Context: an optimization exercise on an open-source flow, tuned for small area and a short achievable clock period. The choices shown serve that exercise and are no tape-out recipe.
Where RTL was checked, it was by simulation tests only, not by an equivalence proof against the original.
Not every run is shown, and edits may drop behaviour that the tests do not exercise.
No functional check of the RTL was part of runs 1 to 5 and 14 to 16.
Power and IR drop assume default switching activity.

==> flow/design.v <==
`timescale 1ns / 1ps
module fa(input wire a, input wire b, input wire ci, output wire s, output wire co);
  assign s = a ^ b ^ ci;
  assign co = (a & b) | (a & ci) | (b & ci);
endmodule
module ha(input wire a, input wire b, output wire s, output wire co);
  assign s = a ^ b;
  assign co = a & b;
endmodule
module top_fp_mul_N32_M23_E8(input  wire clk,
                             input  wire [31:0] a1,
                             input  wire [31:0] b1,
                             output wire [31:0] y);
  genvar k;
  reg  [22:0] ra;
  reg  [11:0] one, two;
  reg  [10:0] negr;
  wire [11:0] neg = {1'b1, negr};    
  wire [11:0] nneg = ~neg;
  wire [24:0] bx = {1'b1, b1[22:0], 1'b0};
  wire [11:0] one_d, two_d, neg_d;
  generate for (k = 0; k < 12; k = k + 1) begin : g_enc
    assign one_d[k] = bx[2*k+1] ^ bx[2*k];
    assign two_d[k] = (bx[2*k+2] & ~bx[2*k+1] & ~bx[2*k]) | (~bx[2*k+2] & bx[2*k+1] & bx[2*k]);
    assign neg_d[k] = bx[2*k+2];
  end endgenerate
  reg  [7:0]  re;
  reg         rs, rS;
  wire [22:0] za, zb;    
  assign za[0] = 1'b1;
  assign zb[0] = 1'b1;
  generate for (k = 1; k < 23; k = k + 1) begin : g_tz
    assign za[k] = ~|a1[k-1:0];
    assign zb[k] = ~|b1[k-1:0];
  end endgenerate
  wire [22:0] zab;
  generate for (k = 0; k < 23; k = k + 1) begin : g_zab
    assign zab[k] = za[k] & zb[22-k];
  end endgenerate
  wire sticky = ~|zab;
  always @(posedge clk) begin
    ra <= a1[22:0];
    one <= one_d;
    two <= two_d;
    negr <= neg_d[10:0];
    re <= a1[30:23] + b1[30:23] + 8'd129;
    rs <= a1[31] ^ b1[31];
    rS <= sticky;
  end
  wire [24:0] pp0;
  wire [24:0] pp1;
  wire [24:0] pp2;
  wire [24:0] pp3;
  wire [24:0] pp4;
  wire [24:0] pp5;
  wire [24:0] pp6;
  wire [24:0] pp7;
  wire [24:0] pp8;
  wire [24:0] pp9;
  wire [24:0] pp10;
  wire [24:0] pp11;
  wire n1;
  wire n2;
  wire n3;
  wire n4;
  wire n5;
  wire n6;
  wire n7;
  wire n8;
  wire n9;
  wire n10;
  wire n11;
  wire s12;
  wire c13;
  wire s14;
  wire c15;
  wire s16;
  wire c17;
  wire s18;
  wire c19;
  wire s20;
  wire c21;
  wire s22;
  wire c23;
  wire s24;
  wire c25;
  wire s26;
  wire c27;
  wire s28;
  wire c29;
  wire s30;
  wire c31;
  wire s32;
  wire c33;
  wire s34;
  wire c35;
  wire s36;
  wire c37;
  wire s38;
  wire c39;
  wire s40;
  wire c41;
  wire s42;
  wire c43;
  wire s44;
  wire c45;
  wire s46;
  wire c47;
  wire s48;
  wire c49;
  wire s50;
  wire c51;
  wire s52;
  wire c53;
  wire s54;
  wire c55;
  wire s56;
  wire c57;
  wire s58;
  wire c59;
  wire s60;
  wire c61;
  wire s62;
  wire c63;
  wire s64;
  wire c65;
  wire s66;
  wire c67;
  wire s68;
  wire c69;
  wire s70;
  wire c71;
  wire s72;
  wire c73;
  wire s74;
  wire c75;
  wire s76;
  wire c77;
  wire s78;
  wire c79;
  wire s80;
  wire c81;
  wire s82;
  wire c83;
  wire s84;
  wire c85;
  wire s86;
  wire c87;
  wire s88;
  wire c89;
  wire s90;
  wire c91;
  wire s92;
  wire c93;
  wire s94;
  wire c95;
  wire s96;
  wire c97;
  wire s98;
  wire c99;
  wire s100;
  wire c101;
  wire s102;
  wire c103;
  wire s104;
  wire c105;
  wire s106;
  wire c107;
  wire s108;
  wire c109;
  wire s110;
  wire c111;
  wire s112;
  wire c113;
  wire s114;
  wire c115;
  wire s116;
  wire c117;
  wire s118;
  wire c119;
  wire s120;
  wire c121;
  wire s122;
  wire c123;
  wire s124;
  wire c125;
  wire s126;
  wire c127;
  wire s128;
  wire c129;
  wire s130;
  wire c131;
  wire s132;
  wire c133;
  wire s134;
  wire c135;
  wire s136;
  wire c137;
  wire s138;
  wire c139;
  wire s140;
  wire c141;
  wire s142;
  wire c143;
  wire s144;
  wire c145;
  wire s146;
  wire c147;
  wire s148;
  wire c149;
  wire s150;
  wire c151;
  wire s152;
  wire c153;
  wire s154;
  wire c155;
  wire s156;
  wire c157;
  wire s158;
  wire c159;
  wire s160;
  wire c161;
  wire s162;
  wire c163;
  wire s164;
  wire c165;
  wire s166;
  wire c167;
  wire s168;
  wire c169;
  wire s170;
  wire c171;
  wire s172;
  wire c173;
  wire s174;
  wire c175;
  wire s176;
  wire c177;
  wire s178;
  wire c179;
  wire s180;
  wire c181;
  wire s182;
  wire c183;
  wire s184;
  wire c185;
  wire s186;
  wire c187;
  wire s188;
  wire c189;
  wire s190;
  wire c191;
  wire s192;
  wire c193;
  wire s194;
  wire c195;
  wire s196;
  wire c197;
  wire s198;
  wire c199;
  wire s200;
  wire c201;
  wire s202;
  wire c203;
  wire s204;
  wire c205;
  wire s206;
  wire c207;
  wire s208;
  wire c209;
  wire s210;
  wire c211;
  wire s212;
  wire c213;
  wire s214;
  wire c215;
  wire s216;
  wire c217;
  wire s218;
  wire c219;
  wire s220;
  wire c221;
  wire s222;
  wire c223;
  wire s224;
  wire c225;
  wire s226;
  wire c227;
  wire s228;
  wire c229;
  wire s230;
  wire c231;
  wire s232;
  wire c233;
  wire s234;
  wire c235;
  wire s236;
  wire c237;
  wire s238;
  wire c239;
  wire s240;
  wire c241;
  wire s242;
  wire c243;
  wire s244;
  wire c245;
  wire s246;
  wire c247;
  wire s248;
  wire c249;
  wire s250;
  wire c251;
  wire s252;
  wire c253;
  wire s254;
  wire c255;
  wire s256;
  wire c257;
  wire s258;
  wire c259;
  wire s260;
  wire c261;
  wire s262;
  wire c263;
  wire s264;
  wire c265;
  wire s266;
  wire c267;
  wire s268;
  wire c269;
  wire s270;
  wire c271;
  wire s272;
  wire c273;
  wire s274;
  wire c275;
  wire s276;
  wire c277;
  wire s278;
  wire c279;
  wire s280;
  wire c281;
  wire s282;
  wire c283;
  wire s284;
  wire c285;
  wire s286;
  wire c287;
  wire s288;
  wire c289;
  wire s290;
  wire c291;
  wire s292;
  wire c293;
  wire s294;
  wire c295;
  wire s296;
  wire c297;
  wire s298;
  wire c299;
  wire s300;
  wire c301;
  wire s302;
  wire c303;
  wire s304;
  wire c305;
  wire s306;
  wire c307;
  wire s308;
  wire c309;
  wire s310;
  wire c311;
  wire s312;
  wire c313;
  wire s314;
  wire c315;
  wire s316;
  wire c317;
  wire s318;
  wire c319;
  wire s320;
  wire c321;
  wire s322;
  wire c323;
  wire s324;
  wire c325;
  wire s326;
  wire c327;
  wire s328;
  wire c329;
  wire s330;
  wire c331;
  wire s332;
  wire c333;
  wire s334;
  wire c335;
  wire s336;
  wire c337;
  wire s338;
  wire c339;
  wire s340;
  wire c341;
  wire s342;
  wire c343;
  wire s344;
  wire c345;
  wire s346;
  wire c347;
  wire s348;
  wire c349;
  wire s350;
  wire c351;
  wire s352;
  wire c353;
  wire s354;
  wire c355;
  wire s356;
  wire c357;
  wire s358;
  wire c359;
  wire s360;
  wire c361;
  wire s362;
  wire c363;
  wire s364;
  wire c365;
  wire s366;
  wire c367;
  wire s368;
  wire c369;
  wire s370;
  wire c371;
  wire s372;
  wire c373;
  wire s374;
  wire c375;
  wire s376;
  wire c377;
  wire s378;
  wire c379;
  wire s380;
  wire c381;
  wire s382;
  wire c383;
  wire s384;
  wire c385;
  wire s386;
  wire c387;
  wire s388;
  wire c389;
  wire s390;
  wire c391;
  wire s392;
  wire c393;
  wire s394;
  wire c395;
  wire s396;
  wire c397;
  wire s398;
  wire c399;
  wire s400;
  wire c401;
  wire s402;
  wire c403;
  wire s404;
  wire c405;
  wire s406;
  wire c407;
  wire s408;
  wire c409;
  wire s410;
  wire c411;
  wire s412;
  wire c413;
  wire s414;
  wire c415;
  wire s416;
  wire c417;
  wire s418;
  wire c419;
  wire s420;
  wire c421;
  wire s422;
  wire c423;
  wire s424;
  wire c425;
  wire s426;
  wire c427;
  wire s428;
  wire c429;
  wire s430;
  wire c431;
  wire s432;
  wire c433;
  wire s434;
  wire c435;
  wire s436;
  wire c437;
  wire s438;
  wire c439;
  wire s440;
  wire c441;
  wire s442;
  wire c443;
  wire s444;
  wire c445;
  wire s446;
  wire c447;
  wire s448;
  wire c449;
  wire s450;
  wire c451;
  wire s452;
  wire c453;
  wire s454;
  wire c455;
  wire s456;
  wire c457;
  wire s458;
  wire c459;
  wire s460;
  wire c461;
  wire s462;
  wire c463;
  wire s464;
  wire c465;
  wire s466;
  wire c467;
  wire s468;
  wire c469;
  wire s470;
  wire c471;
  wire s472;
  wire c473;
  wire s474;
  wire c475;
  wire s476;
  wire c477;
  wire s478;
  wire c479;
  wire s480;
  wire c481;
  wire s482;
  wire c483;
  wire s484;
  wire c485;
  wire s486;
  wire c487;
  wire s488;
  wire c489;
  wire s490;
  wire c491;
  wire s492;
  wire c493;
  wire s494;
  wire c495;
  wire s496;
  wire c497;
  wire s498;
  wire c499;
  wire s500;
  wire c501;
  wire s502;
  wire c503;
  wire s504;
  wire c505;
  wire s506;
  wire c507;
  wire s508;
  wire c509;
  wire s510;
  wire c511;
  wire s512;
  wire c513;
  wire s514;
  wire c515;
  wire s516;
  wire c517;
  wire s518;
  wire c519;
  wire s520;
  wire c521;
  wire s522;
  wire c523;
  wire s524;
  wire c525;
  wire s526;
  wire c527;
  wire s528;
  wire c529;
  wire s530;
  wire c531;
  wire s532;
  wire c533;
  wire s534;
  wire c535;
  wire s536;
  wire c537;
  wire s538;
  wire c539;
  wire s540;
  wire c541;
  wire s542;
  wire c543;
  wire s544;
  wire c545;
  wire s546;
  wire c547;
  wire s548;
  wire c549;
  wire s550;
  wire c551;
  wire s552;
  wire c553;
  wire s554;
  wire c555;
  wire s556;
  wire c557;
  wire s558;
  wire c559;
  wire s560;
  wire c561;
  wire s562;
  wire c563;
  wire s564;
  wire c565;
  wire s566;
  wire c567;
  wire s568;
  wire c569;
  wire s570;
  wire c571;
  wire s572;
  wire c573;
  wire s574;
  wire c575;
  wire s576;
  wire c577;
  wire s578;
  wire c579;
  assign pp0[0] = neg[0] ^ ((ra[0] & one[0]));
  assign pp0[1] = neg[0] ^ ((ra[1] & one[0]) | (ra[0] & two[0]));
  assign pp0[2] = neg[0] ^ ((ra[2] & one[0]) | (ra[1] & two[0]));
  assign pp0[3] = neg[0] ^ ((ra[3] & one[0]) | (ra[2] & two[0]));
  assign pp0[4] = neg[0] ^ ((ra[4] & one[0]) | (ra[3] & two[0]));
  assign pp0[5] = neg[0] ^ ((ra[5] & one[0]) | (ra[4] & two[0]));
  assign pp0[6] = neg[0] ^ ((ra[6] & one[0]) | (ra[5] & two[0]));
  assign pp0[7] = neg[0] ^ ((ra[7] & one[0]) | (ra[6] & two[0]));
  assign pp0[8] = neg[0] ^ ((ra[8] & one[0]) | (ra[7] & two[0]));
  assign pp0[9] = neg[0] ^ ((ra[9] & one[0]) | (ra[8] & two[0]));
  assign pp0[10] = neg[0] ^ ((ra[10] & one[0]) | (ra[9] & two[0]));
  assign pp0[11] = neg[0] ^ ((ra[11] & one[0]) | (ra[10] & two[0]));
  assign pp0[12] = neg[0] ^ ((ra[12] & one[0]) | (ra[11] & two[0]));
  assign pp0[13] = neg[0] ^ ((ra[13] & one[0]) | (ra[12] & two[0]));
  assign pp0[14] = neg[0] ^ ((ra[14] & one[0]) | (ra[13] & two[0]));
  assign pp0[15] = neg[0] ^ ((ra[15] & one[0]) | (ra[14] & two[0]));
  assign pp0[16] = neg[0] ^ ((ra[16] & one[0]) | (ra[15] & two[0]));
  assign pp0[17] = neg[0] ^ ((ra[17] & one[0]) | (ra[16] & two[0]));
  assign pp0[18] = neg[0] ^ ((ra[18] & one[0]) | (ra[17] & two[0]));
  assign pp0[19] = neg[0] ^ ((ra[19] & one[0]) | (ra[18] & two[0]));
  assign pp0[20] = neg[0] ^ ((ra[20] & one[0]) | (ra[19] & two[0]));
  assign pp0[21] = neg[0] ^ ((ra[21] & one[0]) | (ra[20] & two[0]));
  assign pp0[22] = neg[0] ^ ((ra[22] & one[0]) | (ra[21] & two[0]));
  assign pp0[23] = neg[0] ^ (one[0] | (ra[22] & two[0]));
  assign pp0[24] = neg[0] ^ (two[0]);
  assign pp1[0] = neg[1] ^ ((ra[0] & one[1]));
  assign pp1[1] = neg[1] ^ ((ra[1] & one[1]) | (ra[0] & two[1]));
  assign pp1[2] = neg[1] ^ ((ra[2] & one[1]) | (ra[1] & two[1]));
  assign pp1[3] = neg[1] ^ ((ra[3] & one[1]) | (ra[2] & two[1]));
  assign pp1[4] = neg[1] ^ ((ra[4] & one[1]) | (ra[3] & two[1]));
  assign pp1[5] = neg[1] ^ ((ra[5] & one[1]) | (ra[4] & two[1]));
  assign pp1[6] = neg[1] ^ ((ra[6] & one[1]) | (ra[5] & two[1]));
  assign pp1[7] = neg[1] ^ ((ra[7] & one[1]) | (ra[6] & two[1]));
  assign pp1[8] = neg[1] ^ ((ra[8] & one[1]) | (ra[7] & two[1]));
  assign pp1[9] = neg[1] ^ ((ra[9] & one[1]) | (ra[8] & two[1]));
  assign pp1[10] = neg[1] ^ ((ra[10] & one[1]) | (ra[9] & two[1]));
  assign pp1[11] = neg[1] ^ ((ra[11] & one[1]) | (ra[10] & two[1]));
  assign pp1[12] = neg[1] ^ ((ra[12] & one[1]) | (ra[11] & two[1]));
  assign pp1[13] = neg[1] ^ ((ra[13] & one[1]) | (ra[12] & two[1]));
  assign pp1[14] = neg[1] ^ ((ra[14] & one[1]) | (ra[13] & two[1]));
  assign pp1[15] = neg[1] ^ ((ra[15] & one[1]) | (ra[14] & two[1]));
  assign pp1[16] = neg[1] ^ ((ra[16] & one[1]) | (ra[15] & two[1]));
  assign pp1[17] = neg[1] ^ ((ra[17] & one[1]) | (ra[16] & two[1]));
  assign pp1[18] = neg[1] ^ ((ra[18] & one[1]) | (ra[17] & two[1]));
  assign pp1[19] = neg[1] ^ ((ra[19] & one[1]) | (ra[18] & two[1]));
  assign pp1[20] = neg[1] ^ ((ra[20] & one[1]) | (ra[19] & two[1]));
  assign pp1[21] = neg[1] ^ ((ra[21] & one[1]) | (ra[20] & two[1]));
  assign pp1[22] = neg[1] ^ ((ra[22] & one[1]) | (ra[21] & two[1]));
  assign pp1[23] = neg[1] ^ (one[1] | (ra[22] & two[1]));
  assign pp1[24] = neg[1] ^ (two[1]);
  assign pp2[0] = neg[2] ^ ((ra[0] & one[2]));
  assign pp2[1] = neg[2] ^ ((ra[1] & one[2]) | (ra[0] & two[2]));
  assign pp2[2] = neg[2] ^ ((ra[2] & one[2]) | (ra[1] & two[2]));
  assign pp2[3] = neg[2] ^ ((ra[3] & one[2]) | (ra[2] & two[2]));
  assign pp2[4] = neg[2] ^ ((ra[4] & one[2]) | (ra[3] & two[2]));
  assign pp2[5] = neg[2] ^ ((ra[5] & one[2]) | (ra[4] & two[2]));
  assign pp2[6] = neg[2] ^ ((ra[6] & one[2]) | (ra[5] & two[2]));
  assign pp2[7] = neg[2] ^ ((ra[7] & one[2]) | (ra[6] & two[2]));
  assign pp2[8] = neg[2] ^ ((ra[8] & one[2]) | (ra[7] & two[2]));
  assign pp2[9] = neg[2] ^ ((ra[9] & one[2]) | (ra[8] & two[2]));
  assign pp2[10] = neg[2] ^ ((ra[10] & one[2]) | (ra[9] & two[2]));
  assign pp2[11] = neg[2] ^ ((ra[11] & one[2]) | (ra[10] & two[2]));
  assign pp2[12] = neg[2] ^ ((ra[12] & one[2]) | (ra[11] & two[2]));
  assign pp2[13] = neg[2] ^ ((ra[13] & one[2]) | (ra[12] & two[2]));
  assign pp2[14] = neg[2] ^ ((ra[14] & one[2]) | (ra[13] & two[2]));
  assign pp2[15] = neg[2] ^ ((ra[15] & one[2]) | (ra[14] & two[2]));
  assign pp2[16] = neg[2] ^ ((ra[16] & one[2]) | (ra[15] & two[2]));
  assign pp2[17] = neg[2] ^ ((ra[17] & one[2]) | (ra[16] & two[2]));
  assign pp2[18] = neg[2] ^ ((ra[18] & one[2]) | (ra[17] & two[2]));
  assign pp2[19] = neg[2] ^ ((ra[19] & one[2]) | (ra[18] & two[2]));
  assign pp2[20] = neg[2] ^ ((ra[20] & one[2]) | (ra[19] & two[2]));
  assign pp2[21] = neg[2] ^ ((ra[21] & one[2]) | (ra[20] & two[2]));
  assign pp2[22] = neg[2] ^ ((ra[22] & one[2]) | (ra[21] & two[2]));
  assign pp2[23] = neg[2] ^ (one[2] | (ra[22] & two[2]));
  assign pp2[24] = neg[2] ^ (two[2]);
  assign pp3[0] = neg[3] ^ ((ra[0] & one[3]));
  assign pp3[1] = neg[3] ^ ((ra[1] & one[3]) | (ra[0] & two[3]));
  assign pp3[2] = neg[3] ^ ((ra[2] & one[3]) | (ra[1] & two[3]));
  assign pp3[3] = neg[3] ^ ((ra[3] & one[3]) | (ra[2] & two[3]));
  assign pp3[4] = neg[3] ^ ((ra[4] & one[3]) | (ra[3] & two[3]));
  assign pp3[5] = neg[3] ^ ((ra[5] & one[3]) | (ra[4] & two[3]));
  assign pp3[6] = neg[3] ^ ((ra[6] & one[3]) | (ra[5] & two[3]));
  assign pp3[7] = neg[3] ^ ((ra[7] & one[3]) | (ra[6] & two[3]));
  assign pp3[8] = neg[3] ^ ((ra[8] & one[3]) | (ra[7] & two[3]));
  assign pp3[9] = neg[3] ^ ((ra[9] & one[3]) | (ra[8] & two[3]));
  assign pp3[10] = neg[3] ^ ((ra[10] & one[3]) | (ra[9] & two[3]));
  assign pp3[11] = neg[3] ^ ((ra[11] & one[3]) | (ra[10] & two[3]));
  assign pp3[12] = neg[3] ^ ((ra[12] & one[3]) | (ra[11] & two[3]));
  assign pp3[13] = neg[3] ^ ((ra[13] & one[3]) | (ra[12] & two[3]));
  assign pp3[14] = neg[3] ^ ((ra[14] & one[3]) | (ra[13] & two[3]));
  assign pp3[15] = neg[3] ^ ((ra[15] & one[3]) | (ra[14] & two[3]));
  assign pp3[16] = neg[3] ^ ((ra[16] & one[3]) | (ra[15] & two[3]));
  assign pp3[17] = neg[3] ^ ((ra[17] & one[3]) | (ra[16] & two[3]));
  assign pp3[18] = neg[3] ^ ((ra[18] & one[3]) | (ra[17] & two[3]));
  assign pp3[19] = neg[3] ^ ((ra[19] & one[3]) | (ra[18] & two[3]));
  assign pp3[20] = neg[3] ^ ((ra[20] & one[3]) | (ra[19] & two[3]));
  assign pp3[21] = neg[3] ^ ((ra[21] & one[3]) | (ra[20] & two[3]));
  assign pp3[22] = neg[3] ^ ((ra[22] & one[3]) | (ra[21] & two[3]));
  assign pp3[23] = neg[3] ^ (one[3] | (ra[22] & two[3]));
  assign pp3[24] = neg[3] ^ (two[3]);
  assign pp4[0] = neg[4] ^ ((ra[0] & one[4]));
  assign pp4[1] = neg[4] ^ ((ra[1] & one[4]) | (ra[0] & two[4]));
  assign pp4[2] = neg[4] ^ ((ra[2] & one[4]) | (ra[1] & two[4]));
  assign pp4[3] = neg[4] ^ ((ra[3] & one[4]) | (ra[2] & two[4]));
  assign pp4[4] = neg[4] ^ ((ra[4] & one[4]) | (ra[3] & two[4]));
  assign pp4[5] = neg[4] ^ ((ra[5] & one[4]) | (ra[4] & two[4]));
  assign pp4[6] = neg[4] ^ ((ra[6] & one[4]) | (ra[5] & two[4]));
  assign pp4[7] = neg[4] ^ ((ra[7] & one[4]) | (ra[6] & two[4]));
  assign pp4[8] = neg[4] ^ ((ra[8] & one[4]) | (ra[7] & two[4]));
  assign pp4[9] = neg[4] ^ ((ra[9] & one[4]) | (ra[8] & two[4]));
  assign pp4[10] = neg[4] ^ ((ra[10] & one[4]) | (ra[9] & two[4]));
  assign pp4[11] = neg[4] ^ ((ra[11] & one[4]) | (ra[10] & two[4]));
  assign pp4[12] = neg[4] ^ ((ra[12] & one[4]) | (ra[11] & two[4]));
  assign pp4[13] = neg[4] ^ ((ra[13] & one[4]) | (ra[12] & two[4]));
  assign pp4[14] = neg[4] ^ ((ra[14] & one[4]) | (ra[13] & two[4]));
  assign pp4[15] = neg[4] ^ ((ra[15] & one[4]) | (ra[14] & two[4]));
  assign pp4[16] = neg[4] ^ ((ra[16] & one[4]) | (ra[15] & two[4]));
  assign pp4[17] = neg[4] ^ ((ra[17] & one[4]) | (ra[16] & two[4]));
  assign pp4[18] = neg[4] ^ ((ra[18] & one[4]) | (ra[17] & two[4]));
  assign pp4[19] = neg[4] ^ ((ra[19] & one[4]) | (ra[18] & two[4]));
  assign pp4[20] = neg[4] ^ ((ra[20] & one[4]) | (ra[19] & two[4]));
  assign pp4[21] = neg[4] ^ ((ra[21] & one[4]) | (ra[20] & two[4]));
  assign pp4[22] = neg[4] ^ ((ra[22] & one[4]) | (ra[21] & two[4]));
  assign pp4[23] = neg[4] ^ (one[4] | (ra[22] & two[4]));
  assign pp4[24] = neg[4] ^ (two[4]);
  assign pp5[0] = neg[5] ^ ((ra[0] & one[5]));
  assign pp5[1] = neg[5] ^ ((ra[1] & one[5]) | (ra[0] & two[5]));
  assign pp5[2] = neg[5] ^ ((ra[2] & one[5]) | (ra[1] & two[5]));
  assign pp5[3] = neg[5] ^ ((ra[3] & one[5]) | (ra[2] & two[5]));
  assign pp5[4] = neg[5] ^ ((ra[4] & one[5]) | (ra[3] & two[5]));
  assign pp5[5] = neg[5] ^ ((ra[5] & one[5]) | (ra[4] & two[5]));
  assign pp5[6] = neg[5] ^ ((ra[6] & one[5]) | (ra[5] & two[5]));
  assign pp5[7] = neg[5] ^ ((ra[7] & one[5]) | (ra[6] & two[5]));
  assign pp5[8] = neg[5] ^ ((ra[8] & one[5]) | (ra[7] & two[5]));
  assign pp5[9] = neg[5] ^ ((ra[9] & one[5]) | (ra[8] & two[5]));
  assign pp5[10] = neg[5] ^ ((ra[10] & one[5]) | (ra[9] & two[5]));
  assign pp5[11] = neg[5] ^ ((ra[11] & one[5]) | (ra[10] & two[5]));
  assign pp5[12] = neg[5] ^ ((ra[12] & one[5]) | (ra[11] & two[5]));
  assign pp5[13] = neg[5] ^ ((ra[13] & one[5]) | (ra[12] & two[5]));
  assign pp5[14] = neg[5] ^ ((ra[14] & one[5]) | (ra[13] & two[5]));
  assign pp5[15] = neg[5] ^ ((ra[15] & one[5]) | (ra[14] & two[5]));
  assign pp5[16] = neg[5] ^ ((ra[16] & one[5]) | (ra[15] & two[5]));
  assign pp5[17] = neg[5] ^ ((ra[17] & one[5]) | (ra[16] & two[5]));
  assign pp5[18] = neg[5] ^ ((ra[18] & one[5]) | (ra[17] & two[5]));
  assign pp5[19] = neg[5] ^ ((ra[19] & one[5]) | (ra[18] & two[5]));
  assign pp5[20] = neg[5] ^ ((ra[20] & one[5]) | (ra[19] & two[5]));
  assign pp5[21] = neg[5] ^ ((ra[21] & one[5]) | (ra[20] & two[5]));
  assign pp5[22] = neg[5] ^ ((ra[22] & one[5]) | (ra[21] & two[5]));
  assign pp5[23] = neg[5] ^ (one[5] | (ra[22] & two[5]));
  assign pp5[24] = neg[5] ^ (two[5]);
  assign pp6[0] = neg[6] ^ ((ra[0] & one[6]));
  assign pp6[1] = neg[6] ^ ((ra[1] & one[6]) | (ra[0] & two[6]));
  assign pp6[2] = neg[6] ^ ((ra[2] & one[6]) | (ra[1] & two[6]));
  assign pp6[3] = neg[6] ^ ((ra[3] & one[6]) | (ra[2] & two[6]));
  assign pp6[4] = neg[6] ^ ((ra[4] & one[6]) | (ra[3] & two[6]));
  assign pp6[5] = neg[6] ^ ((ra[5] & one[6]) | (ra[4] & two[6]));
  assign pp6[6] = neg[6] ^ ((ra[6] & one[6]) | (ra[5] & two[6]));
  assign pp6[7] = neg[6] ^ ((ra[7] & one[6]) | (ra[6] & two[6]));
  assign pp6[8] = neg[6] ^ ((ra[8] & one[6]) | (ra[7] & two[6]));
  assign pp6[9] = neg[6] ^ ((ra[9] & one[6]) | (ra[8] & two[6]));
  assign pp6[10] = neg[6] ^ ((ra[10] & one[6]) | (ra[9] & two[6]));
  assign pp6[11] = neg[6] ^ ((ra[11] & one[6]) | (ra[10] & two[6]));
  assign pp6[12] = neg[6] ^ ((ra[12] & one[6]) | (ra[11] & two[6]));
  assign pp6[13] = neg[6] ^ ((ra[13] & one[6]) | (ra[12] & two[6]));
  assign pp6[14] = neg[6] ^ ((ra[14] & one[6]) | (ra[13] & two[6]));
  assign pp6[15] = neg[6] ^ ((ra[15] & one[6]) | (ra[14] & two[6]));
  assign pp6[16] = neg[6] ^ ((ra[16] & one[6]) | (ra[15] & two[6]));
  assign pp6[17] = neg[6] ^ ((ra[17] & one[6]) | (ra[16] & two[6]));
  assign pp6[18] = neg[6] ^ ((ra[18] & one[6]) | (ra[17] & two[6]));
  assign pp6[19] = neg[6] ^ ((ra[19] & one[6]) | (ra[18] & two[6]));
  assign pp6[20] = neg[6] ^ ((ra[20] & one[6]) | (ra[19] & two[6]));
  assign pp6[21] = neg[6] ^ ((ra[21] & one[6]) | (ra[20] & two[6]));
  assign pp6[22] = neg[6] ^ ((ra[22] & one[6]) | (ra[21] & two[6]));
  assign pp6[23] = neg[6] ^ (one[6] | (ra[22] & two[6]));
  assign pp6[24] = neg[6] ^ (two[6]);
  assign pp7[0] = neg[7] ^ ((ra[0] & one[7]));
  assign pp7[1] = neg[7] ^ ((ra[1] & one[7]) | (ra[0] & two[7]));
  assign pp7[2] = neg[7] ^ ((ra[2] & one[7]) | (ra[1] & two[7]));
  assign pp7[3] = neg[7] ^ ((ra[3] & one[7]) | (ra[2] & two[7]));
  assign pp7[4] = neg[7] ^ ((ra[4] & one[7]) | (ra[3] & two[7]));
  assign pp7[5] = neg[7] ^ ((ra[5] & one[7]) | (ra[4] & two[7]));
  assign pp7[6] = neg[7] ^ ((ra[6] & one[7]) | (ra[5] & two[7]));
  assign pp7[7] = neg[7] ^ ((ra[7] & one[7]) | (ra[6] & two[7]));
  assign pp7[8] = neg[7] ^ ((ra[8] & one[7]) | (ra[7] & two[7]));
  assign pp7[9] = neg[7] ^ ((ra[9] & one[7]) | (ra[8] & two[7]));
  assign pp7[10] = neg[7] ^ ((ra[10] & one[7]) | (ra[9] & two[7]));
  assign pp7[11] = neg[7] ^ ((ra[11] & one[7]) | (ra[10] & two[7]));
  assign pp7[12] = neg[7] ^ ((ra[12] & one[7]) | (ra[11] & two[7]));
  assign pp7[13] = neg[7] ^ ((ra[13] & one[7]) | (ra[12] & two[7]));
  assign pp7[14] = neg[7] ^ ((ra[14] & one[7]) | (ra[13] & two[7]));
  assign pp7[15] = neg[7] ^ ((ra[15] & one[7]) | (ra[14] & two[7]));
  assign pp7[16] = neg[7] ^ ((ra[16] & one[7]) | (ra[15] & two[7]));
  assign pp7[17] = neg[7] ^ ((ra[17] & one[7]) | (ra[16] & two[7]));
  assign pp7[18] = neg[7] ^ ((ra[18] & one[7]) | (ra[17] & two[7]));
  assign pp7[19] = neg[7] ^ ((ra[19] & one[7]) | (ra[18] & two[7]));
  assign pp7[20] = neg[7] ^ ((ra[20] & one[7]) | (ra[19] & two[7]));
  assign pp7[21] = neg[7] ^ ((ra[21] & one[7]) | (ra[20] & two[7]));
  assign pp7[22] = neg[7] ^ ((ra[22] & one[7]) | (ra[21] & two[7]));
  assign pp7[23] = neg[7] ^ (one[7] | (ra[22] & two[7]));
  assign pp7[24] = neg[7] ^ (two[7]);
  assign pp8[0] = neg[8] ^ ((ra[0] & one[8]));
  assign pp8[1] = neg[8] ^ ((ra[1] & one[8]) | (ra[0] & two[8]));
  assign pp8[2] = neg[8] ^ ((ra[2] & one[8]) | (ra[1] & two[8]));
  assign pp8[3] = neg[8] ^ ((ra[3] & one[8]) | (ra[2] & two[8]));
  assign pp8[4] = neg[8] ^ ((ra[4] & one[8]) | (ra[3] & two[8]));
  assign pp8[5] = neg[8] ^ ((ra[5] & one[8]) | (ra[4] & two[8]));
  assign pp8[6] = neg[8] ^ ((ra[6] & one[8]) | (ra[5] & two[8]));
  assign pp8[7] = neg[8] ^ ((ra[7] & one[8]) | (ra[6] & two[8]));
  assign pp8[8] = neg[8] ^ ((ra[8] & one[8]) | (ra[7] & two[8]));
  assign pp8[9] = neg[8] ^ ((ra[9] & one[8]) | (ra[8] & two[8]));
  assign pp8[10] = neg[8] ^ ((ra[10] & one[8]) | (ra[9] & two[8]));
  assign pp8[11] = neg[8] ^ ((ra[11] & one[8]) | (ra[10] & two[8]));
  assign pp8[12] = neg[8] ^ ((ra[12] & one[8]) | (ra[11] & two[8]));
  assign pp8[13] = neg[8] ^ ((ra[13] & one[8]) | (ra[12] & two[8]));
  assign pp8[14] = neg[8] ^ ((ra[14] & one[8]) | (ra[13] & two[8]));
  assign pp8[15] = neg[8] ^ ((ra[15] & one[8]) | (ra[14] & two[8]));
  assign pp8[16] = neg[8] ^ ((ra[16] & one[8]) | (ra[15] & two[8]));
  assign pp8[17] = neg[8] ^ ((ra[17] & one[8]) | (ra[16] & two[8]));
  assign pp8[18] = neg[8] ^ ((ra[18] & one[8]) | (ra[17] & two[8]));
  assign pp8[19] = neg[8] ^ ((ra[19] & one[8]) | (ra[18] & two[8]));
  assign pp8[20] = neg[8] ^ ((ra[20] & one[8]) | (ra[19] & two[8]));
  assign pp8[21] = neg[8] ^ ((ra[21] & one[8]) | (ra[20] & two[8]));
  assign pp8[22] = neg[8] ^ ((ra[22] & one[8]) | (ra[21] & two[8]));
  assign pp8[23] = neg[8] ^ (one[8] | (ra[22] & two[8]));
  assign pp8[24] = neg[8] ^ (two[8]);
  assign pp9[0] = neg[9] ^ ((ra[0] & one[9]));
  assign pp9[1] = neg[9] ^ ((ra[1] & one[9]) | (ra[0] & two[9]));
  assign pp9[2] = neg[9] ^ ((ra[2] & one[9]) | (ra[1] & two[9]));
  assign pp9[3] = neg[9] ^ ((ra[3] & one[9]) | (ra[2] & two[9]));
  assign pp9[4] = neg[9] ^ ((ra[4] & one[9]) | (ra[3] & two[9]));
  assign pp9[5] = neg[9] ^ ((ra[5] & one[9]) | (ra[4] & two[9]));
  assign pp9[6] = neg[9] ^ ((ra[6] & one[9]) | (ra[5] & two[9]));
  assign pp9[7] = neg[9] ^ ((ra[7] & one[9]) | (ra[6] & two[9]));
  assign pp9[8] = neg[9] ^ ((ra[8] & one[9]) | (ra[7] & two[9]));
  assign pp9[9] = neg[9] ^ ((ra[9] & one[9]) | (ra[8] & two[9]));
  assign pp9[10] = neg[9] ^ ((ra[10] & one[9]) | (ra[9] & two[9]));
  assign pp9[11] = neg[9] ^ ((ra[11] & one[9]) | (ra[10] & two[9]));
  assign pp9[12] = neg[9] ^ ((ra[12] & one[9]) | (ra[11] & two[9]));
  assign pp9[13] = neg[9] ^ ((ra[13] & one[9]) | (ra[12] & two[9]));
  assign pp9[14] = neg[9] ^ ((ra[14] & one[9]) | (ra[13] & two[9]));
  assign pp9[15] = neg[9] ^ ((ra[15] & one[9]) | (ra[14] & two[9]));
  assign pp9[16] = neg[9] ^ ((ra[16] & one[9]) | (ra[15] & two[9]));
  assign pp9[17] = neg[9] ^ ((ra[17] & one[9]) | (ra[16] & two[9]));
  assign pp9[18] = neg[9] ^ ((ra[18] & one[9]) | (ra[17] & two[9]));
  assign pp9[19] = neg[9] ^ ((ra[19] & one[9]) | (ra[18] & two[9]));
  assign pp9[20] = neg[9] ^ ((ra[20] & one[9]) | (ra[19] & two[9]));
  assign pp9[21] = neg[9] ^ ((ra[21] & one[9]) | (ra[20] & two[9]));
  assign pp9[22] = neg[9] ^ ((ra[22] & one[9]) | (ra[21] & two[9]));
  assign pp9[23] = neg[9] ^ (one[9] | (ra[22] & two[9]));
  assign pp9[24] = neg[9] ^ (two[9]);
  assign pp10[0] = neg[10] ^ ((ra[0] & one[10]));
  assign pp10[1] = neg[10] ^ ((ra[1] & one[10]) | (ra[0] & two[10]));
  assign pp10[2] = neg[10] ^ ((ra[2] & one[10]) | (ra[1] & two[10]));
  assign pp10[3] = neg[10] ^ ((ra[3] & one[10]) | (ra[2] & two[10]));
  assign pp10[4] = neg[10] ^ ((ra[4] & one[10]) | (ra[3] & two[10]));
  assign pp10[5] = neg[10] ^ ((ra[5] & one[10]) | (ra[4] & two[10]));
  assign pp10[6] = neg[10] ^ ((ra[6] & one[10]) | (ra[5] & two[10]));
  assign pp10[7] = neg[10] ^ ((ra[7] & one[10]) | (ra[6] & two[10]));
  assign pp10[8] = neg[10] ^ ((ra[8] & one[10]) | (ra[7] & two[10]));
  assign pp10[9] = neg[10] ^ ((ra[9] & one[10]) | (ra[8] & two[10]));
  assign pp10[10] = neg[10] ^ ((ra[10] & one[10]) | (ra[9] & two[10]));
  assign pp10[11] = neg[10] ^ ((ra[11] & one[10]) | (ra[10] & two[10]));
  assign pp10[12] = neg[10] ^ ((ra[12] & one[10]) | (ra[11] & two[10]));
  assign pp10[13] = neg[10] ^ ((ra[13] & one[10]) | (ra[12] & two[10]));
  assign pp10[14] = neg[10] ^ ((ra[14] & one[10]) | (ra[13] & two[10]));
  assign pp10[15] = neg[10] ^ ((ra[15] & one[10]) | (ra[14] & two[10]));
  assign pp10[16] = neg[10] ^ ((ra[16] & one[10]) | (ra[15] & two[10]));
  assign pp10[17] = neg[10] ^ ((ra[17] & one[10]) | (ra[16] & two[10]));
  assign pp10[18] = neg[10] ^ ((ra[18] & one[10]) | (ra[17] & two[10]));
  assign pp10[19] = neg[10] ^ ((ra[19] & one[10]) | (ra[18] & two[10]));
  assign pp10[20] = neg[10] ^ ((ra[20] & one[10]) | (ra[19] & two[10]));
  assign pp10[21] = neg[10] ^ ((ra[21] & one[10]) | (ra[20] & two[10]));
  assign pp10[22] = neg[10] ^ ((ra[22] & one[10]) | (ra[21] & two[10]));
  assign pp10[23] = neg[10] ^ (one[10] | (ra[22] & two[10]));
  assign pp10[24] = neg[10] ^ (two[10]);
  assign pp11[0] = neg[11] ^ ((ra[0] & one[11]));
  assign pp11[1] = neg[11] ^ ((ra[1] & one[11]) | (ra[0] & two[11]));
  assign pp11[2] = neg[11] ^ ((ra[2] & one[11]) | (ra[1] & two[11]));
  assign pp11[3] = neg[11] ^ ((ra[3] & one[11]) | (ra[2] & two[11]));
  assign pp11[4] = neg[11] ^ ((ra[4] & one[11]) | (ra[3] & two[11]));
  assign pp11[5] = neg[11] ^ ((ra[5] & one[11]) | (ra[4] & two[11]));
  assign pp11[6] = neg[11] ^ ((ra[6] & one[11]) | (ra[5] & two[11]));
  assign pp11[7] = neg[11] ^ ((ra[7] & one[11]) | (ra[6] & two[11]));
  assign pp11[8] = neg[11] ^ ((ra[8] & one[11]) | (ra[7] & two[11]));
  assign pp11[9] = neg[11] ^ ((ra[9] & one[11]) | (ra[8] & two[11]));
  assign pp11[10] = neg[11] ^ ((ra[10] & one[11]) | (ra[9] & two[11]));
  assign pp11[11] = neg[11] ^ ((ra[11] & one[11]) | (ra[10] & two[11]));
  assign pp11[12] = neg[11] ^ ((ra[12] & one[11]) | (ra[11] & two[11]));
  assign pp11[13] = neg[11] ^ ((ra[13] & one[11]) | (ra[12] & two[11]));
  assign pp11[14] = neg[11] ^ ((ra[14] & one[11]) | (ra[13] & two[11]));
  assign pp11[15] = neg[11] ^ ((ra[15] & one[11]) | (ra[14] & two[11]));
  assign pp11[16] = neg[11] ^ ((ra[16] & one[11]) | (ra[15] & two[11]));
  assign pp11[17] = neg[11] ^ ((ra[17] & one[11]) | (ra[16] & two[11]));
  assign pp11[18] = neg[11] ^ ((ra[18] & one[11]) | (ra[17] & two[11]));
  assign pp11[19] = neg[11] ^ ((ra[19] & one[11]) | (ra[18] & two[11]));
  assign pp11[20] = neg[11] ^ ((ra[20] & one[11]) | (ra[19] & two[11]));
  assign pp11[21] = neg[11] ^ ((ra[21] & one[11]) | (ra[20] & two[11]));
  assign pp11[22] = neg[11] ^ ((ra[22] & one[11]) | (ra[21] & two[11]));
  assign pp11[23] = neg[11] ^ (one[11] | (ra[22] & two[11]));
  assign pp11[24] = neg[11] ^ (two[11]);
  assign n1 = ~pp0[22];
  assign n2 = ~ra[4];
  assign n3 = ~ra[6];
  assign n4 = ~ra[8];
  assign n5 = ~ra[10];
  assign n6 = ~ra[12];
  assign n7 = ~ra[14];
  assign n8 = ~ra[16];
  assign n9 = ~ra[18];
  assign n10 = ~ra[20];
  assign n11 = ~ra[22];
  ha u13 (.a(neg[1]), .b(pp0[2]), .s(s12), .co(c13));
  ha u15 (.a(pp0[3]), .b(pp1[1]), .s(s14), .co(c15));
  fa u17 (.a(neg[2]), .b(pp0[4]), .ci(pp1[2]), .s(s16), .co(c17));
  ha u19 (.a(pp2[0]), .b(c15), .s(s18), .co(c19));
  fa u21 (.a(pp0[5]), .b(pp1[3]), .ci(pp2[1]), .s(s20), .co(c21));
  ha u23 (.a(c17), .b(c19), .s(s22), .co(c23));
  fa u25 (.a(neg[3]), .b(pp0[6]), .ci(pp1[4]), .s(s24), .co(c25));
  fa u27 (.a(pp2[2]), .b(pp3[0]), .ci(c21), .s(s26), .co(c27));
  ha u29 (.a(s24), .b(c23), .s(s28), .co(c29));
  fa u31 (.a(pp0[7]), .b(pp1[5]), .ci(pp2[3]), .s(s30), .co(c31));
  fa u33 (.a(pp3[1]), .b(c25), .ci(s30), .s(s32), .co(c33));
  ha u35 (.a(c27), .b(c29), .s(s34), .co(c35));
  fa u37 (.a(neg[4]), .b(pp0[8]), .ci(pp1[6]), .s(s36), .co(c37));
  fa u39 (.a(pp2[4]), .b(pp3[2]), .ci(pp4[0]), .s(s38), .co(c39));
  fa u41 (.a(c31), .b(s36), .ci(s38), .s(s40), .co(c41));
  ha u43 (.a(c33), .b(s40), .s(s42), .co(c43));
  fa u45 (.a(pp0[9]), .b(pp1[7]), .ci(pp2[5]), .s(s44), .co(c45));
  fa u47 (.a(pp3[3]), .b(pp4[1]), .ci(c37), .s(s46), .co(c47));
  fa u49 (.a(c39), .b(s44), .ci(s46), .s(s48), .co(c49));
  ha u51 (.a(c41), .b(c43), .s(s50), .co(c51));
  fa u53 (.a(neg[5]), .b(pp0[10]), .ci(pp1[8]), .s(s52), .co(c53));
  fa u55 (.a(pp2[6]), .b(pp3[4]), .ci(pp4[2]), .s(s54), .co(c55));
  fa u57 (.a(pp5[0]), .b(c45), .ci(s52), .s(s56), .co(c57));
  fa u59 (.a(s54), .b(c47), .ci(s56), .s(s58), .co(c59));
  ha u61 (.a(c49), .b(s58), .s(s60), .co(c61));
  fa u63 (.a(pp0[11]), .b(pp1[9]), .ci(pp2[7]), .s(s62), .co(c63));
  fa u65 (.a(pp3[5]), .b(pp4[3]), .ci(pp5[1]), .s(s64), .co(c65));
  fa u67 (.a(c53), .b(c55), .ci(s62), .s(s66), .co(c67));
  fa u69 (.a(s64), .b(c57), .ci(s66), .s(s68), .co(c69));
  ha u71 (.a(c59), .b(s68), .s(s70), .co(c71));
  fa u73 (.a(neg[6]), .b(pp0[12]), .ci(pp1[10]), .s(s72), .co(c73));
  fa u75 (.a(pp2[8]), .b(pp3[6]), .ci(pp4[4]), .s(s74), .co(c75));
  fa u77 (.a(pp5[2]), .b(pp6[0]), .ci(c63), .s(s76), .co(c77));
  fa u79 (.a(c65), .b(s72), .ci(s74), .s(s78), .co(c79));
  fa u81 (.a(s76), .b(c67), .ci(s78), .s(s80), .co(c81));
  ha u83 (.a(c69), .b(s80), .s(s82), .co(c83));
  fa u85 (.a(pp0[13]), .b(pp1[11]), .ci(pp2[9]), .s(s84), .co(c85));
  fa u87 (.a(pp3[7]), .b(pp4[5]), .ci(pp5[3]), .s(s86), .co(c87));
  fa u89 (.a(pp6[1]), .b(c73), .ci(c75), .s(s88), .co(c89));
  fa u91 (.a(s84), .b(s86), .ci(c77), .s(s90), .co(c91));
  fa u93 (.a(c79), .b(s88), .ci(s90), .s(s92), .co(c93));
  ha u95 (.a(c81), .b(c83), .s(s94), .co(c95));
  fa u97 (.a(neg[7]), .b(pp0[14]), .ci(pp1[12]), .s(s96), .co(c97));
  fa u99 (.a(pp2[10]), .b(pp3[8]), .ci(pp4[6]), .s(s98), .co(c99));
  fa u101 (.a(pp5[4]), .b(pp6[2]), .ci(pp7[0]), .s(s100), .co(c101));
  fa u103 (.a(c85), .b(c87), .ci(s100), .s(s102), .co(c103));
  fa u105 (.a(s96), .b(s98), .ci(c89), .s(s104), .co(c105));
  fa u107 (.a(s102), .b(c91), .ci(s104), .s(s106), .co(c107));
  ha u109 (.a(c93), .b(s106), .s(s108), .co(c109));
  fa u111 (.a(pp0[15]), .b(pp1[13]), .ci(pp2[11]), .s(s110), .co(c111));
  fa u113 (.a(pp3[9]), .b(pp4[7]), .ci(pp5[5]), .s(s112), .co(c113));
  fa u115 (.a(pp6[3]), .b(pp7[1]), .ci(c101), .s(s114), .co(c115));
  fa u117 (.a(c97), .b(c99), .ci(s110), .s(s116), .co(c117));
  fa u119 (.a(s112), .b(s114), .ci(c103), .s(s118), .co(c119));
  fa u121 (.a(s116), .b(c105), .ci(s118), .s(s120), .co(c121));
  ha u123 (.a(c107), .b(s120), .s(s122), .co(c123));
  fa u125 (.a(neg[8]), .b(pp0[16]), .ci(pp1[14]), .s(s124), .co(c125));
  fa u127 (.a(pp2[12]), .b(pp3[10]), .ci(pp4[8]), .s(s126), .co(c127));
  fa u129 (.a(pp5[6]), .b(pp6[4]), .ci(pp7[2]), .s(s128), .co(c129));
  fa u131 (.a(pp8[0]), .b(c111), .ci(c113), .s(s130), .co(c131));
  fa u133 (.a(s124), .b(s126), .ci(s128), .s(s132), .co(c133));
  fa u135 (.a(c115), .b(c117), .ci(s130), .s(s134), .co(c135));
  fa u137 (.a(s132), .b(c119), .ci(s134), .s(s136), .co(c137));
  ha u139 (.a(c121), .b(s136), .s(s138), .co(c139));
  fa u141 (.a(pp0[17]), .b(pp1[15]), .ci(pp2[13]), .s(s140), .co(c141));
  fa u143 (.a(pp3[11]), .b(pp4[9]), .ci(pp5[7]), .s(s142), .co(c143));
  fa u145 (.a(pp6[5]), .b(pp7[3]), .ci(pp8[1]), .s(s144), .co(c145));
  fa u147 (.a(c125), .b(c127), .ci(c129), .s(s146), .co(c147));
  fa u149 (.a(s140), .b(s142), .ci(s144), .s(s148), .co(c149));
  fa u151 (.a(c131), .b(c133), .ci(s146), .s(s150), .co(c151));
  fa u153 (.a(s148), .b(c135), .ci(s150), .s(s152), .co(c153));
  ha u155 (.a(c137), .b(s152), .s(s154), .co(c155));
  fa u157 (.a(neg[9]), .b(pp0[18]), .ci(pp1[16]), .s(s156), .co(c157));
  fa u159 (.a(pp2[14]), .b(pp3[12]), .ci(pp4[10]), .s(s158), .co(c159));
  fa u161 (.a(pp5[8]), .b(pp6[6]), .ci(pp7[4]), .s(s160), .co(c161));
  fa u163 (.a(pp8[2]), .b(pp9[0]), .ci(c141), .s(s162), .co(c163));
  fa u165 (.a(c143), .b(c145), .ci(s156), .s(s164), .co(c165));
  fa u167 (.a(s158), .b(s160), .ci(c147), .s(s166), .co(c167));
  fa u169 (.a(s162), .b(c149), .ci(s164), .s(s168), .co(c169));
  fa u171 (.a(s166), .b(c151), .ci(s168), .s(s170), .co(c171));
  ha u173 (.a(c153), .b(s170), .s(s172), .co(c173));
  fa u175 (.a(pp0[19]), .b(pp1[17]), .ci(pp2[15]), .s(s174), .co(c175));
  fa u177 (.a(pp3[13]), .b(pp4[11]), .ci(pp5[9]), .s(s176), .co(c177));
  fa u179 (.a(pp6[7]), .b(pp7[5]), .ci(pp8[3]), .s(s178), .co(c179));
  fa u181 (.a(pp9[1]), .b(c157), .ci(c159), .s(s180), .co(c181));
  fa u183 (.a(c161), .b(s174), .ci(s176), .s(s182), .co(c183));
  fa u185 (.a(s178), .b(c163), .ci(c165), .s(s184), .co(c185));
  fa u187 (.a(s180), .b(s182), .ci(c167), .s(s186), .co(c187));
  fa u189 (.a(c169), .b(s184), .ci(s186), .s(s188), .co(c189));
  ha u191 (.a(c171), .b(c173), .s(s190), .co(c191));
  fa u193 (.a(neg[10]), .b(pp0[20]), .ci(pp10[0]), .s(s192), .co(c193));
  fa u195 (.a(pp1[18]), .b(pp2[16]), .ci(pp3[14]), .s(s194), .co(c195));
  fa u197 (.a(pp4[12]), .b(pp5[10]), .ci(pp6[8]), .s(s196), .co(c197));
  fa u199 (.a(pp7[6]), .b(pp8[4]), .ci(pp9[2]), .s(s198), .co(c199));
  fa u201 (.a(c175), .b(c177), .ci(c179), .s(s200), .co(c201));
  fa u203 (.a(s192), .b(s194), .ci(s196), .s(s202), .co(c203));
  fa u205 (.a(s198), .b(c181), .ci(c183), .s(s204), .co(c205));
  fa u207 (.a(s200), .b(s202), .ci(c185), .s(s206), .co(c207));
  fa u209 (.a(s204), .b(c187), .ci(s206), .s(s208), .co(c209));
  ha u211 (.a(c189), .b(s208), .s(s210), .co(c211));
  fa u213 (.a(pp0[21]), .b(pp10[1]), .ci(pp1[19]), .s(s212), .co(c213));
  fa u215 (.a(pp2[17]), .b(pp3[15]), .ci(pp4[13]), .s(s214), .co(c215));
  fa u217 (.a(pp5[11]), .b(pp6[9]), .ci(pp7[7]), .s(s216), .co(c217));
  fa u219 (.a(pp8[5]), .b(pp9[3]), .ci(c193), .s(s218), .co(c219));
  fa u221 (.a(c195), .b(c197), .ci(c199), .s(s220), .co(c221));
  fa u223 (.a(s212), .b(s214), .ci(s216), .s(s222), .co(c223));
  fa u225 (.a(c201), .b(s218), .ci(c203), .s(s224), .co(c225));
  fa u227 (.a(s220), .b(s222), .ci(c205), .s(s226), .co(c227));
  fa u229 (.a(s224), .b(c207), .ci(s226), .s(s228), .co(c229));
  ha u231 (.a(c209), .b(s228), .s(s230), .co(c231));
  fa u233 (.a(pp10[2]), .b(pp11[0]), .ci(pp1[20]), .s(s232), .co(c233));
  fa u235 (.a(pp2[18]), .b(pp3[16]), .ci(pp4[14]), .s(s234), .co(c235));
  fa u237 (.a(pp5[12]), .b(pp6[10]), .ci(pp7[8]), .s(s236), .co(c237));
  fa u239 (.a(pp8[6]), .b(pp9[4]), .ci(n1), .s(s238), .co(c239));
  fa u241 (.a(c213), .b(c215), .ci(c217), .s(s240), .co(c241));
  fa u243 (.a(s232), .b(s234), .ci(s236), .s(s242), .co(c243));
  fa u245 (.a(s238), .b(c219), .ci(c221), .s(s244), .co(c245));
  fa u247 (.a(c223), .b(s240), .ci(s242), .s(s246), .co(c247));
  fa u249 (.a(c225), .b(s244), .ci(s246), .s(s248), .co(c249));
  fa u251 (.a(c227), .b(s248), .ci(c229), .s(s250), .co(c251));
  fa u253 (.a(pp0[22]), .b(pp0[23]), .ci(pp10[3]), .s(s252), .co(c253));
  fa u255 (.a(pp11[1]), .b(pp1[21]), .ci(pp2[19]), .s(s254), .co(c255));
  fa u257 (.a(pp3[17]), .b(pp4[15]), .ci(pp5[13]), .s(s256), .co(c257));
  fa u259 (.a(pp6[11]), .b(pp7[9]), .ci(pp8[7]), .s(s258), .co(c259));
  fa u261 (.a(pp9[5]), .b(c233), .ci(c235), .s(s260), .co(c261));
  fa u263 (.a(c237), .b(c239), .ci(s252), .s(s262), .co(c263));
  fa u265 (.a(s254), .b(s256), .ci(s258), .s(s264), .co(c265));
  fa u267 (.a(c241), .b(c243), .ci(s260), .s(s266), .co(c267));
  fa u269 (.a(s262), .b(s264), .ci(c245), .s(s268), .co(c269));
  fa u271 (.a(c247), .b(s266), .ci(s268), .s(s270), .co(c271));
  fa u273 (.a(c249), .b(s270), .ci(c251), .s(s272), .co(c273));
  fa u275 (.a(ra[0]), .b(pp0[24]), .ci(pp10[4]), .s(s274), .co(c275));
  fa u277 (.a(pp11[2]), .b(pp1[22]), .ci(pp2[20]), .s(s276), .co(c277));
  fa u279 (.a(pp3[18]), .b(pp4[16]), .ci(pp5[14]), .s(s278), .co(c279));
  fa u281 (.a(pp6[12]), .b(pp7[10]), .ci(pp8[8]), .s(s280), .co(c281));
  fa u283 (.a(pp9[6]), .b(c253), .ci(c255), .s(s282), .co(c283));
  fa u285 (.a(c257), .b(c259), .ci(s274), .s(s284), .co(c285));
  fa u287 (.a(s276), .b(s278), .ci(s280), .s(s286), .co(c287));
  fa u289 (.a(c261), .b(c263), .ci(c265), .s(s288), .co(c289));
  fa u291 (.a(s282), .b(s284), .ci(s286), .s(s290), .co(c291));
  fa u293 (.a(c267), .b(s288), .ci(s290), .s(s292), .co(c293));
  fa u295 (.a(c269), .b(s292), .ci(c271), .s(s294), .co(c295));
  fa u297 (.a(ra[1]), .b(neg[0]), .ci(pp10[5]), .s(s296), .co(c297));
  fa u299 (.a(pp11[3]), .b(pp1[23]), .ci(pp2[21]), .s(s298), .co(c299));
  fa u301 (.a(pp3[19]), .b(pp4[17]), .ci(pp5[15]), .s(s300), .co(c301));
  fa u303 (.a(pp6[13]), .b(pp7[11]), .ci(pp8[9]), .s(s302), .co(c303));
  fa u305 (.a(pp9[7]), .b(c275), .ci(c277), .s(s304), .co(c305));
  fa u307 (.a(c279), .b(c281), .ci(s296), .s(s306), .co(c307));
  fa u309 (.a(s298), .b(s300), .ci(s302), .s(s308), .co(c309));
  fa u311 (.a(c283), .b(c285), .ci(c287), .s(s310), .co(c311));
  fa u313 (.a(s304), .b(s306), .ci(s308), .s(s312), .co(c313));
  fa u315 (.a(c289), .b(c291), .ci(s310), .s(s314), .co(c315));
  fa u317 (.a(s312), .b(c293), .ci(s314), .s(s316), .co(c317));
  fa u319 (.a(ra[2]), .b(neg[0]), .ci(pp10[6]), .s(s318), .co(c319));
  fa u321 (.a(pp11[4]), .b(pp1[24]), .ci(pp2[22]), .s(s320), .co(c321));
  fa u323 (.a(pp3[20]), .b(pp4[18]), .ci(pp5[16]), .s(s322), .co(c323));
  fa u325 (.a(pp6[14]), .b(pp7[12]), .ci(pp8[10]), .s(s324), .co(c325));
  fa u327 (.a(pp9[8]), .b(c297), .ci(c299), .s(s326), .co(c327));
  fa u329 (.a(c301), .b(c303), .ci(s318), .s(s328), .co(c329));
  fa u331 (.a(s320), .b(s322), .ci(s324), .s(s330), .co(c331));
  fa u333 (.a(c305), .b(c307), .ci(s326), .s(s332), .co(c333));
  fa u335 (.a(c309), .b(s328), .ci(s330), .s(s334), .co(c335));
  fa u337 (.a(c311), .b(s332), .ci(c313), .s(s336), .co(c337));
  fa u339 (.a(s334), .b(c315), .ci(s336), .s(s338), .co(c339));
  fa u341 (.a(nneg[0]), .b(nneg[1]), .ci(ra[3]), .s(s340), .co(c341));
  fa u343 (.a(pp10[7]), .b(pp11[5]), .ci(pp2[23]), .s(s342), .co(c343));
  fa u345 (.a(pp3[21]), .b(pp4[19]), .ci(pp5[17]), .s(s344), .co(c345));
  fa u347 (.a(pp6[15]), .b(pp7[13]), .ci(pp8[11]), .s(s346), .co(c347));
  fa u349 (.a(pp9[9]), .b(s340), .ci(c319), .s(s348), .co(c349));
  fa u351 (.a(c321), .b(c323), .ci(c325), .s(s350), .co(c351));
  fa u353 (.a(s342), .b(s344), .ci(s346), .s(s352), .co(c353));
  fa u355 (.a(c327), .b(c329), .ci(s348), .s(s354), .co(c355));
  fa u357 (.a(c331), .b(s350), .ci(s352), .s(s356), .co(c357));
  fa u359 (.a(c333), .b(s354), .ci(c335), .s(s358), .co(c359));
  fa u361 (.a(s356), .b(c337), .ci(s358), .s(s360), .co(c361));
  fa u363 (.a(n2), .b(c341), .ci(pp10[8]), .s(s362), .co(c363));
  fa u365 (.a(pp11[6]), .b(pp2[24]), .ci(pp3[22]), .s(s364), .co(c365));
  fa u367 (.a(pp4[20]), .b(pp5[18]), .ci(pp6[16]), .s(s366), .co(c367));
  fa u369 (.a(pp7[14]), .b(pp8[12]), .ci(pp9[10]), .s(s368), .co(c369));
  fa u371 (.a(c343), .b(c345), .ci(c347), .s(s370), .co(c371));
  fa u373 (.a(s362), .b(s364), .ci(s366), .s(s372), .co(c373));
  fa u375 (.a(s368), .b(c349), .ci(c351), .s(s374), .co(c375));
  fa u377 (.a(c353), .b(s370), .ci(s372), .s(s376), .co(c377));
  fa u379 (.a(c355), .b(s374), .ci(c357), .s(s378), .co(c379));
  fa u381 (.a(s376), .b(c359), .ci(s378), .s(s380), .co(c381));
  fa u383 (.a(nneg[2]), .b(ra[4]), .ci(ra[5]), .s(s382), .co(c383));
  fa u385 (.a(pp10[9]), .b(pp11[7]), .ci(pp3[23]), .s(s384), .co(c385));
  fa u387 (.a(pp4[21]), .b(pp5[19]), .ci(pp6[17]), .s(s386), .co(c387));
  fa u389 (.a(pp7[15]), .b(pp8[13]), .ci(pp9[11]), .s(s388), .co(c389));
  fa u391 (.a(s382), .b(c363), .ci(c365), .s(s390), .co(c391));
  fa u393 (.a(c367), .b(c369), .ci(s384), .s(s392), .co(c393));
  fa u395 (.a(s386), .b(s388), .ci(c371), .s(s394), .co(c395));
  fa u397 (.a(s390), .b(c373), .ci(s392), .s(s396), .co(c397));
  fa u399 (.a(c375), .b(s394), .ci(c377), .s(s398), .co(c399));
  fa u401 (.a(s396), .b(c379), .ci(s398), .s(s400), .co(c401));
  fa u403 (.a(n3), .b(c383), .ci(pp10[10]), .s(s402), .co(c403));
  fa u405 (.a(pp11[8]), .b(pp3[24]), .ci(pp4[22]), .s(s404), .co(c405));
  fa u407 (.a(pp5[20]), .b(pp6[18]), .ci(pp7[16]), .s(s406), .co(c407));
  fa u409 (.a(pp8[14]), .b(pp9[12]), .ci(c385), .s(s408), .co(c409));
  fa u411 (.a(c387), .b(c389), .ci(s402), .s(s410), .co(c411));
  fa u413 (.a(s404), .b(s406), .ci(c391), .s(s412), .co(c413));
  fa u415 (.a(s408), .b(c393), .ci(s410), .s(s414), .co(c415));
  fa u417 (.a(c395), .b(s412), .ci(c397), .s(s416), .co(c417));
  fa u419 (.a(s414), .b(c399), .ci(s416), .s(s418), .co(c419));
  fa u421 (.a(nneg[3]), .b(ra[6]), .ci(ra[7]), .s(s420), .co(c421));
  fa u423 (.a(pp10[11]), .b(pp11[9]), .ci(pp4[23]), .s(s422), .co(c423));
  fa u425 (.a(pp5[21]), .b(pp6[19]), .ci(pp7[17]), .s(s424), .co(c425));
  fa u427 (.a(pp8[15]), .b(pp9[13]), .ci(s420), .s(s426), .co(c427));
  fa u429 (.a(c403), .b(c405), .ci(c407), .s(s428), .co(c429));
  fa u431 (.a(s422), .b(s424), .ci(s426), .s(s430), .co(c431));
  fa u433 (.a(c409), .b(c411), .ci(s428), .s(s432), .co(c433));
  fa u435 (.a(s430), .b(c413), .ci(c415), .s(s434), .co(c435));
  fa u437 (.a(s432), .b(c417), .ci(s434), .s(s436), .co(c437));
  fa u439 (.a(n4), .b(c421), .ci(pp10[12]), .s(s438), .co(c439));
  fa u441 (.a(pp11[10]), .b(pp4[24]), .ci(pp5[22]), .s(s440), .co(c441));
  fa u443 (.a(pp6[20]), .b(pp7[18]), .ci(pp8[16]), .s(s442), .co(c443));
  fa u445 (.a(pp9[14]), .b(c423), .ci(c425), .s(s444), .co(c445));
  fa u447 (.a(c427), .b(s438), .ci(s440), .s(s446), .co(c447));
  fa u449 (.a(s442), .b(c429), .ci(c431), .s(s448), .co(c449));
  fa u451 (.a(s444), .b(s446), .ci(c433), .s(s450), .co(c451));
  fa u453 (.a(s448), .b(c435), .ci(s450), .s(s452), .co(c453));
  fa u455 (.a(nneg[4]), .b(ra[8]), .ci(ra[9]), .s(s454), .co(c455));
  fa u457 (.a(pp10[13]), .b(pp11[11]), .ci(pp5[23]), .s(s456), .co(c457));
  fa u459 (.a(pp6[21]), .b(pp7[19]), .ci(pp8[17]), .s(s458), .co(c459));
  fa u461 (.a(pp9[15]), .b(s454), .ci(c439), .s(s460), .co(c461));
  fa u463 (.a(c441), .b(c443), .ci(s456), .s(s462), .co(c463));
  fa u465 (.a(s458), .b(c445), .ci(s460), .s(s464), .co(c465));
  fa u467 (.a(c447), .b(s462), .ci(c449), .s(s466), .co(c467));
  fa u469 (.a(s464), .b(c451), .ci(s466), .s(s468), .co(c469));
  fa u471 (.a(n5), .b(c455), .ci(pp10[14]), .s(s470), .co(c471));
  fa u473 (.a(pp11[12]), .b(pp5[24]), .ci(pp6[22]), .s(s472), .co(c473));
  fa u475 (.a(pp7[20]), .b(pp8[18]), .ci(pp9[16]), .s(s474), .co(c475));
  fa u477 (.a(c457), .b(c459), .ci(s470), .s(s476), .co(c477));
  fa u479 (.a(s472), .b(s474), .ci(c461), .s(s478), .co(c479));
  fa u481 (.a(c463), .b(s476), .ci(s478), .s(s480), .co(c481));
  fa u483 (.a(c465), .b(c467), .ci(s480), .s(s482), .co(c483));
  fa u485 (.a(nneg[5]), .b(ra[10]), .ci(ra[11]), .s(s484), .co(c485));
  fa u487 (.a(pp10[15]), .b(pp11[13]), .ci(pp6[23]), .s(s486), .co(c487));
  fa u489 (.a(pp7[21]), .b(pp8[19]), .ci(pp9[17]), .s(s488), .co(c489));
  fa u491 (.a(s484), .b(c471), .ci(c473), .s(s490), .co(c491));
  fa u493 (.a(c475), .b(s486), .ci(s488), .s(s492), .co(c493));
  fa u495 (.a(c477), .b(s490), .ci(s492), .s(s494), .co(c495));
  fa u497 (.a(c479), .b(s494), .ci(c481), .s(s496), .co(c497));
  fa u499 (.a(n6), .b(c485), .ci(pp10[16]), .s(s498), .co(c499));
  fa u501 (.a(pp11[14]), .b(pp6[24]), .ci(pp7[22]), .s(s500), .co(c501));
  fa u503 (.a(pp8[20]), .b(pp9[18]), .ci(c487), .s(s502), .co(c503));
  fa u505 (.a(c489), .b(s498), .ci(s500), .s(s504), .co(c505));
  fa u507 (.a(c491), .b(s502), .ci(c493), .s(s506), .co(c507));
  fa u509 (.a(s504), .b(s506), .ci(c495), .s(s508), .co(c509));
  fa u511 (.a(nneg[6]), .b(ra[12]), .ci(ra[13]), .s(s510), .co(c511));
  fa u513 (.a(pp10[17]), .b(pp11[15]), .ci(pp7[23]), .s(s512), .co(c513));
  fa u515 (.a(pp8[21]), .b(pp9[19]), .ci(s510), .s(s514), .co(c515));
  fa u517 (.a(c499), .b(c501), .ci(s512), .s(s516), .co(c517));
  fa u519 (.a(s514), .b(c503), .ci(c505), .s(s518), .co(c519));
  fa u521 (.a(s516), .b(c507), .ci(s518), .s(s520), .co(c521));
  fa u523 (.a(n7), .b(c511), .ci(pp10[18]), .s(s522), .co(c523));
  fa u525 (.a(pp11[16]), .b(pp7[24]), .ci(pp8[22]), .s(s524), .co(c525));
  fa u527 (.a(pp9[20]), .b(c513), .ci(c515), .s(s526), .co(c527));
  fa u529 (.a(s522), .b(s524), .ci(c517), .s(s528), .co(c529));
  fa u531 (.a(s526), .b(c519), .ci(s528), .s(s530), .co(c531));
  fa u533 (.a(nneg[7]), .b(ra[14]), .ci(ra[15]), .s(s532), .co(c533));
  fa u535 (.a(pp10[19]), .b(pp11[17]), .ci(pp8[23]), .s(s534), .co(c535));
  fa u537 (.a(pp9[21]), .b(s532), .ci(c523), .s(s536), .co(c537));
  fa u539 (.a(c525), .b(s534), .ci(c527), .s(s538), .co(c539));
  fa u541 (.a(s536), .b(c529), .ci(s538), .s(s540), .co(c541));
  fa u543 (.a(n8), .b(c533), .ci(pp10[20]), .s(s542), .co(c543));
  fa u545 (.a(pp11[18]), .b(pp8[24]), .ci(pp9[22]), .s(s544), .co(c545));
  fa u547 (.a(c535), .b(s542), .ci(s544), .s(s546), .co(c547));
  fa u549 (.a(c537), .b(s546), .ci(c539), .s(s548), .co(c549));
  fa u551 (.a(nneg[8]), .b(ra[16]), .ci(ra[17]), .s(s550), .co(c551));
  fa u553 (.a(pp10[21]), .b(pp11[19]), .ci(pp9[23]), .s(s552), .co(c553));
  fa u555 (.a(s550), .b(c543), .ci(c545), .s(s554), .co(c555));
  fa u557 (.a(s552), .b(c547), .ci(s554), .s(s556), .co(c557));
  fa u559 (.a(n9), .b(c551), .ci(pp10[22]), .s(s558), .co(c559));
  fa u561 (.a(pp11[20]), .b(pp9[24]), .ci(c553), .s(s560), .co(c561));
  fa u563 (.a(s558), .b(c555), .ci(s560), .s(s562), .co(c563));
  fa u565 (.a(nneg[9]), .b(ra[18]), .ci(ra[19]), .s(s564), .co(c565));
  fa u567 (.a(pp10[23]), .b(pp11[21]), .ci(s564), .s(s566), .co(c567));
  fa u569 (.a(c559), .b(s566), .ci(c561), .s(s568), .co(c569));
  fa u571 (.a(n10), .b(c565), .ci(pp10[24]), .s(s570), .co(c571));
  fa u573 (.a(pp11[22]), .b(c567), .ci(s570), .s(s572), .co(c573));
  fa u575 (.a(nneg[10]), .b(ra[20]), .ci(ra[21]), .s(s574), .co(c575));
  fa u577 (.a(pp11[23]), .b(s574), .ci(c571), .s(s576), .co(c577));
  fa u579 (.a(n11), .b(c575), .ci(pp11[24]), .s(s578), .co(c579));
  wire [22:0] lx = {c231, c211, c191, s188, c155, c139, c123, c109, c95, s92, c71, c61, c51, s48, c35, s32, s26, s20, s16, c13, pp1[0], pp0[1], neg[0]};
  wire [22:0] ly = {s250, s230, s210, s190, s172, s154, s138, s122, s108, s94, s82, s70, s60, s50, s42, s34, s28, s22, s18, s14, s12, 1'b0, pp0[0]};
  wire [23:0] lsum = {1'b0, lx} + {1'b0, ly};
  wire [24:0] hx = {c579, c577, c573, c569, c563, c557, c549, c541, c531, c521, c509, c497, c483, c469, c453, c437, c419, c401, c381, c361, c339, c317, c295, c273, s272};
  wire [24:0] hy = {n11, s578, s576, s572, s568, s562, s556, s548, s540, s530, s520, s508, s496, s482, s468, s452, s436, s418, s400, s380, s360, s338, s316, s294, lsum[23]};
  reg  [24:0] rx, ry;      
  reg         rp22, rS2, rs2;
  reg  [7:0]  re2;
  always @(posedge clk) begin
    rx   <= hx;
    ry   <= hy;
    rp22 <= lsum[22];
    rS2  <= rS;
    rs2  <= rs;
    re2  <= re;
  end
  wire r1 = rp22 | rS2;
  wire r0 = rp22 & rS2;
  wire [24:0] p = rx ^ ry;
  wire [24:0] g = rx & ry;
  wire [24:0] gl [0:5];
  wire [24:0] pl [0:5];
  assign gl[0] = g;
  assign pl[0] = p;
  genvar l, i;
  generate for (l = 0; l < 5; l = l + 1) begin : g_lvl
    for (i = 0; i < 25; i = i + 1) begin : g_bit
      if ((i >> l) & 1) begin : g_comb
        localparam integer J = ((i >> l) << l) - 1;
        assign gl[l+1][i] = gl[l][i] | (pl[l][i] & gl[l][J]);
        assign pl[l+1][i] = pl[l][i] & pl[l][J];
      end else begin : g_pass
        assign gl[l+1][i] = gl[l][i];
        assign pl[l+1][i] = pl[l][i];
      end
    end
  end endgenerate
  wire [24:0] G = gl[5];
  wire [24:0] Pp = pl[5];
  wire [24:0] c0 = {G[23:0] | (Pp[23:0] & {24{r0}}), r0};
  wire [24:0] c1 = {G[23:0] | (Pp[23:0] & {24{r1}}), r1};
  wire [24:0] w0 = p ^ c0;
  wire [24:0] w1 = p ^ c1;
  wire n = p[24] ^ G[23];
  wire [7:0] re2p1 = re2 + 8'd1;
  wire [7:0] e = n ? re2p1 : re2;
  wire [22:0] m = n ? w1[23:1] : w0[22:0];
  assign y = {rs2, e, m};
endmodule
==> flow/run.sh <==
#!/bin/bash
# synth_recipe.tcl (not shown) runs the flow's synth.tcl, then flattens the netlist and writes it again
# the make line also repeats each setting of config.mk as NAME=value (left out here)
make -C /OpenROAD-flow-scripts/flow DESIGN_CONFIG=/design/flow/config.mk WORK_HOME=/design/flow/orfs CLKGATE_MAP_FILE= SYNTH_SCRIPT=/design/flow/synth_recipe.tcl finish
==> flow/config.mk <==
export PLATFORM = sky130hd
export DESIGN_NAME = top_fp_mul_N32_M23_E8
export DESIGN_NICKNAME = top_fp_mul_N32_M23_E8
export VERILOG_FILES = /design/flow/design.v
export SDC_FILE = /design/flow/constraint.sdc
export NUM_CORES = 4
export LEC_CHECK = 0
export ABC_AREA = 1
export CAP_MARGIN = 20
export CORE_MARGIN = 2
export CORE_UTILIZATION = 40
export SETUP_SLACK_MARGIN = 3.0
export SLEW_MARGIN = 20
export SYNTH_HIERARCHICAL = 1
==> flow/constraint.sdc <==
create_clock -name core_clock -period 8.5 [get_ports {clk}]
set_input_delay 1.7000 -clock core_clock [delete_from_list [all_inputs] [get_ports {clk}]]
set_output_delay 1.7000 -clock core_clock [all_outputs]
set_load 0.01 [all_outputs]
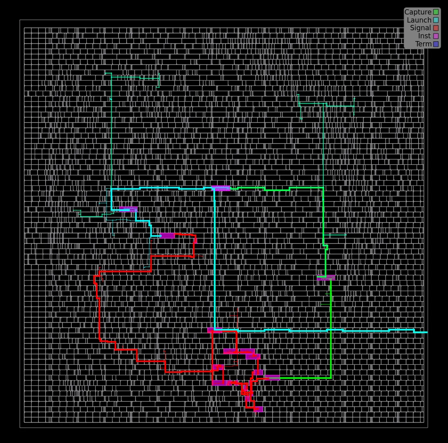
Figure 1: run 1, worst path highlighted.
setup TNS: 0 ps
fin crit period: 5194 ps
Util after Layout: 0.4516

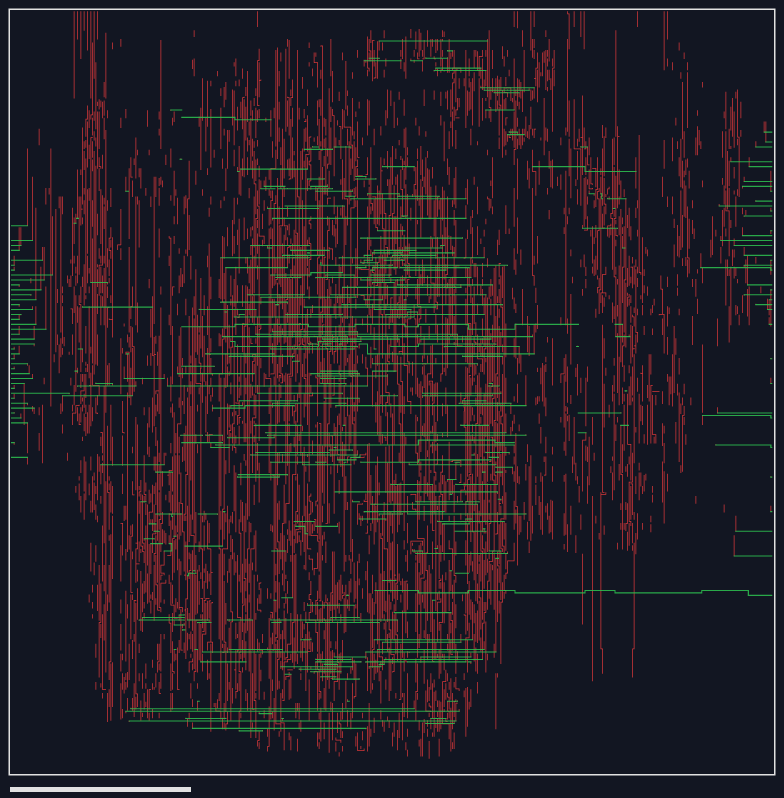
Figure 2: run 1, signal wires by layer.
The bar under the picture is 50 um long. Two of the layers only.
[M2] red | wire length: 22.7 mm
[M3] green | wire length: 4460 um

==> results.cfg, run 1 <==
[logic_synthesis]
async_flop_share = 0
synth_edf_count = 0
yosysTopAreaCell = fa_1
synthCells = 1884
synth_compound_area_frac = 0.1354
synth_xor_area_frac = 0.1627
ys_top_cells_by_area = fa_1 (31%), xor2_1 (16%), dfxtp_1 (15%), o22ai_1 (9.6%), ha_1 (5.8%)
synth_simple_gate_area_share = 0.1064
synth.most_common_cell = xor2_1
yosysWarnings = 7
synthesis.nets = 2295
synthMuxAreaShare = 0.003290
netlist.area_leader.share = 0.3111

[detailed_routing]
routed_wl_um = 51280
drc = 0
viasPerCell = 5.647
route.met3.wl_um = 4459
wl_met1_um = 22780
route.met2.wl_um = 22700
ant_nets = 0
via_count = 13800

[sta]
timing.final.ws_setup_ps = 3306
setup_viol = 0
fin_worst_skew_ps = 10.58
max_freq_mhz = 192.5
slew_viol_final = 0
hold_violations = 0
fin_crit_sh = 0.6110
hold_slack_ps = 325.1
slew_headroom = 0.3516
worstMarginPinSlew_ps = 971.3

[placed_design]
placed_area_um2 = 18410
port_buffers = 96
place_congestion = 0.9250
dpl.cell_count = 2412
dp_hpwl_um = 38960

[die]
std_cell_rows = 75
die_h_um = 210.9
tap_cells = 539
die_area_um2 = 44460
start_util = 0.4062
ios = 97
die_w_um = 210.9
fp.coreArea_um2 = 42130

[cells_and_area]
layout.nonclk_buf_frac = 0.06352
multi_input_area_um2 = 13310
reg_top3 = rx x25, ry x25, ra x23
n_clock_buffer = 17
clk_share = 0.03229
nets = 2303
nMultiInputCombCells = 1444
regArea_um2 = 2582
synthToLayoutAreaGrowth_pct = 11.18
dominant_cells = multi-input combinational cells
n_antenna_cell = 0
final_common_cell = xor2_1
inverters_excl_clock = 171
final_area_um2 = 19030
seq_share = 0.1357
drive_gt1_frac = 0.07139
buffers = 129

[critical_path]
crit_type = reg -> reg
crit_required_ps = 8880
cp_top_family = adder cells
cp_cell_sequence = inv_1 -> o22ai_1 -> xor2_1 -> fa_1 -> fa_1 -> fa_1 -> fa_1 -> fa_1 -> ha_1 -> ha_1 -> nand4_1 -> nor4_1 -> nand2_1 -> nand3_1 -> nand2_1 -> nand2_1
worst-path-stages = 16
cpPeakStageDelay_ps = 640
critPathCapture = rp22
worstReg2RegStart = ra[2]
timing.rr.end = rp22
startpoint = ra[2]
arrival_ps = 5570
cp_common_cell = fa_1
worst-r2r-cell-count = 16

[pwr]
ir_worst_vdd_mv = 0.4434
seqPwrFrac = 0.106
combinationalPower_uw = 6920
p_clk_uw = 757
p_comb_frac = 0.806
netSwitchingFraction = 0.5019
power_leader = combinational cells
power_density_nw_per_um2 = 450.9
p_leak_uw = 0.008219
seq_power_uw = 907
p_switching_uw = 4307
internal_power_uw = 4274

[grt]
grt_pass1_vias = 14120
grtUsageMet2 = 0.3632
grt_overflow = 0
grt_use_total = 0.2370
busiest_layer = met2
antenna_found_initial = 0
use_met1 = 0.3284

[cts]
cts_tree = yes
cts_buffers = 17
clkLatencyLatePin_ps = 440
postCtsSetupBuffers = 0
cts_resized = 0
clock_path_buffers = 2
htreeDepth = 4

[run_status]
outcome = no timing/DRC/antenna violations

[worst_hold_path]
hold_depth = 0
hold_end = re2[4]
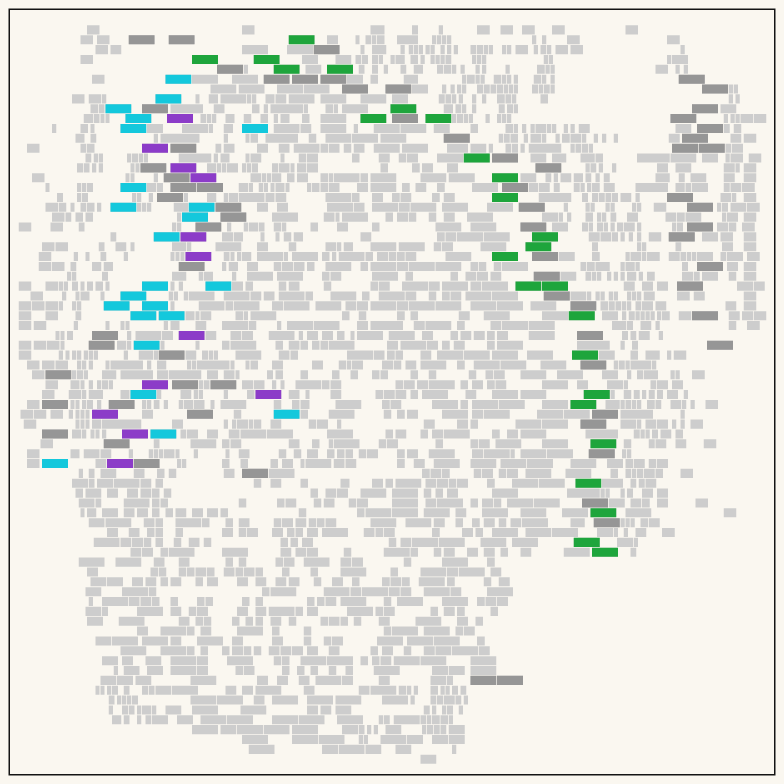
Figure 3: run 1, where the registers sit.
[`ra`] cyan | sequential cells: 23
[`rx`] green | sequential cells: 25
[`two`] purple | sequential cells: 12
not coloured: 69

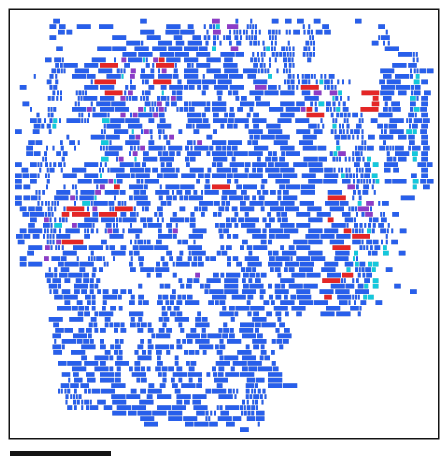
Figure 4: run 1, cell sizes after repair.
The bar under the picture is 50 um long.
[x6 and larger] red | cells: 29 | share: 1.5%
[x3 and x4] purple | cells: 48 | share: 2.5%
[x1 and smaller] blue | cells: 1769 | share: 93%
[x2] cyan | cells: 59 | share: 3.1%

Figure 5. Clock network drawn from the DEF (run 1).
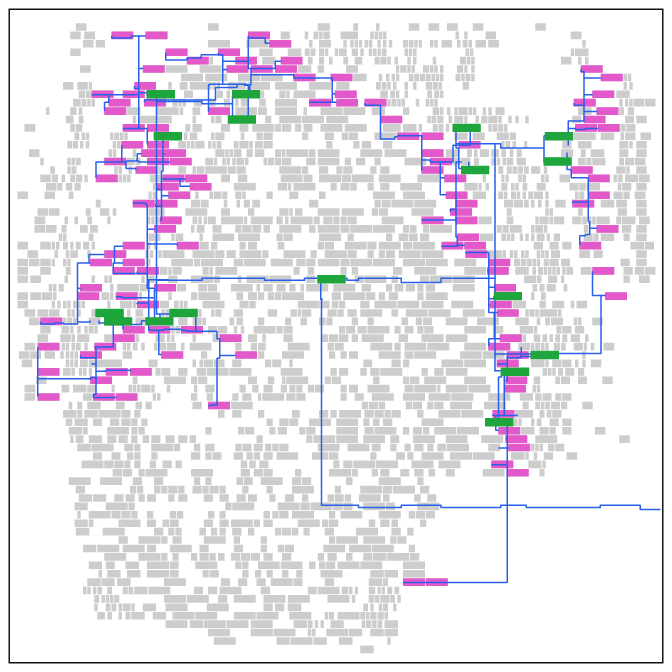

==> run 1 -> run 2 <==
--- a/flow/config.mk
+++ b/flow/config.mk
@@ -9,6 +9,6 @@
 export CAP_MARGIN = 20
 export CORE_MARGIN = 2
 export CORE_UTILIZATION = 40
-export SETUP_SLACK_MARGIN = 3.0
+export SETUP_SLACK_MARGIN = 3.5
 export SLEW_MARGIN = 20
 export SYNTH_HIERARCHICAL = 1
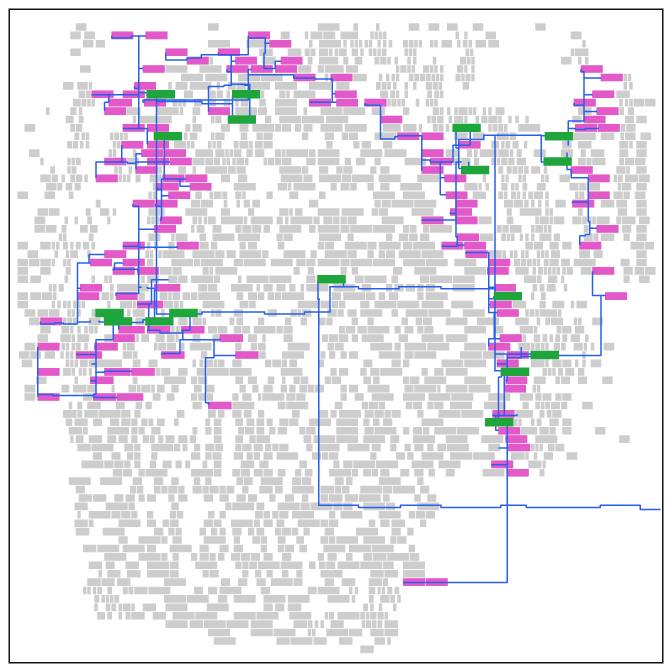
Figure 6: run 2, clock network drawn from the DEF.
[clock-net drivers] green | count: 17
[clock wires] blue | length: 1870 um
[flip-flops] magenta | count: 129
routed clock nets: 18
Skew-Pair Late Insertion Delay: 440 ps
Final Skew: 11.51 ps
Clk. pwr: 760 uW
Clock power frac: 0.086

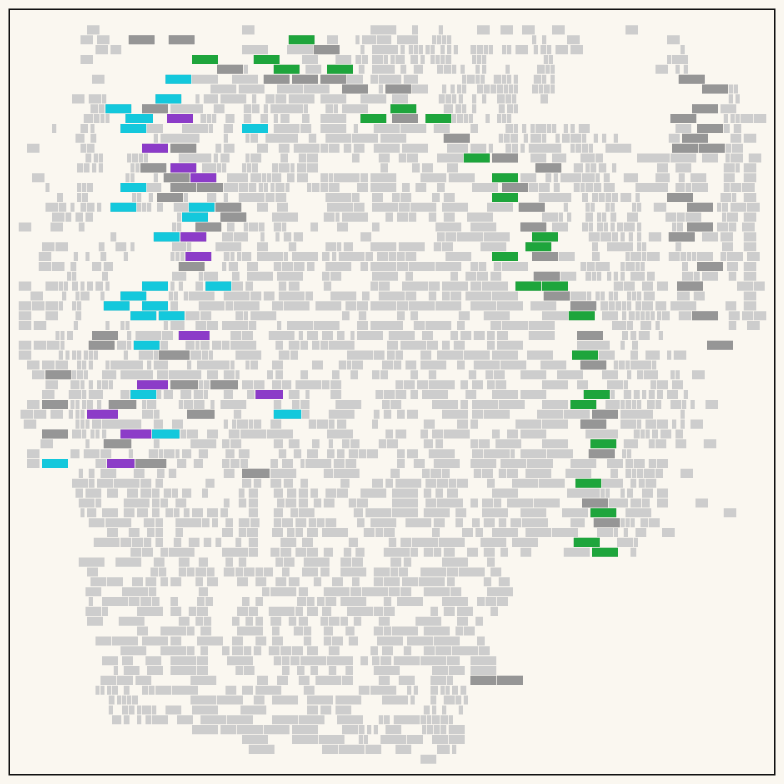
Figure 7: run 2, where the registers sit.
[`rx`] green | sequential cells: 25
[`two`] purple | sequential cells: 12
[`ra`] cyan | sequential cells: 23

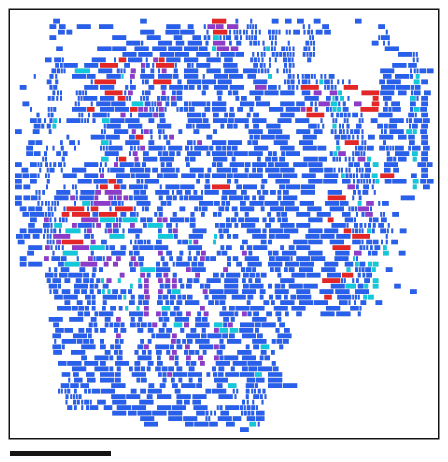
Figure 8: run 2, cell sizes after repair.
The bar under the picture is 50 um long.
[x1 and smaller] blue | cells: 1718 | share: 87%
[x3 and x4] purple | cells: 122 | share: 6.2%
[x6 and larger] red | cells: 43 | share: 2.2%
[x2] cyan | cells: 87 | share: 4.4%
non-clock buffer count: 170
synthesis-to-layout area growth: 15.86%

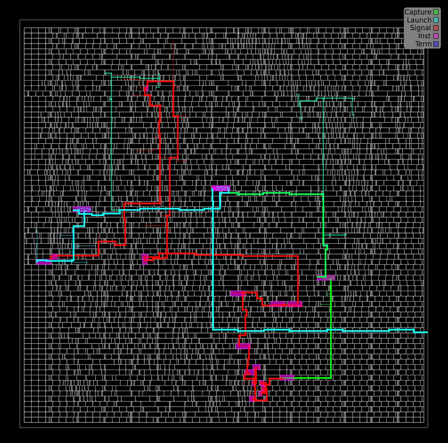
Figure 9: run 2, worst path highlighted.
Util after Layout: 0.4706
fin cells: 2509
Worst Setup Slack, final: 3534 ps

==> run 2 against run 1 <==
  * Critical path depth fell by 1
  * Worst setup slack improved by 230 ps
  * First-iteration DRC count fell by 4.7%
  * Non-clock buffer count rose by 41
  * Flip-flop and latch count did not move
  * Synthesized cell count did not move
  * Sequential power rose by 1%
  * Count of clock-buffer cells in the layout did not move
  * Critical endpoint is now ry[0]
  * Highest routed layer unchanged
==> results.cfg, run 2 <==
[critical_path]
worst-path-stages = 15
crit_type = reg -> reg
timing.rr.end = ry[0]
cp_cell_sequence = buf_4 -> inv_1 -> o22ai_1 -> xor2_1 -> fa_1 -> fa_1 -> fa_1 -> fa_1 -> ha_1 -> inv_1 -> nor3_2 -> nand4_1 -> inv_1 -> nand2_1 -> o21ai_0
end_kind = register
arrival_ps = 5320
startpoint = ra[22]
cpMaxStageDelayCell = fa_1
cp_common_cell = fa_1
worstReg2RegStart = ra[22]
cp_top_family = adder cells
crit_required_ps = 8850
cpPeakStageDelay_ps = 610

[grt]
antenna_found_initial = 0
grtUsageMet2 = 0.3699
grt_max_degree = 33
grt_use_total = 0.2442
grt_overflow = 0
use_met1 = 0.3369
grt_pass1_vias = 14240

[cells_and_area]
dominant_cells = multi-input combinational cells
inverters_excl_clock = 190
multi_input_area_um2 = 13540
regArea_um2 = 2619
seq_cells = 129
layout.nonclk_buf_frac = 0.07818
seq_share = 0.1321
clk_share = 0.03098
n_antenna_cell = 0
n_clock_buffer = 17
final_common_cell = xor2_1
reg_top3 = rx x25, ry x25, ra x23
nMultiInputCombCells = 1449

[detailed_routing]
wl_met1_um = 23380
route.met3.wl_um = 5483
drc = 0
route.met2.wl_um = 24250
viasPerCell = 5.731
via_count = 14380
routed_wl_um = 55300
first_pass_iters = 5
ant_nets = 0

[pwr]
seqPwrFrac = 0.103
netSwitchingFraction = 0.5092
power_leader = combinational cells
p_switching_uw = 4520
seq_power_uw = 918
internal_power_uw = 4357
p_leak_uw = 0.008434
combinationalPower_uw = 7200
ir_worst_vdd_mv = 0.4572
power_density_nw_per_um2 = 447.7
p_comb_frac = 0.811

[logic_synthesis]
async_flop_share = 0
synth_simple_gate_area_share = 0.1064
synthesis.nets = 2295
synthMuxAreaShare = 0.003290
synth_compound_area_frac = 0.1354
synth.most_common_cell = xor2_1
ys_top_cells_by_area = fa_1 (31%), xor2_1 (16%), dfxtp_1 (15%), o22ai_1 (9.6%), ha_1 (5.8%)
synth_adder_area_share = 0.3696
ys_ff_latch = 129
synth_edf_count = 0
netlist.area_leader.share = 0.3111
synthCells = 1884
yosysWarnings = 7
synth_xor_area_frac = 0.1627
yosysTopAreaCell = fa_1

[placed_design]
place_congestion = 0.9250
dpl.cell_count = 2412
placed_area_um2 = 18410
dp_hpwl_um = 38960
port_buffers = 96

[cts]
cts_tree = yes
htreeDepth = 4
cts_resized = 15
cts_buffers = 17
postCtsSetupBuffers = 9

[sta]
slew_headroom = 0.4219
post-route-min-period_ps = 4966
setup_viol = 0
hold_slack_ps = 325.3
max_freq_mhz = 201.4
hold_violations = 0
slew_viol_final = 0
worstMarginPinSlew_ps = 858.1
tns_ps = 0
fin_crit_sh = 0.5842

[die]
std_cell_rows = 75
start_util = 0.4062
die_h_um = 210.9
fp.coreArea_um2 = 42130
ios = 97
die_w_um = 210.9
tap_cells = 539

[worst_hold_path]
hold_depth = 0
hold_end = re2[4]

[run_status]
outcome = no timing/DRC/antenna violations
Figure 10. Signal wires by layer (run 2).
The bar under the picture is 50 um long. Two of the layers only.
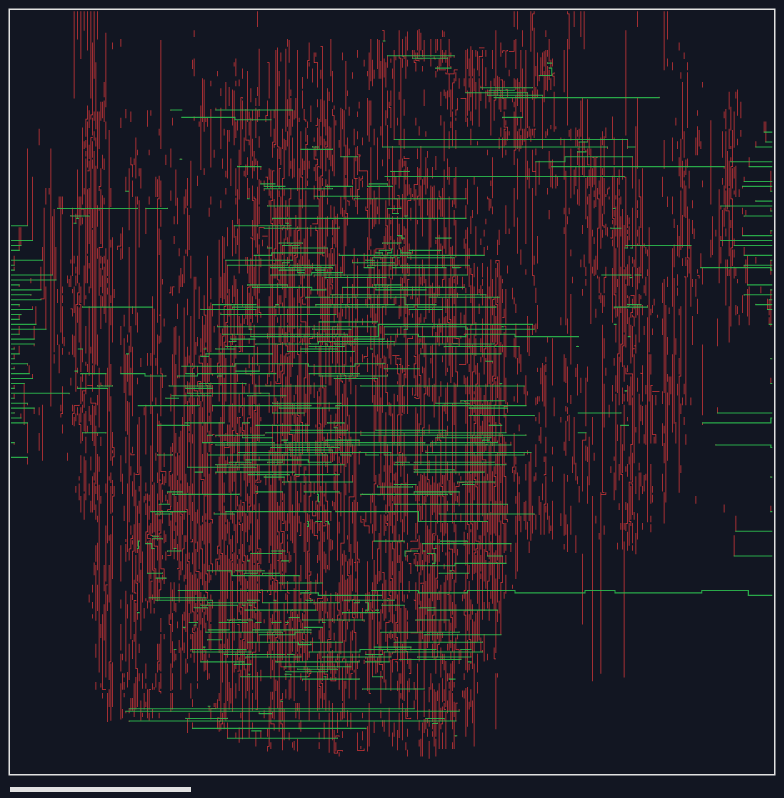

==> run 2 -> run 3 <==
==> flow/flow/run.sh (new file) <==
#!/bin/bash
bash standard.sh MATCH_CELL_FOOTPRINT=0 "BUFFER_PORTS_ARGS=-buffer_cell sky130_fd_sc_hd__buf_2" finish > standard.log 2>&1
==> flow/standard.sh (new file) <==
#!/bin/bash
# synth_recipe.tcl (not shown) runs the flow's synth.tcl, then flattens the netlist and writes it again
# the make line also repeats each setting of config.mk as NAME=value (left out here)
make -C /OpenROAD-flow-scripts/flow DESIGN_CONFIG=/design/flow/config.mk WORK_HOME=/design/flow/orfs CLKGATE_MAP_FILE= SYNTH_SCRIPT=/design/flow/synth_recipe.tcl "${@:-finish}"
removed: flow/run.sh
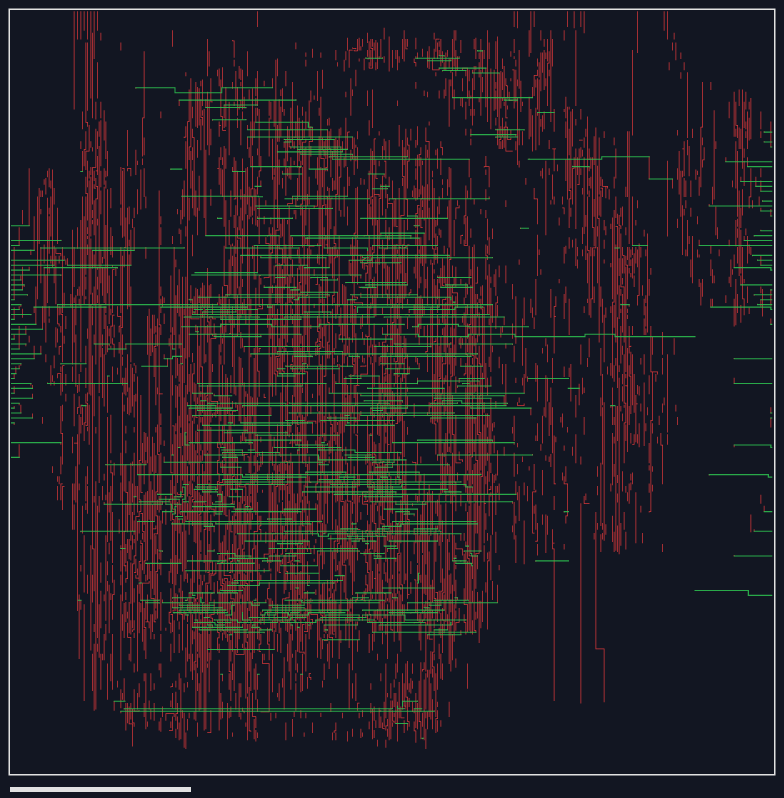
Figure 11: run 3, signal wires by layer.
The bar under the picture is 50 um long. Two of the layers only.
[M3] green | wire length: 6000 um
[M2] red | wire length: 23.4 mm
total number of vias: 14350
GRT Util Overall: 0.2430
Routed WL: 54200 um
wire per inst: 21.58 um

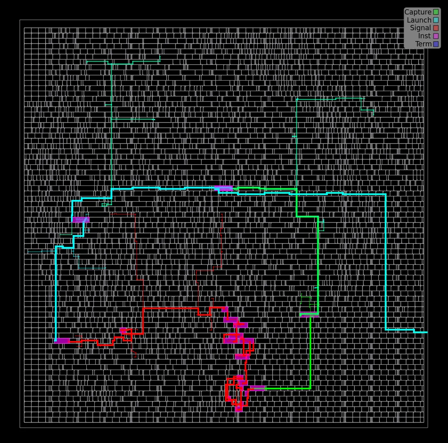
Figure 12: run 3, worst path highlighted.
fin crit period: 4912 ps
Util after Layout: 0.4558
fin cells: 2511

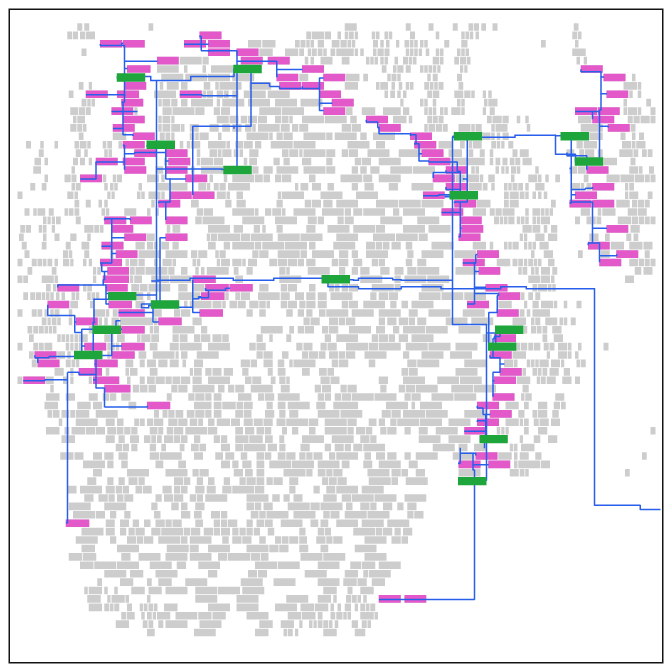
Figure 13: run 3, clock network drawn from the DEF.
[clock-net drivers] green | count: 17
[clock wires] blue | length: 1920 um
[flip-flops] magenta | count: 129
routed clock nets: 18
Final Skew: 13.11 ps
Clk. pwr: 731 uW
Skew-Pair Late Insertion Delay: 450 ps

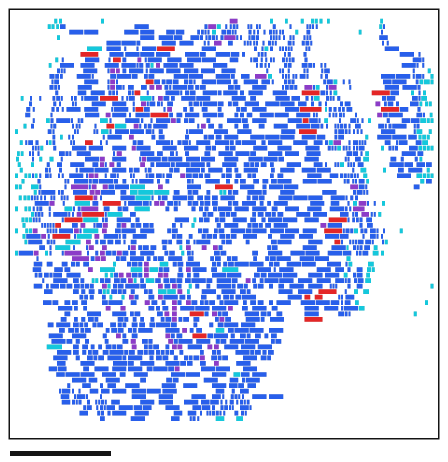
Figure 14: run 3, cell sizes after repair.
The bar under the picture is 50 um long.
[x2] cyan | cells: 194 | share: 9.8%
[x1 and smaller] blue | cells: 1628 | share: 83%
[x6 and larger] red | cells: 32 | share: 1.6%
[x3 and x4] purple | cells: 117 | share: 5.9%
Worst Setup Slack, final: 3588 ps
non-clock buffer count: 173
Design Area, Final: 19210 um2
synthesis-to-layout area growth: 12.22%

==> run 3 against run 2 <==
  * Still clean on timing, DRC and antenna
  * Core utilization shrank 1.5 points
  * Flip-flop and latch count is the same
  * Sequential share of layout area is 0.42 points higher
  * Critical path type unchanged
  * Critical endpoint unchanged
  * Largest power group unchanged
==> results.cfg, run 3 <==
[cells_and_area]
final_common_cell = xor2_1
drive_gt1_frac = 0.1740
seq_share = 0.1362
inverters_excl_clock = 193
nets = 2369
nMultiInputCombCells = 1444
seq_cells = 129

[critical_path]
cpMaxStageDelayCell = dfxtp_2
arrival_ps = 5220
cpPeakStageDelay_ps = 540
crit_type = reg -> reg
crit_required_ps = 8810
cp_top_family = adder cells
cp_cell_sequence = buf_4 -> xor2_1 -> fa_1 -> fa_1 -> fa_1 -> fa_1 -> fa_1 -> fa_1 -> ha_1 -> inv_1 -> nor3_2 -> nand2_1 -> o311ai_0 -> a21oi_1 -> o21ai_0

[placed_design]
placed_area_um2 = 17930
dp_hpwl_um = 38820
dpl.cell_count = 2412
port_buffers = 96

[sta]
slew_viol_final = 0
hold_slack_ps = 325.4
hold_violations = 0
max_freq_mhz = 203.6

[pwr]
seqPwrFrac = 0.109
power_leader = combinational cells
p_clk_frac = 0.086
seq_power_uw = 921
internal_power_uw = 4058
p_switching_uw = 4409
p_leak_uw = 0.008395

[die]
start_util = 0.4062
tap_cells = 539

[logic_synthesis]
synth_compound_area_frac = 0.1354
synthMuxAreaShare = 0.003290
synth_xor_area_frac = 0.1627
netlist.area_leader.share = 0.3111
synth.most_common_cell = xor2_1
ys_ff_latch = 129
synth_simple_gate_area_share = 0.1064
yosysTopAreaCell = fa_1

[grt]
grtUsageMet2 = 0.3693
grt_pass1_vias = 14370

[cts]
postCtsSetupBuffers = 13
cts_resized = 15
cts_buffers = 17

[detailed_routing]
drc = 0
route.met2.wl_um = 23380

[run_status]
outcome = no timing/DRC/antenna violations
Figure 15. Where the registers sit (run 3).
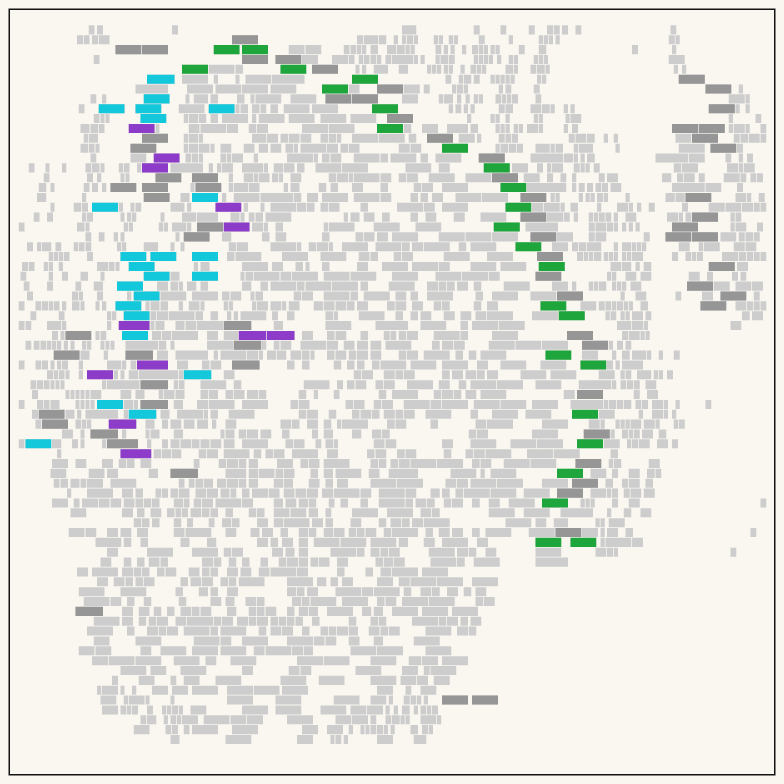

==> run 3 -> run 4 <==
--- a/flow/config.mk
+++ b/flow/config.mk
@@ -9,6 +9,6 @@
 export CAP_MARGIN = 20
 export CORE_MARGIN = 2
 export CORE_UTILIZATION = 40
-export SETUP_SLACK_MARGIN = 3.5
+export SETUP_SLACK_MARGIN = 4.0
 export SLEW_MARGIN = 20
 export SYNTH_HIERARCHICAL = 1
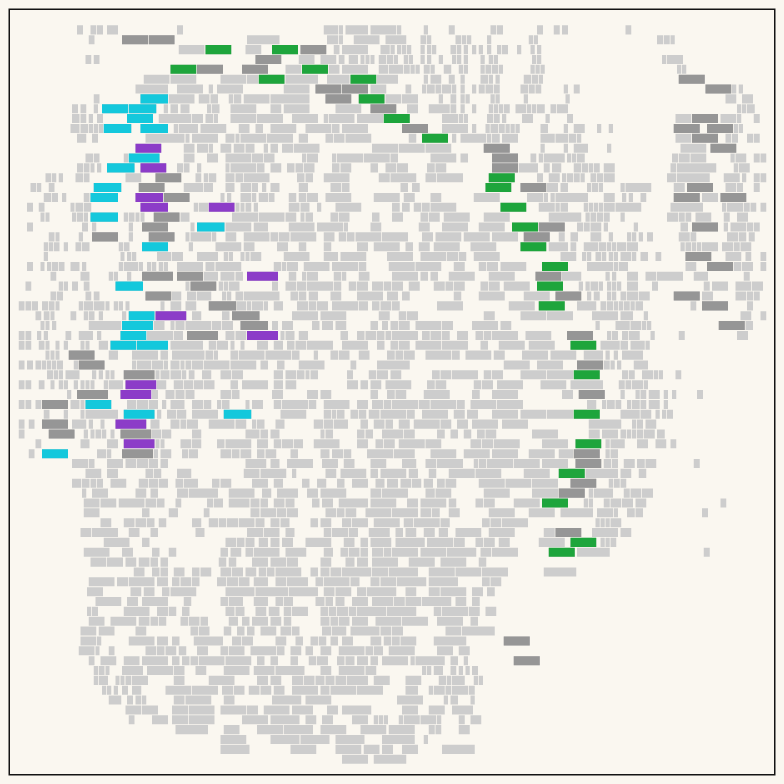
Figure 16: run 4, where the registers sit.
[`rx`] green | sequential cells: 25
[`two`] purple | sequential cells: 12
[`ra`] cyan | sequential cells: 23

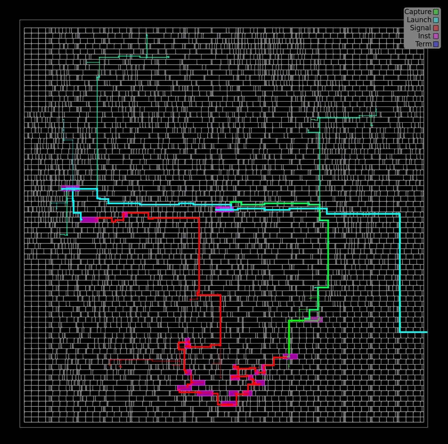
Figure 17: run 4, worst path highlighted.
Worst Setup Slack, final: 3801 ps
fin cells: 2550

==> run 4 against run 3 <==
  * First-iteration DRC count increased by 4.4%
  * Via count increased by 2.9%
  * Flip-flop and latch count unchanged
  * Register-to-register slack improved by 210 ps
  * Synthesized cell count unchanged
  * Core utilization increased by 3.1 points
  * Non-clock buffer count increased by 38
  * Clock skew about the same
  * Combinational power increased by 14%
  * Worst hold slack got worse by 0.54 ps
  * Synthesized area unchanged
  * Cell count increased by 1.6%
==> results.cfg, run 4 <==
[run_status]
outcome = no timing/DRC/antenna violations

[logic_synthesis]
synth.most_common_cell = xor2_1
synthCells = 1884
synth_compound_area_frac = 0.1354
synth_edf_count = 0
synth_adder_area_share = 0.3696
synth_simple_gate_area_share = 0.1064
async_flop_share = 0
yosysTopAreaCell = fa_1
ys_ff_latch = 129
synth_xor_area_frac = 0.1627
synthMuxAreaShare = 0.003290

[pwr]
p_clk_uw = 749
p_switching_uw = 4858
p_leak_uw = 0.008735
internal_power_uw = 4599
seq_power_uw = 920
netSwitchingFraction = 0.5137
power_density_nw_per_um2 = 461.4
combinationalPower_uw = 7790
p_clk_frac = 0.079
seqPwrFrac = 0.097
p_comb_frac = 0.824

[die]
die_area_um2 = 44460
start_util = 0.4062
tap_cells = 539
ios = 97
std_cell_rows = 75
die_h_um = 210.9

[critical_path]
critPathCapture = rp22
crit_required_ps = 8880
timing.rr.end = rp22
cpPeakStageDelay_ps = 490
cp_cell_sequence = clkinvlp_4 -> buf_4 -> o22ai_1 -> xor2_1 -> fa_1 -> fa_1 -> fa_2 -> fa_1 -> ha_1 -> ha_1 -> ha_1 -> nand4_1 -> nor4_2 -> nand2_1 -> nand3_1 -> nand2_1 -> nand2_1
worst-path-stages = 17
crit_type = reg -> reg

[cells_and_area]
reg_top3 = rx x25, ry x25, ra x23
regArea_um2 = 2666
clk_share = 0.02979
layout.nonclk_buf_frac = 0.07454
nMultiInputCombCells = 1450
synthToLayoutAreaGrowth_pct = 19.75
finalCoreUtilization = 0.4864
buffers = 211

[detailed_routing]
route.met2.wl_um = 25220
viasPerCell = 5.787
wl_met1_um = 24260
route.met3.wl_um = 6350
ant_nets = 0
drc = 0

[cts]
cts_buffers = 17
cts_tree = yes
clock_path_buffers = 2
htreeDepth = 4

[sta]
hold_slack_ps = 324.9
fin_worst_skew_ps = 13.11
setup_viol = 0
max_freq_mhz = 212.8
tns_ps = 0
slew_headroom = 0.3378
worstMarginPinSlew_ps = 983.0
hold_violations = 0
post-route-min-period_ps = 4699

[placed_design]
place_congestion = 0.9372
port_buffers = 96
placed_area_um2 = 17900
dpl.cell_count = 2407

[worst_hold_path]
hold_end = rs2

[grt]
grt_max_degree = 33
use_met1 = 0.3446
grtUsageMet2 = 0.3791
busiest_layer = met2
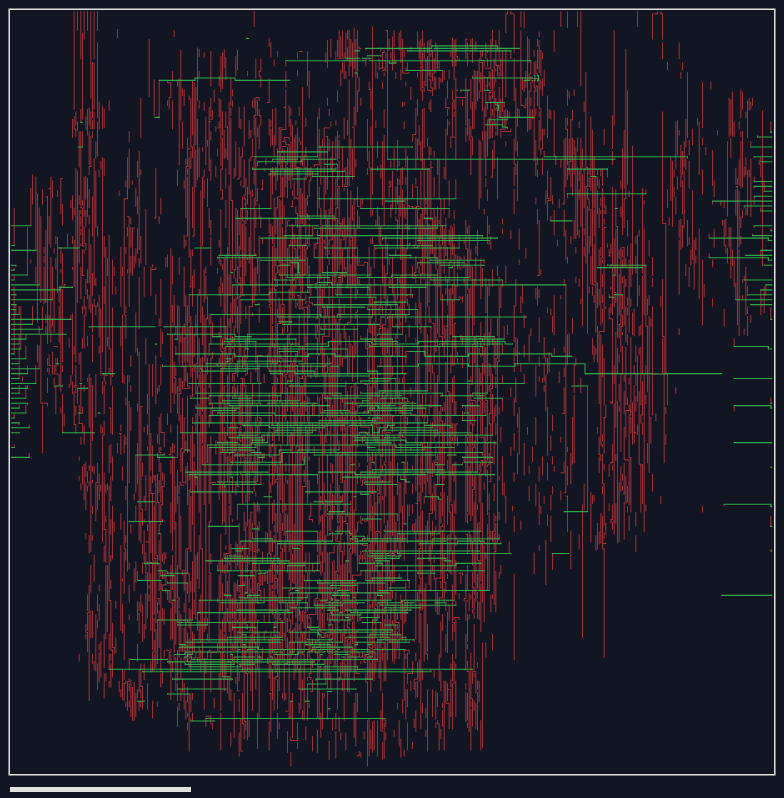
Figure 18: run 4, signal wires by layer.
The bar under the picture is 50 um long. Two of the layers only.
[M2] red | wire length: 25.2 mm
[M3] green | wire length: 6350 um
total number of vias: 14760
GRT Util Overall: 0.2536
wire per inst: 22.65 um
Routed WL: 57770 um

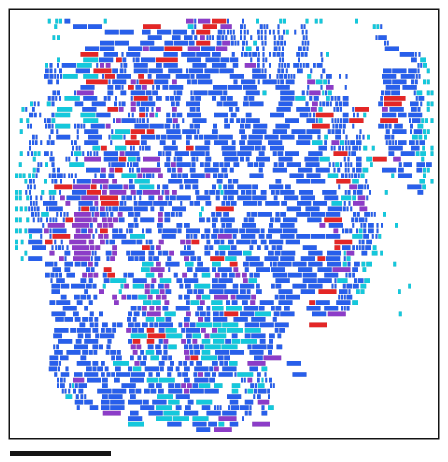
Figure 19: run 4, cell sizes after repair.
The bar under the picture is 50 um long.
[x3 and x4] purple | cells: 177 | share: 8.8%
[x1 and smaller] blue | cells: 1510 | share: 75%
[x6 and larger] red | cells: 66 | share: 3.3%
[x2] cyan | cells: 258 | share: 13%

Figure 20. Clock network drawn from the DEF (run 4).
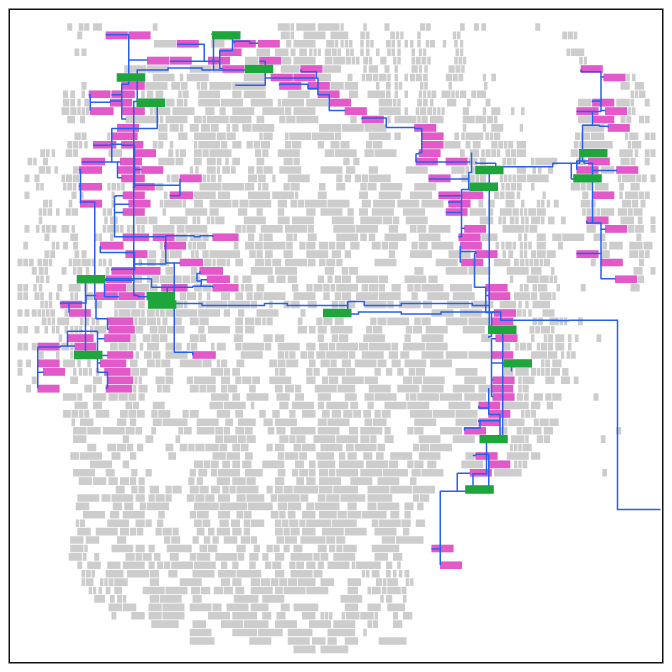

==> run 4 -> run 5 <==
--- a/flow/design.v
+++ b/flow/design.v
@@ -1233,33 +1233,47 @@
   fa u575 (.a(nneg[10]), .b(ra[20]), .ci(ra[21]), .s(s574), .co(c575));
   fa u577 (.a(pp11[23]), .b(s574), .ci(c571), .s(s576), .co(c577));
   fa u579 (.a(n11), .b(c575), .ci(pp11[24]), .s(s578), .co(c579));
-  wire [22:0] lx = {c231, c211, c191, s188, c155, c139, c123, c109, c95, s92, c71, c61, c51, s48, c35, s32, s26, s20, s16, c13, pp1[0], pp0[1], neg[0]};
-  wire [22:0] ly = {s250, s230, s210, s190, s172, s154, s138, s122, s108, s94, s82, s70, s60, s50, s42, s34, s28, s22, s18, s14, s12, 1'b0, pp0[0]};
-  wire [23:0] lsum = {1'b0, lx} + {1'b0, ly};
+  wire [16:0] lx = {c123, c109, c95, s92, c71, c61, c51, s48, c35, s32, s26, s20, s16, c13, pp1[0], pp0[1], neg[0]};
+  wire [16:0] ly = {s138, s122, s108, s94, s82, s70, s60, s50, s42, s34, s28, s22, s18, s14, s12, 1'b0, pp0[0]};
+  wire [17:0] lsum = {1'b0, lx} + {1'b0, ly};
+  wire [5:0] mx = {c231, c211, c191, s188, c155, c139};
+  wire [5:0] my = {s250, s230, s210, s190, s172, s154};
   wire [24:0] hx = {c579, c577, c573, c569, c563, c557, c549, c541, c531, c521, c509, c497, c483, c469, c453, c437, c419, c401, c381, c361, c339, c317, c295, c273, s272};
-  wire [24:0] hy = {n11, s578, s576, s572, s568, s562, s556, s548, s540, s530, s520, s508, s496, s482, s468, s452, s436, s418, s400, s380, s360, s338, s316, s294, lsum[23]};
-  reg  [24:0] rx, ry;      
-  reg         rp22, rS2, rs2;
+  wire [23:0] hy = {n11, s578, s576, s572, s568, s562, s556, s548, s540, s530, s520, s508, s496, s482, s468, s452, s436, s418, s400, s380, s360, s338, s316, s294};
+  reg  [24:0] rx;           
+  reg  [23:0] ry;
+  reg  [5:0] rmx, rmy;     
+  reg         rcj, rS2, rs2;
   reg  [7:0]  re2;
   always @(posedge clk) begin
     rx   <= hx;
     ry   <= hy;
-    rp22 <= lsum[22];
+    rmx  <= mx;
+    rmy  <= my;
+    rcj  <= lsum[17];
     rS2  <= rS;
     rs2  <= rs;
     re2  <= re;
   end
-  wire r1 = rp22 | rS2;
-  wire r0 = rp22 & rS2;
-  wire [24:0] p = rx ^ ry;
-  wire [24:0] g = rx & ry;
-  wire [24:0] gl [0:5];
-  wire [24:0] pl [0:5];
-  assign gl[0] = g;
-  assign pl[0] = p;
+  wire [5+1:0] msum = {1'b0, rmx} + {1'b0, rmy} + {{(5+1){1'b0}}, rcj};
+  wire q_p22 = msum[5];
+  wire q_c23 = msum[5+1];
+  wire r1 = q_p22 | rS2;
+  wire r0 = q_p22 & rS2;
+  wire q_p0 = rx[0] ^ q_c23;
+  wire q_g0 = rx[0] & q_c23;
+  wire ci_n  = q_g0;                  
+  wire ci_r0 = q_g0 | (q_p0 & r0);
+  wire ci_r1 = q_g0 | (q_p0 & r1);
+  wire [24:1] p = rx[24:1] ^ ry[23:0];
+  wire [24:1] g = rx[24:1] & ry[23:0];
+  wire [23:0] gl [0:5];
+  wire [23:0] pl [0:5];
+  assign gl[0] = g[24:1];
+  assign pl[0] = p[24:1];
   genvar l, i;
   generate for (l = 0; l < 5; l = l + 1) begin : g_lvl
-    for (i = 0; i < 25; i = i + 1) begin : g_bit
+    for (i = 0; i < 24; i = i + 1) begin : g_bit
       if ((i >> l) & 1) begin : g_comb
         localparam integer J = ((i >> l) << l) - 1;
         assign gl[l+1][i] = gl[l][i] | (pl[l][i] & gl[l][J]);
@@ -1270,13 +1284,13 @@
       end
     end
   end endgenerate
-  wire [24:0] G = gl[5];
-  wire [24:0] Pp = pl[5];
-  wire [24:0] c0 = {G[23:0] | (Pp[23:0] & {24{r0}}), r0};
-  wire [24:0] c1 = {G[23:0] | (Pp[23:0] & {24{r1}}), r1};
-  wire [24:0] w0 = p ^ c0;
-  wire [24:0] w1 = p ^ c1;
-  wire n = p[24] ^ G[23];
+  wire [23:0] G = gl[5];
+  wire [23:0] Pp = pl[5];
+  wire [24:1] cr0 = {G[22:0] | (Pp[22:0] & {23{ci_r0}}), ci_r0};
+  wire [24:1] cr1 = {G[22:0] | (Pp[22:0] & {23{ci_r1}}), ci_r1};
+  wire [24:0] w0 = {p ^ cr0, q_p0 ^ r0};
+  wire [24:0] w1 = {p ^ cr1, q_p0 ^ r1};
+  wire n = p[24] ^ (G[22] | (Pp[22] & ci_n));
   wire [7:0] re2p1 = re2 + 8'd1;
   wire [7:0] e = n ? re2p1 : re2;
   wire [22:0] m = n ? w1[23:1] : w0[22:0];
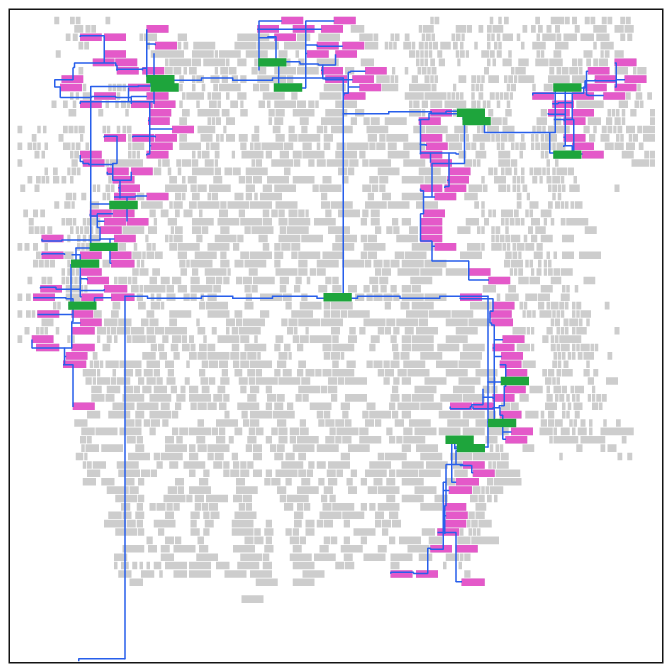
Figure 21: run 5, clock network drawn from the DEF.
[clock-net drivers] green | count: 17
[clock wires] blue | length: 1890 um
[flip-flops] magenta | count: 140
routed clock nets: 18

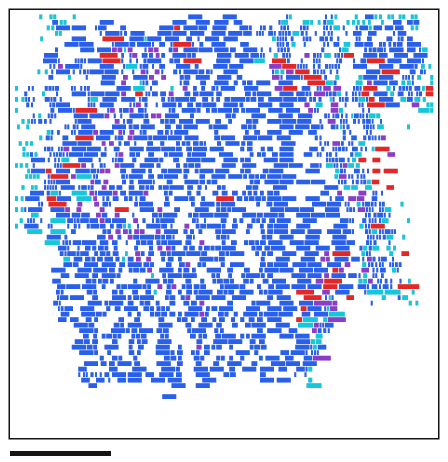
Figure 22: run 5, cell sizes after repair.
The bar under the picture is 50 um long.
[x3 and x4] purple | cells: 120 | share: 6.1%
[x2] cyan | cells: 197 | share: 10%
[x6 and larger] red | cells: 50 | share: 2.5%
[x1 and smaller] blue | cells: 1612 | share: 81%

==> run 5 against run 4 <==
  * Combinational power fell by about 20%
  * Clock skew is 1.6 ps lower
  * Sequential share of layout area increased by 1.3 points
  * Maximum frequency grew 0.70%
  * Count of clock-buffer cells in the layout decreased by 1
  * Core utilization shrank 2.7 points
  * Global-route usage decreased by 0.74 points
  * Sequential power is 11% higher
  * Critical path depth is 1 lower
  * Synthesized area grew 0.60%
  * Synthesized cell count up 0.37%
==> results.cfg, run 5 <==
[cells_and_area]
dominant_cells = multi-input combinational cells
regArea_um2 = 2815
multi_input_area_um2 = 13510
clk_share = 0.03042
drive_gt1_frac = 0.1854
n_antenna_cell = 0
buffers = 175
seq_cells = 140

[logic_synthesis]
synthesis.nets = 2304
async_flop_share = 0
synth_adder_area_share = 0.3697
synth_simple_gate_area_share = 0.1119
synthCells = 1891
synth.most_common_cell = xor2_1
synth_xor_area_frac = 0.1521

[detailed_routing]
via_count = 14480
viasPerCell = 5.734
route.met2.wl_um = 23610
routed_wl_um = 54690
ant_nets = 0

[sta]
fin_crit_sh = 0.5490
worstMarginPinSlew_ps = 930.6
hold_violations = 0
tns_ps = 0
slew_headroom = 0.3789
timing.final.ws_setup_ps = 3833
fin_worst_skew_ps = 11.48

[critical_path]
crit_required_ps = 6800
cp_top_family = adder cells
cpMaxStageDelayCell = fa_2
timing.rr.end = rx[0]
end_kind = output port
arrival_ps = 2970
worstReg2RegStart = ra[14]

[pwr]
seq_power_uw = 1020
ir_worst_vdd_mv = 0.2261
power_leader = combinational cells
netSwitchingFraction = 0.4958
seqPwrFrac = 0.128

[placed_design]
dp_hpwl_um = 36900

[run_status]
outcome = no timing/DRC/antenna violations

[die]
std_cell_rows = 76

[worst_hold_path]
hold_depth = 0

[grt]
busiest_layer = met2
grtUsageMet2 = 0.3665
grt_use_total = 0.2462
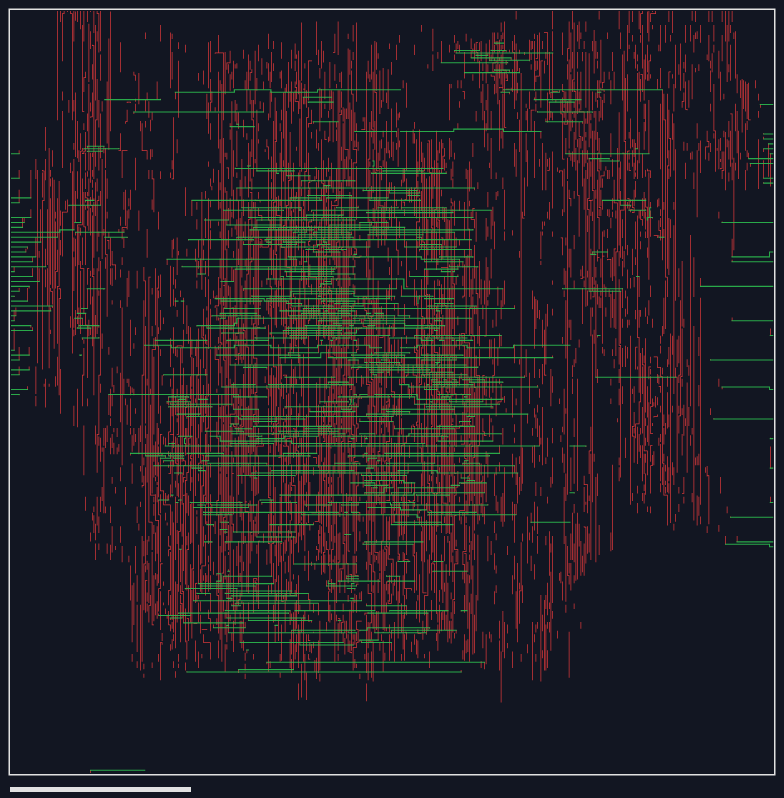
Figure 23: run 5, signal wires by layer.
The bar under the picture is 50 um long. Two of the layers only.
[M2] red | wire length: 23.6 mm
[M3] green | wire length: 6300 um

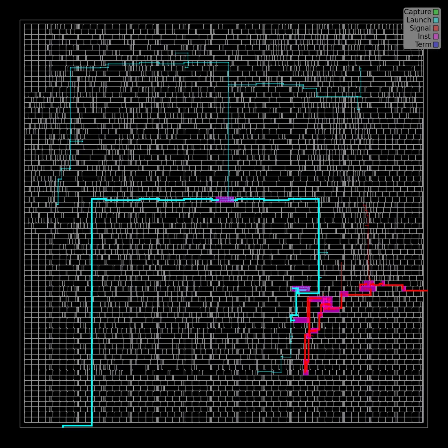
Figure 24: run 5, worst path highlighted.
Util after Layout: 0.4594
fin crit period: 4667 ps
fin cells: 2525

Figure 25. Where the registers sit (run 5).
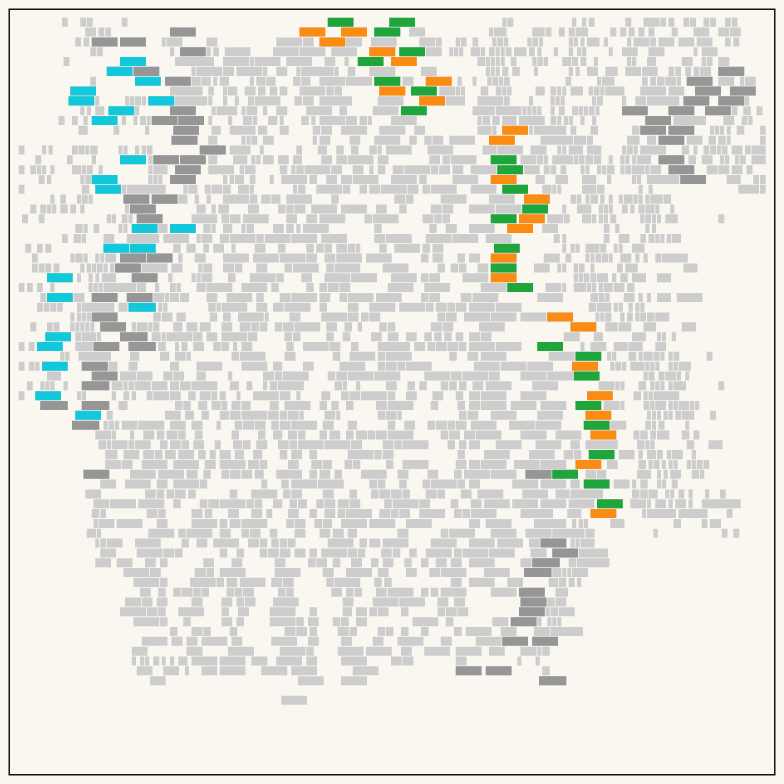

==> run 5 -> run 6 <==
--- a/flow/design.v
+++ b/flow/design.v
@@ -1233,16 +1233,16 @@
   fa u575 (.a(nneg[10]), .b(ra[20]), .ci(ra[21]), .s(s574), .co(c575));
   fa u577 (.a(pp11[23]), .b(s574), .ci(c571), .s(s576), .co(c577));
   fa u579 (.a(n11), .b(c575), .ci(pp11[24]), .s(s578), .co(c579));
-  wire [16:0] lx = {c123, c109, c95, s92, c71, c61, c51, s48, c35, s32, s26, s20, s16, c13, pp1[0], pp0[1], neg[0]};
-  wire [16:0] ly = {s138, s122, s108, s94, s82, s70, s60, s50, s42, s34, s28, s22, s18, s14, s12, 1'b0, pp0[0]};
-  wire [17:0] lsum = {1'b0, lx} + {1'b0, ly};
-  wire [5:0] mx = {c231, c211, c191, s188, c155, c139};
-  wire [5:0] my = {s250, s230, s210, s190, s172, s154};
+  wire [18:0] lx = {c155, c139, c123, c109, c95, s92, c71, c61, c51, s48, c35, s32, s26, s20, s16, c13, pp1[0], pp0[1], neg[0]};
+  wire [18:0] ly = {s172, s154, s138, s122, s108, s94, s82, s70, s60, s50, s42, s34, s28, s22, s18, s14, s12, 1'b0, pp0[0]};
+  wire [19:0] lsum = {1'b0, lx} + {1'b0, ly};
+  wire [3:0] mx = {c231, c211, c191, s188};
+  wire [3:0] my = {s250, s230, s210, s190};
   wire [24:0] hx = {c579, c577, c573, c569, c563, c557, c549, c541, c531, c521, c509, c497, c483, c469, c453, c437, c419, c401, c381, c361, c339, c317, c295, c273, s272};
   wire [23:0] hy = {n11, s578, s576, s572, s568, s562, s556, s548, s540, s530, s520, s508, s496, s482, s468, s452, s436, s418, s400, s380, s360, s338, s316, s294};
   reg  [24:0] rx;           
   reg  [23:0] ry;
-  reg  [5:0] rmx, rmy;     
+  reg  [3:0] rmx, rmy;     
   reg         rcj, rS2, rs2;
   reg  [7:0]  re2;
   always @(posedge clk) begin
@@ -1250,14 +1250,14 @@
     ry   <= hy;
     rmx  <= mx;
     rmy  <= my;
-    rcj  <= lsum[17];
+    rcj  <= lsum[19];
     rS2  <= rS;
     rs2  <= rs;
     re2  <= re;
   end
-  wire [5+1:0] msum = {1'b0, rmx} + {1'b0, rmy} + {{(5+1){1'b0}}, rcj};
-  wire q_p22 = msum[5];
-  wire q_c23 = msum[5+1];
+  wire [3+1:0] msum = {1'b0, rmx} + {1'b0, rmy} + {{(3+1){1'b0}}, rcj};
+  wire q_p22 = msum[3];
+  wire q_c23 = msum[3+1];
   wire r1 = q_p22 | rS2;
   wire r0 = q_p22 & rS2;
   wire q_p0 = rx[0] ^ q_c23;
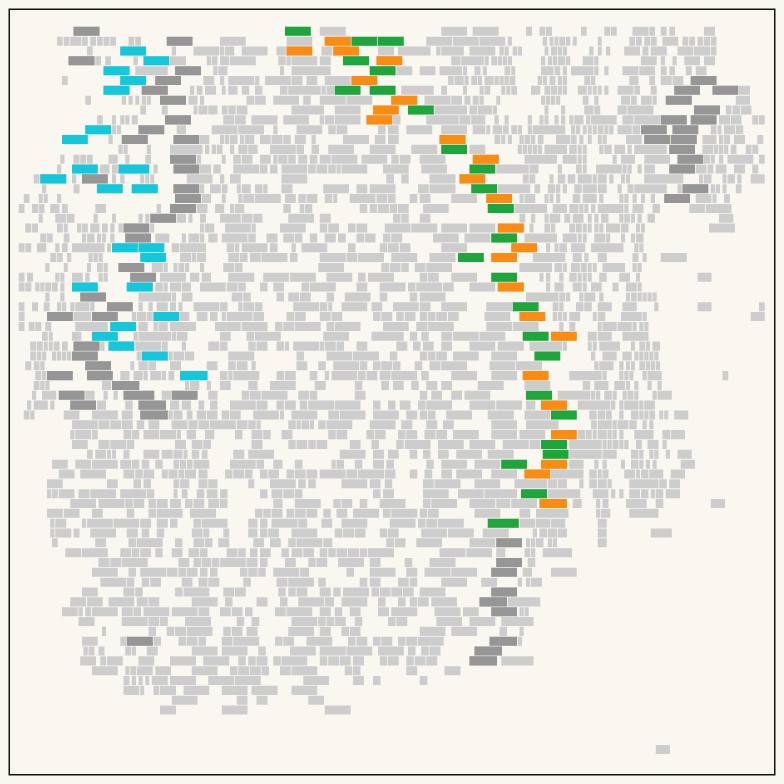
Figure 26: run 6, where the registers sit.
[`ry`] orange | sequential cells: 24
[`ra`] cyan | sequential cells: 23
[`rx`] green | sequential cells: 25
Util after Layout: 0.4802
Seq group: 1040 uW
FF/Latch Area: 2745 um2
sequential share of cell area: 0.1357

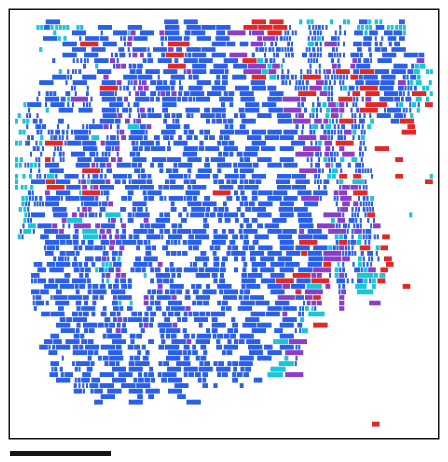
Figure 27: run 6, cell sizes after repair.
The bar under the picture is 50 um long.
[x2] cyan | cells: 178 | share: 8.8%
[x6 and larger] red | cells: 65 | share: 3.2%
[x1 and smaller] blue | cells: 1618 | share: 80%
[x3 and x4] purple | cells: 164 | share: 8.1%
synthesis-to-layout area growth: 17.76%
Design Area, Final: 20230 um2
Worst Setup Slack, final: 3983 ps

==> run 6 against run 5 <==
  * Sequential power hardly changed
  * Wire length increased by 0.83%
  * Core utilization grew 2.1 points
  * Critical path type unchanged
  * Critical endpoint is now y[7]
  * Via count rose by 1.5%
  * Largest cell class unchanged
==> results.cfg, run 6 <==
[cts]
postCtsSetupBuffers = 8
htreeDepth = 4

[grt]
grt_pass1_vias = 14830
busiest_layer = met2
antenna_found_initial = 1
grtUsageMet2 = 0.3748
grt_overflow = 0
use_met1 = 0.3278
grt_max_degree = 27

[cells_and_area]
n_antenna_cell = 0
nMultiInputCombCells = 1476
n_clock_buffer = 19
layout.nonclk_buf_frac = 0.06709
inverters_excl_clock = 192
seq_cells = 136
nets = 2425
buffers = 189

[pwr]
p_leak_uw = 0.008948
power_density_nw_per_um2 = 428.3
combinationalPower_uw = 6900
p_comb_frac = 0.796
p_switching_uw = 4260
internal_power_uw = 4406

[critical_path]
end_kind = output port
crit_type = reg -> out
cp_top_family = simple AND/OR/NAND/NOR gates
worstReg2RegStart = two[1]
timing.rr.end = rcj
cp_cell_sequence = ha_4 -> nand2_1 -> inv_1 -> nand2_1 -> nand2_1 -> nand2_2 -> nand2_2 -> inv_2 -> fa_2 -> buf_4 -> buf_6 -> nor2_4 -> nor2_2 -> nor2_1 -> nor2_1 -> xor2_1 -> nand2_1 -> nand2_1 -> buf_6
crit_required_ps = 6800
cp_common_cell = nand2_1
critPathCapture = y[7]
cpPeakStageDelay_ps = 410
worst-path-stages = 19

[run_status]
outcome = no timing/DRC/antenna violations

[detailed_routing]
routed_wl_um = 55140
route.met2.wl_um = 24520
route.met3.wl_um = 5133
via_count = 14690
drc = 0
wl_met1_um = 23150
first_pass_iters = 6
viasPerCell = 5.730

[logic_synthesis]
synth.most_common_cell = xor2_1
synth_adder_area_share = 0.3705
synthMuxAreaShare = 0.002621
synth_xor_area_frac = 0.1544
ys_ff_latch = 136
netlist.area_leader.share = 0.3122
synth_compound_area_frac = 0.1279

[sta]
slew_viol_final = 0
max_freq_mhz = 221.4
hold_slack_ps = 324.8
fin_crit_sh = 0.5314
worstMarginPinSlew_ps = 934.8
hold_violations = 0

[placed_design]
place_congestion = 0.8832
dp_hpwl_um = 37460
dpl.cell_count = 2456

[die]
tap_cells = 539
die_w_um = 211.3
std_cell_rows = 75
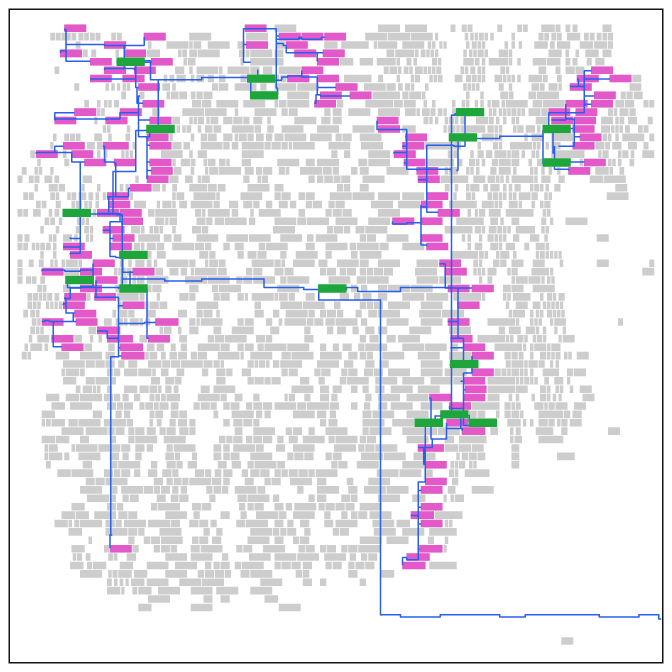
Figure 28: run 6, clock network drawn from the DEF.
[flip-flops] magenta | count: 136
[clock-net drivers] green | count: 17
[clock wires] blue | length: 1840 um
routed clock nets: 18
Clk. pwr: 729 uW
Clock power frac: 0.084
Final Skew: 16.05 ps
Skew-Pair Late Insertion Delay: 440 ps

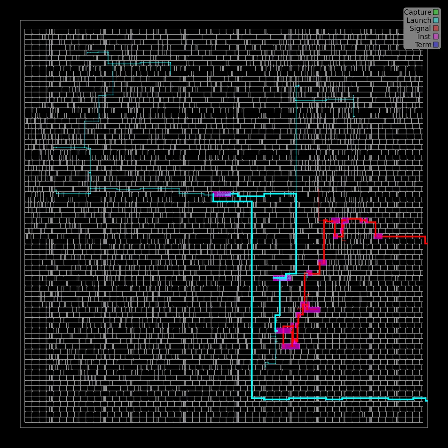
Figure 29: run 6, worst path highlighted.
fin cells: 2564
fin crit period: 4517 ps

Figure 30. Signal wires by layer (run 6).
The bar under the picture is 50 um long. Two of the layers only.
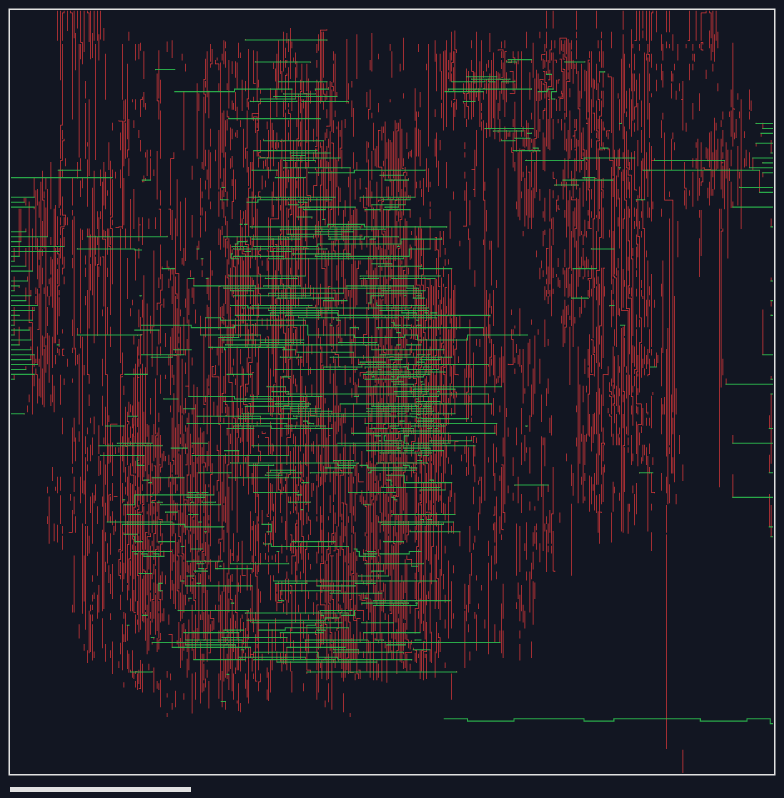

==> run 6 -> run 7 <==
--- a/flow/config.mk
+++ b/flow/config.mk
@@ -9,6 +9,6 @@
 export CAP_MARGIN = 20
 export CORE_MARGIN = 2
 export CORE_UTILIZATION = 40
-export SETUP_SLACK_MARGIN = 4.0
-export SLEW_MARGIN = 20
+export SETUP_SLACK_MARGIN = 3.5
+export SLEW_MARGIN = 70
 export SYNTH_HIERARCHICAL = 1
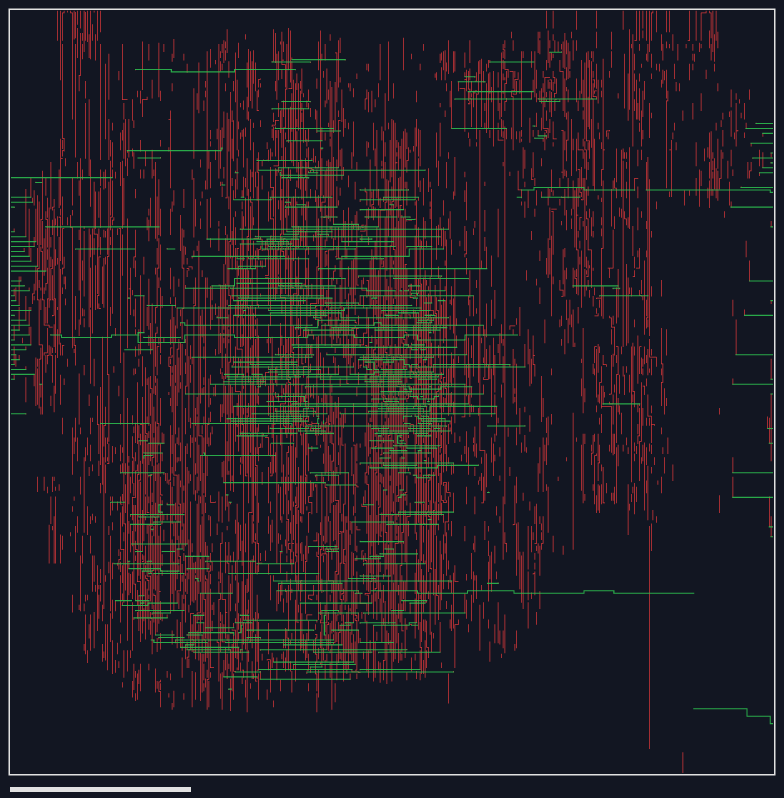
Figure 31: run 7, signal wires by layer.
The bar under the picture is 50 um long. Two of the layers only.
[M3] green | wire length: 5000 um
[M2] red | wire length: 22.4 mm
GRT Util Overall: 0.2364
Routed WL: 51290 um
total number of vias: 13980

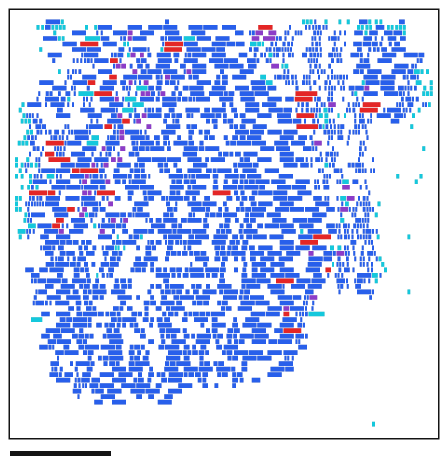
Figure 32: run 7, cell sizes after repair.
The bar under the picture is 50 um long.
[x3 and x4] purple | cells: 54 | share: 2.8%
[x6 and larger] red | cells: 34 | share: 1.7%
[x1 and smaller] blue | cells: 1711 | share: 88%
[x2] cyan | cells: 150 | share: 7.7%

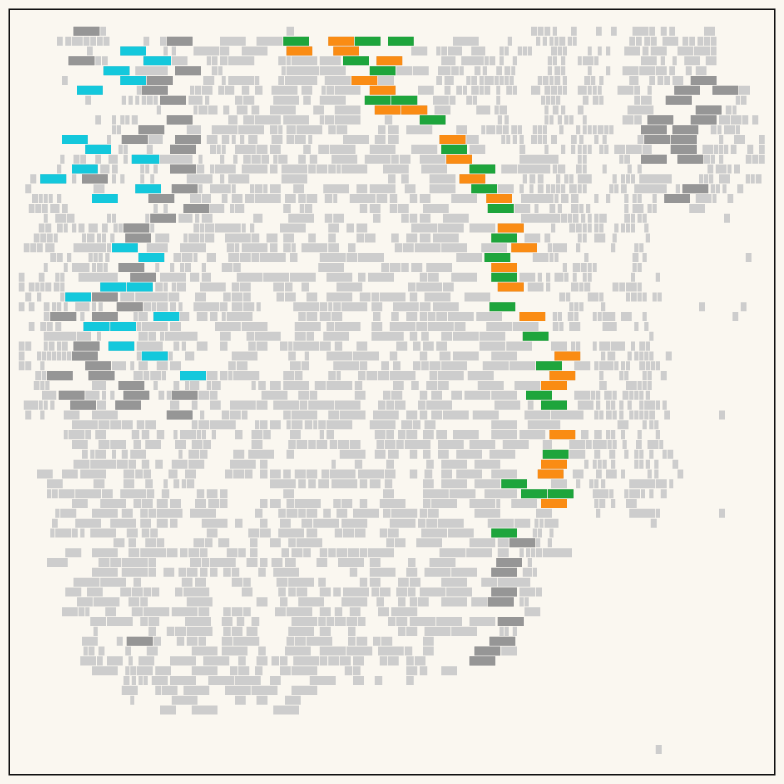
Figure 33: run 7, where the registers sit.
[`rx`] green | sequential cells: 25
[`ra`] cyan | sequential cells: 23
[`ry`] orange | sequential cells: 24
not coloured: 64

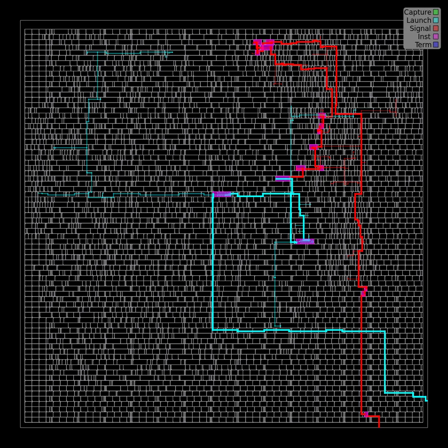
Figure 34: run 7, worst path highlighted.
Util after Layout: 0.4456
fin cells: 2488
fin crit period: 4689 ps
Worst Setup Slack, final: 3811 ps

==> run 7 against run 6 <==
  * Via count down 4.9%
  * Cell count fell by 3.0%
  * Core utilization decreased by 3.5 points
  * Combinational power is 16% lower
  * Wire length fell by 7.0%
  * Flip-flop and latch count unchanged
  * Worst setup slack got worse by 170 ps
  * Die area unchanged
  * Largest cell class unchanged
==> results.cfg, run 7 <==
[critical_path]
arrival_ps = 2990
cp_common_cell = nand2_2
cpPeakStageDelay_ps = 430
timing.rr.end = rcj
crit_required_ps = 6800
crit_type = reg -> out

[logic_synthesis]
netlist.area_leader.share = 0.3122
synth_simple_gate_area_share = 0.1124
ys_top_cells_by_area = fa_1 (31%), dfxtp_1 (16%), xor2_1 (15%), o22ai_1 (9.6%), nand2_1 (6.4%)
synth_xor_area_frac = 0.1544
synthMuxAreaShare = 0.002621
synthesis.nets = 2335
synth.most_common_cell = xor2_1

[detailed_routing]
viasPerCell = 5.619
first_pass_iters = 5
ant_nets = 0
post_drt_wl_per_cell_um = 20.62

[cts]
htreeDepth = 4
postCtsSetupBuffers = 0
cts_tree = yes

[cells_and_area]
inverters_excl_clock = 181
dominant_cells = multi-input combinational cells
buffers = 135
drive_gt1_frac = 0.1221
reg_top3 = rx x25, ry x24, ra x23
seq_cells = 136
final_common_cell = nand2_1

[die]
fp.coreArea_um2 = 42130
die_h_um = 211.3
tap_cells = 539
die_w_um = 211.3
start_util = 0.4078

[sta]
fin_worst_skew_ps = 11.61
setup_viol = 0

[pwr]
p_clk_frac = 0.100
seq_power_uw = 978
power_leader = combinational cells
p_clk_uw = 747

[grt]
use_met1 = 0.3235
busiest_layer = met2
antenna_found_initial = 0

[placed_design]
place_congestion = 0.8832
dpl.cell_count = 2456

[worst_hold_path]
hold_end = re2[4]

[run_status]
outcome = no timing/DRC/antenna violations
Figure 35. Clock network drawn from the DEF (run 7).
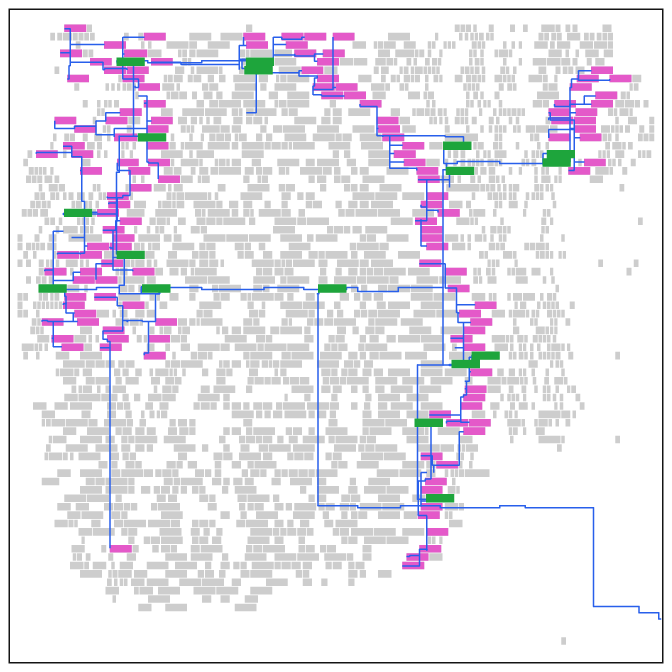

==> run 7 -> run 8 <==
--- a/flow/config.mk
+++ b/flow/config.mk
@@ -9,6 +9,6 @@
 export CAP_MARGIN = 20
 export CORE_MARGIN = 2
 export CORE_UTILIZATION = 40
-export SETUP_SLACK_MARGIN = 3.5
+export SETUP_SLACK_MARGIN = 3.75
 export SLEW_MARGIN = 70
 export SYNTH_HIERARCHICAL = 1
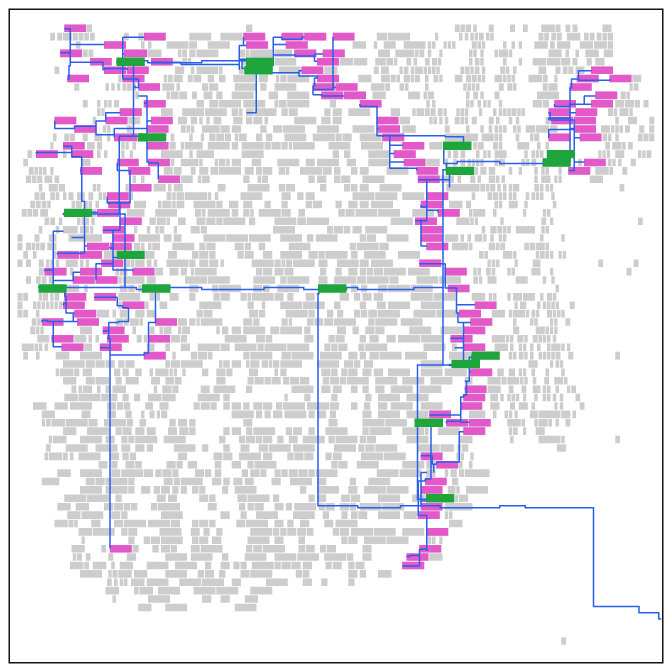
Figure 36: run 8, clock network drawn from the DEF.
[flip-flops] magenta | count: 136
[clock wires] blue | length: 1910 um
[clock-net drivers] green | count: 17
routed clock nets: 18
Clock power frac: 0.098
Clk. pwr: 748 uW

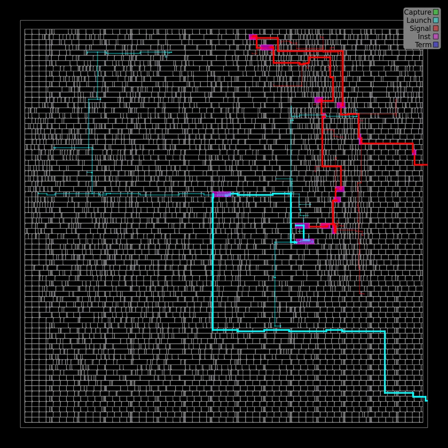
Figure 37: run 8, worst path highlighted.
Util after Layout: 0.4483
fin crit period: 4603 ps
Worst Setup Slack, final: 3897 ps
fin cells: 2493

==> run 8 against run 7 <==
  * Maximum frequency grew 1.9%
  * Synthesized area is the same
  * Worst hold slack is essentially flat
  * Power grew 1.6%
  * Sequential share of layout area shrank 0.088 points
  * Sequential power is essentially flat
  * Flip-flop and latch count is the same
  * Register-to-register slack gained 40 ps
  * Critical endpoint is now y[13]
  * Largest cell class unchanged
==> results.cfg, run 8 <==
[pwr]
seqPwrFrac = 0.129
p_comb_frac = 0.773
p_leak_uw = 0.008523
power_density_nw_per_um2 = 403.1
seq_power_uw = 981
netSwitchingFraction = 0.5001

[cts]
cts_tree = yes
postCtsSetupBuffers = 0
clkLatencyLatePin_ps = 440

[critical_path]
critPathCapture = y[13]
cpMaxStageDelayCell = ha_1
worst-path-stages = 13
worst-r2r-cell-count = 15
cp_cell_sequence = ha_1 -> nand2_1 -> nand2_1 -> a21oi_2 -> nand2_4 -> nand2_1 -> nand2_4 -> nand3_4 -> nand3_2 -> nand2_4 -> nand2_1 -> nand2_1 -> buf_2
crit_required_ps = 6800
timing.rr.end = rcj
cp_top_family = simple AND/OR/NAND/NOR gates
startpoint = rx[6]
arrival_ps = 2900

[sta]
fin_crit_sh = 0.5415
hold_violations = 0
setup_viol = 0
fin_worst_skew_ps = 12.76
hold_slack_ps = 323.5
worstMarginPinSlew_ps = 430.4
slew_headroom = 0.7128
max_freq_mhz = 217.3

[cells_and_area]
inverters_excl_clock = 181
seq_share = 0.1443
n_clock_buffer = 20
drive_gt1_frac = 0.1300
dominant_cells = multi-input combinational cells

[detailed_routing]
routed_wl_um = 51720
viasPerCell = 5.629
route.met2.wl_um = 22700
ant_nets = 0

[die]
die_h_um = 211.3
die_w_um = 211.3
ios = 97

[grt]
grt_overflow = 0
use_met1 = 0.3235
busiest_layer = met2

[logic_synthesis]
synthMuxAreaShare = 0.002621
netlist.area_leader.share = 0.3122
synth_adder_area_share = 0.3705
synth_edf_count = 0
ys_ff_latch = 136
async_flop_share = 0
synth_simple_gate_area_share = 0.1124

[placed_design]
port_buffers = 96
dp_hpwl_um = 37380

[worst_hold_path]
hold_depth = 0
hold_end = re2[4]

[run_status]
outcome = no timing/DRC/antenna violations
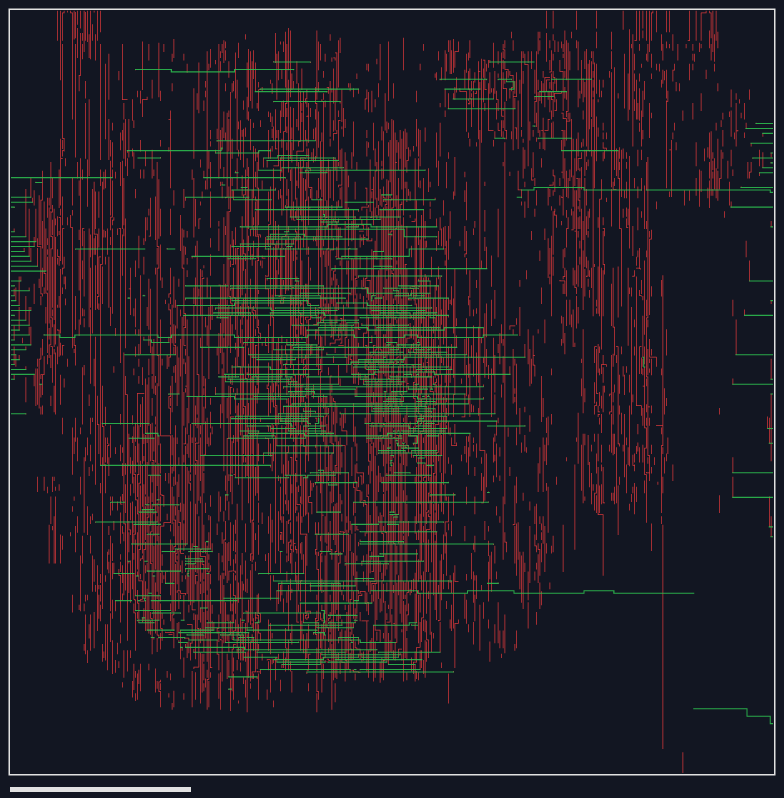
Figure 38: run 8, signal wires by layer.
The bar under the picture is 50 um long. Two of the layers only.
[M3] green | wire length: 5130 um
[M2] red | wire length: 22.7 mm

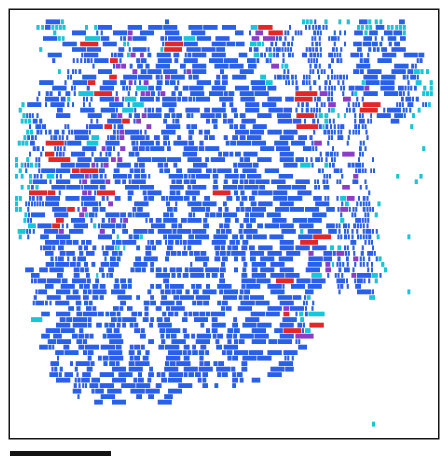
Figure 39: run 8, cell sizes after repair.
The bar under the picture is 50 um long.
[x3 and x4] purple | cells: 61 | share: 3.1%
[x1 and smaller] blue | cells: 1700 | share: 87%
[x6 and larger] red | cells: 35 | share: 1.8%
[x2] cyan | cells: 158 | share: 8.1%

Figure 40. Where the registers sit (run 8).
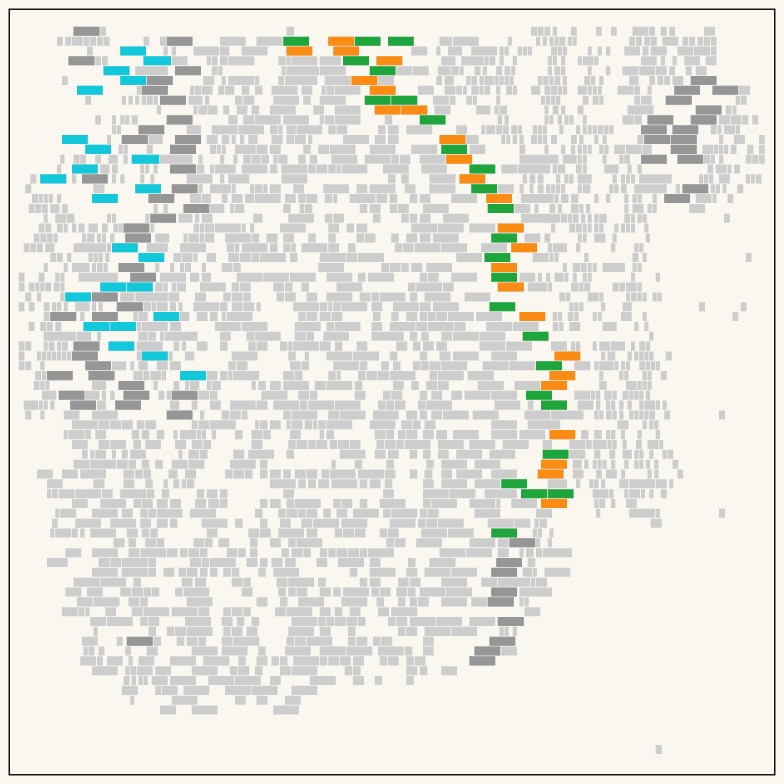

==> run 8 -> run 9 <==
--- a/flow/config.mk
+++ b/flow/config.mk
@@ -9,6 +9,8 @@
 export CAP_MARGIN = 20
 export CORE_MARGIN = 2
 export CORE_UTILIZATION = 40
+export CTS_CLUSTER_SIZE = 40
+export PLACE_DENSITY = 0.9
 export SETUP_SLACK_MARGIN = 3.75
 export SLEW_MARGIN = 70
 export SYNTH_HIERARCHICAL = 1
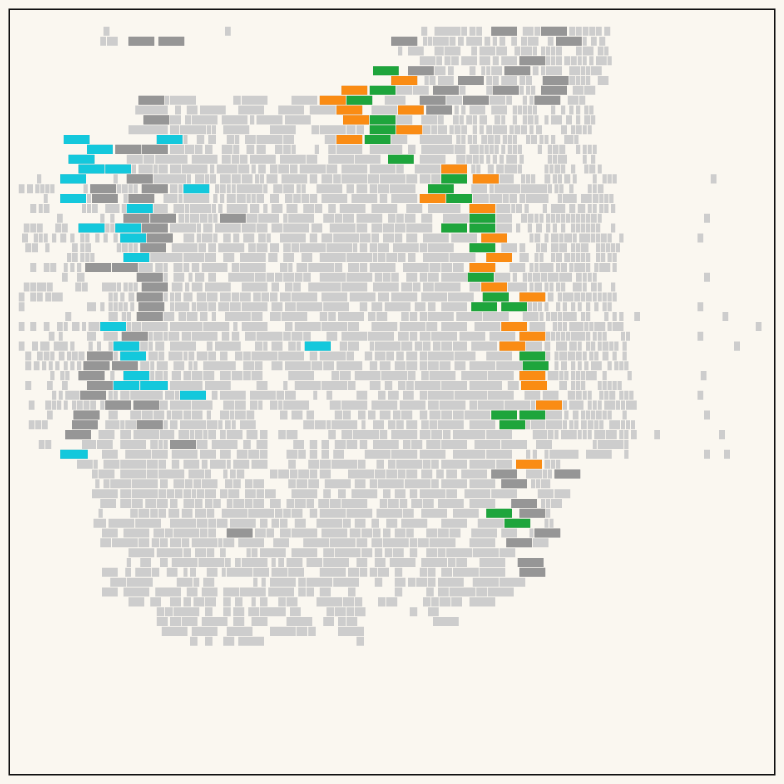
Figure 41: run 9, where the registers sit.
[`ry`] orange | sequential cells: 24
[`rx`] green | sequential cells: 25
[`ra`] cyan | sequential cells: 23
not coloured: 64

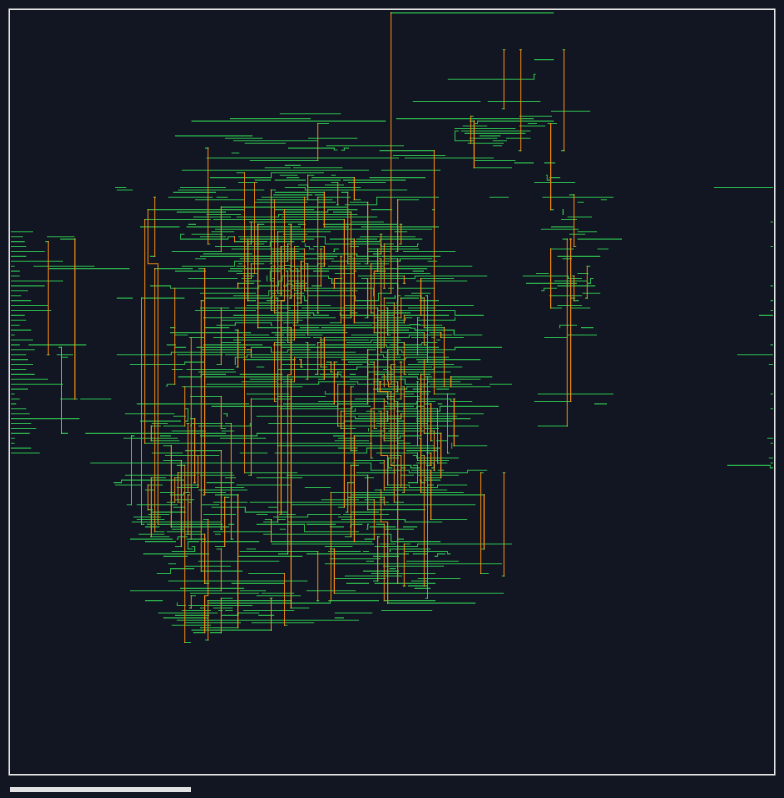
Figure 42: run 9, signal wires by layer.
The bar under the picture is 50 um long. Two of the layers only.
[M3] green | wire length: 8510 um
[M4] orange | wire length: 3750 um
Routed WL: 55750 um
wire per inst: 22.39 um
GRT Util Overall: 0.2468

==> run 9 against run 8 <==
  * Die area is the same
  * Wire length grew 7.8%
  * Synthesized area is the same
  * Non-clock buffer count shrank 3
  * Cell area shrank 0.30%
  * Cell count shrank 0.12%
  * Highest routed layer is now met5
==> results.cfg, run 9 <==
[critical_path]
timing.rr.end = rx[0]
startpoint = rmx[2]
cpMaxStageDelayCell = fa_1
end_kind = output port
arrival_ps = 2900
worst-path-stages = 14
crit_type = reg -> out
cpPeakStageDelay_ps = 400
cp_common_cell = nand2_1
worstReg2RegStart = ra[14]

[detailed_routing]
route.met2.wl_um = 23850
via_count = 15420
ant_nets = 0
viasPerCell = 6.194
wl_met1_um = 19600
drc = 0

[worst_hold_path]
hold_end = rs2
hold_depth = 0

[cells_and_area]
nets = 2351
final_common_cell = nand2_1
n_antenna_cell = 0
seq_share = 0.1447
buffers = 136
clk_share = 0.03202
multi_input_area_um2 = 13300
synthToLayoutAreaGrowth_pct = 9.605
dominant_cells = multi-input combinational cells
seq_cells = 136
nMultiInputCombCells = 1466

[grt]
use_met1 = 0.2985
grt_max_degree = 37
grtUsageMet2 = 0.3769

[cts]
postCtsSetupBuffers = 0
clkLatencyLatePin_ps = 430
htreeDepth = 4
cts_resized = 2
clock_path_buffers = 2

[die]
std_cell_rows = 75
tap_cells = 539
die_h_um = 211.3
start_util = 0.4078

[logic_synthesis]
synthCells = 1922
synth_xor_area_frac = 0.1544
yosysWarnings = 7
synth_simple_gate_area_share = 0.1124
ys_top_cells_by_area = fa_1 (31%), dfxtp_1 (16%), xor2_1 (15%), o22ai_1 (9.6%), nand2_1 (6.4%)
synthesis.nets = 2335
netlist.area_leader.share = 0.3122
async_flop_share = 0

[pwr]
combinationalPower_uw = 6260
seqPwrFrac = 0.124
power_density_nw_per_um2 = 425.3
p_clk_frac = 0.095
p_comb_frac = 0.782
p_leak_uw = 0.008509
seq_power_uw = 989
p_clk_uw = 760
internal_power_uw = 3838
netSwitchingFraction = 0.5208
ir_worst_vdd_mv = 0.2251

[sta]
slew_viol_final = 0
slew_headroom = 0.7016
hold_slack_ps = 326.9
fin_crit_sh = 0.5411
tns_ps = 0
worstMarginPinSlew_ps = 446.1
max_freq_mhz = 217.4
hold_violations = 0

[run_status]
outcome = no timing/DRC/antenna violations

[placed_design]
dpl.cell_count = 2456
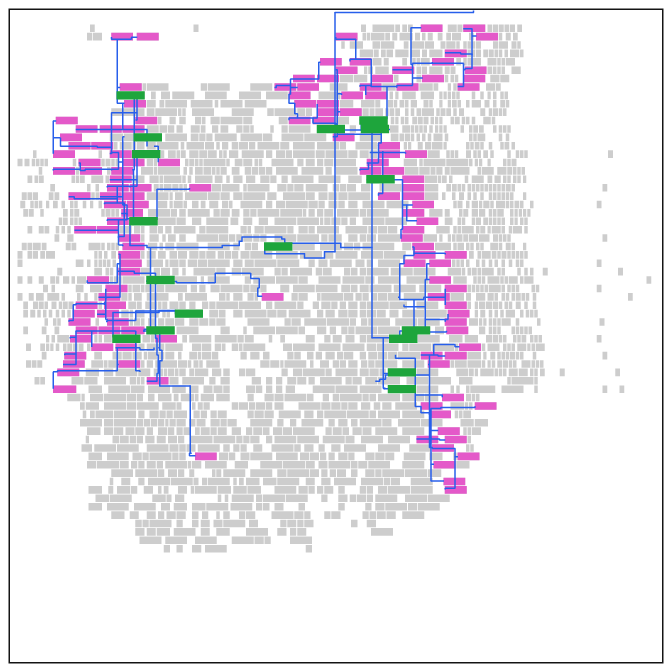
Figure 43: run 9, clock network drawn from the DEF.
[clock wires] blue | length: 1840 um
[clock-net drivers] green | count: 17
[flip-flops] magenta | count: 136
routed clock nets: 18

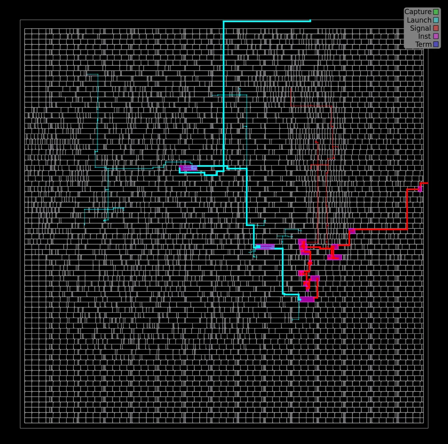
Figure 44: run 9, worst path highlighted.
fin cells: 2490
fin crit period: 4599 ps
Util after Layout: 0.4470
Worst Setup Slack, final: 3901 ps

Figure 45. Cell sizes after repair (run 9).
The bar under the picture is 50 um long.
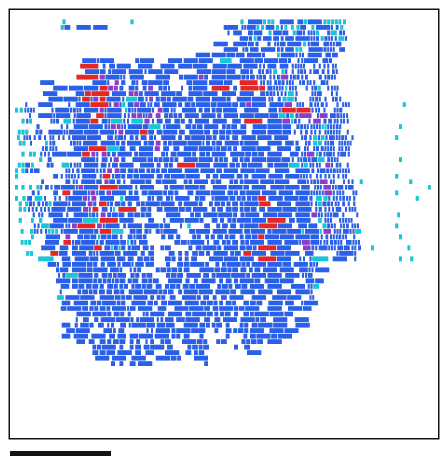

==> run 9 -> run 10 <==
--- a/flow/config.mk
+++ b/flow/config.mk
@@ -9,8 +9,8 @@
 export CAP_MARGIN = 20
 export CORE_MARGIN = 2
 export CORE_UTILIZATION = 40
-export CTS_CLUSTER_SIZE = 40
-export PLACE_DENSITY = 0.9
+export CTS_CLUSTER_SIZE = 30
+export PLACE_DENSITY = 0.75
 export SETUP_SLACK_MARGIN = 3.75
 export SLEW_MARGIN = 70
 export SYNTH_HIERARCHICAL = 1
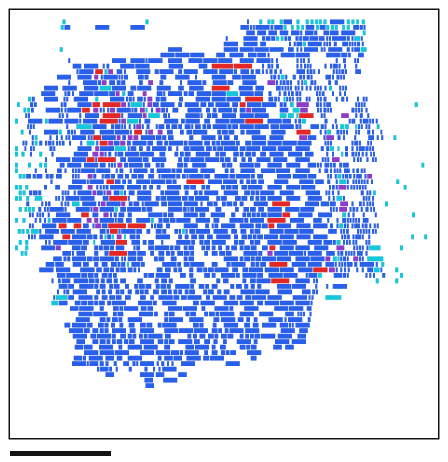
Figure 46: run 10, cell sizes after repair.
The bar under the picture is 50 um long.
[x3 and x4] purple | cells: 57 | share: 2.9%
[x1 and smaller] blue | cells: 1702 | share: 87%
[x2] cyan | cells: 152 | share: 7.8%
[x6 and larger] red | cells: 39 | share: 2.0%

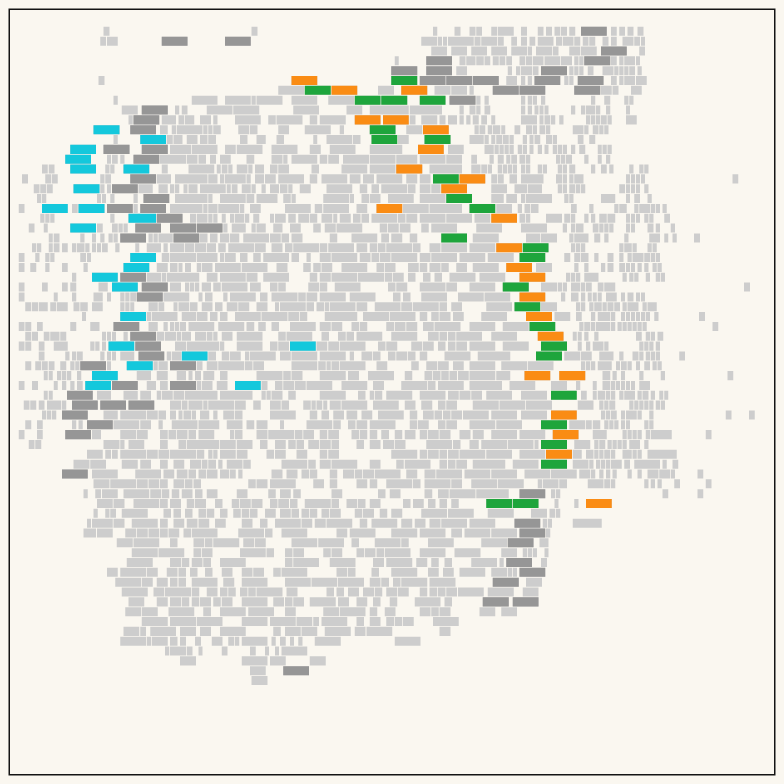
Figure 47: run 10, where the registers sit.
[`ry`] orange | sequential cells: 24
[`rx`] green | sequential cells: 25
[`ra`] cyan | sequential cells: 23
Seq group: 982 uW
sequential share of cell area: 0.1447

==> run 10 against run 9 <==
  * Synthesized area did not move
  * Clock skew rose by 8.3 ps
  * Maximum frequency rose by 1.4%
  * Power fell by 4.3%
  * Cell count barely moved
  * Wire length fell by 6.6%
  * Cell area barely moved
  * Critical path depth did not move
  * Core utilization barely moved
  * Global-route usage fell by 1.2 points
  * Count of clock-buffer cells in the layout did not move
  * Critical endpoint is now y[2]
  * Largest power group unchanged
  * Highest routed layer is now met4
==> results.cfg, run 10 <==
[critical_path]
cpPeakStageDelay_ps = 370
crit_required_ps = 6800
cpMaxStageDelayCell = fa_1
cp_top_family = adder cells
startpoint = rmx[2]
crit_type = reg -> out
end_kind = output port

[cts]
cts_resized = 3
htreeDepth = 4
clkLatencyLatePin_ps = 440

[logic_synthesis]
synth.most_common_cell = xor2_1
synth_edf_count = 0
ys_ff_latch = 136
synth_xor_area_frac = 0.1544
async_flop_share = 0
synthCells = 1922
yosysWarnings = 7
netlist.area_leader.share = 0.3122
synth_adder_area_share = 0.3705
synth_simple_gate_area_share = 0.1124
synthMuxAreaShare = 0.002621

[pwr]
netSwitchingFraction = 0.5103
p_clk_uw = 749

[cells_and_area]
seq_cells = 136
multi_input_area_um2 = 13300
final_area_um2 = 18820
layout.nonclk_buf_frac = 0.04348
n_clock_buffer = 17
regArea_um2 = 2724
buffers = 136
nets = 2350
reg_top3 = rx x25, ry x24, ra x23
n_antenna_cell = 0

[die]
start_util = 0.4078
ios = 97
std_cell_rows = 75
tap_cells = 539
fp.coreArea_um2 = 42130

[detailed_routing]
post_drt_wl_per_cell_um = 20.93
route.met3.wl_um = 6770
routed_wl_um = 52090
wl_met1_um = 20660
drc = 0
via_count = 14640

[sta]
hold_violations = 0
hold_slack_ps = 325.6
slew_headroom = 0.7102
fin_worst_skew_ps = 19.08
slew_viol_final = 0
fin_crit_sh = 0.5334

[grt]
busiest_layer = met2
grt_max_degree = 37
grt_overflow = 0
antenna_found_initial = 0

[placed_design]
place_congestion = 0.9494

[worst_hold_path]
hold_end = re2[2]

[run_status]
outcome = no timing/DRC/antenna violations
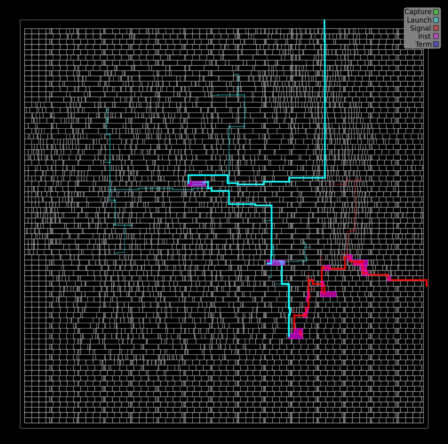
Figure 48: run 10, worst path highlighted.
Worst Setup Slack, final: 3966 ps
Util after Layout: 0.4467
fin crit period: 4534 ps
fin cells: 2489

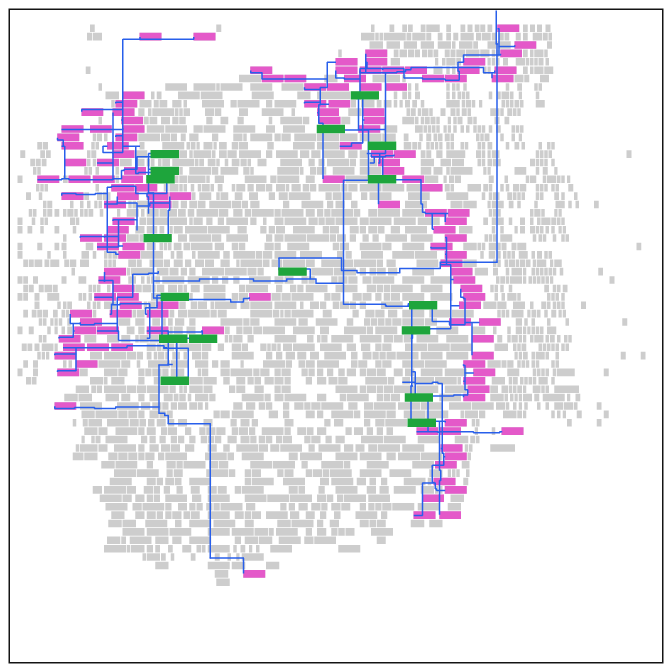
Figure 49: run 10, clock network drawn from the DEF.
[clock wires] blue | length: 1980 um
[clock-net drivers] green | count: 17
[flip-flops] magenta | count: 136
routed clock nets: 18

Figure 50. Signal wires by layer (run 10).
The bar under the picture is 50 um long. Two of the layers only.
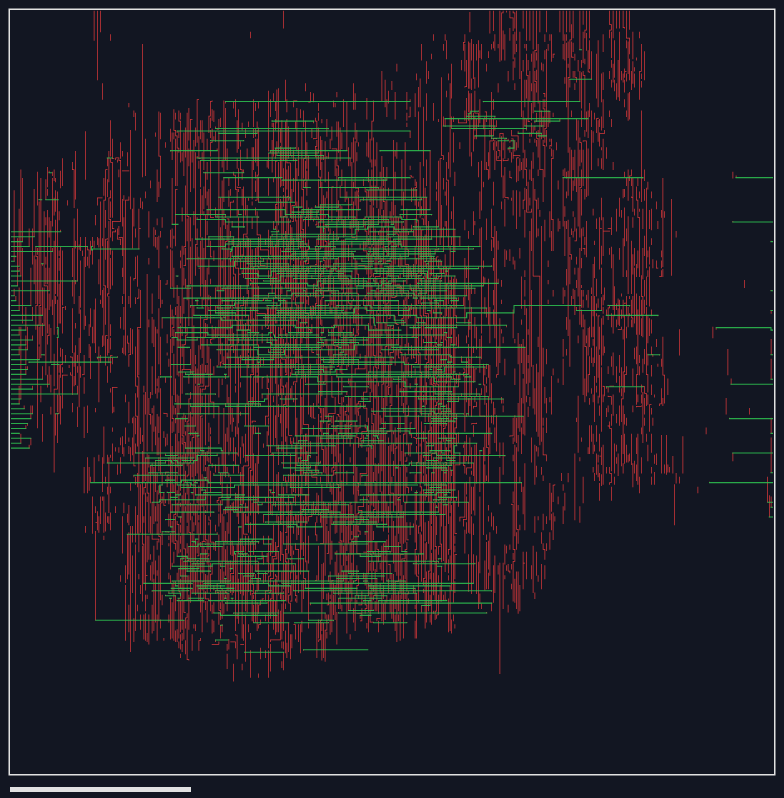

==> run 10 -> run 11 <==
--- a/flow/config.mk
+++ b/flow/config.mk
@@ -8,9 +8,7 @@
 export ABC_AREA = 1
 export CAP_MARGIN = 20
 export CORE_MARGIN = 2
-export CORE_UTILIZATION = 40
-export CTS_CLUSTER_SIZE = 30
-export PLACE_DENSITY = 0.75
-export SETUP_SLACK_MARGIN = 3.75
+export CORE_UTILIZATION = 55
+export SETUP_SLACK_MARGIN = 3.5
 export SLEW_MARGIN = 70
 export SYNTH_HIERARCHICAL = 1
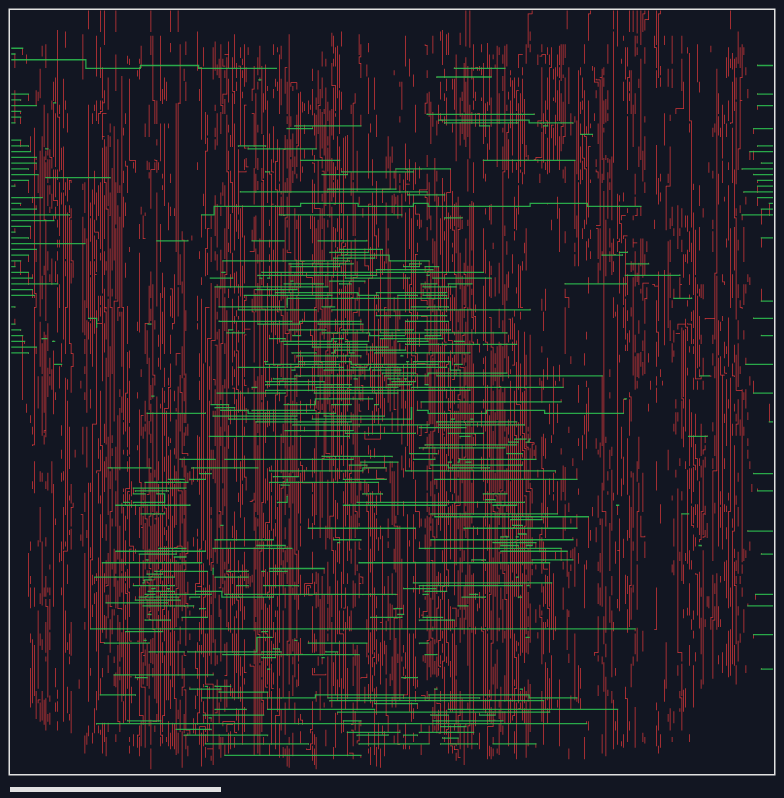
Figure 51: run 11, signal wires by layer.
The bar under the picture is 50 um long. Two of the layers only.
[M3] green | wire length: 4830 um
[M2] red | wire length: 22.8 mm
GRT Util Overall: 0.3171
Routed WL: 51120 um

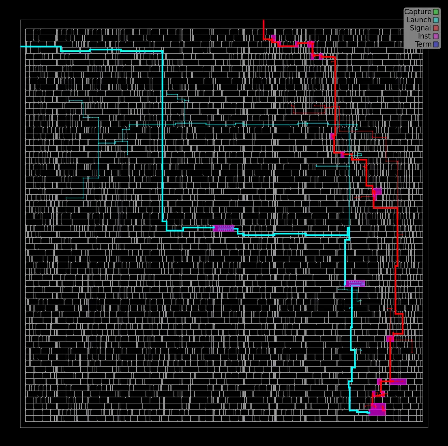
Figure 52: run 11, worst path highlighted.
fin cells: 2347
Util after Layout: 0.6044

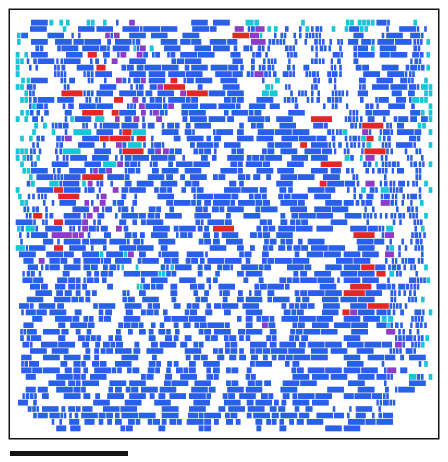
Figure 53: run 11, cell sizes after repair.
The bar under the picture is 50 um long.
[x1 and smaller] blue | cells: 1713 | share: 88%
[x6 and larger] red | cells: 36 | share: 1.8%
[x3 and x4] purple | cells: 57 | share: 2.9%
[x2] cyan | cells: 144 | share: 7.4%
Design Area, Final: 18540 um2
non-clock buffer count: 136

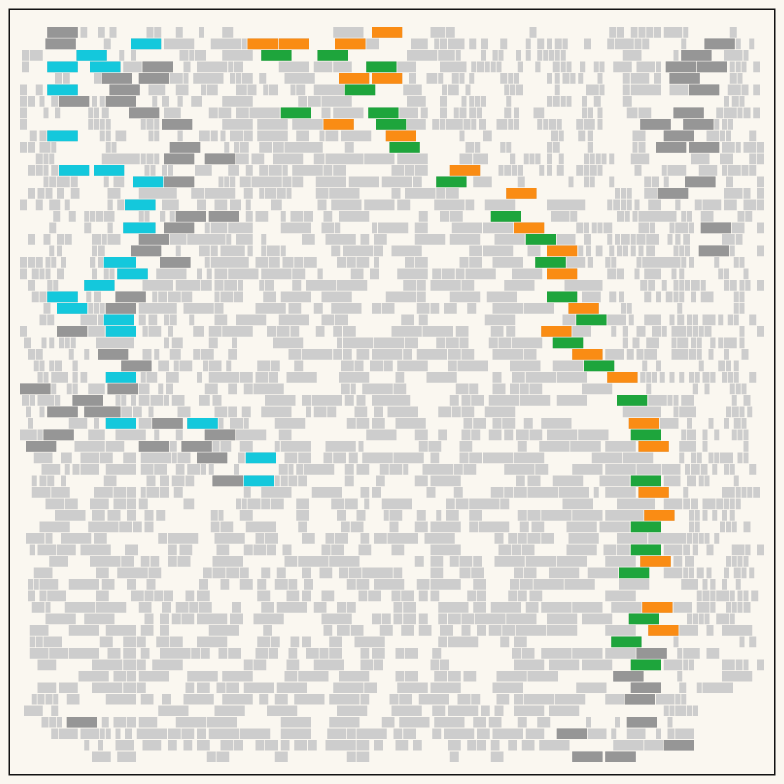
Figure 54: run 11, where the registers sit.
[`ry`] orange | sequential cells: 24
[`rx`] green | sequential cells: 25
[`ra`] cyan | sequential cells: 23
not coloured: 64

==> run 11 against run 10 <==
  * Cell area decreased by 1.5%
  * Critical path depth increased by 4
  * Die area decreased by 27%
  * Cell count down 5.7%
  * Sequential share of layout area increased by 0.25 points
  * Global-route usage grew 8.2 points
  * First-iteration DRC count down 30%
  * Largest cell class unchanged
  * Highest routed layer unchanged
==> results.cfg, run 11 <==
[cells_and_area]
final_common_cell = nand2_1
regArea_um2 = 2729
n_clock_buffer = 17
synthToLayoutAreaGrowth_pct = 7.872
drive_gt1_frac = 0.1215
clk_share = 0.03017
reg_top3 = rx x25, ry x24, ra x23
layout.nonclk_buf_frac = 0.04394
n_antenna_cell = 1
multi_input_area_um2 = 13220
nMultiInputCombCells = 1465
seq_share = 0.1472
nets = 2350
dominant_cells = multi-input combinational cells
largest_register = rx
seq_cells = 136

[detailed_routing]
viasPerCell = 5.948
ant_nets = 0
post_drt_wl_per_cell_um = 21.78
via_count = 13960
wl_met1_um = 22070
drc = 0
route.met2.wl_um = 22780

[pwr]
p_clk_frac = 0.095
power_leader = combinational cells
netSwitchingFraction = 0.5065
p_clk_uw = 702
combinationalPower_uw = 5730
p_leak_uw = 0.008475
seqPwrFrac = 0.132
seq_power_uw = 978
internal_power_uw = 3658
p_switching_uw = 3755
ir_worst_vdd_mv = 0.4972
p_comb_frac = 0.773

[logic_synthesis]
ys_ff_latch = 136
yosysWarnings = 7
synth_edf_count = 0
synth_simple_gate_area_share = 0.1124
async_flop_share = 0
synth_xor_area_frac = 0.1544
synthMuxAreaShare = 0.002621
synthCells = 1922
synth_cell_types = 44
synth_compound_area_frac = 0.1279
synth.most_common_cell = xor2_1
yosysTopAreaCell = fa_1
netlist.area_leader.share = 0.3122
ys_top_cells_by_area = fa_1 (31%), dfxtp_1 (16%), xor2_1 (15%), o22ai_1 (9.6%), nand2_1 (6.4%)
synth_adder_area_share = 0.3705

[critical_path]
cp_cell_sequence = ha_1 -> a21oi_1 -> nand2_1 -> nand2_1 -> nand3_1 -> fa_1 -> clkinv_4 -> nand2_1 -> nand3_2 -> nand2_1 -> nand2_1 -> nand2_1 -> nand2_1 -> nand2_1 -> nand2_1 -> nand2_1 -> nand2_1 -> buf_2
cp_common_cell = nand2_1
worst-path-stages = 18
cp_top_family = simple AND/OR/NAND/NOR gates
startpoint = rmx[2]
cpPeakStageDelay_ps = 500
crit_type = reg -> out
arrival_ps = 3040
cpMaxStageDelayCell = fa_1
worst-r2r-cell-count = 15
crit_required_ps = 6800
end_kind = output port
critPathCapture = y[20]
timing.rr.end = rcj
worstReg2RegStart = two[2]

[grt]
use_met1 = 0.4451
grt_pass1_vias = 14360
grt_overflow = 0
grtUsageMet2 = 0.4885
antenna_found_initial = 0

[sta]
worstMarginPinSlew_ps = 487.1
timing.final.ws_setup_ps = 3760
setup_viol = 0
fin_crit_sh = 0.5576
slew_headroom = 0.6742
post-route-min-period_ps = 4740
hold_violations = 0
hold_slack_ps = 324.8
fin_worst_skew_ps = 25.68
max_freq_mhz = 211.0
slew_viol_final = 0
tns_ps = 0

[die]
ios = 97
start_util = 0.5603
std_cell_rows = 64
die_w_um = 180.8
tap_cells = 396
die_h_um = 180.8
fp.coreArea_um2 = 30670

[cts]
postCtsSetupBuffers = 0
cts_num_sinks = 136
clock_path_buffers = 2
cts_buffers = 17
cts_resized = 0
clkLatencyLatePin_ps = 440
cts_tree = yes
htreeDepth = 4

[placed_design]
placed_area_um2 = 17950
port_buffers = 96
place_congestion = 0.8778
dp_hpwl_um = 37020

[run_status]
outcome = no timing/DRC/antenna violations

[worst_hold_path]
hold_end = re2[2]
Figure 55. Clock network drawn from the DEF (run 11).
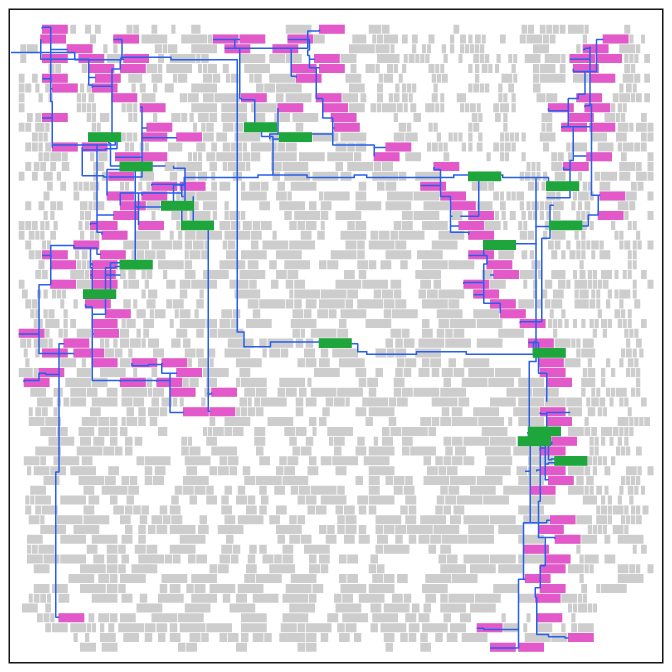

==> run 11 -> run 12 <==
--- a/flow/config.mk
+++ b/flow/config.mk
@@ -8,7 +8,7 @@
 export ABC_AREA = 1
 export CAP_MARGIN = 20
 export CORE_MARGIN = 2
-export CORE_UTILIZATION = 55
+export CORE_UTILIZATION = 40
 export SETUP_SLACK_MARGIN = 3.5
-export SLEW_MARGIN = 70
+export SLEW_MARGIN = 20
 export SYNTH_HIERARCHICAL = 1
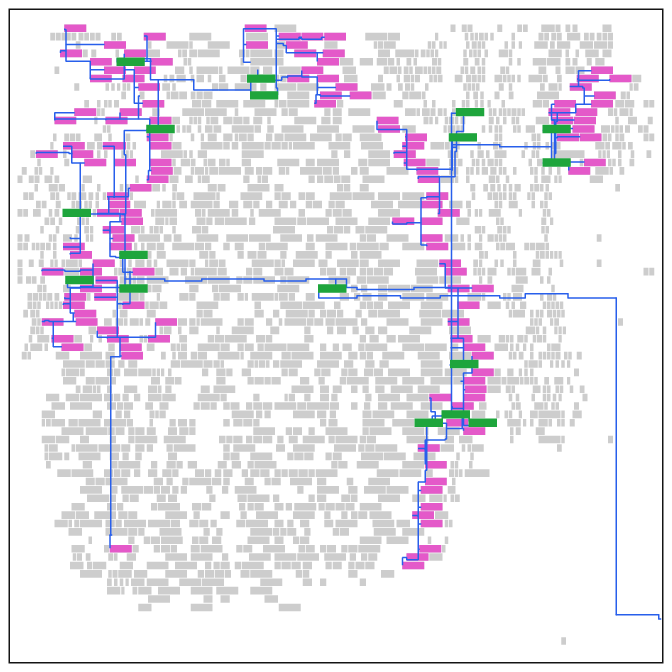
Figure 56: run 12, clock network drawn from the DEF.
[flip-flops] magenta | count: 136
[clock wires] blue | length: 1850 um
[clock-net drivers] green | count: 17
routed clock nets: 18
Final Skew: 16.39 ps
Clk. pwr: 730 uW
Skew-Pair Late Insertion Delay: 450 ps
Clock power frac: 0.097

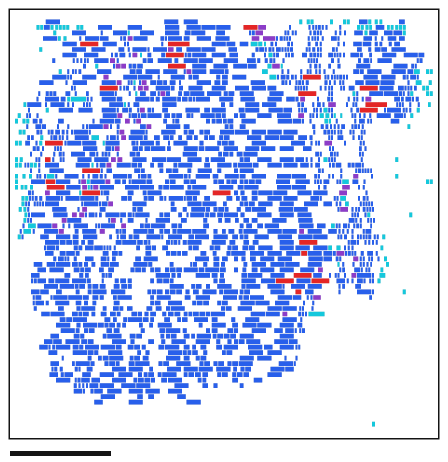
Figure 57: run 12, cell sizes after repair.
The bar under the picture is 50 um long.
[x6 and larger] red | cells: 24 | share: 1.2%
[x3 and x4] purple | cells: 61 | share: 3.1%
[x1 and smaller] blue | cells: 1728 | share: 89%
[x2] cyan | cells: 139 | share: 7.1%

==> run 12 against run 11 <==
  * Still clean on timing, DRC and antenna
  * Non-clock buffer count is 2 higher
  * Count of clock-buffer cells in the layout up 2
  * Wire length is 0.19% higher
  * Synthesized cell count stayed put
  * Critical path depth shrank 3
  * Core utilization down 16 points
  * Global-route usage down 8.3 points
  * Sequential share of layout area fell by 0.13 points
  * Die area grew 37%
  * Critical endpoint is now y[11]
  * Largest cell class unchanged
  * Largest power group unchanged
==> results.cfg, run 12 <==
[run_status]
outcome = no timing/DRC/antenna violations

[cells_and_area]
reg_top3 = rx x25, ry x24, ra x23
drive_gt1_frac = 0.1148
n_antenna_cell = 0
seq_share = 0.1459
seq_cells = 136
largest_register = rx
n_clock_buffer = 19
nets = 2352
inverters_excl_clock = 181
dominant_cells = multi-input combinational cells
final_area_um2 = 18670
multi_input_area_um2 = 13200
clk_share = 0.03150

[detailed_routing]
wl_met1_um = 22140
ant_nets = 0
route.met3.wl_um = 4870
via_count = 14000
drc = 0

[sta]
slew_viol_final = 0
tns_ps = 0
hold_violations = 0
hold_slack_ps = 324.0
slew_headroom = 0.3805
fin_crit_sh = 0.5509
worstMarginPinSlew_ps = 928.2
setup_viol = 0

[worst_hold_path]
hold_end = re2[2]

[die]
start_util = 0.4078
fp.coreArea_um2 = 42130
die_w_um = 211.3
ios = 97
die_area_um2 = 44630
std_cell_rows = 75

[cts]
cts_tree = yes
cts_num_sinks = 136
clock_path_buffers = 2
htreeDepth = 4
cts_resized = 2

[logic_synthesis]
synth_compound_area_frac = 0.1279
netlist.area_leader.share = 0.3122
synth.most_common_cell = xor2_1
yosysWarnings = 7
synthCells = 1922
yosysTopAreaCell = fa_1
synth_simple_gate_area_share = 0.1124
synth_xor_area_frac = 0.1544
synthMuxAreaShare = 0.002621
async_flop_share = 0
synthesis.nets = 2335
ys_ff_latch = 136

[grt]
grt_max_degree = 37
busiest_layer = met2
grt_overflow = 0
grtUsageMet2 = 0.3609
antenna_found_initial = 1
grt_use_total = 0.2344
use_met1 = 0.3195
grt_pass1_vias = 14530

[critical_path]
worst-path-stages = 15
end_kind = output port
critPathCapture = y[11]
startpoint = rmx[2]
cpMaxStageDelayCell = fa_2
arrival_ps = 2980
crit_required_ps = 6800
worstReg2RegStart = one[2]
cp_cell_sequence = ha_1 -> a21oi_1 -> nand2_1 -> nand2_1 -> nand3_1 -> fa_2 -> clkinvlp_4 -> nand2_1 -> nand3_2 -> inv_1 -> o21ai_0 -> xor2_1 -> nand2_1 -> nand2_1 -> buf_2
crit_type = reg -> out
worst-r2r-cell-count = 15
cp_common_cell = nand2_1
timing.rr.end = rcj
cpPeakStageDelay_ps = 430

[pwr]
ir_worst_vdd_mv = 0.1942
p_leak_uw = 0.008480
power_leader = combinational cells
internal_power_uw = 3730
seqPwrFrac = 0.130
p_switching_uw = 3763
power_density_nw_per_um2 = 401.3
combinationalPower_uw = 5790

[placed_design]
dpl.cell_count = 2456
port_buffers = 96
placed_area_um2 = 18040
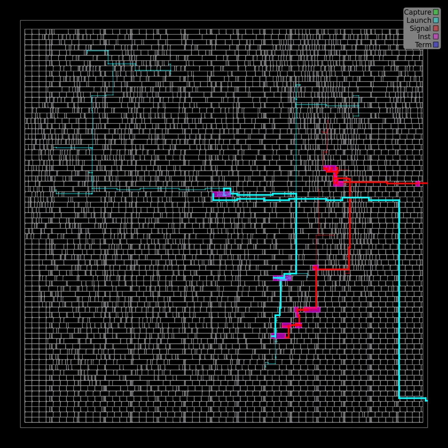
Figure 58: run 12, worst path highlighted.
fin crit period: 4683 ps
Worst Setup Slack, final: 3817 ps
fin cells: 2491
Util after Layout: 0.4431

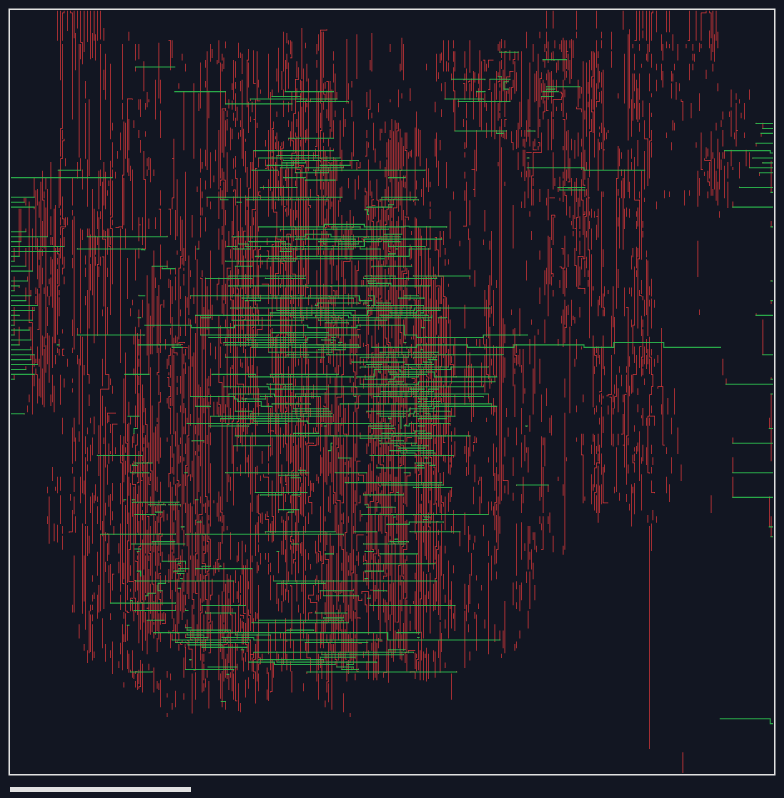
Figure 59: run 12, signal wires by layer.
The bar under the picture is 50 um long. Two of the layers only.
[M2] red | wire length: 22.5 mm
[M3] green | wire length: 4870 um
Routed WL: 51220 um
wire per inst: 20.56 um

Figure 60. Where the registers sit (run 12).
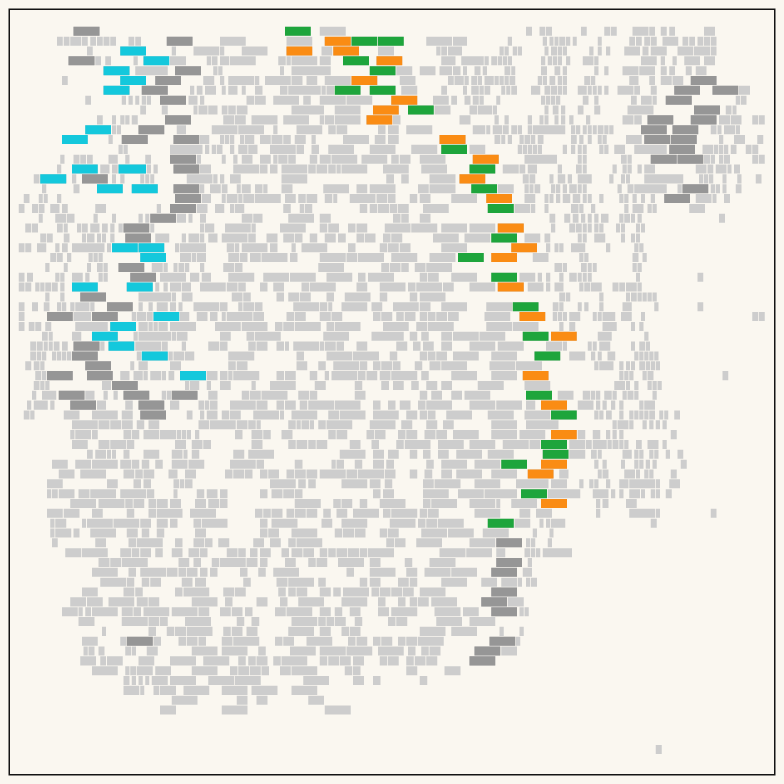

==> run 12 -> run 13 <==
--- a/flow/config.mk
+++ b/flow/config.mk
@@ -8,7 +8,8 @@
 export ABC_AREA = 1
 export CAP_MARGIN = 20
 export CORE_MARGIN = 2
-export CORE_UTILIZATION = 40
+export CORE_UTILIZATION = 60
+export CTS_BUF_LIST = sky130_fd_sc_hd__clkbuf_8
 export SETUP_SLACK_MARGIN = 3.5
 export SLEW_MARGIN = 20
 export SYNTH_HIERARCHICAL = 1
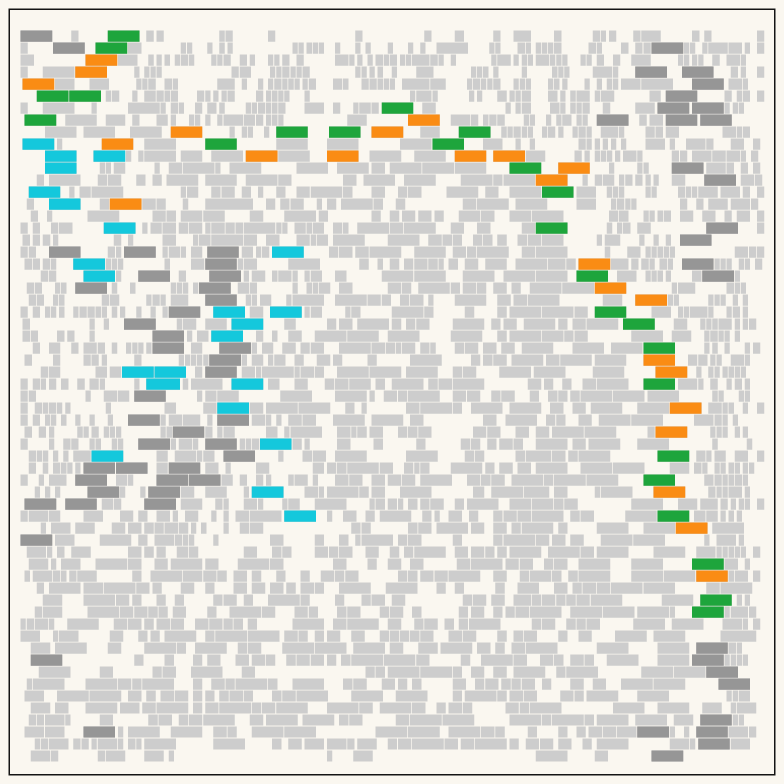
Figure 61: run 13, where the registers sit.
[`ra`] cyan | sequential cells: 23
[`ry`] orange | sequential cells: 24
[`rx`] green | sequential cells: 25
Seq group: 974 uW
Util after Layout: 0.6522
sequential share of cell area: 0.1491

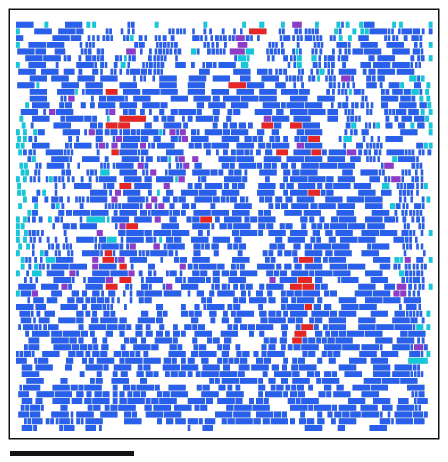
Figure 62: run 13, cell sizes after repair.
The bar under the picture is 50 um long.
[x6 and larger] red | cells: 29 | share: 1.5%
[x3 and x4] purple | cells: 55 | share: 2.8%
[x2] cyan | cells: 137 | share: 7.0%
[x1 and smaller] blue | cells: 1727 | share: 89%

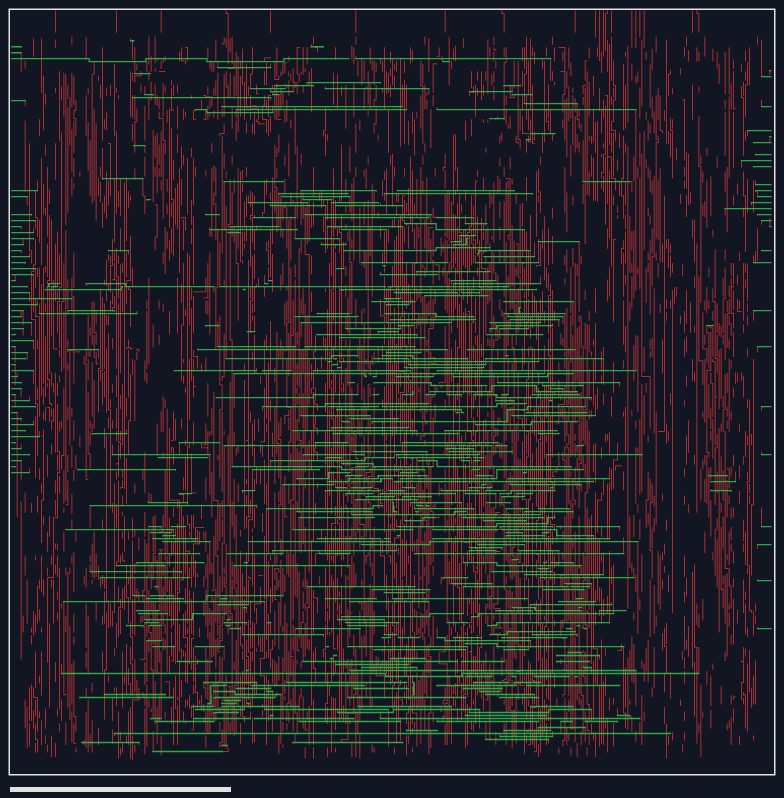
Figure 63: run 13, signal wires by layer.
The bar under the picture is 50 um long. Two of the layers only.
[M3] green | wire length: 6390 um
[M2] red | wire length: 22.3 mm

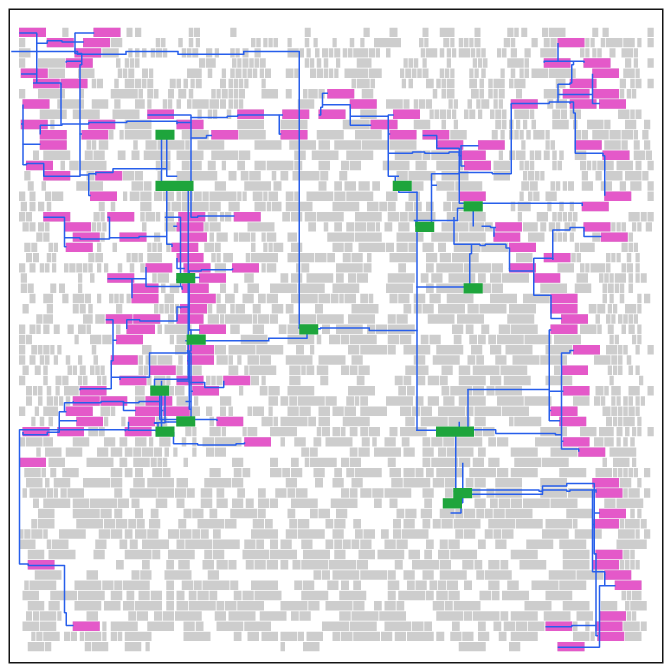
Figure 64: run 13, clock network drawn from the DEF.
[flip-flops] magenta | count: 136
[clock wires] blue | length: 2100 um
[clock-net drivers] green | count: 17
flops lie: all over the die

==> run 13 against run 12 <==
  * Largest cell class unchanged
  * Register-to-register slack worse by 120 ps
  * Sequential share of layout area up 0.32 points
  * Synthesized area unchanged
  * Via count up 2.5%
  * Largest power group unchanged
  * Die area down 33%
  * First-iteration DRC count up 14%
  * Count of clock-buffer cells in the layout down 1
  * Clock power down 22%
==> results.cfg, run 13 <==
[pwr]
p_switching_uw = 3789
power_leader = combinational cells
p_comb_frac = 0.789
internal_power_uw = 3514
combinationalPower_uw = 5760
ir_worst_vdd_mv = 0.5683
seqPwrFrac = 0.133
netSwitchingFraction = 0.5189
power_density_nw_per_um2 = 399.8
p_clk_frac = 0.078
p_clk_uw = 566

[cells_and_area]
buffers = 134
nMultiInputCombCells = 1465
layout.nonclk_buf_frac = 0.04192
layoutNonFillerInstCount = 2326
dominant_cells = multi-input combinational cells
n_clock_buffer = 18
nets = 2348
largest_register = rx
synthToLayoutAreaGrowth_pct = 6.313
seq_cells = 136
inverters_excl_clock = 181
drive_gt1_frac = 0.1134
reg_top3 = rx x25, ry x24, ra x23
final_common_cell = xor2_1

[placed_design]
port_buffers = 96
place_congestion = 0.9120
dp_hpwl_um = 36790

[grt]
antenna_found_initial = 0
grtUsageMet2 = 0.5280
use_met1 = 0.4959
grt_max_degree = 37
grt_overflow = 0
busiest_layer = met2
grt_pass1_vias = 14720

[die]
ios = 97
die_w_um = 173.2
tap_cells = 378
start_util = 0.6134
fp.coreArea_um2 = 28010

[critical_path]
startpoint = rmx[2]
cpMaxStageDelayCell = fa_2
worstReg2RegStart = two[4]
crit_required_ps = 6800
worst-r2r-cell-count = 15
critPathCapture = y[20]
arrival_ps = 3090
cp_top_family = simple AND/OR/NAND/NOR gates
cp_common_cell = nand2_1
cp_cell_sequence = ha_1 -> a21oi_1 -> nand2_1 -> nand2_1 -> nand3_1 -> fa_2 -> clkinvlp_4 -> nand2_1 -> nand3_2 -> nand2_1 -> nand2_1 -> nand2_1 -> nand2_1 -> nand2_1 -> nand2_1 -> nand2_1 -> nand2_1 -> buf_2
timing.rr.end = rcj

[run_status]
outcome = no timing/DRC/antenna violations

[detailed_routing]
route.met2.wl_um = 22280
route.met3.wl_um = 6392
viasPerCell = 6.172
via_count = 14360
wl_met1_um = 21310
post_drt_wl_per_cell_um = 22.13
drc = 0
first_pass_iters = 5
ant_nets = 0

[sta]
hold_violations = 0
post-route-min-period_ps = 4794
setup_viol = 0
hold_slack_ps = 317.7
timing.final.ws_setup_ps = 3706
slew_headroom = 0.2902
tns_ps = 0

[logic_synthesis]
ys_top_cells_by_area = fa_1 (31%), dfxtp_1 (16%), xor2_1 (15%), o22ai_1 (9.6%), nand2_1 (6.4%)
synthCells = 1922
synth_xor_area_frac = 0.1544
synth_adder_area_share = 0.3705
synth_compound_area_frac = 0.1279
synthMuxAreaShare = 0.002621
synth_simple_gate_area_share = 0.1124
synth_cell_types = 44
synth.most_common_cell = xor2_1
synthesis.nets = 2335
yosysTopAreaCell = fa_1
async_flop_share = 0

[cts]
cts_num_sinks = 136
cts_buffers = 17
cts_resized = 2
cts_tree = yes
clkLatencyLatePin_ps = 470

[worst_hold_path]
hold_end = re2[6]
hold_depth = 0
Figure 65. Worst path highlighted (run 13).
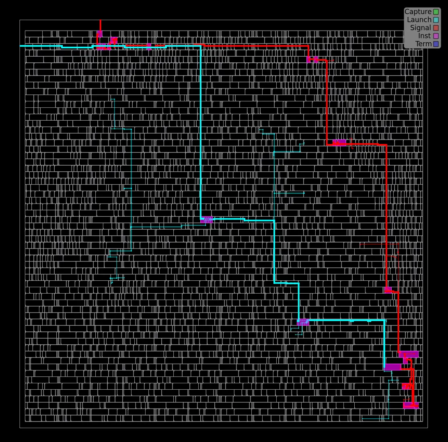

==> run 13 -> run 14 <==
--- a/flow/design.v
+++ b/flow/design.v
@@ -1233,16 +1233,16 @@
   fa u575 (.a(nneg[10]), .b(ra[20]), .ci(ra[21]), .s(s574), .co(c575));
   fa u577 (.a(pp11[23]), .b(s574), .ci(c571), .s(s576), .co(c577));
   fa u579 (.a(n11), .b(c575), .ci(pp11[24]), .s(s578), .co(c579));
-  wire [18:0] lx = {c155, c139, c123, c109, c95, s92, c71, c61, c51, s48, c35, s32, s26, s20, s16, c13, pp1[0], pp0[1], neg[0]};
-  wire [18:0] ly = {s172, s154, s138, s122, s108, s94, s82, s70, s60, s50, s42, s34, s28, s22, s18, s14, s12, 1'b0, pp0[0]};
-  wire [19:0] lsum = {1'b0, lx} + {1'b0, ly};
-  wire [3:0] mx = {c231, c211, c191, s188};
-  wire [3:0] my = {s250, s230, s210, s190};
+  wire [20:0] lx = {c191, s188, c155, c139, c123, c109, c95, s92, c71, c61, c51, s48, c35, s32, s26, s20, s16, c13, pp1[0], pp0[1], neg[0]};
+  wire [20:0] ly = {s210, s190, s172, s154, s138, s122, s108, s94, s82, s70, s60, s50, s42, s34, s28, s22, s18, s14, s12, 1'b0, pp0[0]};
+  wire [21:0] lsum = {1'b0, lx} + {1'b0, ly};
+  wire [1:0] mx = {c231, c211};
+  wire [1:0] my = {s250, s230};
   wire [24:0] hx = {c579, c577, c573, c569, c563, c557, c549, c541, c531, c521, c509, c497, c483, c469, c453, c437, c419, c401, c381, c361, c339, c317, c295, c273, s272};
   wire [23:0] hy = {n11, s578, s576, s572, s568, s562, s556, s548, s540, s530, s520, s508, s496, s482, s468, s452, s436, s418, s400, s380, s360, s338, s316, s294};
   reg  [24:0] rx;           
   reg  [23:0] ry;
-  reg  [3:0] rmx, rmy;     
+  reg  [1:0] rmx, rmy;     
   reg         rcj, rS2, rs2;
   reg  [7:0]  re2;
   always @(posedge clk) begin
@@ -1250,14 +1250,14 @@
     ry   <= hy;
     rmx  <= mx;
     rmy  <= my;
-    rcj  <= lsum[19];
+    rcj  <= lsum[21];
     rS2  <= rS;
     rs2  <= rs;
     re2  <= re;
   end
-  wire [3+1:0] msum = {1'b0, rmx} + {1'b0, rmy} + {{(3+1){1'b0}}, rcj};
-  wire q_p22 = msum[3];
-  wire q_c23 = msum[3+1];
+  wire [1+1:0] msum = {1'b0, rmx} + {1'b0, rmy} + {{(1+1){1'b0}}, rcj};
+  wire q_p22 = msum[1];
+  wire q_c23 = msum[1+1];
   wire r1 = q_p22 | rS2;
   wire r0 = q_p22 & rS2;
   wire q_p0 = rx[0] ^ q_c23;
--- a/flow/config.mk
+++ b/flow/config.mk
@@ -8,8 +8,7 @@
 export ABC_AREA = 1
 export CAP_MARGIN = 20
 export CORE_MARGIN = 2
-export CORE_UTILIZATION = 60
-export CTS_BUF_LIST = sky130_fd_sc_hd__clkbuf_8
-export SETUP_SLACK_MARGIN = 3.5
-export SLEW_MARGIN = 20
+export CORE_UTILIZATION = 40
+export SETUP_SLACK_MARGIN = 3.75
+export SLEW_MARGIN = 70
 export SYNTH_HIERARCHICAL = 1
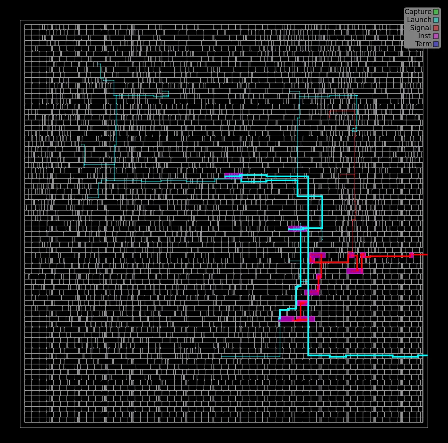
Figure 66: run 14, worst path highlighted.
fin crit period: 4707 ps
fin cells: 2402

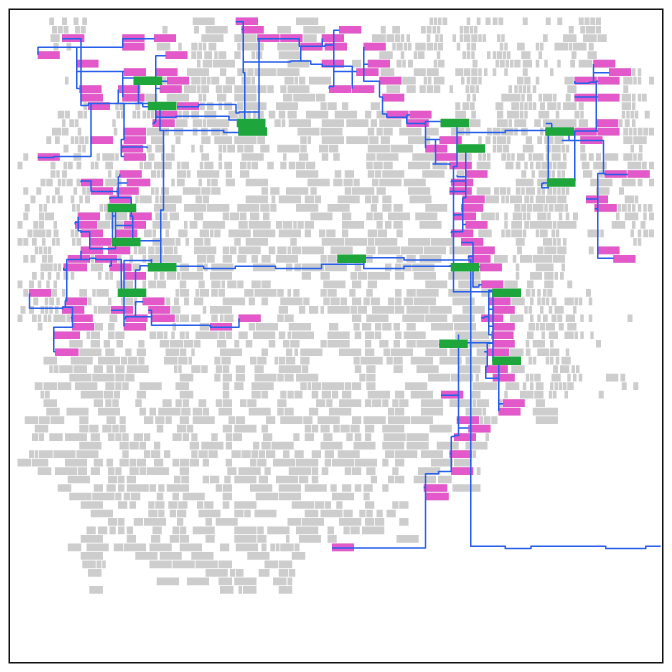
Figure 67: run 14, clock network drawn from the DEF.
[clock wires] blue | length: 1890 um
[clock-net drivers] green | count: 17
[flip-flops] magenta | count: 132
routed clock nets: 18
Clock power frac: 0.098
Final Skew: 16.93 ps
Skew-Pair Late Insertion Delay: 440 ps

==> run 14 against run 13 <==
  * Still clean on timing, DRC and antenna
  * Sequential power is 3.1% lower
  * Wire length is 0.23% lower
  * Worst hold slack better by 5.7 ps
  * Clock skew is 5.0 ps lower
  * Synthesized cell count is 5.2% lower
  * First-iteration DRC count is 24% lower
  * Global-route usage is 12 points lower
  * Maximum frequency is 1.9% higher
  * Critical path type unchanged
==> results.cfg, run 14 <==
[run_status]
outcome = no timing/DRC/antenna violations

[pwr]
seq_power_uw = 944
ir_worst_vdd_mv = 0.3695
p_switching_uw = 3880
power_uw = 7823
combinationalPower_uw = 6110
netSwitchingFraction = 0.4959
power_density_nw_per_um2 = 417.5
p_comb_frac = 0.782
internal_power_uw = 3944
p_clk_uw = 764
power_leader = combinational cells

[sta]
slew_headroom = 0.7114
hold_violations = 0
max_freq_mhz = 212.5
setup_viol = 0
hold_slack_ps = 323.4
fin_crit_sh = 0.5538
tns_ps = 0
worstMarginPinSlew_ps = 431.5
timing.final.ws_setup_ps = 3793

[critical_path]
startpoint = rmy[0]
worst-path-stages = 12
end_kind = output port
timing.rr.end = rcj
worst-r2r-cell-count = 15
cp_cell_sequence = ha_4 -> a21oi_4 -> fa_1 -> inv_2 -> nand2_2 -> fa_2 -> clkinv_4 -> buf_4 -> fa_2 -> nand2_1 -> nand2_1 -> buf_2
crit_required_ps = 6800
cp_top_family = adder cells
cpPeakStageDelay_ps = 430
arrival_ps = 3010
critPathCapture = y[1]
worstReg2RegStart = ra[5]
crit_type = reg -> out
cpMaxStageDelayCell = fa_1

[logic_synthesis]
netlist.area_leader.share = 0.3205
synth_adder_area_share = 0.3793
synth_compound_area_frac = 0.1288
ys_top_cells_by_area = fa_1 (32%), xor2_1 (16%), dfxtp_1 (16%), o22ai_1 (9.9%), ha_1 (5.9%)
synth_cell_types = 43
async_flop_share = 0
synthMuxAreaShare = 0.002681
synth_simple_gate_area_share = 0.09456
synthesis.nets = 2236
yosysWarnings = 7
synthCells = 1823
synth.most_common_cell = xor2_1
yosysTopAreaCell = fa_1
ys_ff_latch = 132
synth_xor_area_frac = 0.1673

[placed_design]
placed_area_um2 = 17810
place_congestion = 0.9203
dp_hpwl_um = 36710
dpl.cell_count = 2361

[cells_and_area]
reg_top3 = rx x25, ry x24, ra x23
clk_share = 0.03272
synthToLayoutAreaGrowth_pct = 11.50
seq_cells = 132
multi_input_area_share = 0.7054
drive_gt1_frac = 0.1498
dominant_cells = multi-input combinational cells
final_common_cell = xor2_1
nMultiInputCombCells = 1389
n_clock_buffer = 19
multi_input_area_um2 = 13220
seq_share = 0.1416
inverters_excl_clock = 163
largest_register = rx
nets = 2263
finalCoreUtilization = 0.4497

[detailed_routing]
post_drt_wl_per_cell_um = 21.38
wl_met1_um = 21570
ant_nets = 0
viasPerCell = 5.669
top_layer = met4
drc = 0
routed_wl_um = 51350
route.met2.wl_um = 22560

[cts]
cts_resized = 13
cts_num_sinks = 132
cts_tree = yes
clock_path_buffers = 2
cts_buffers = 17
postCtsSetupBuffers = 3

[grt]
grt_max_degree = 32
use_met1 = 0.3228
antenna_found_initial = 0
grt_pass1_wl_um = 79930
busiest_layer = met2
grtUsageMet2 = 0.3557
grt_pass1_vias = 13960

[die]
die_h_um = 209.0
tap_cells = 539
die_w_um = 209.0
die_area_um2 = 43660
fp.coreArea_um2 = 41670
ios = 97

[worst_hold_path]
hold_depth = 0
hold_end = re2[3]
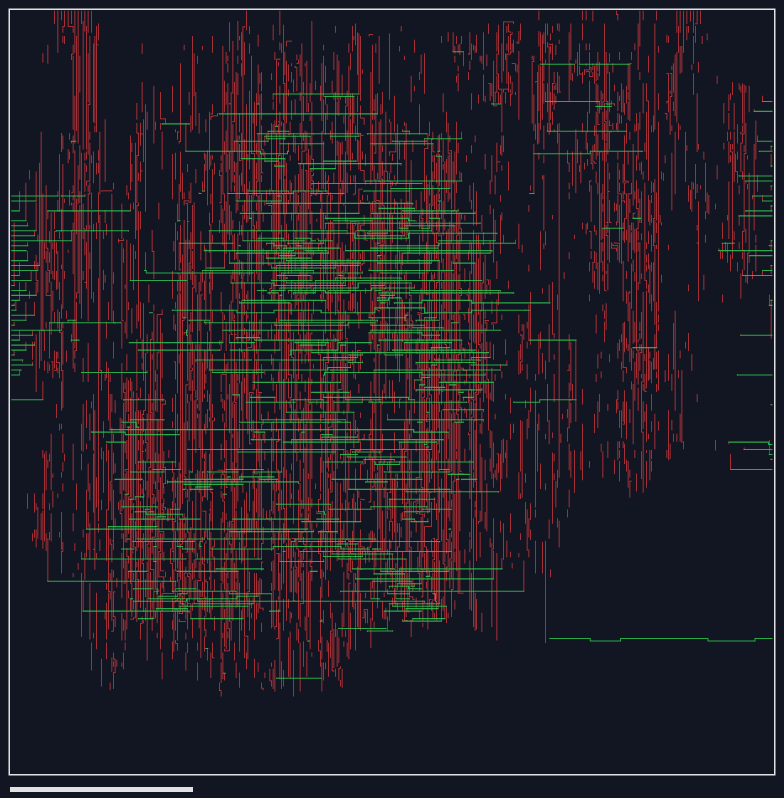
Figure 68: run 14, signal wires by layer.
The bar under the picture is 50 um long. Two of the layers only.
[M2] red | wire length: 22.6 mm
[M3] green | wire length: 5430 um

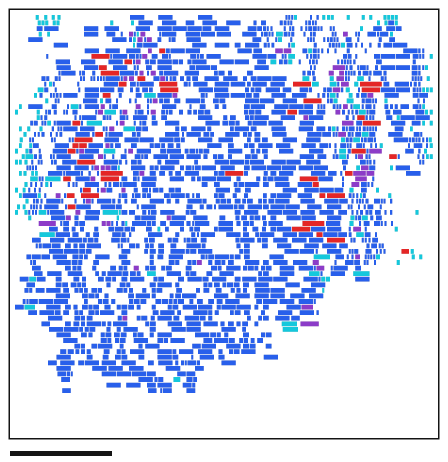
Figure 69: run 14, cell sizes after repair.
The bar under the picture is 50 um long.
[x2] cyan | cells: 164 | share: 8.8%
[x1 and smaller] blue | cells: 1584 | share: 85%
[x3 and x4] purple | cells: 71 | share: 3.8%
[x6 and larger] red | cells: 44 | share: 2.4%
Design Area, Final: 18740 um2
non-clock buffer count: 147

Figure 70. Where the registers sit (run 14).
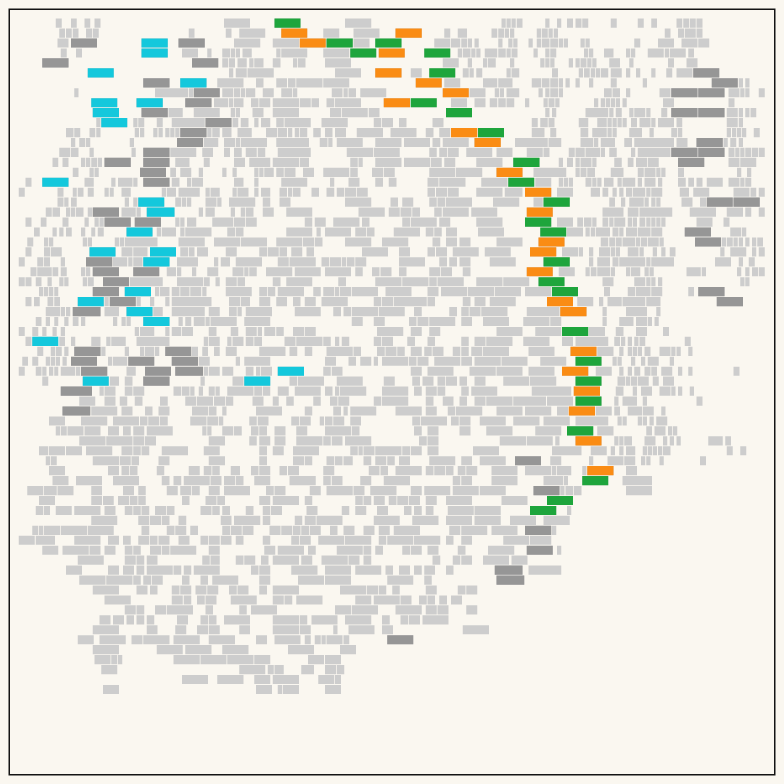

==> run 14 -> run 15 <==
--- a/flow/design.v
+++ b/flow/design.v
@@ -1238,8 +1238,8 @@
   wire [21:0] lsum = {1'b0, lx} + {1'b0, ly};
   wire [1:0] mx = {c231, c211};
   wire [1:0] my = {s250, s230};
-  wire [24:0] hx = {c579, c577, c573, c569, c563, c557, c549, c541, c531, c521, c509, c497, c483, c469, c453, c437, c419, c401, c381, c361, c339, c317, c295, c273, s272};
-  wire [23:0] hy = {n11, s578, s576, s572, s568, s562, s556, s548, s540, s530, s520, s508, s496, s482, s468, s452, s436, s418, s400, s380, s360, s338, s316, s294};
+  wire [24:0] hx = {(c579 ^ n11), (c577 ^ s578), (c573 ^ s576), (c569 ^ s572), (c563 ^ s568), (c557 ^ s562), (c549 ^ s556), (c541 ^ s548), (c531 ^ s540), (c521 ^ s530), (c509 ^ s520), (c497 ^ s508), (c483 ^ s496), (c469 ^ s482), (c453 ^ s468), (c437 ^ s452), (c419 ^ s436), (c401 ^ s418), (c381 ^ s400), (c361 ^ s380), (c339 ^ s360), (c317 ^ s338), c295, c273, s272};
+  wire [23:0] hy = {(c579 & n11), (c577 & s578), (c573 & s576), (c569 & s572), (c563 & s568), (c557 & s562), (c549 & s556), (c541 & s548), (c531 & s540), (c521 & s530), (c509 & s520), (c497 & s508), (c483 & s496), (c469 & s482), (c453 & s468), (c437 & s452), (c419 & s436), (c401 & s418), (c381 & s400), (c361 & s380), (c339 & s360), (c317 & s338), s316, s294};
   reg  [24:0] rx;           
   reg  [23:0] ry;
   reg  [1:0] rmx, rmy;     
@@ -1265,8 +1265,17 @@
   wire ci_n  = q_g0;                  
   wire ci_r0 = q_g0 | (q_p0 & r0);
   wire ci_r1 = q_g0 | (q_p0 & r1);
-  wire [24:1] p = rx[24:1] ^ ry[23:0];
-  wire [24:1] g = rx[24:1] & ry[23:0];
+  wire [24:1] p, g;
+  genvar b;
+  generate for (b = 1; b <= 24; b = b + 1) begin : g_pg
+    if (b > 2) begin : g_reg
+      assign p[b] = rx[b];
+      assign g[b] = ry[b-1];
+    end else begin : g_add
+      assign p[b] = rx[b] ^ ry[b-1];
+      assign g[b] = rx[b] & ry[b-1];
+    end
+  end endgenerate
   wire [23:0] gl [0:5];
   wire [23:0] pl [0:5];
   assign gl[0] = g[24:1];
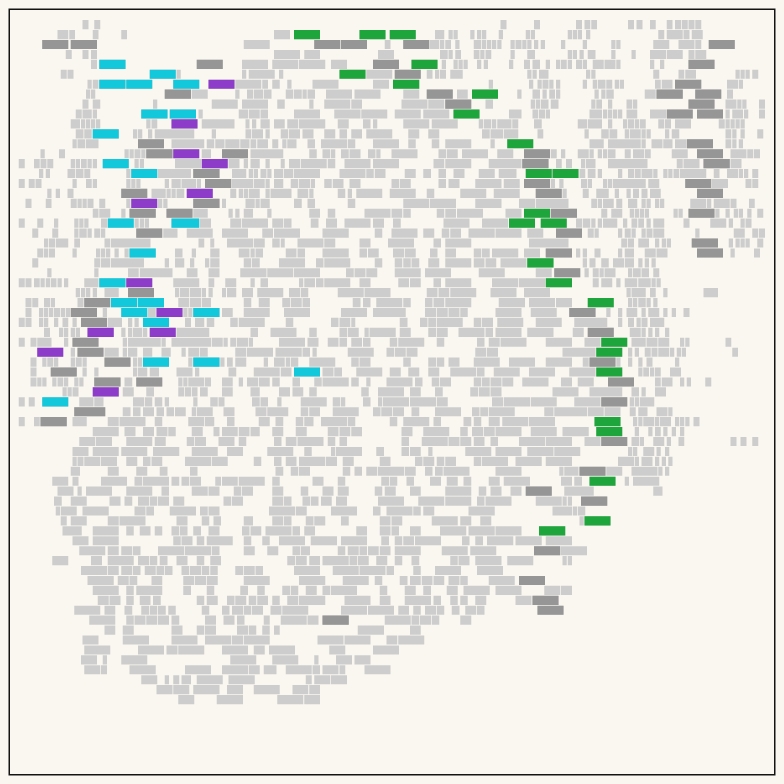
Figure 71: run 15, where the registers sit.
[`rx`] green | sequential cells: 25
[`ra`] cyan | sequential cells: 23
[`two`] purple | sequential cells: 12
not coloured: 71
sequential share of cell area: 0.1408
FF/Latch Area: 2628 um2
Util after Layout: 0.4470
Seq group: 1030 uW

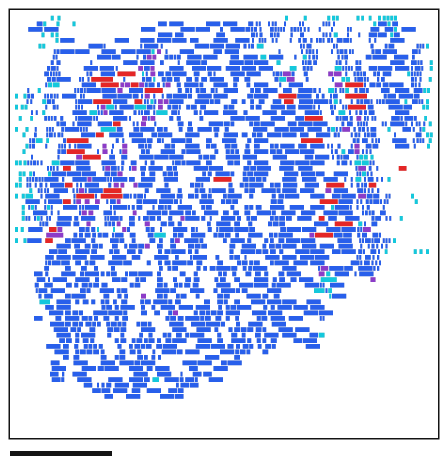
Figure 72: run 15, cell sizes after repair.
The bar under the picture is 50 um long.
[x3 and x4] purple | cells: 68 | share: 3.6%
[x2] cyan | cells: 145 | share: 7.7%
[x1 and smaller] blue | cells: 1641 | share: 87%
[x6 and larger] red | cells: 35 | share: 1.9%

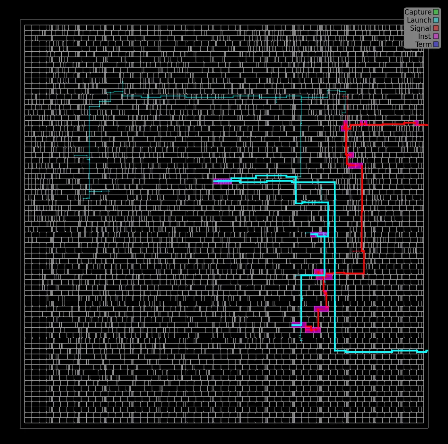
Figure 73: run 15, worst path highlighted.
fin crit period: 4745 ps
fin cells: 2429
Worst Setup Slack, final: 3755 ps

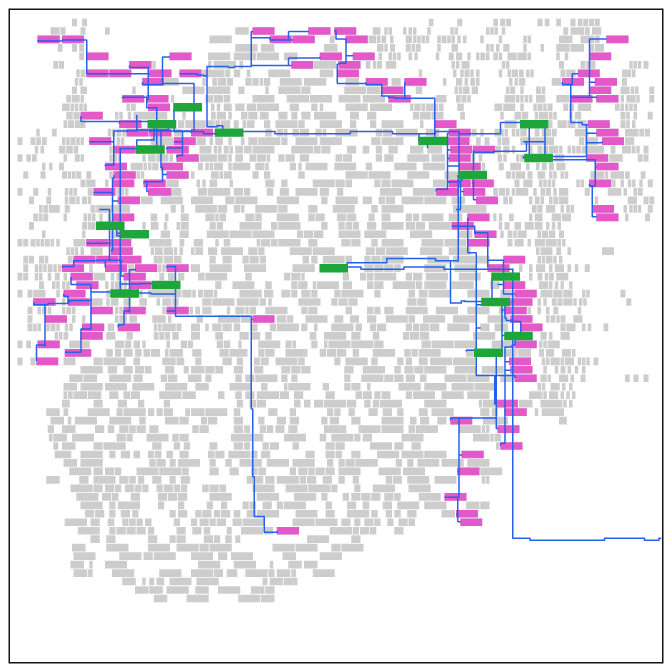
Figure 74: run 15, clock network drawn from the DEF.
[flip-flops] magenta | count: 131
[clock-net drivers] green | count: 17
[clock wires] blue | length: 1970 um
routed clock nets: 18

==> run 15 against run 14 <==
  * Sequential power rose by 9%
  * Synthesized area up 0.41%
  * Cell count grew 1.1%
  * Flip-flop and latch count shrank 1
  * Sequential share of layout area down 0.089 points
==> results.cfg, run 15 <==
[logic_synthesis]
synthMuxAreaShare = 0.002670
synth_xor_area_frac = 0.1661
synth_cell_types = 42
synth.most_common_cell = xor2_1
ys_top_cells_by_area = fa_1 (32%), xor2_1 (16%), dfxtp_1 (16%), o22ai_1 (9.8%), ha_1 (5.9%)
synth_edf_count = 0
netlist.area_leader.share = 0.3192
synthCells = 1855
async_flop_share = 0
synth_simple_gate_area_share = 0.1021
yosysTopAreaCell = fa_1
synthesis.nets = 2268

[pwr]
ir_worst_vdd_mv = 0.1825
combinationalPower_uw = 5640
netSwitchingFraction = 0.4838
p_clk_frac = 0.109
seqPwrFrac = 0.137
p_leak_uw = 0.008295
internal_power_uw = 3859
p_clk_uw = 812

[sta]
slew_viol_final = 0
tns_ps = 0
hold_violations = 0
fin_worst_skew_ps = 23.57
fin_crit_sh = 0.5582
setup_viol = 0
worstMarginPinSlew_ps = 458.6

[placed_design]
place_congestion = 0.9230
dp_hpwl_um = 36910
placed_area_um2 = 17840
dpl.cell_count = 2388
port_buffers = 96

[detailed_routing]
top_layer = met4
via_count = 13770
route.met2.wl_um = 22430
viasPerCell = 5.670
post_drt_wl_per_cell_um = 21.14
ant_nets = 0

[cts]
postCtsSetupBuffers = 2
cts_buffers = 17
clkLatencyLatePin_ps = 440
clock_path_buffers = 2
cts_num_sinks = 131

[worst_hold_path]
hold_end = re2[6]

[cells_and_area]
largest_register = rx
final_common_cell = xor2_1
multi_input_area_share = 0.7058
dominant_cells = multi-input combinational cells
layout.nonclk_buf_frac = 0.04658
multi_input_area_um2 = 13180
nMultiInputCombCells = 1419
synthToLayoutAreaGrowth_pct = 10.64
n_clock_buffer = 19

[grt]
grt_pass1_vias = 14260
grt_pass1_wl_um = 80070
antenna_found_initial = 1
use_met1 = 0.3236

[critical_path]
arrival_ps = 3050
worst-r2r-cell-count = 13
worst-path-stages = 15
worstReg2RegStart = negr[10]
cpMaxStageDelayCell = fa_1
timing.rr.end = rcj
startpoint = rmy[0]

[die]
die_h_um = 209.4
std_cell_rows = 75
die_w_um = 209.4

[run_status]
outcome = no timing/DRC/antenna violations
Figure 75. Signal wires by layer (run 15).
The bar under the picture is 50 um long. Two of the layers only.
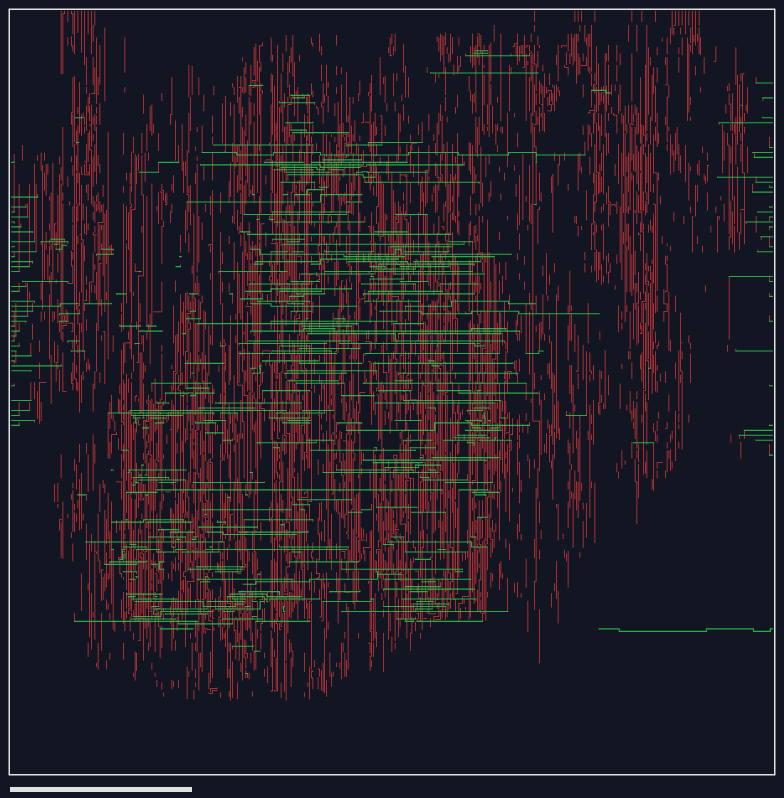

==> run 15 -> run 16 <==
--- a/flow/design.v
+++ b/flow/design.v
@@ -1233,16 +1233,16 @@
   fa u575 (.a(nneg[10]), .b(ra[20]), .ci(ra[21]), .s(s574), .co(c575));
   fa u577 (.a(pp11[23]), .b(s574), .ci(c571), .s(s576), .co(c577));
   fa u579 (.a(n11), .b(c575), .ci(pp11[24]), .s(s578), .co(c579));
-  wire [20:0] lx = {c191, s188, c155, c139, c123, c109, c95, s92, c71, c61, c51, s48, c35, s32, s26, s20, s16, c13, pp1[0], pp0[1], neg[0]};
-  wire [20:0] ly = {s210, s190, s172, s154, s138, s122, s108, s94, s82, s70, s60, s50, s42, s34, s28, s22, s18, s14, s12, 1'b0, pp0[0]};
-  wire [21:0] lsum = {1'b0, lx} + {1'b0, ly};
-  wire [1:0] mx = {c231, c211};
-  wire [1:0] my = {s250, s230};
+  wire [18:0] lx = {c155, c139, c123, c109, c95, s92, c71, c61, c51, s48, c35, s32, s26, s20, s16, c13, pp1[0], pp0[1], neg[0]};
+  wire [18:0] ly = {s172, s154, s138, s122, s108, s94, s82, s70, s60, s50, s42, s34, s28, s22, s18, s14, s12, 1'b0, pp0[0]};
+  wire [19:0] lsum = {1'b0, lx} + {1'b0, ly};
+  wire [3:0] mx = {c231, c211, c191, s188};
+  wire [3:0] my = {s250, s230, s210, s190};
   wire [24:0] hx = {(c579 ^ n11), (c577 ^ s578), (c573 ^ s576), (c569 ^ s572), (c563 ^ s568), (c557 ^ s562), (c549 ^ s556), (c541 ^ s548), (c531 ^ s540), (c521 ^ s530), (c509 ^ s520), (c497 ^ s508), (c483 ^ s496), (c469 ^ s482), (c453 ^ s468), (c437 ^ s452), (c419 ^ s436), (c401 ^ s418), (c381 ^ s400), (c361 ^ s380), (c339 ^ s360), (c317 ^ s338), c295, c273, s272};
   wire [23:0] hy = {(c579 & n11), (c577 & s578), (c573 & s576), (c569 & s572), (c563 & s568), (c557 & s562), (c549 & s556), (c541 & s548), (c531 & s540), (c521 & s530), (c509 & s520), (c497 & s508), (c483 & s496), (c469 & s482), (c453 & s468), (c437 & s452), (c419 & s436), (c401 & s418), (c381 & s400), (c361 & s380), (c339 & s360), (c317 & s338), s316, s294};
   reg  [24:0] rx;           
   reg  [23:0] ry;
-  reg  [1:0] rmx, rmy;     
+  reg  [3:0] rmx, rmy;     
   reg         rcj, rS2, rs2;
   reg  [7:0]  re2;
   always @(posedge clk) begin
@@ -1250,14 +1250,14 @@
     ry   <= hy;
     rmx  <= mx;
     rmy  <= my;
-    rcj  <= lsum[21];
+    rcj  <= lsum[19];
     rS2  <= rS;
     rs2  <= rs;
     re2  <= re;
   end
-  wire [1+1:0] msum = {1'b0, rmx} + {1'b0, rmy} + {{(1+1){1'b0}}, rcj};
-  wire q_p22 = msum[1];
-  wire q_c23 = msum[1+1];
+  wire [3+1:0] msum = {1'b0, rmx} + {1'b0, rmy} + {{(3+1){1'b0}}, rcj};
+  wire q_p22 = msum[3];
+  wire q_c23 = msum[3+1];
   wire r1 = q_p22 | rS2;
   wire r0 = q_p22 & rS2;
   wire q_p0 = rx[0] ^ q_c23;
--- a/flow/config.mk
+++ b/flow/config.mk
@@ -9,6 +9,6 @@
 export CAP_MARGIN = 20
 export CORE_MARGIN = 2
 export CORE_UTILIZATION = 40
-export SETUP_SLACK_MARGIN = 3.75
+export SETUP_SLACK_MARGIN = 3.5
 export SLEW_MARGIN = 70
 export SYNTH_HIERARCHICAL = 1
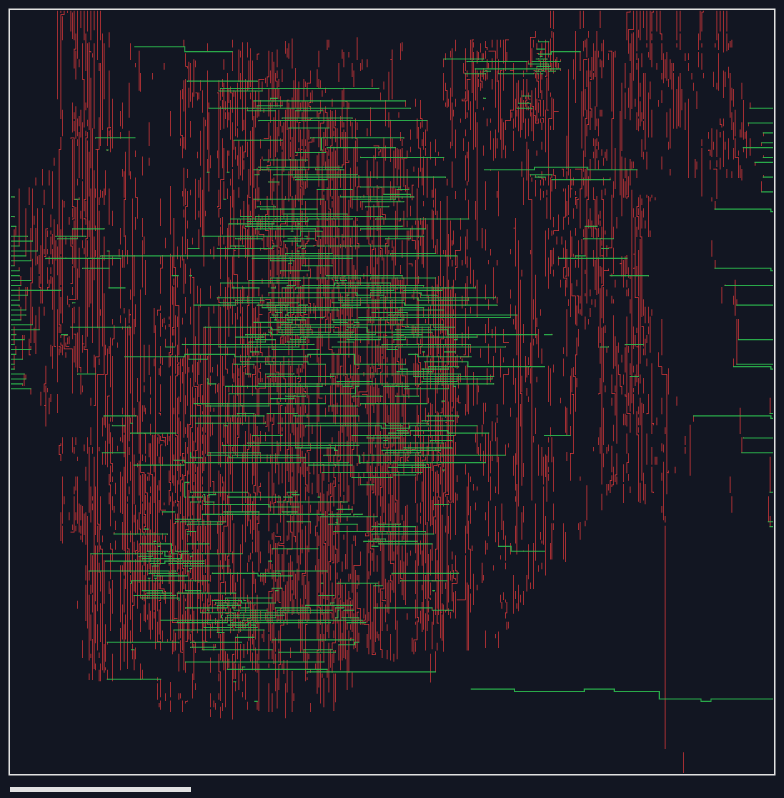
Figure 76: run 16, signal wires by layer.
The bar under the picture is 50 um long. Two of the layers only.
[M2] red | wire length: 22.7 mm
[M3] green | wire length: 5740 um

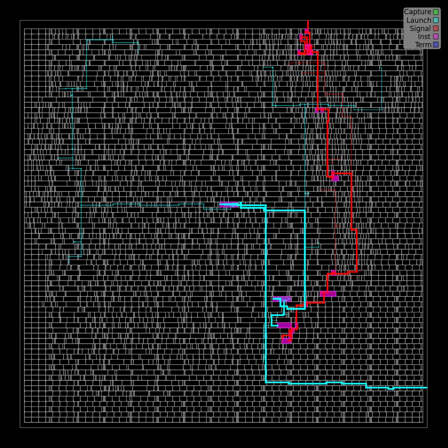
Figure 77: run 16, worst path highlighted.
fin cells: 2495
Worst Setup Slack, final: 3762 ps
Util after Layout: 0.4475
fin crit period: 4738 ps

==> run 16 against run 15 <==
  * Non-clock buffer count down 3
  * Cell area up 1.0%
  * First-iteration DRC count up 16%
  * Synthesized cell count up 3.8%
  * Clock power up 2%
  * Sequential power up 5%
  * Core utilization up 0.050 points
  * Critical path type unchanged
  * Largest power group unchanged
==> results.cfg, run 16 <==
[critical_path]
crit_required_ps = 6800
cp_common_cell = nand2_1
worst-r2r-cell-count = 15
crit_type = reg -> out
arrival_ps = 3040
cpMaxStageDelayCell = fa_2
startpoint = rmx[2]
critPathCapture = y[20]
end_kind = output port
worst-path-stages = 18
worstReg2RegStart = two[2]
cp_cell_sequence = ha_1 -> a21oi_1 -> nand2_1 -> nand2_1 -> nand3_1 -> fa_2 -> inv_4 -> nand2_1 -> nand3_2 -> nand2_1 -> nand2_1 -> nand2_1 -> nand2_1 -> nand2_1 -> nand2_1 -> nand2_1 -> nand2_1 -> buf_2
cp_top_family = simple AND/OR/NAND/NOR gates

[logic_synthesis]
yosysTopAreaCell = fa_1
synth_edf_count = 0
netlist.area_leader.share = 0.3128
async_flop_share = 0
synthesis.nets = 2339
synth_simple_gate_area_share = 0.1128
yosysWarnings = 7
synthCells = 1926
ys_ff_latch = 135
synth_cell_types = 43
synth_compound_area_frac = 0.1284
synth.most_common_cell = nand2_1
synthMuxAreaShare = 0.001313
synth_xor_area_frac = 0.1547

[cts]
cts_num_sinks = 135
postCtsSetupBuffers = 0
cts_buffers = 17
cts_tree = yes
htreeDepth = 4
clock_path_buffers = 2
cts_resized = 1

[detailed_routing]
first_pass_iters = 6
ant_nets = 0
post_drt_wl_per_cell_um = 21.06
top_layer = met4
route.met3.wl_um = 5739
wl_met1_um = 22130
via_count = 14180
drc = 0

[sta]
worstMarginPinSlew_ps = 451.4
setup_viol = 0
hold_slack_ps = 325.5
max_freq_mhz = 211.1
hold_violations = 0
slew_headroom = 0.6986
slew_viol_final = 0
fin_crit_sh = 0.5574
tns_ps = 0

[pwr]
p_comb_frac = 0.742
power_density_nw_per_um2 = 391.0
netSwitchingFraction = 0.4864
internal_power_uw = 3787
power_uw = 7373
ir_worst_vdd_mv = 0.1936
combinationalPower_uw = 5470
p_switching_uw = 3586
seq_power_uw = 1080
seqPwrFrac = 0.146

[placed_design]
port_buffers = 96
dp_hpwl_um = 37940
place_congestion = 0.9566
dpl.cell_count = 2459
placed_area_um2 = 18140

[cells_and_area]
synthToLayoutAreaGrowth_pct = 9.935
final_area_um2 = 18860
reg_top3 = rx x25, ra x23, ry x23
drive_gt1_frac = 0.1263
clk_share = 0.03497
final_common_cell = nand2_1
n_antenna_cell = 0
buffers = 139
seq_share = 0.1436
inverters_excl_clock = 183
regArea_um2 = 2708
nets = 2357
layout.nonclk_buf_frac = 0.04459
nMultiInputCombCells = 1468
multi_input_area_share = 0.7027
n_clock_buffer = 18

[grt]
antenna_found_initial = 0
grt_pass1_vias = 14700
use_met1 = 0.3247
grt_overflow = 0
busiest_layer = met2
grt_pass1_wl_um = 82650
grt_max_degree = 37
grtUsageMet2 = 0.3615
grt_use_total = 0.2413

[die]
tap_cells = 539
die_w_um = 211.1
std_cell_rows = 75
start_util = 0.4071
die_area_um2 = 44550
ios = 97
fp.coreArea_um2 = 42130
die_h_um = 211.1

[worst_hold_path]
hold_end = re2[5]
hold_depth = 0

[run_status]
outcome = no timing/DRC/antenna violations
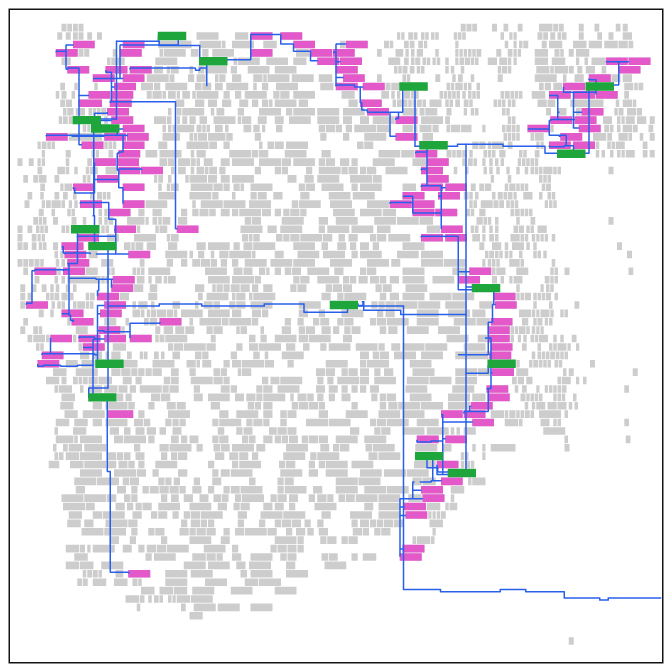
Figure 78: run 16, clock network drawn from the DEF.
[clock wires] blue | length: 1970 um
[flip-flops] magenta | count: 135
[clock-net drivers] green | count: 17
routed clock nets: 18
Clock power frac: 0.112
Clk. pwr: 825 uW
Skew-Pair Late Insertion Delay: 450 ps

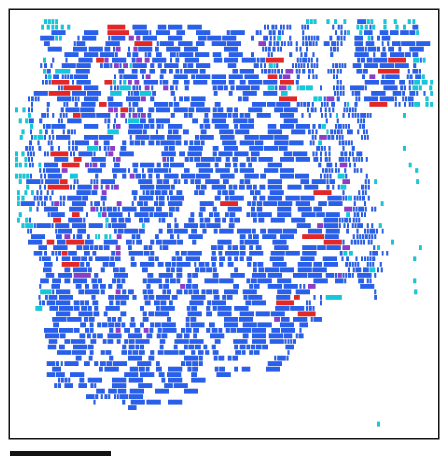
Figure 79: run 16, cell sizes after repair.
The bar under the picture is 50 um long.
[x2] cyan | cells: 149 | share: 7.6%
[x6 and larger] red | cells: 36 | share: 1.8%
[x3 and x4] purple | cells: 62 | share: 3.2%
[x1 and smaller] blue | cells: 1709 | share: 87%

Figure 80. Where the registers sit (run 16).
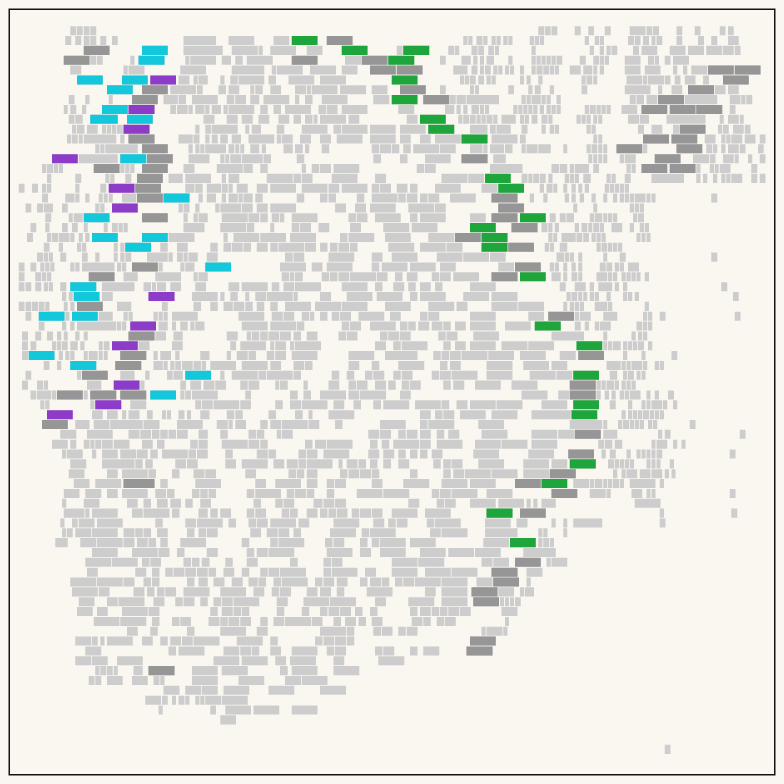

==> run 16 -> run 17 <==
--- a/flow/design.v
+++ b/flow/design.v
@@ -1233,16 +1233,16 @@
   fa u575 (.a(nneg[10]), .b(ra[20]), .ci(ra[21]), .s(s574), .co(c575));
   fa u577 (.a(pp11[23]), .b(s574), .ci(c571), .s(s576), .co(c577));
   fa u579 (.a(n11), .b(c575), .ci(pp11[24]), .s(s578), .co(c579));
-  wire [18:0] lx = {c155, c139, c123, c109, c95, s92, c71, c61, c51, s48, c35, s32, s26, s20, s16, c13, pp1[0], pp0[1], neg[0]};
-  wire [18:0] ly = {s172, s154, s138, s122, s108, s94, s82, s70, s60, s50, s42, s34, s28, s22, s18, s14, s12, 1'b0, pp0[0]};
-  wire [19:0] lsum = {1'b0, lx} + {1'b0, ly};
-  wire [3:0] mx = {c231, c211, c191, s188};
-  wire [3:0] my = {s250, s230, s210, s190};
+  wire [21:0] lx = {c211, c191, s188, c155, c139, c123, c109, c95, s92, c71, c61, c51, s48, c35, s32, s26, s20, s16, c13, pp1[0], pp0[1], neg[0]};
+  wire [21:0] ly = {s230, s210, s190, s172, s154, s138, s122, s108, s94, s82, s70, s60, s50, s42, s34, s28, s22, s18, s14, s12, 1'b0, pp0[0]};
+  wire [22:0] lsum = {1'b0, lx} + {1'b0, ly};
+  wire [0:0] mx = {c231};
+  wire [0:0] my = {s250};
   wire [24:0] hx = {(c579 ^ n11), (c577 ^ s578), (c573 ^ s576), (c569 ^ s572), (c563 ^ s568), (c557 ^ s562), (c549 ^ s556), (c541 ^ s548), (c531 ^ s540), (c521 ^ s530), (c509 ^ s520), (c497 ^ s508), (c483 ^ s496), (c469 ^ s482), (c453 ^ s468), (c437 ^ s452), (c419 ^ s436), (c401 ^ s418), (c381 ^ s400), (c361 ^ s380), (c339 ^ s360), (c317 ^ s338), c295, c273, s272};
   wire [23:0] hy = {(c579 & n11), (c577 & s578), (c573 & s576), (c569 & s572), (c563 & s568), (c557 & s562), (c549 & s556), (c541 & s548), (c531 & s540), (c521 & s530), (c509 & s520), (c497 & s508), (c483 & s496), (c469 & s482), (c453 & s468), (c437 & s452), (c419 & s436), (c401 & s418), (c381 & s400), (c361 & s380), (c339 & s360), (c317 & s338), s316, s294};
   reg  [24:0] rx;           
   reg  [23:0] ry;
-  reg  [3:0] rmx, rmy;     
+  reg  [0:0] rmx, rmy;     
   reg         rcj, rS2, rs2;
   reg  [7:0]  re2;
   always @(posedge clk) begin
@@ -1250,14 +1250,14 @@
     ry   <= hy;
     rmx  <= mx;
     rmy  <= my;
-    rcj  <= lsum[19];
+    rcj  <= lsum[22];
     rS2  <= rS;
     rs2  <= rs;
     re2  <= re;
   end
-  wire [3+1:0] msum = {1'b0, rmx} + {1'b0, rmy} + {{(3+1){1'b0}}, rcj};
-  wire q_p22 = msum[3];
-  wire q_c23 = msum[3+1];
+  wire [0+1:0] msum = {1'b0, rmx} + {1'b0, rmy} + {{(0+1){1'b0}}, rcj};
+  wire q_p22 = msum[0];
+  wire q_c23 = msum[0+1];
   wire r1 = q_p22 | rS2;
   wire r0 = q_p22 & rS2;
   wire q_p0 = rx[0] ^ q_c23;
--- a/flow/config.mk
+++ b/flow/config.mk
@@ -9,6 +9,6 @@
 export CAP_MARGIN = 20
 export CORE_MARGIN = 2
 export CORE_UTILIZATION = 40
-export SETUP_SLACK_MARGIN = 3.5
+export SETUP_SLACK_MARGIN = 3.75
 export SLEW_MARGIN = 70
 export SYNTH_HIERARCHICAL = 1
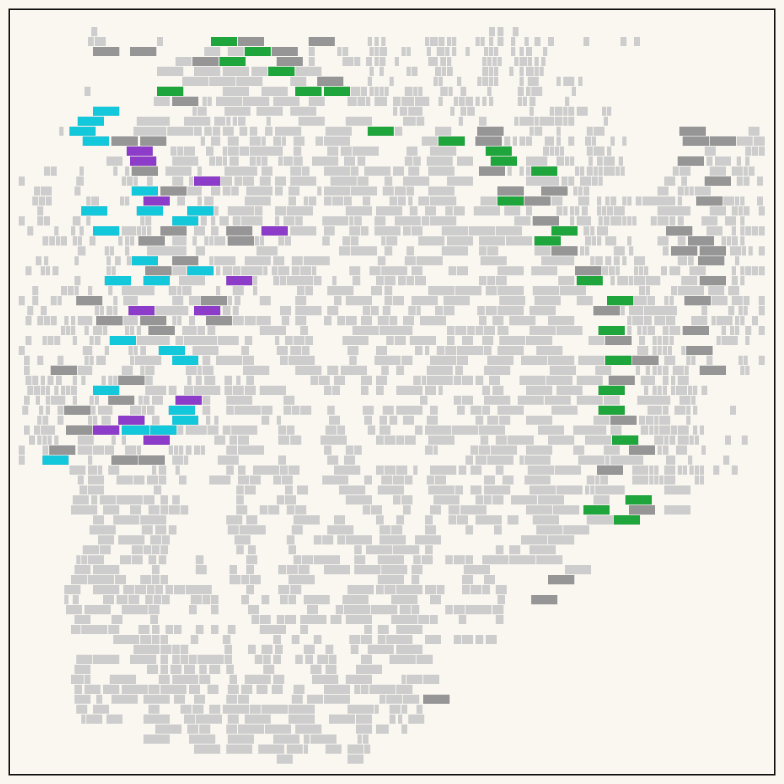
Figure 81: run 17, where the registers sit.
[`rx`] green | sequential cells: 25
[`two`] purple | sequential cells: 12
[`ra`] cyan | sequential cells: 23

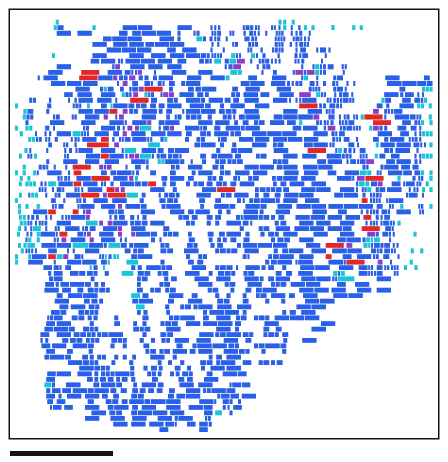
Figure 82: run 17, cell sizes after repair.
The bar under the picture is 50 um long.
[x2] cyan | cells: 157 | share: 8.5%
[x3 and x4] purple | cells: 53 | share: 2.9%
[x6 and larger] red | cells: 32 | share: 1.7%
[x1 and smaller] blue | cells: 1595 | share: 87%
non-clock buffer count: 123
Worst Setup Slack, final: 3846 ps
Design Area, Final: 18290 um2
synthesis-to-layout area growth: 9.280%

==> run 17 against run 16 <==
  * Synthesized area down 2.5%
  * Combinational power rose by 1%
  * Maximum frequency rose by 1.8%
  * Clock skew is 4.6 ps higher
  * Flip-flop and latch count decreased by 6
  * Cell count decreased by 5.1%
  * Sequential share of layout area shrank 0.23 points
  * Power decreased by 1.6%
  * Worst setup slack better by 84 ps
  * Critical endpoint is now rcj
  * Largest cell class unchanged
  * Highest routed layer unchanged
==> results.cfg, run 17 <==
[cells_and_area]
nMultiInputCombCells = 1398
dominant_cells = multi-input combinational cells
clk_share = 0.03059
drive_gt1_frac = 0.1317
seq_cells = 129
seq_share = 0.1413
reg_top3 = rx x25, ra x23, ry x23
nets = 2238

[logic_synthesis]
async_flop_share = 0
netlist.area_leader.share = 0.3218
synth_edf_count = 0
synth_compound_area_frac = 0.1283

[grt]
grtUsageMet2 = 0.3621
grt_max_degree = 32
grt_pass1_wl_um = 79880
use_met1 = 0.3406
busiest_layer = met2

[detailed_routing]
wl_met1_um = 23140

[pwr]
p_switching_uw = 3582
power_leader = combinational cells
seqPwrFrac = 0.140
internal_power_uw = 3673

[critical_path]
cpPeakStageDelay_ps = 520
arrival_ps = 5030
cp_cell_sequence = clkinv_2 -> o22ai_1 -> xor2_1 -> fa_1 -> fa_1 -> fa_1 -> fa_1 -> fa_1 -> ha_1 -> ha_1 -> nand2_1 -> inv_1 -> nand3_1 -> nor3_2 -> nand3_1 -> nand3_1
timing.rr.end = rcj
worst-path-stages = 16
end_kind = register
critPathCapture = rcj
worstReg2RegStart = two[6]

[die]
tap_cells = 532
ios = 97
die_h_um = 208.5
std_cell_rows = 74

[sta]
fin_crit_sh = 0.5475
fin_worst_skew_ps = 16.81
hold_slack_ps = 321.3
tns_ps = 0
max_freq_mhz = 214.9
worstMarginPinSlew_ps = 438.2

[worst_hold_path]
hold_end = re2[4]

[placed_design]
placed_area_um2 = 17640
dp_hpwl_um = 38250

[run_status]
outcome = no timing/DRC/antenna violations

[cts]
cts_tree = yes
cts_buffers = 17
clkLatencyLatePin_ps = 440
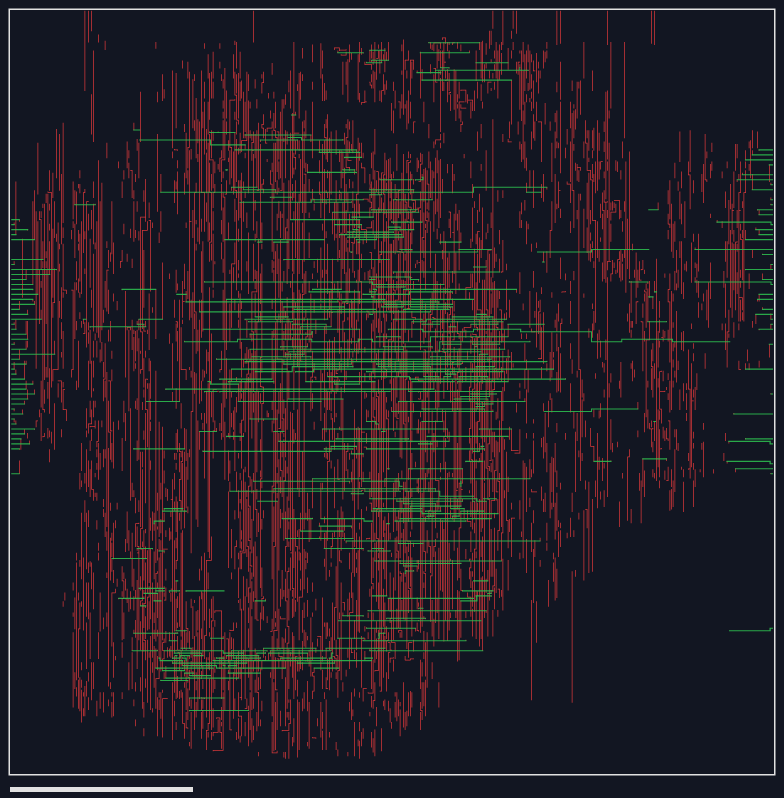
Figure 83: run 17, signal wires by layer.
The bar under the picture is 50 um long. Two of the layers only.
[M3] green | wire length: 4770 um
[M2] red | wire length: 22.2 mm
wire per inst: 21.50 um
total number of vias: 13340
GRT Util Overall: 0.2372
Routed WL: 50930 um

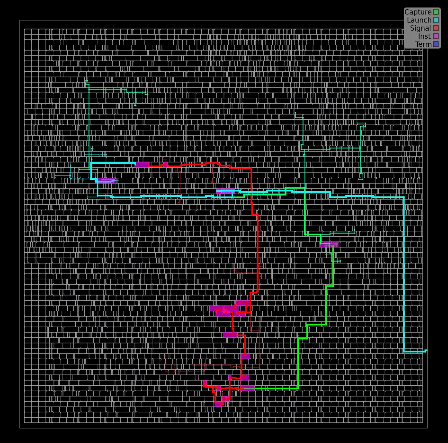
Figure 84: run 17, worst path highlighted.
fin cells: 2369
Util after Layout: 0.4458
fin crit period: 4654 ps

Figure 85. Clock network drawn from the DEF (run 17).
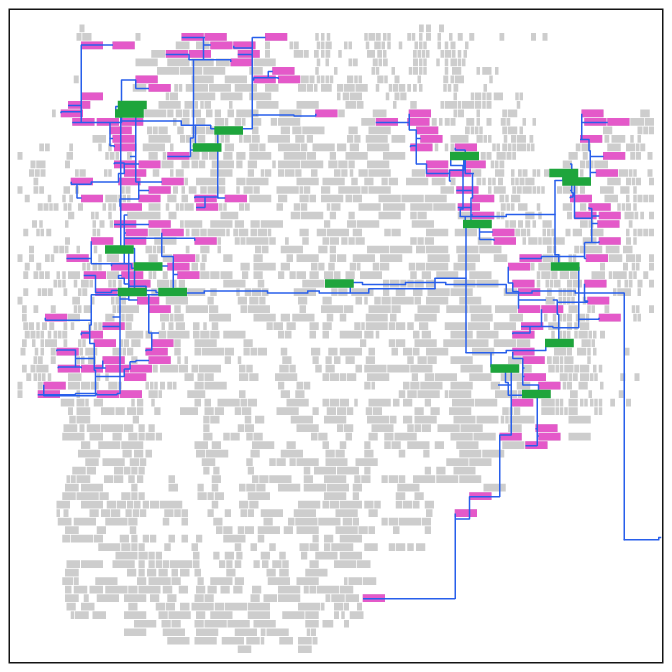

==> run 17 -> run 18 <==
--- a/flow/config.mk
+++ b/flow/config.mk
@@ -9,6 +9,8 @@
 export CAP_MARGIN = 20
 export CORE_MARGIN = 2
 export CORE_UTILIZATION = 40
+export CTS_CLUSTER_SIZE = 30
+export PLACE_DENSITY = 0.75
 export SETUP_SLACK_MARGIN = 3.75
 export SLEW_MARGIN = 70
 export SYNTH_HIERARCHICAL = 1
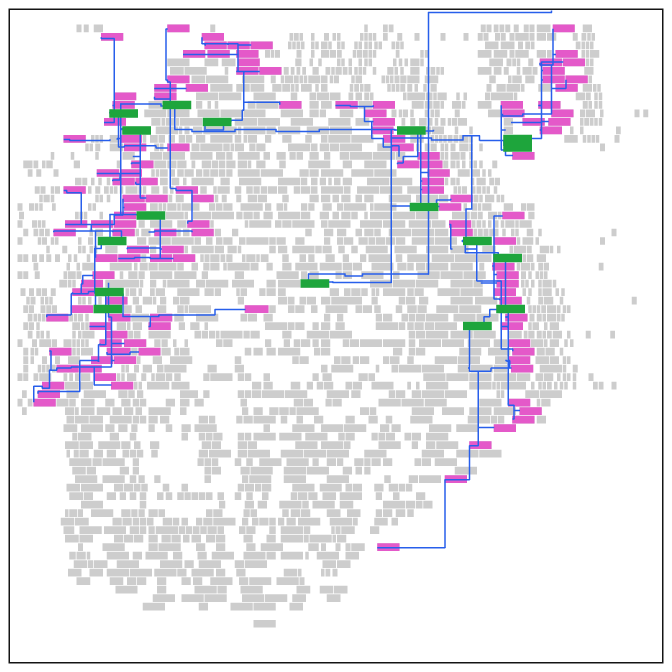
Figure 86: run 18, clock network drawn from the DEF.
[flip-flops] magenta | count: 129
[clock wires] blue | length: 1790 um
[clock-net drivers] green | count: 17
routed clock nets: 18

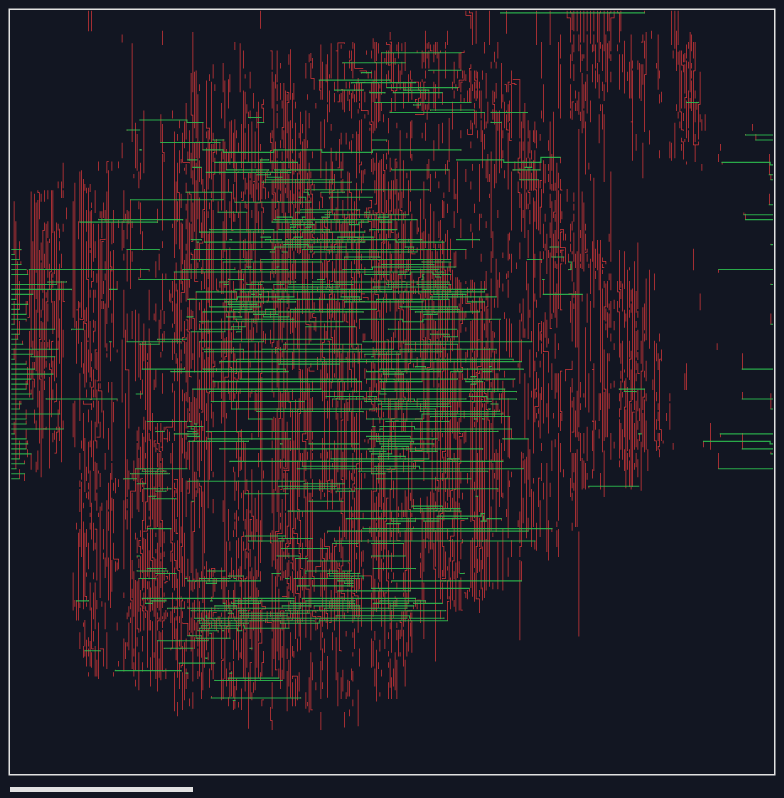
Figure 87: run 18, signal wires by layer.
The bar under the picture is 50 um long. Two of the layers only.
[M2] red | wire length: 23.1 mm
[M3] green | wire length: 6120 um

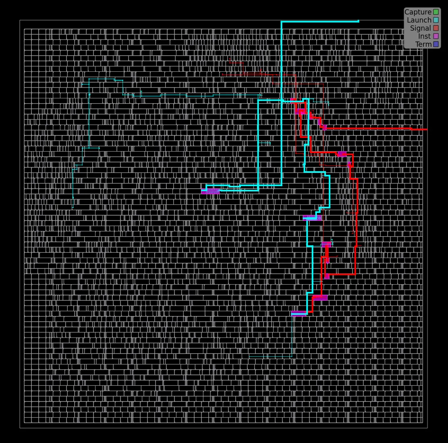
Figure 88: run 18, worst path highlighted.
Worst Setup Slack, final: 3889 ps
Util after Layout: 0.4474

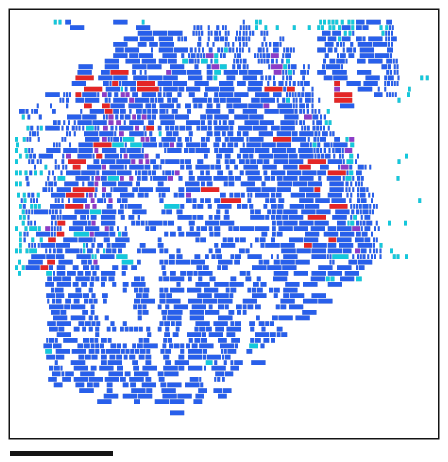
Figure 89: run 18, cell sizes after repair.
The bar under the picture is 50 um long.
[x6 and larger] red | cells: 39 | share: 2.1%
[x2] cyan | cells: 146 | share: 7.9%
[x1 and smaller] blue | cells: 1598 | share: 87%
[x3 and x4] purple | cells: 56 | share: 3.0%

==> run 18 against run 17 <==
  * Still clean
  * Sequential share of layout area barely moved
  * Non-clock buffer count rose by 1
  * Clock skew rose by 2.9 ps
  * Count of clock-buffer cells in the layout did not move
  * Worst setup slack improved by 43 ps
  * Highest routed layer unchanged
==> results.cfg, run 18 <==
[logic_synthesis]
synthFlopType = dfxtp_1
synth_edf_count = 0
ys_ff_latch = 129
yosysTopAreaCell = fa_1
synth_simple_gate_area_share = 0.09714
synth.most_common_cell = xor2_1
synth_compound_area_frac = 0.1283
ys_top_cells_by_area = fa_1 (32%), xor2_1 (16%), dfxtp_1 (15%), o22ai_1 (9.8%), ha_1 (5.9%)
yosysWarnings = 7
synth_cell_types = 41
synthesis.nets = 2234
synthMuxAreaShare = 0.002692
async_flop_share = 0
synth_adder_area_share = 0.3809
synthCells = 1821

[cts]
cts_resized = 2
clock_path_buffers = 2
cts_num_sinks = 129
cts_tree = yes
htreeDepth = 4
postCtsSetupBuffers = 2

[sta]
max_freq_mhz = 216.9
post-route-min-period_ps = 4611
fin_worst_skew_ps = 19.76
hold_slack_ps = 322.5
slew_headroom = 0.6788
setup_viol = 0
worstMarginPinSlew_ps = 480.2
slew_viol_final = 0
tns_ps = 0

[detailed_routing]
via_count = 13680
drc = 0
wl_met1_um = 20740
route.met2.wl_um = 23050
route.met3.wl_um = 6122
ant_nets = 0

[grt]
grt_pass1_vias = 14310
use_met1 = 0.3135
grt_max_degree = 32
grtUsageMet2 = 0.3729
grt_use_total = 0.2384
grt_overflow = 0
grt_pass1_wl_um = 80580
busiest_layer = met2

[cells_and_area]
dominant_cells = multi-input combinational cells
multi_input_area_um2 = 13090
buffers = 124
nMultiInputCombCells = 1398
final_common_cell = xor2_1
seq_share = 0.1409
final_area_um2 = 18350
layoutNonFillerInstCount = 2371
n_antenna_cell = 0
reg_top3 = rx x25, ra x23, ry x23
layout.nonclk_buf_frac = 0.04057
n_clock_buffer = 17
regArea_um2 = 2585
nets = 2239
multi_input_area_share = 0.7132
seq_cells = 129
clk_share = 0.03354
drive_gt1_frac = 0.1310
inverters_excl_clock = 156
synthToLayoutAreaGrowth_pct = 9.677

[pwr]
seq_power_uw = 1010
ir_worst_vdd_mv = 0.2167
p_leak_uw = 0.008089
internal_power_uw = 3773
p_switching_uw = 3706
seqPwrFrac = 0.136
power_density_nw_per_um2 = 407.5
p_clk_uw = 760
power_leader = combinational cells
p_comb_frac = 0.763
power_uw = 7479

[critical_path]
critPathCapture = y[12]
cpPeakStageDelay_ps = 490
worstReg2RegStart = two[6]
cp_common_cell = nand2_1
startpoint = rmx
worst-path-stages = 12
cp_top_family = adder cells
cp_cell_sequence = fa_1 -> ha_1 -> inv_1 -> nand2_2 -> inv_1 -> nor2_4 -> o21ai_0 -> nand2_1 -> xor2_1 -> nand2_1 -> nand2_1 -> buf_2
cpMaxStageDelayCell = fa_1
crit_type = reg -> out
timing.rr.end = rcj
arrival_ps = 2910
crit_required_ps = 6800

[die]
std_cell_rows = 74
start_util = 0.4079
ios = 97
die_w_um = 208.5
fp.coreArea_um2 = 41020
die_area_um2 = 43480

[placed_design]
port_buffers = 96
dpl.cell_count = 2337
dp_hpwl_um = 38810
place_congestion = 0.9714
placed_area_um2 = 17640

[run_status]
outcome = no timing/DRC/antenna violations

[worst_hold_path]
hold_end = re2[4]

-- re-timing with driven ports --
The flow's constraints put no driver on any port. The routed layouts listed below were extracted and timed again, unchanged, in two steps. Step 1 assumes that a clkbuf_16 drives the clock port and a buf_2 every other input. Step 2 moves the port delays by t, midway between the first and last clock arrival at a register: inputs arrive t later, outputs are due t later. That takes back most of the time a late clock gives input paths. a / b / c = no drivers / after step 1 / after step 2; a / b = the first two.
run	t (ns)	setup slack, ns	worst setup path at the end
run 1	0.484	3.306 / 3.306 / 3.306	register to register
run 2	0.485	3.534 / 3.534 / 3.534	register to register
run 3	0.488	3.588 / 3.588 / 3.588	register to register
run 4	0.485	3.801 / 3.801 / 3.801	register to register
run 5	0.500	3.833 / 3.774 / 4.104	register to register
run 6	0.494	3.983 / 3.925 / 4.046	register to register
run 7	0.496	3.811 / 3.752 / 4.001	register to register
run 8	0.496	3.897 / 3.839 / 4.038	register to register
run 9	0.479	3.901 / 3.852 / 3.961	register to register
run 10	0.483	3.966 / 3.912 / 4.045	register to register
run 11	0.485	3.760 / 3.706 / 4.002	register to register
run 12	0.494	3.817 / 3.761 / 3.833	register to register
run 13	0.504	3.706 / 3.659 / 3.706	register to register
run 14	0.482	3.793 / 3.740 / 3.922	register to register
run 15	0.480	3.755 / 3.702 / 3.803	register to register
run 16	0.503	3.762 / 3.708 / 3.937	register to register
run 17	0.484	3.846 / 3.846 / 3.846	register to register
run 18	0.481	3.889 / 3.839 / 3.925	register to register
After both steps setup and hold are still met in every run listed.
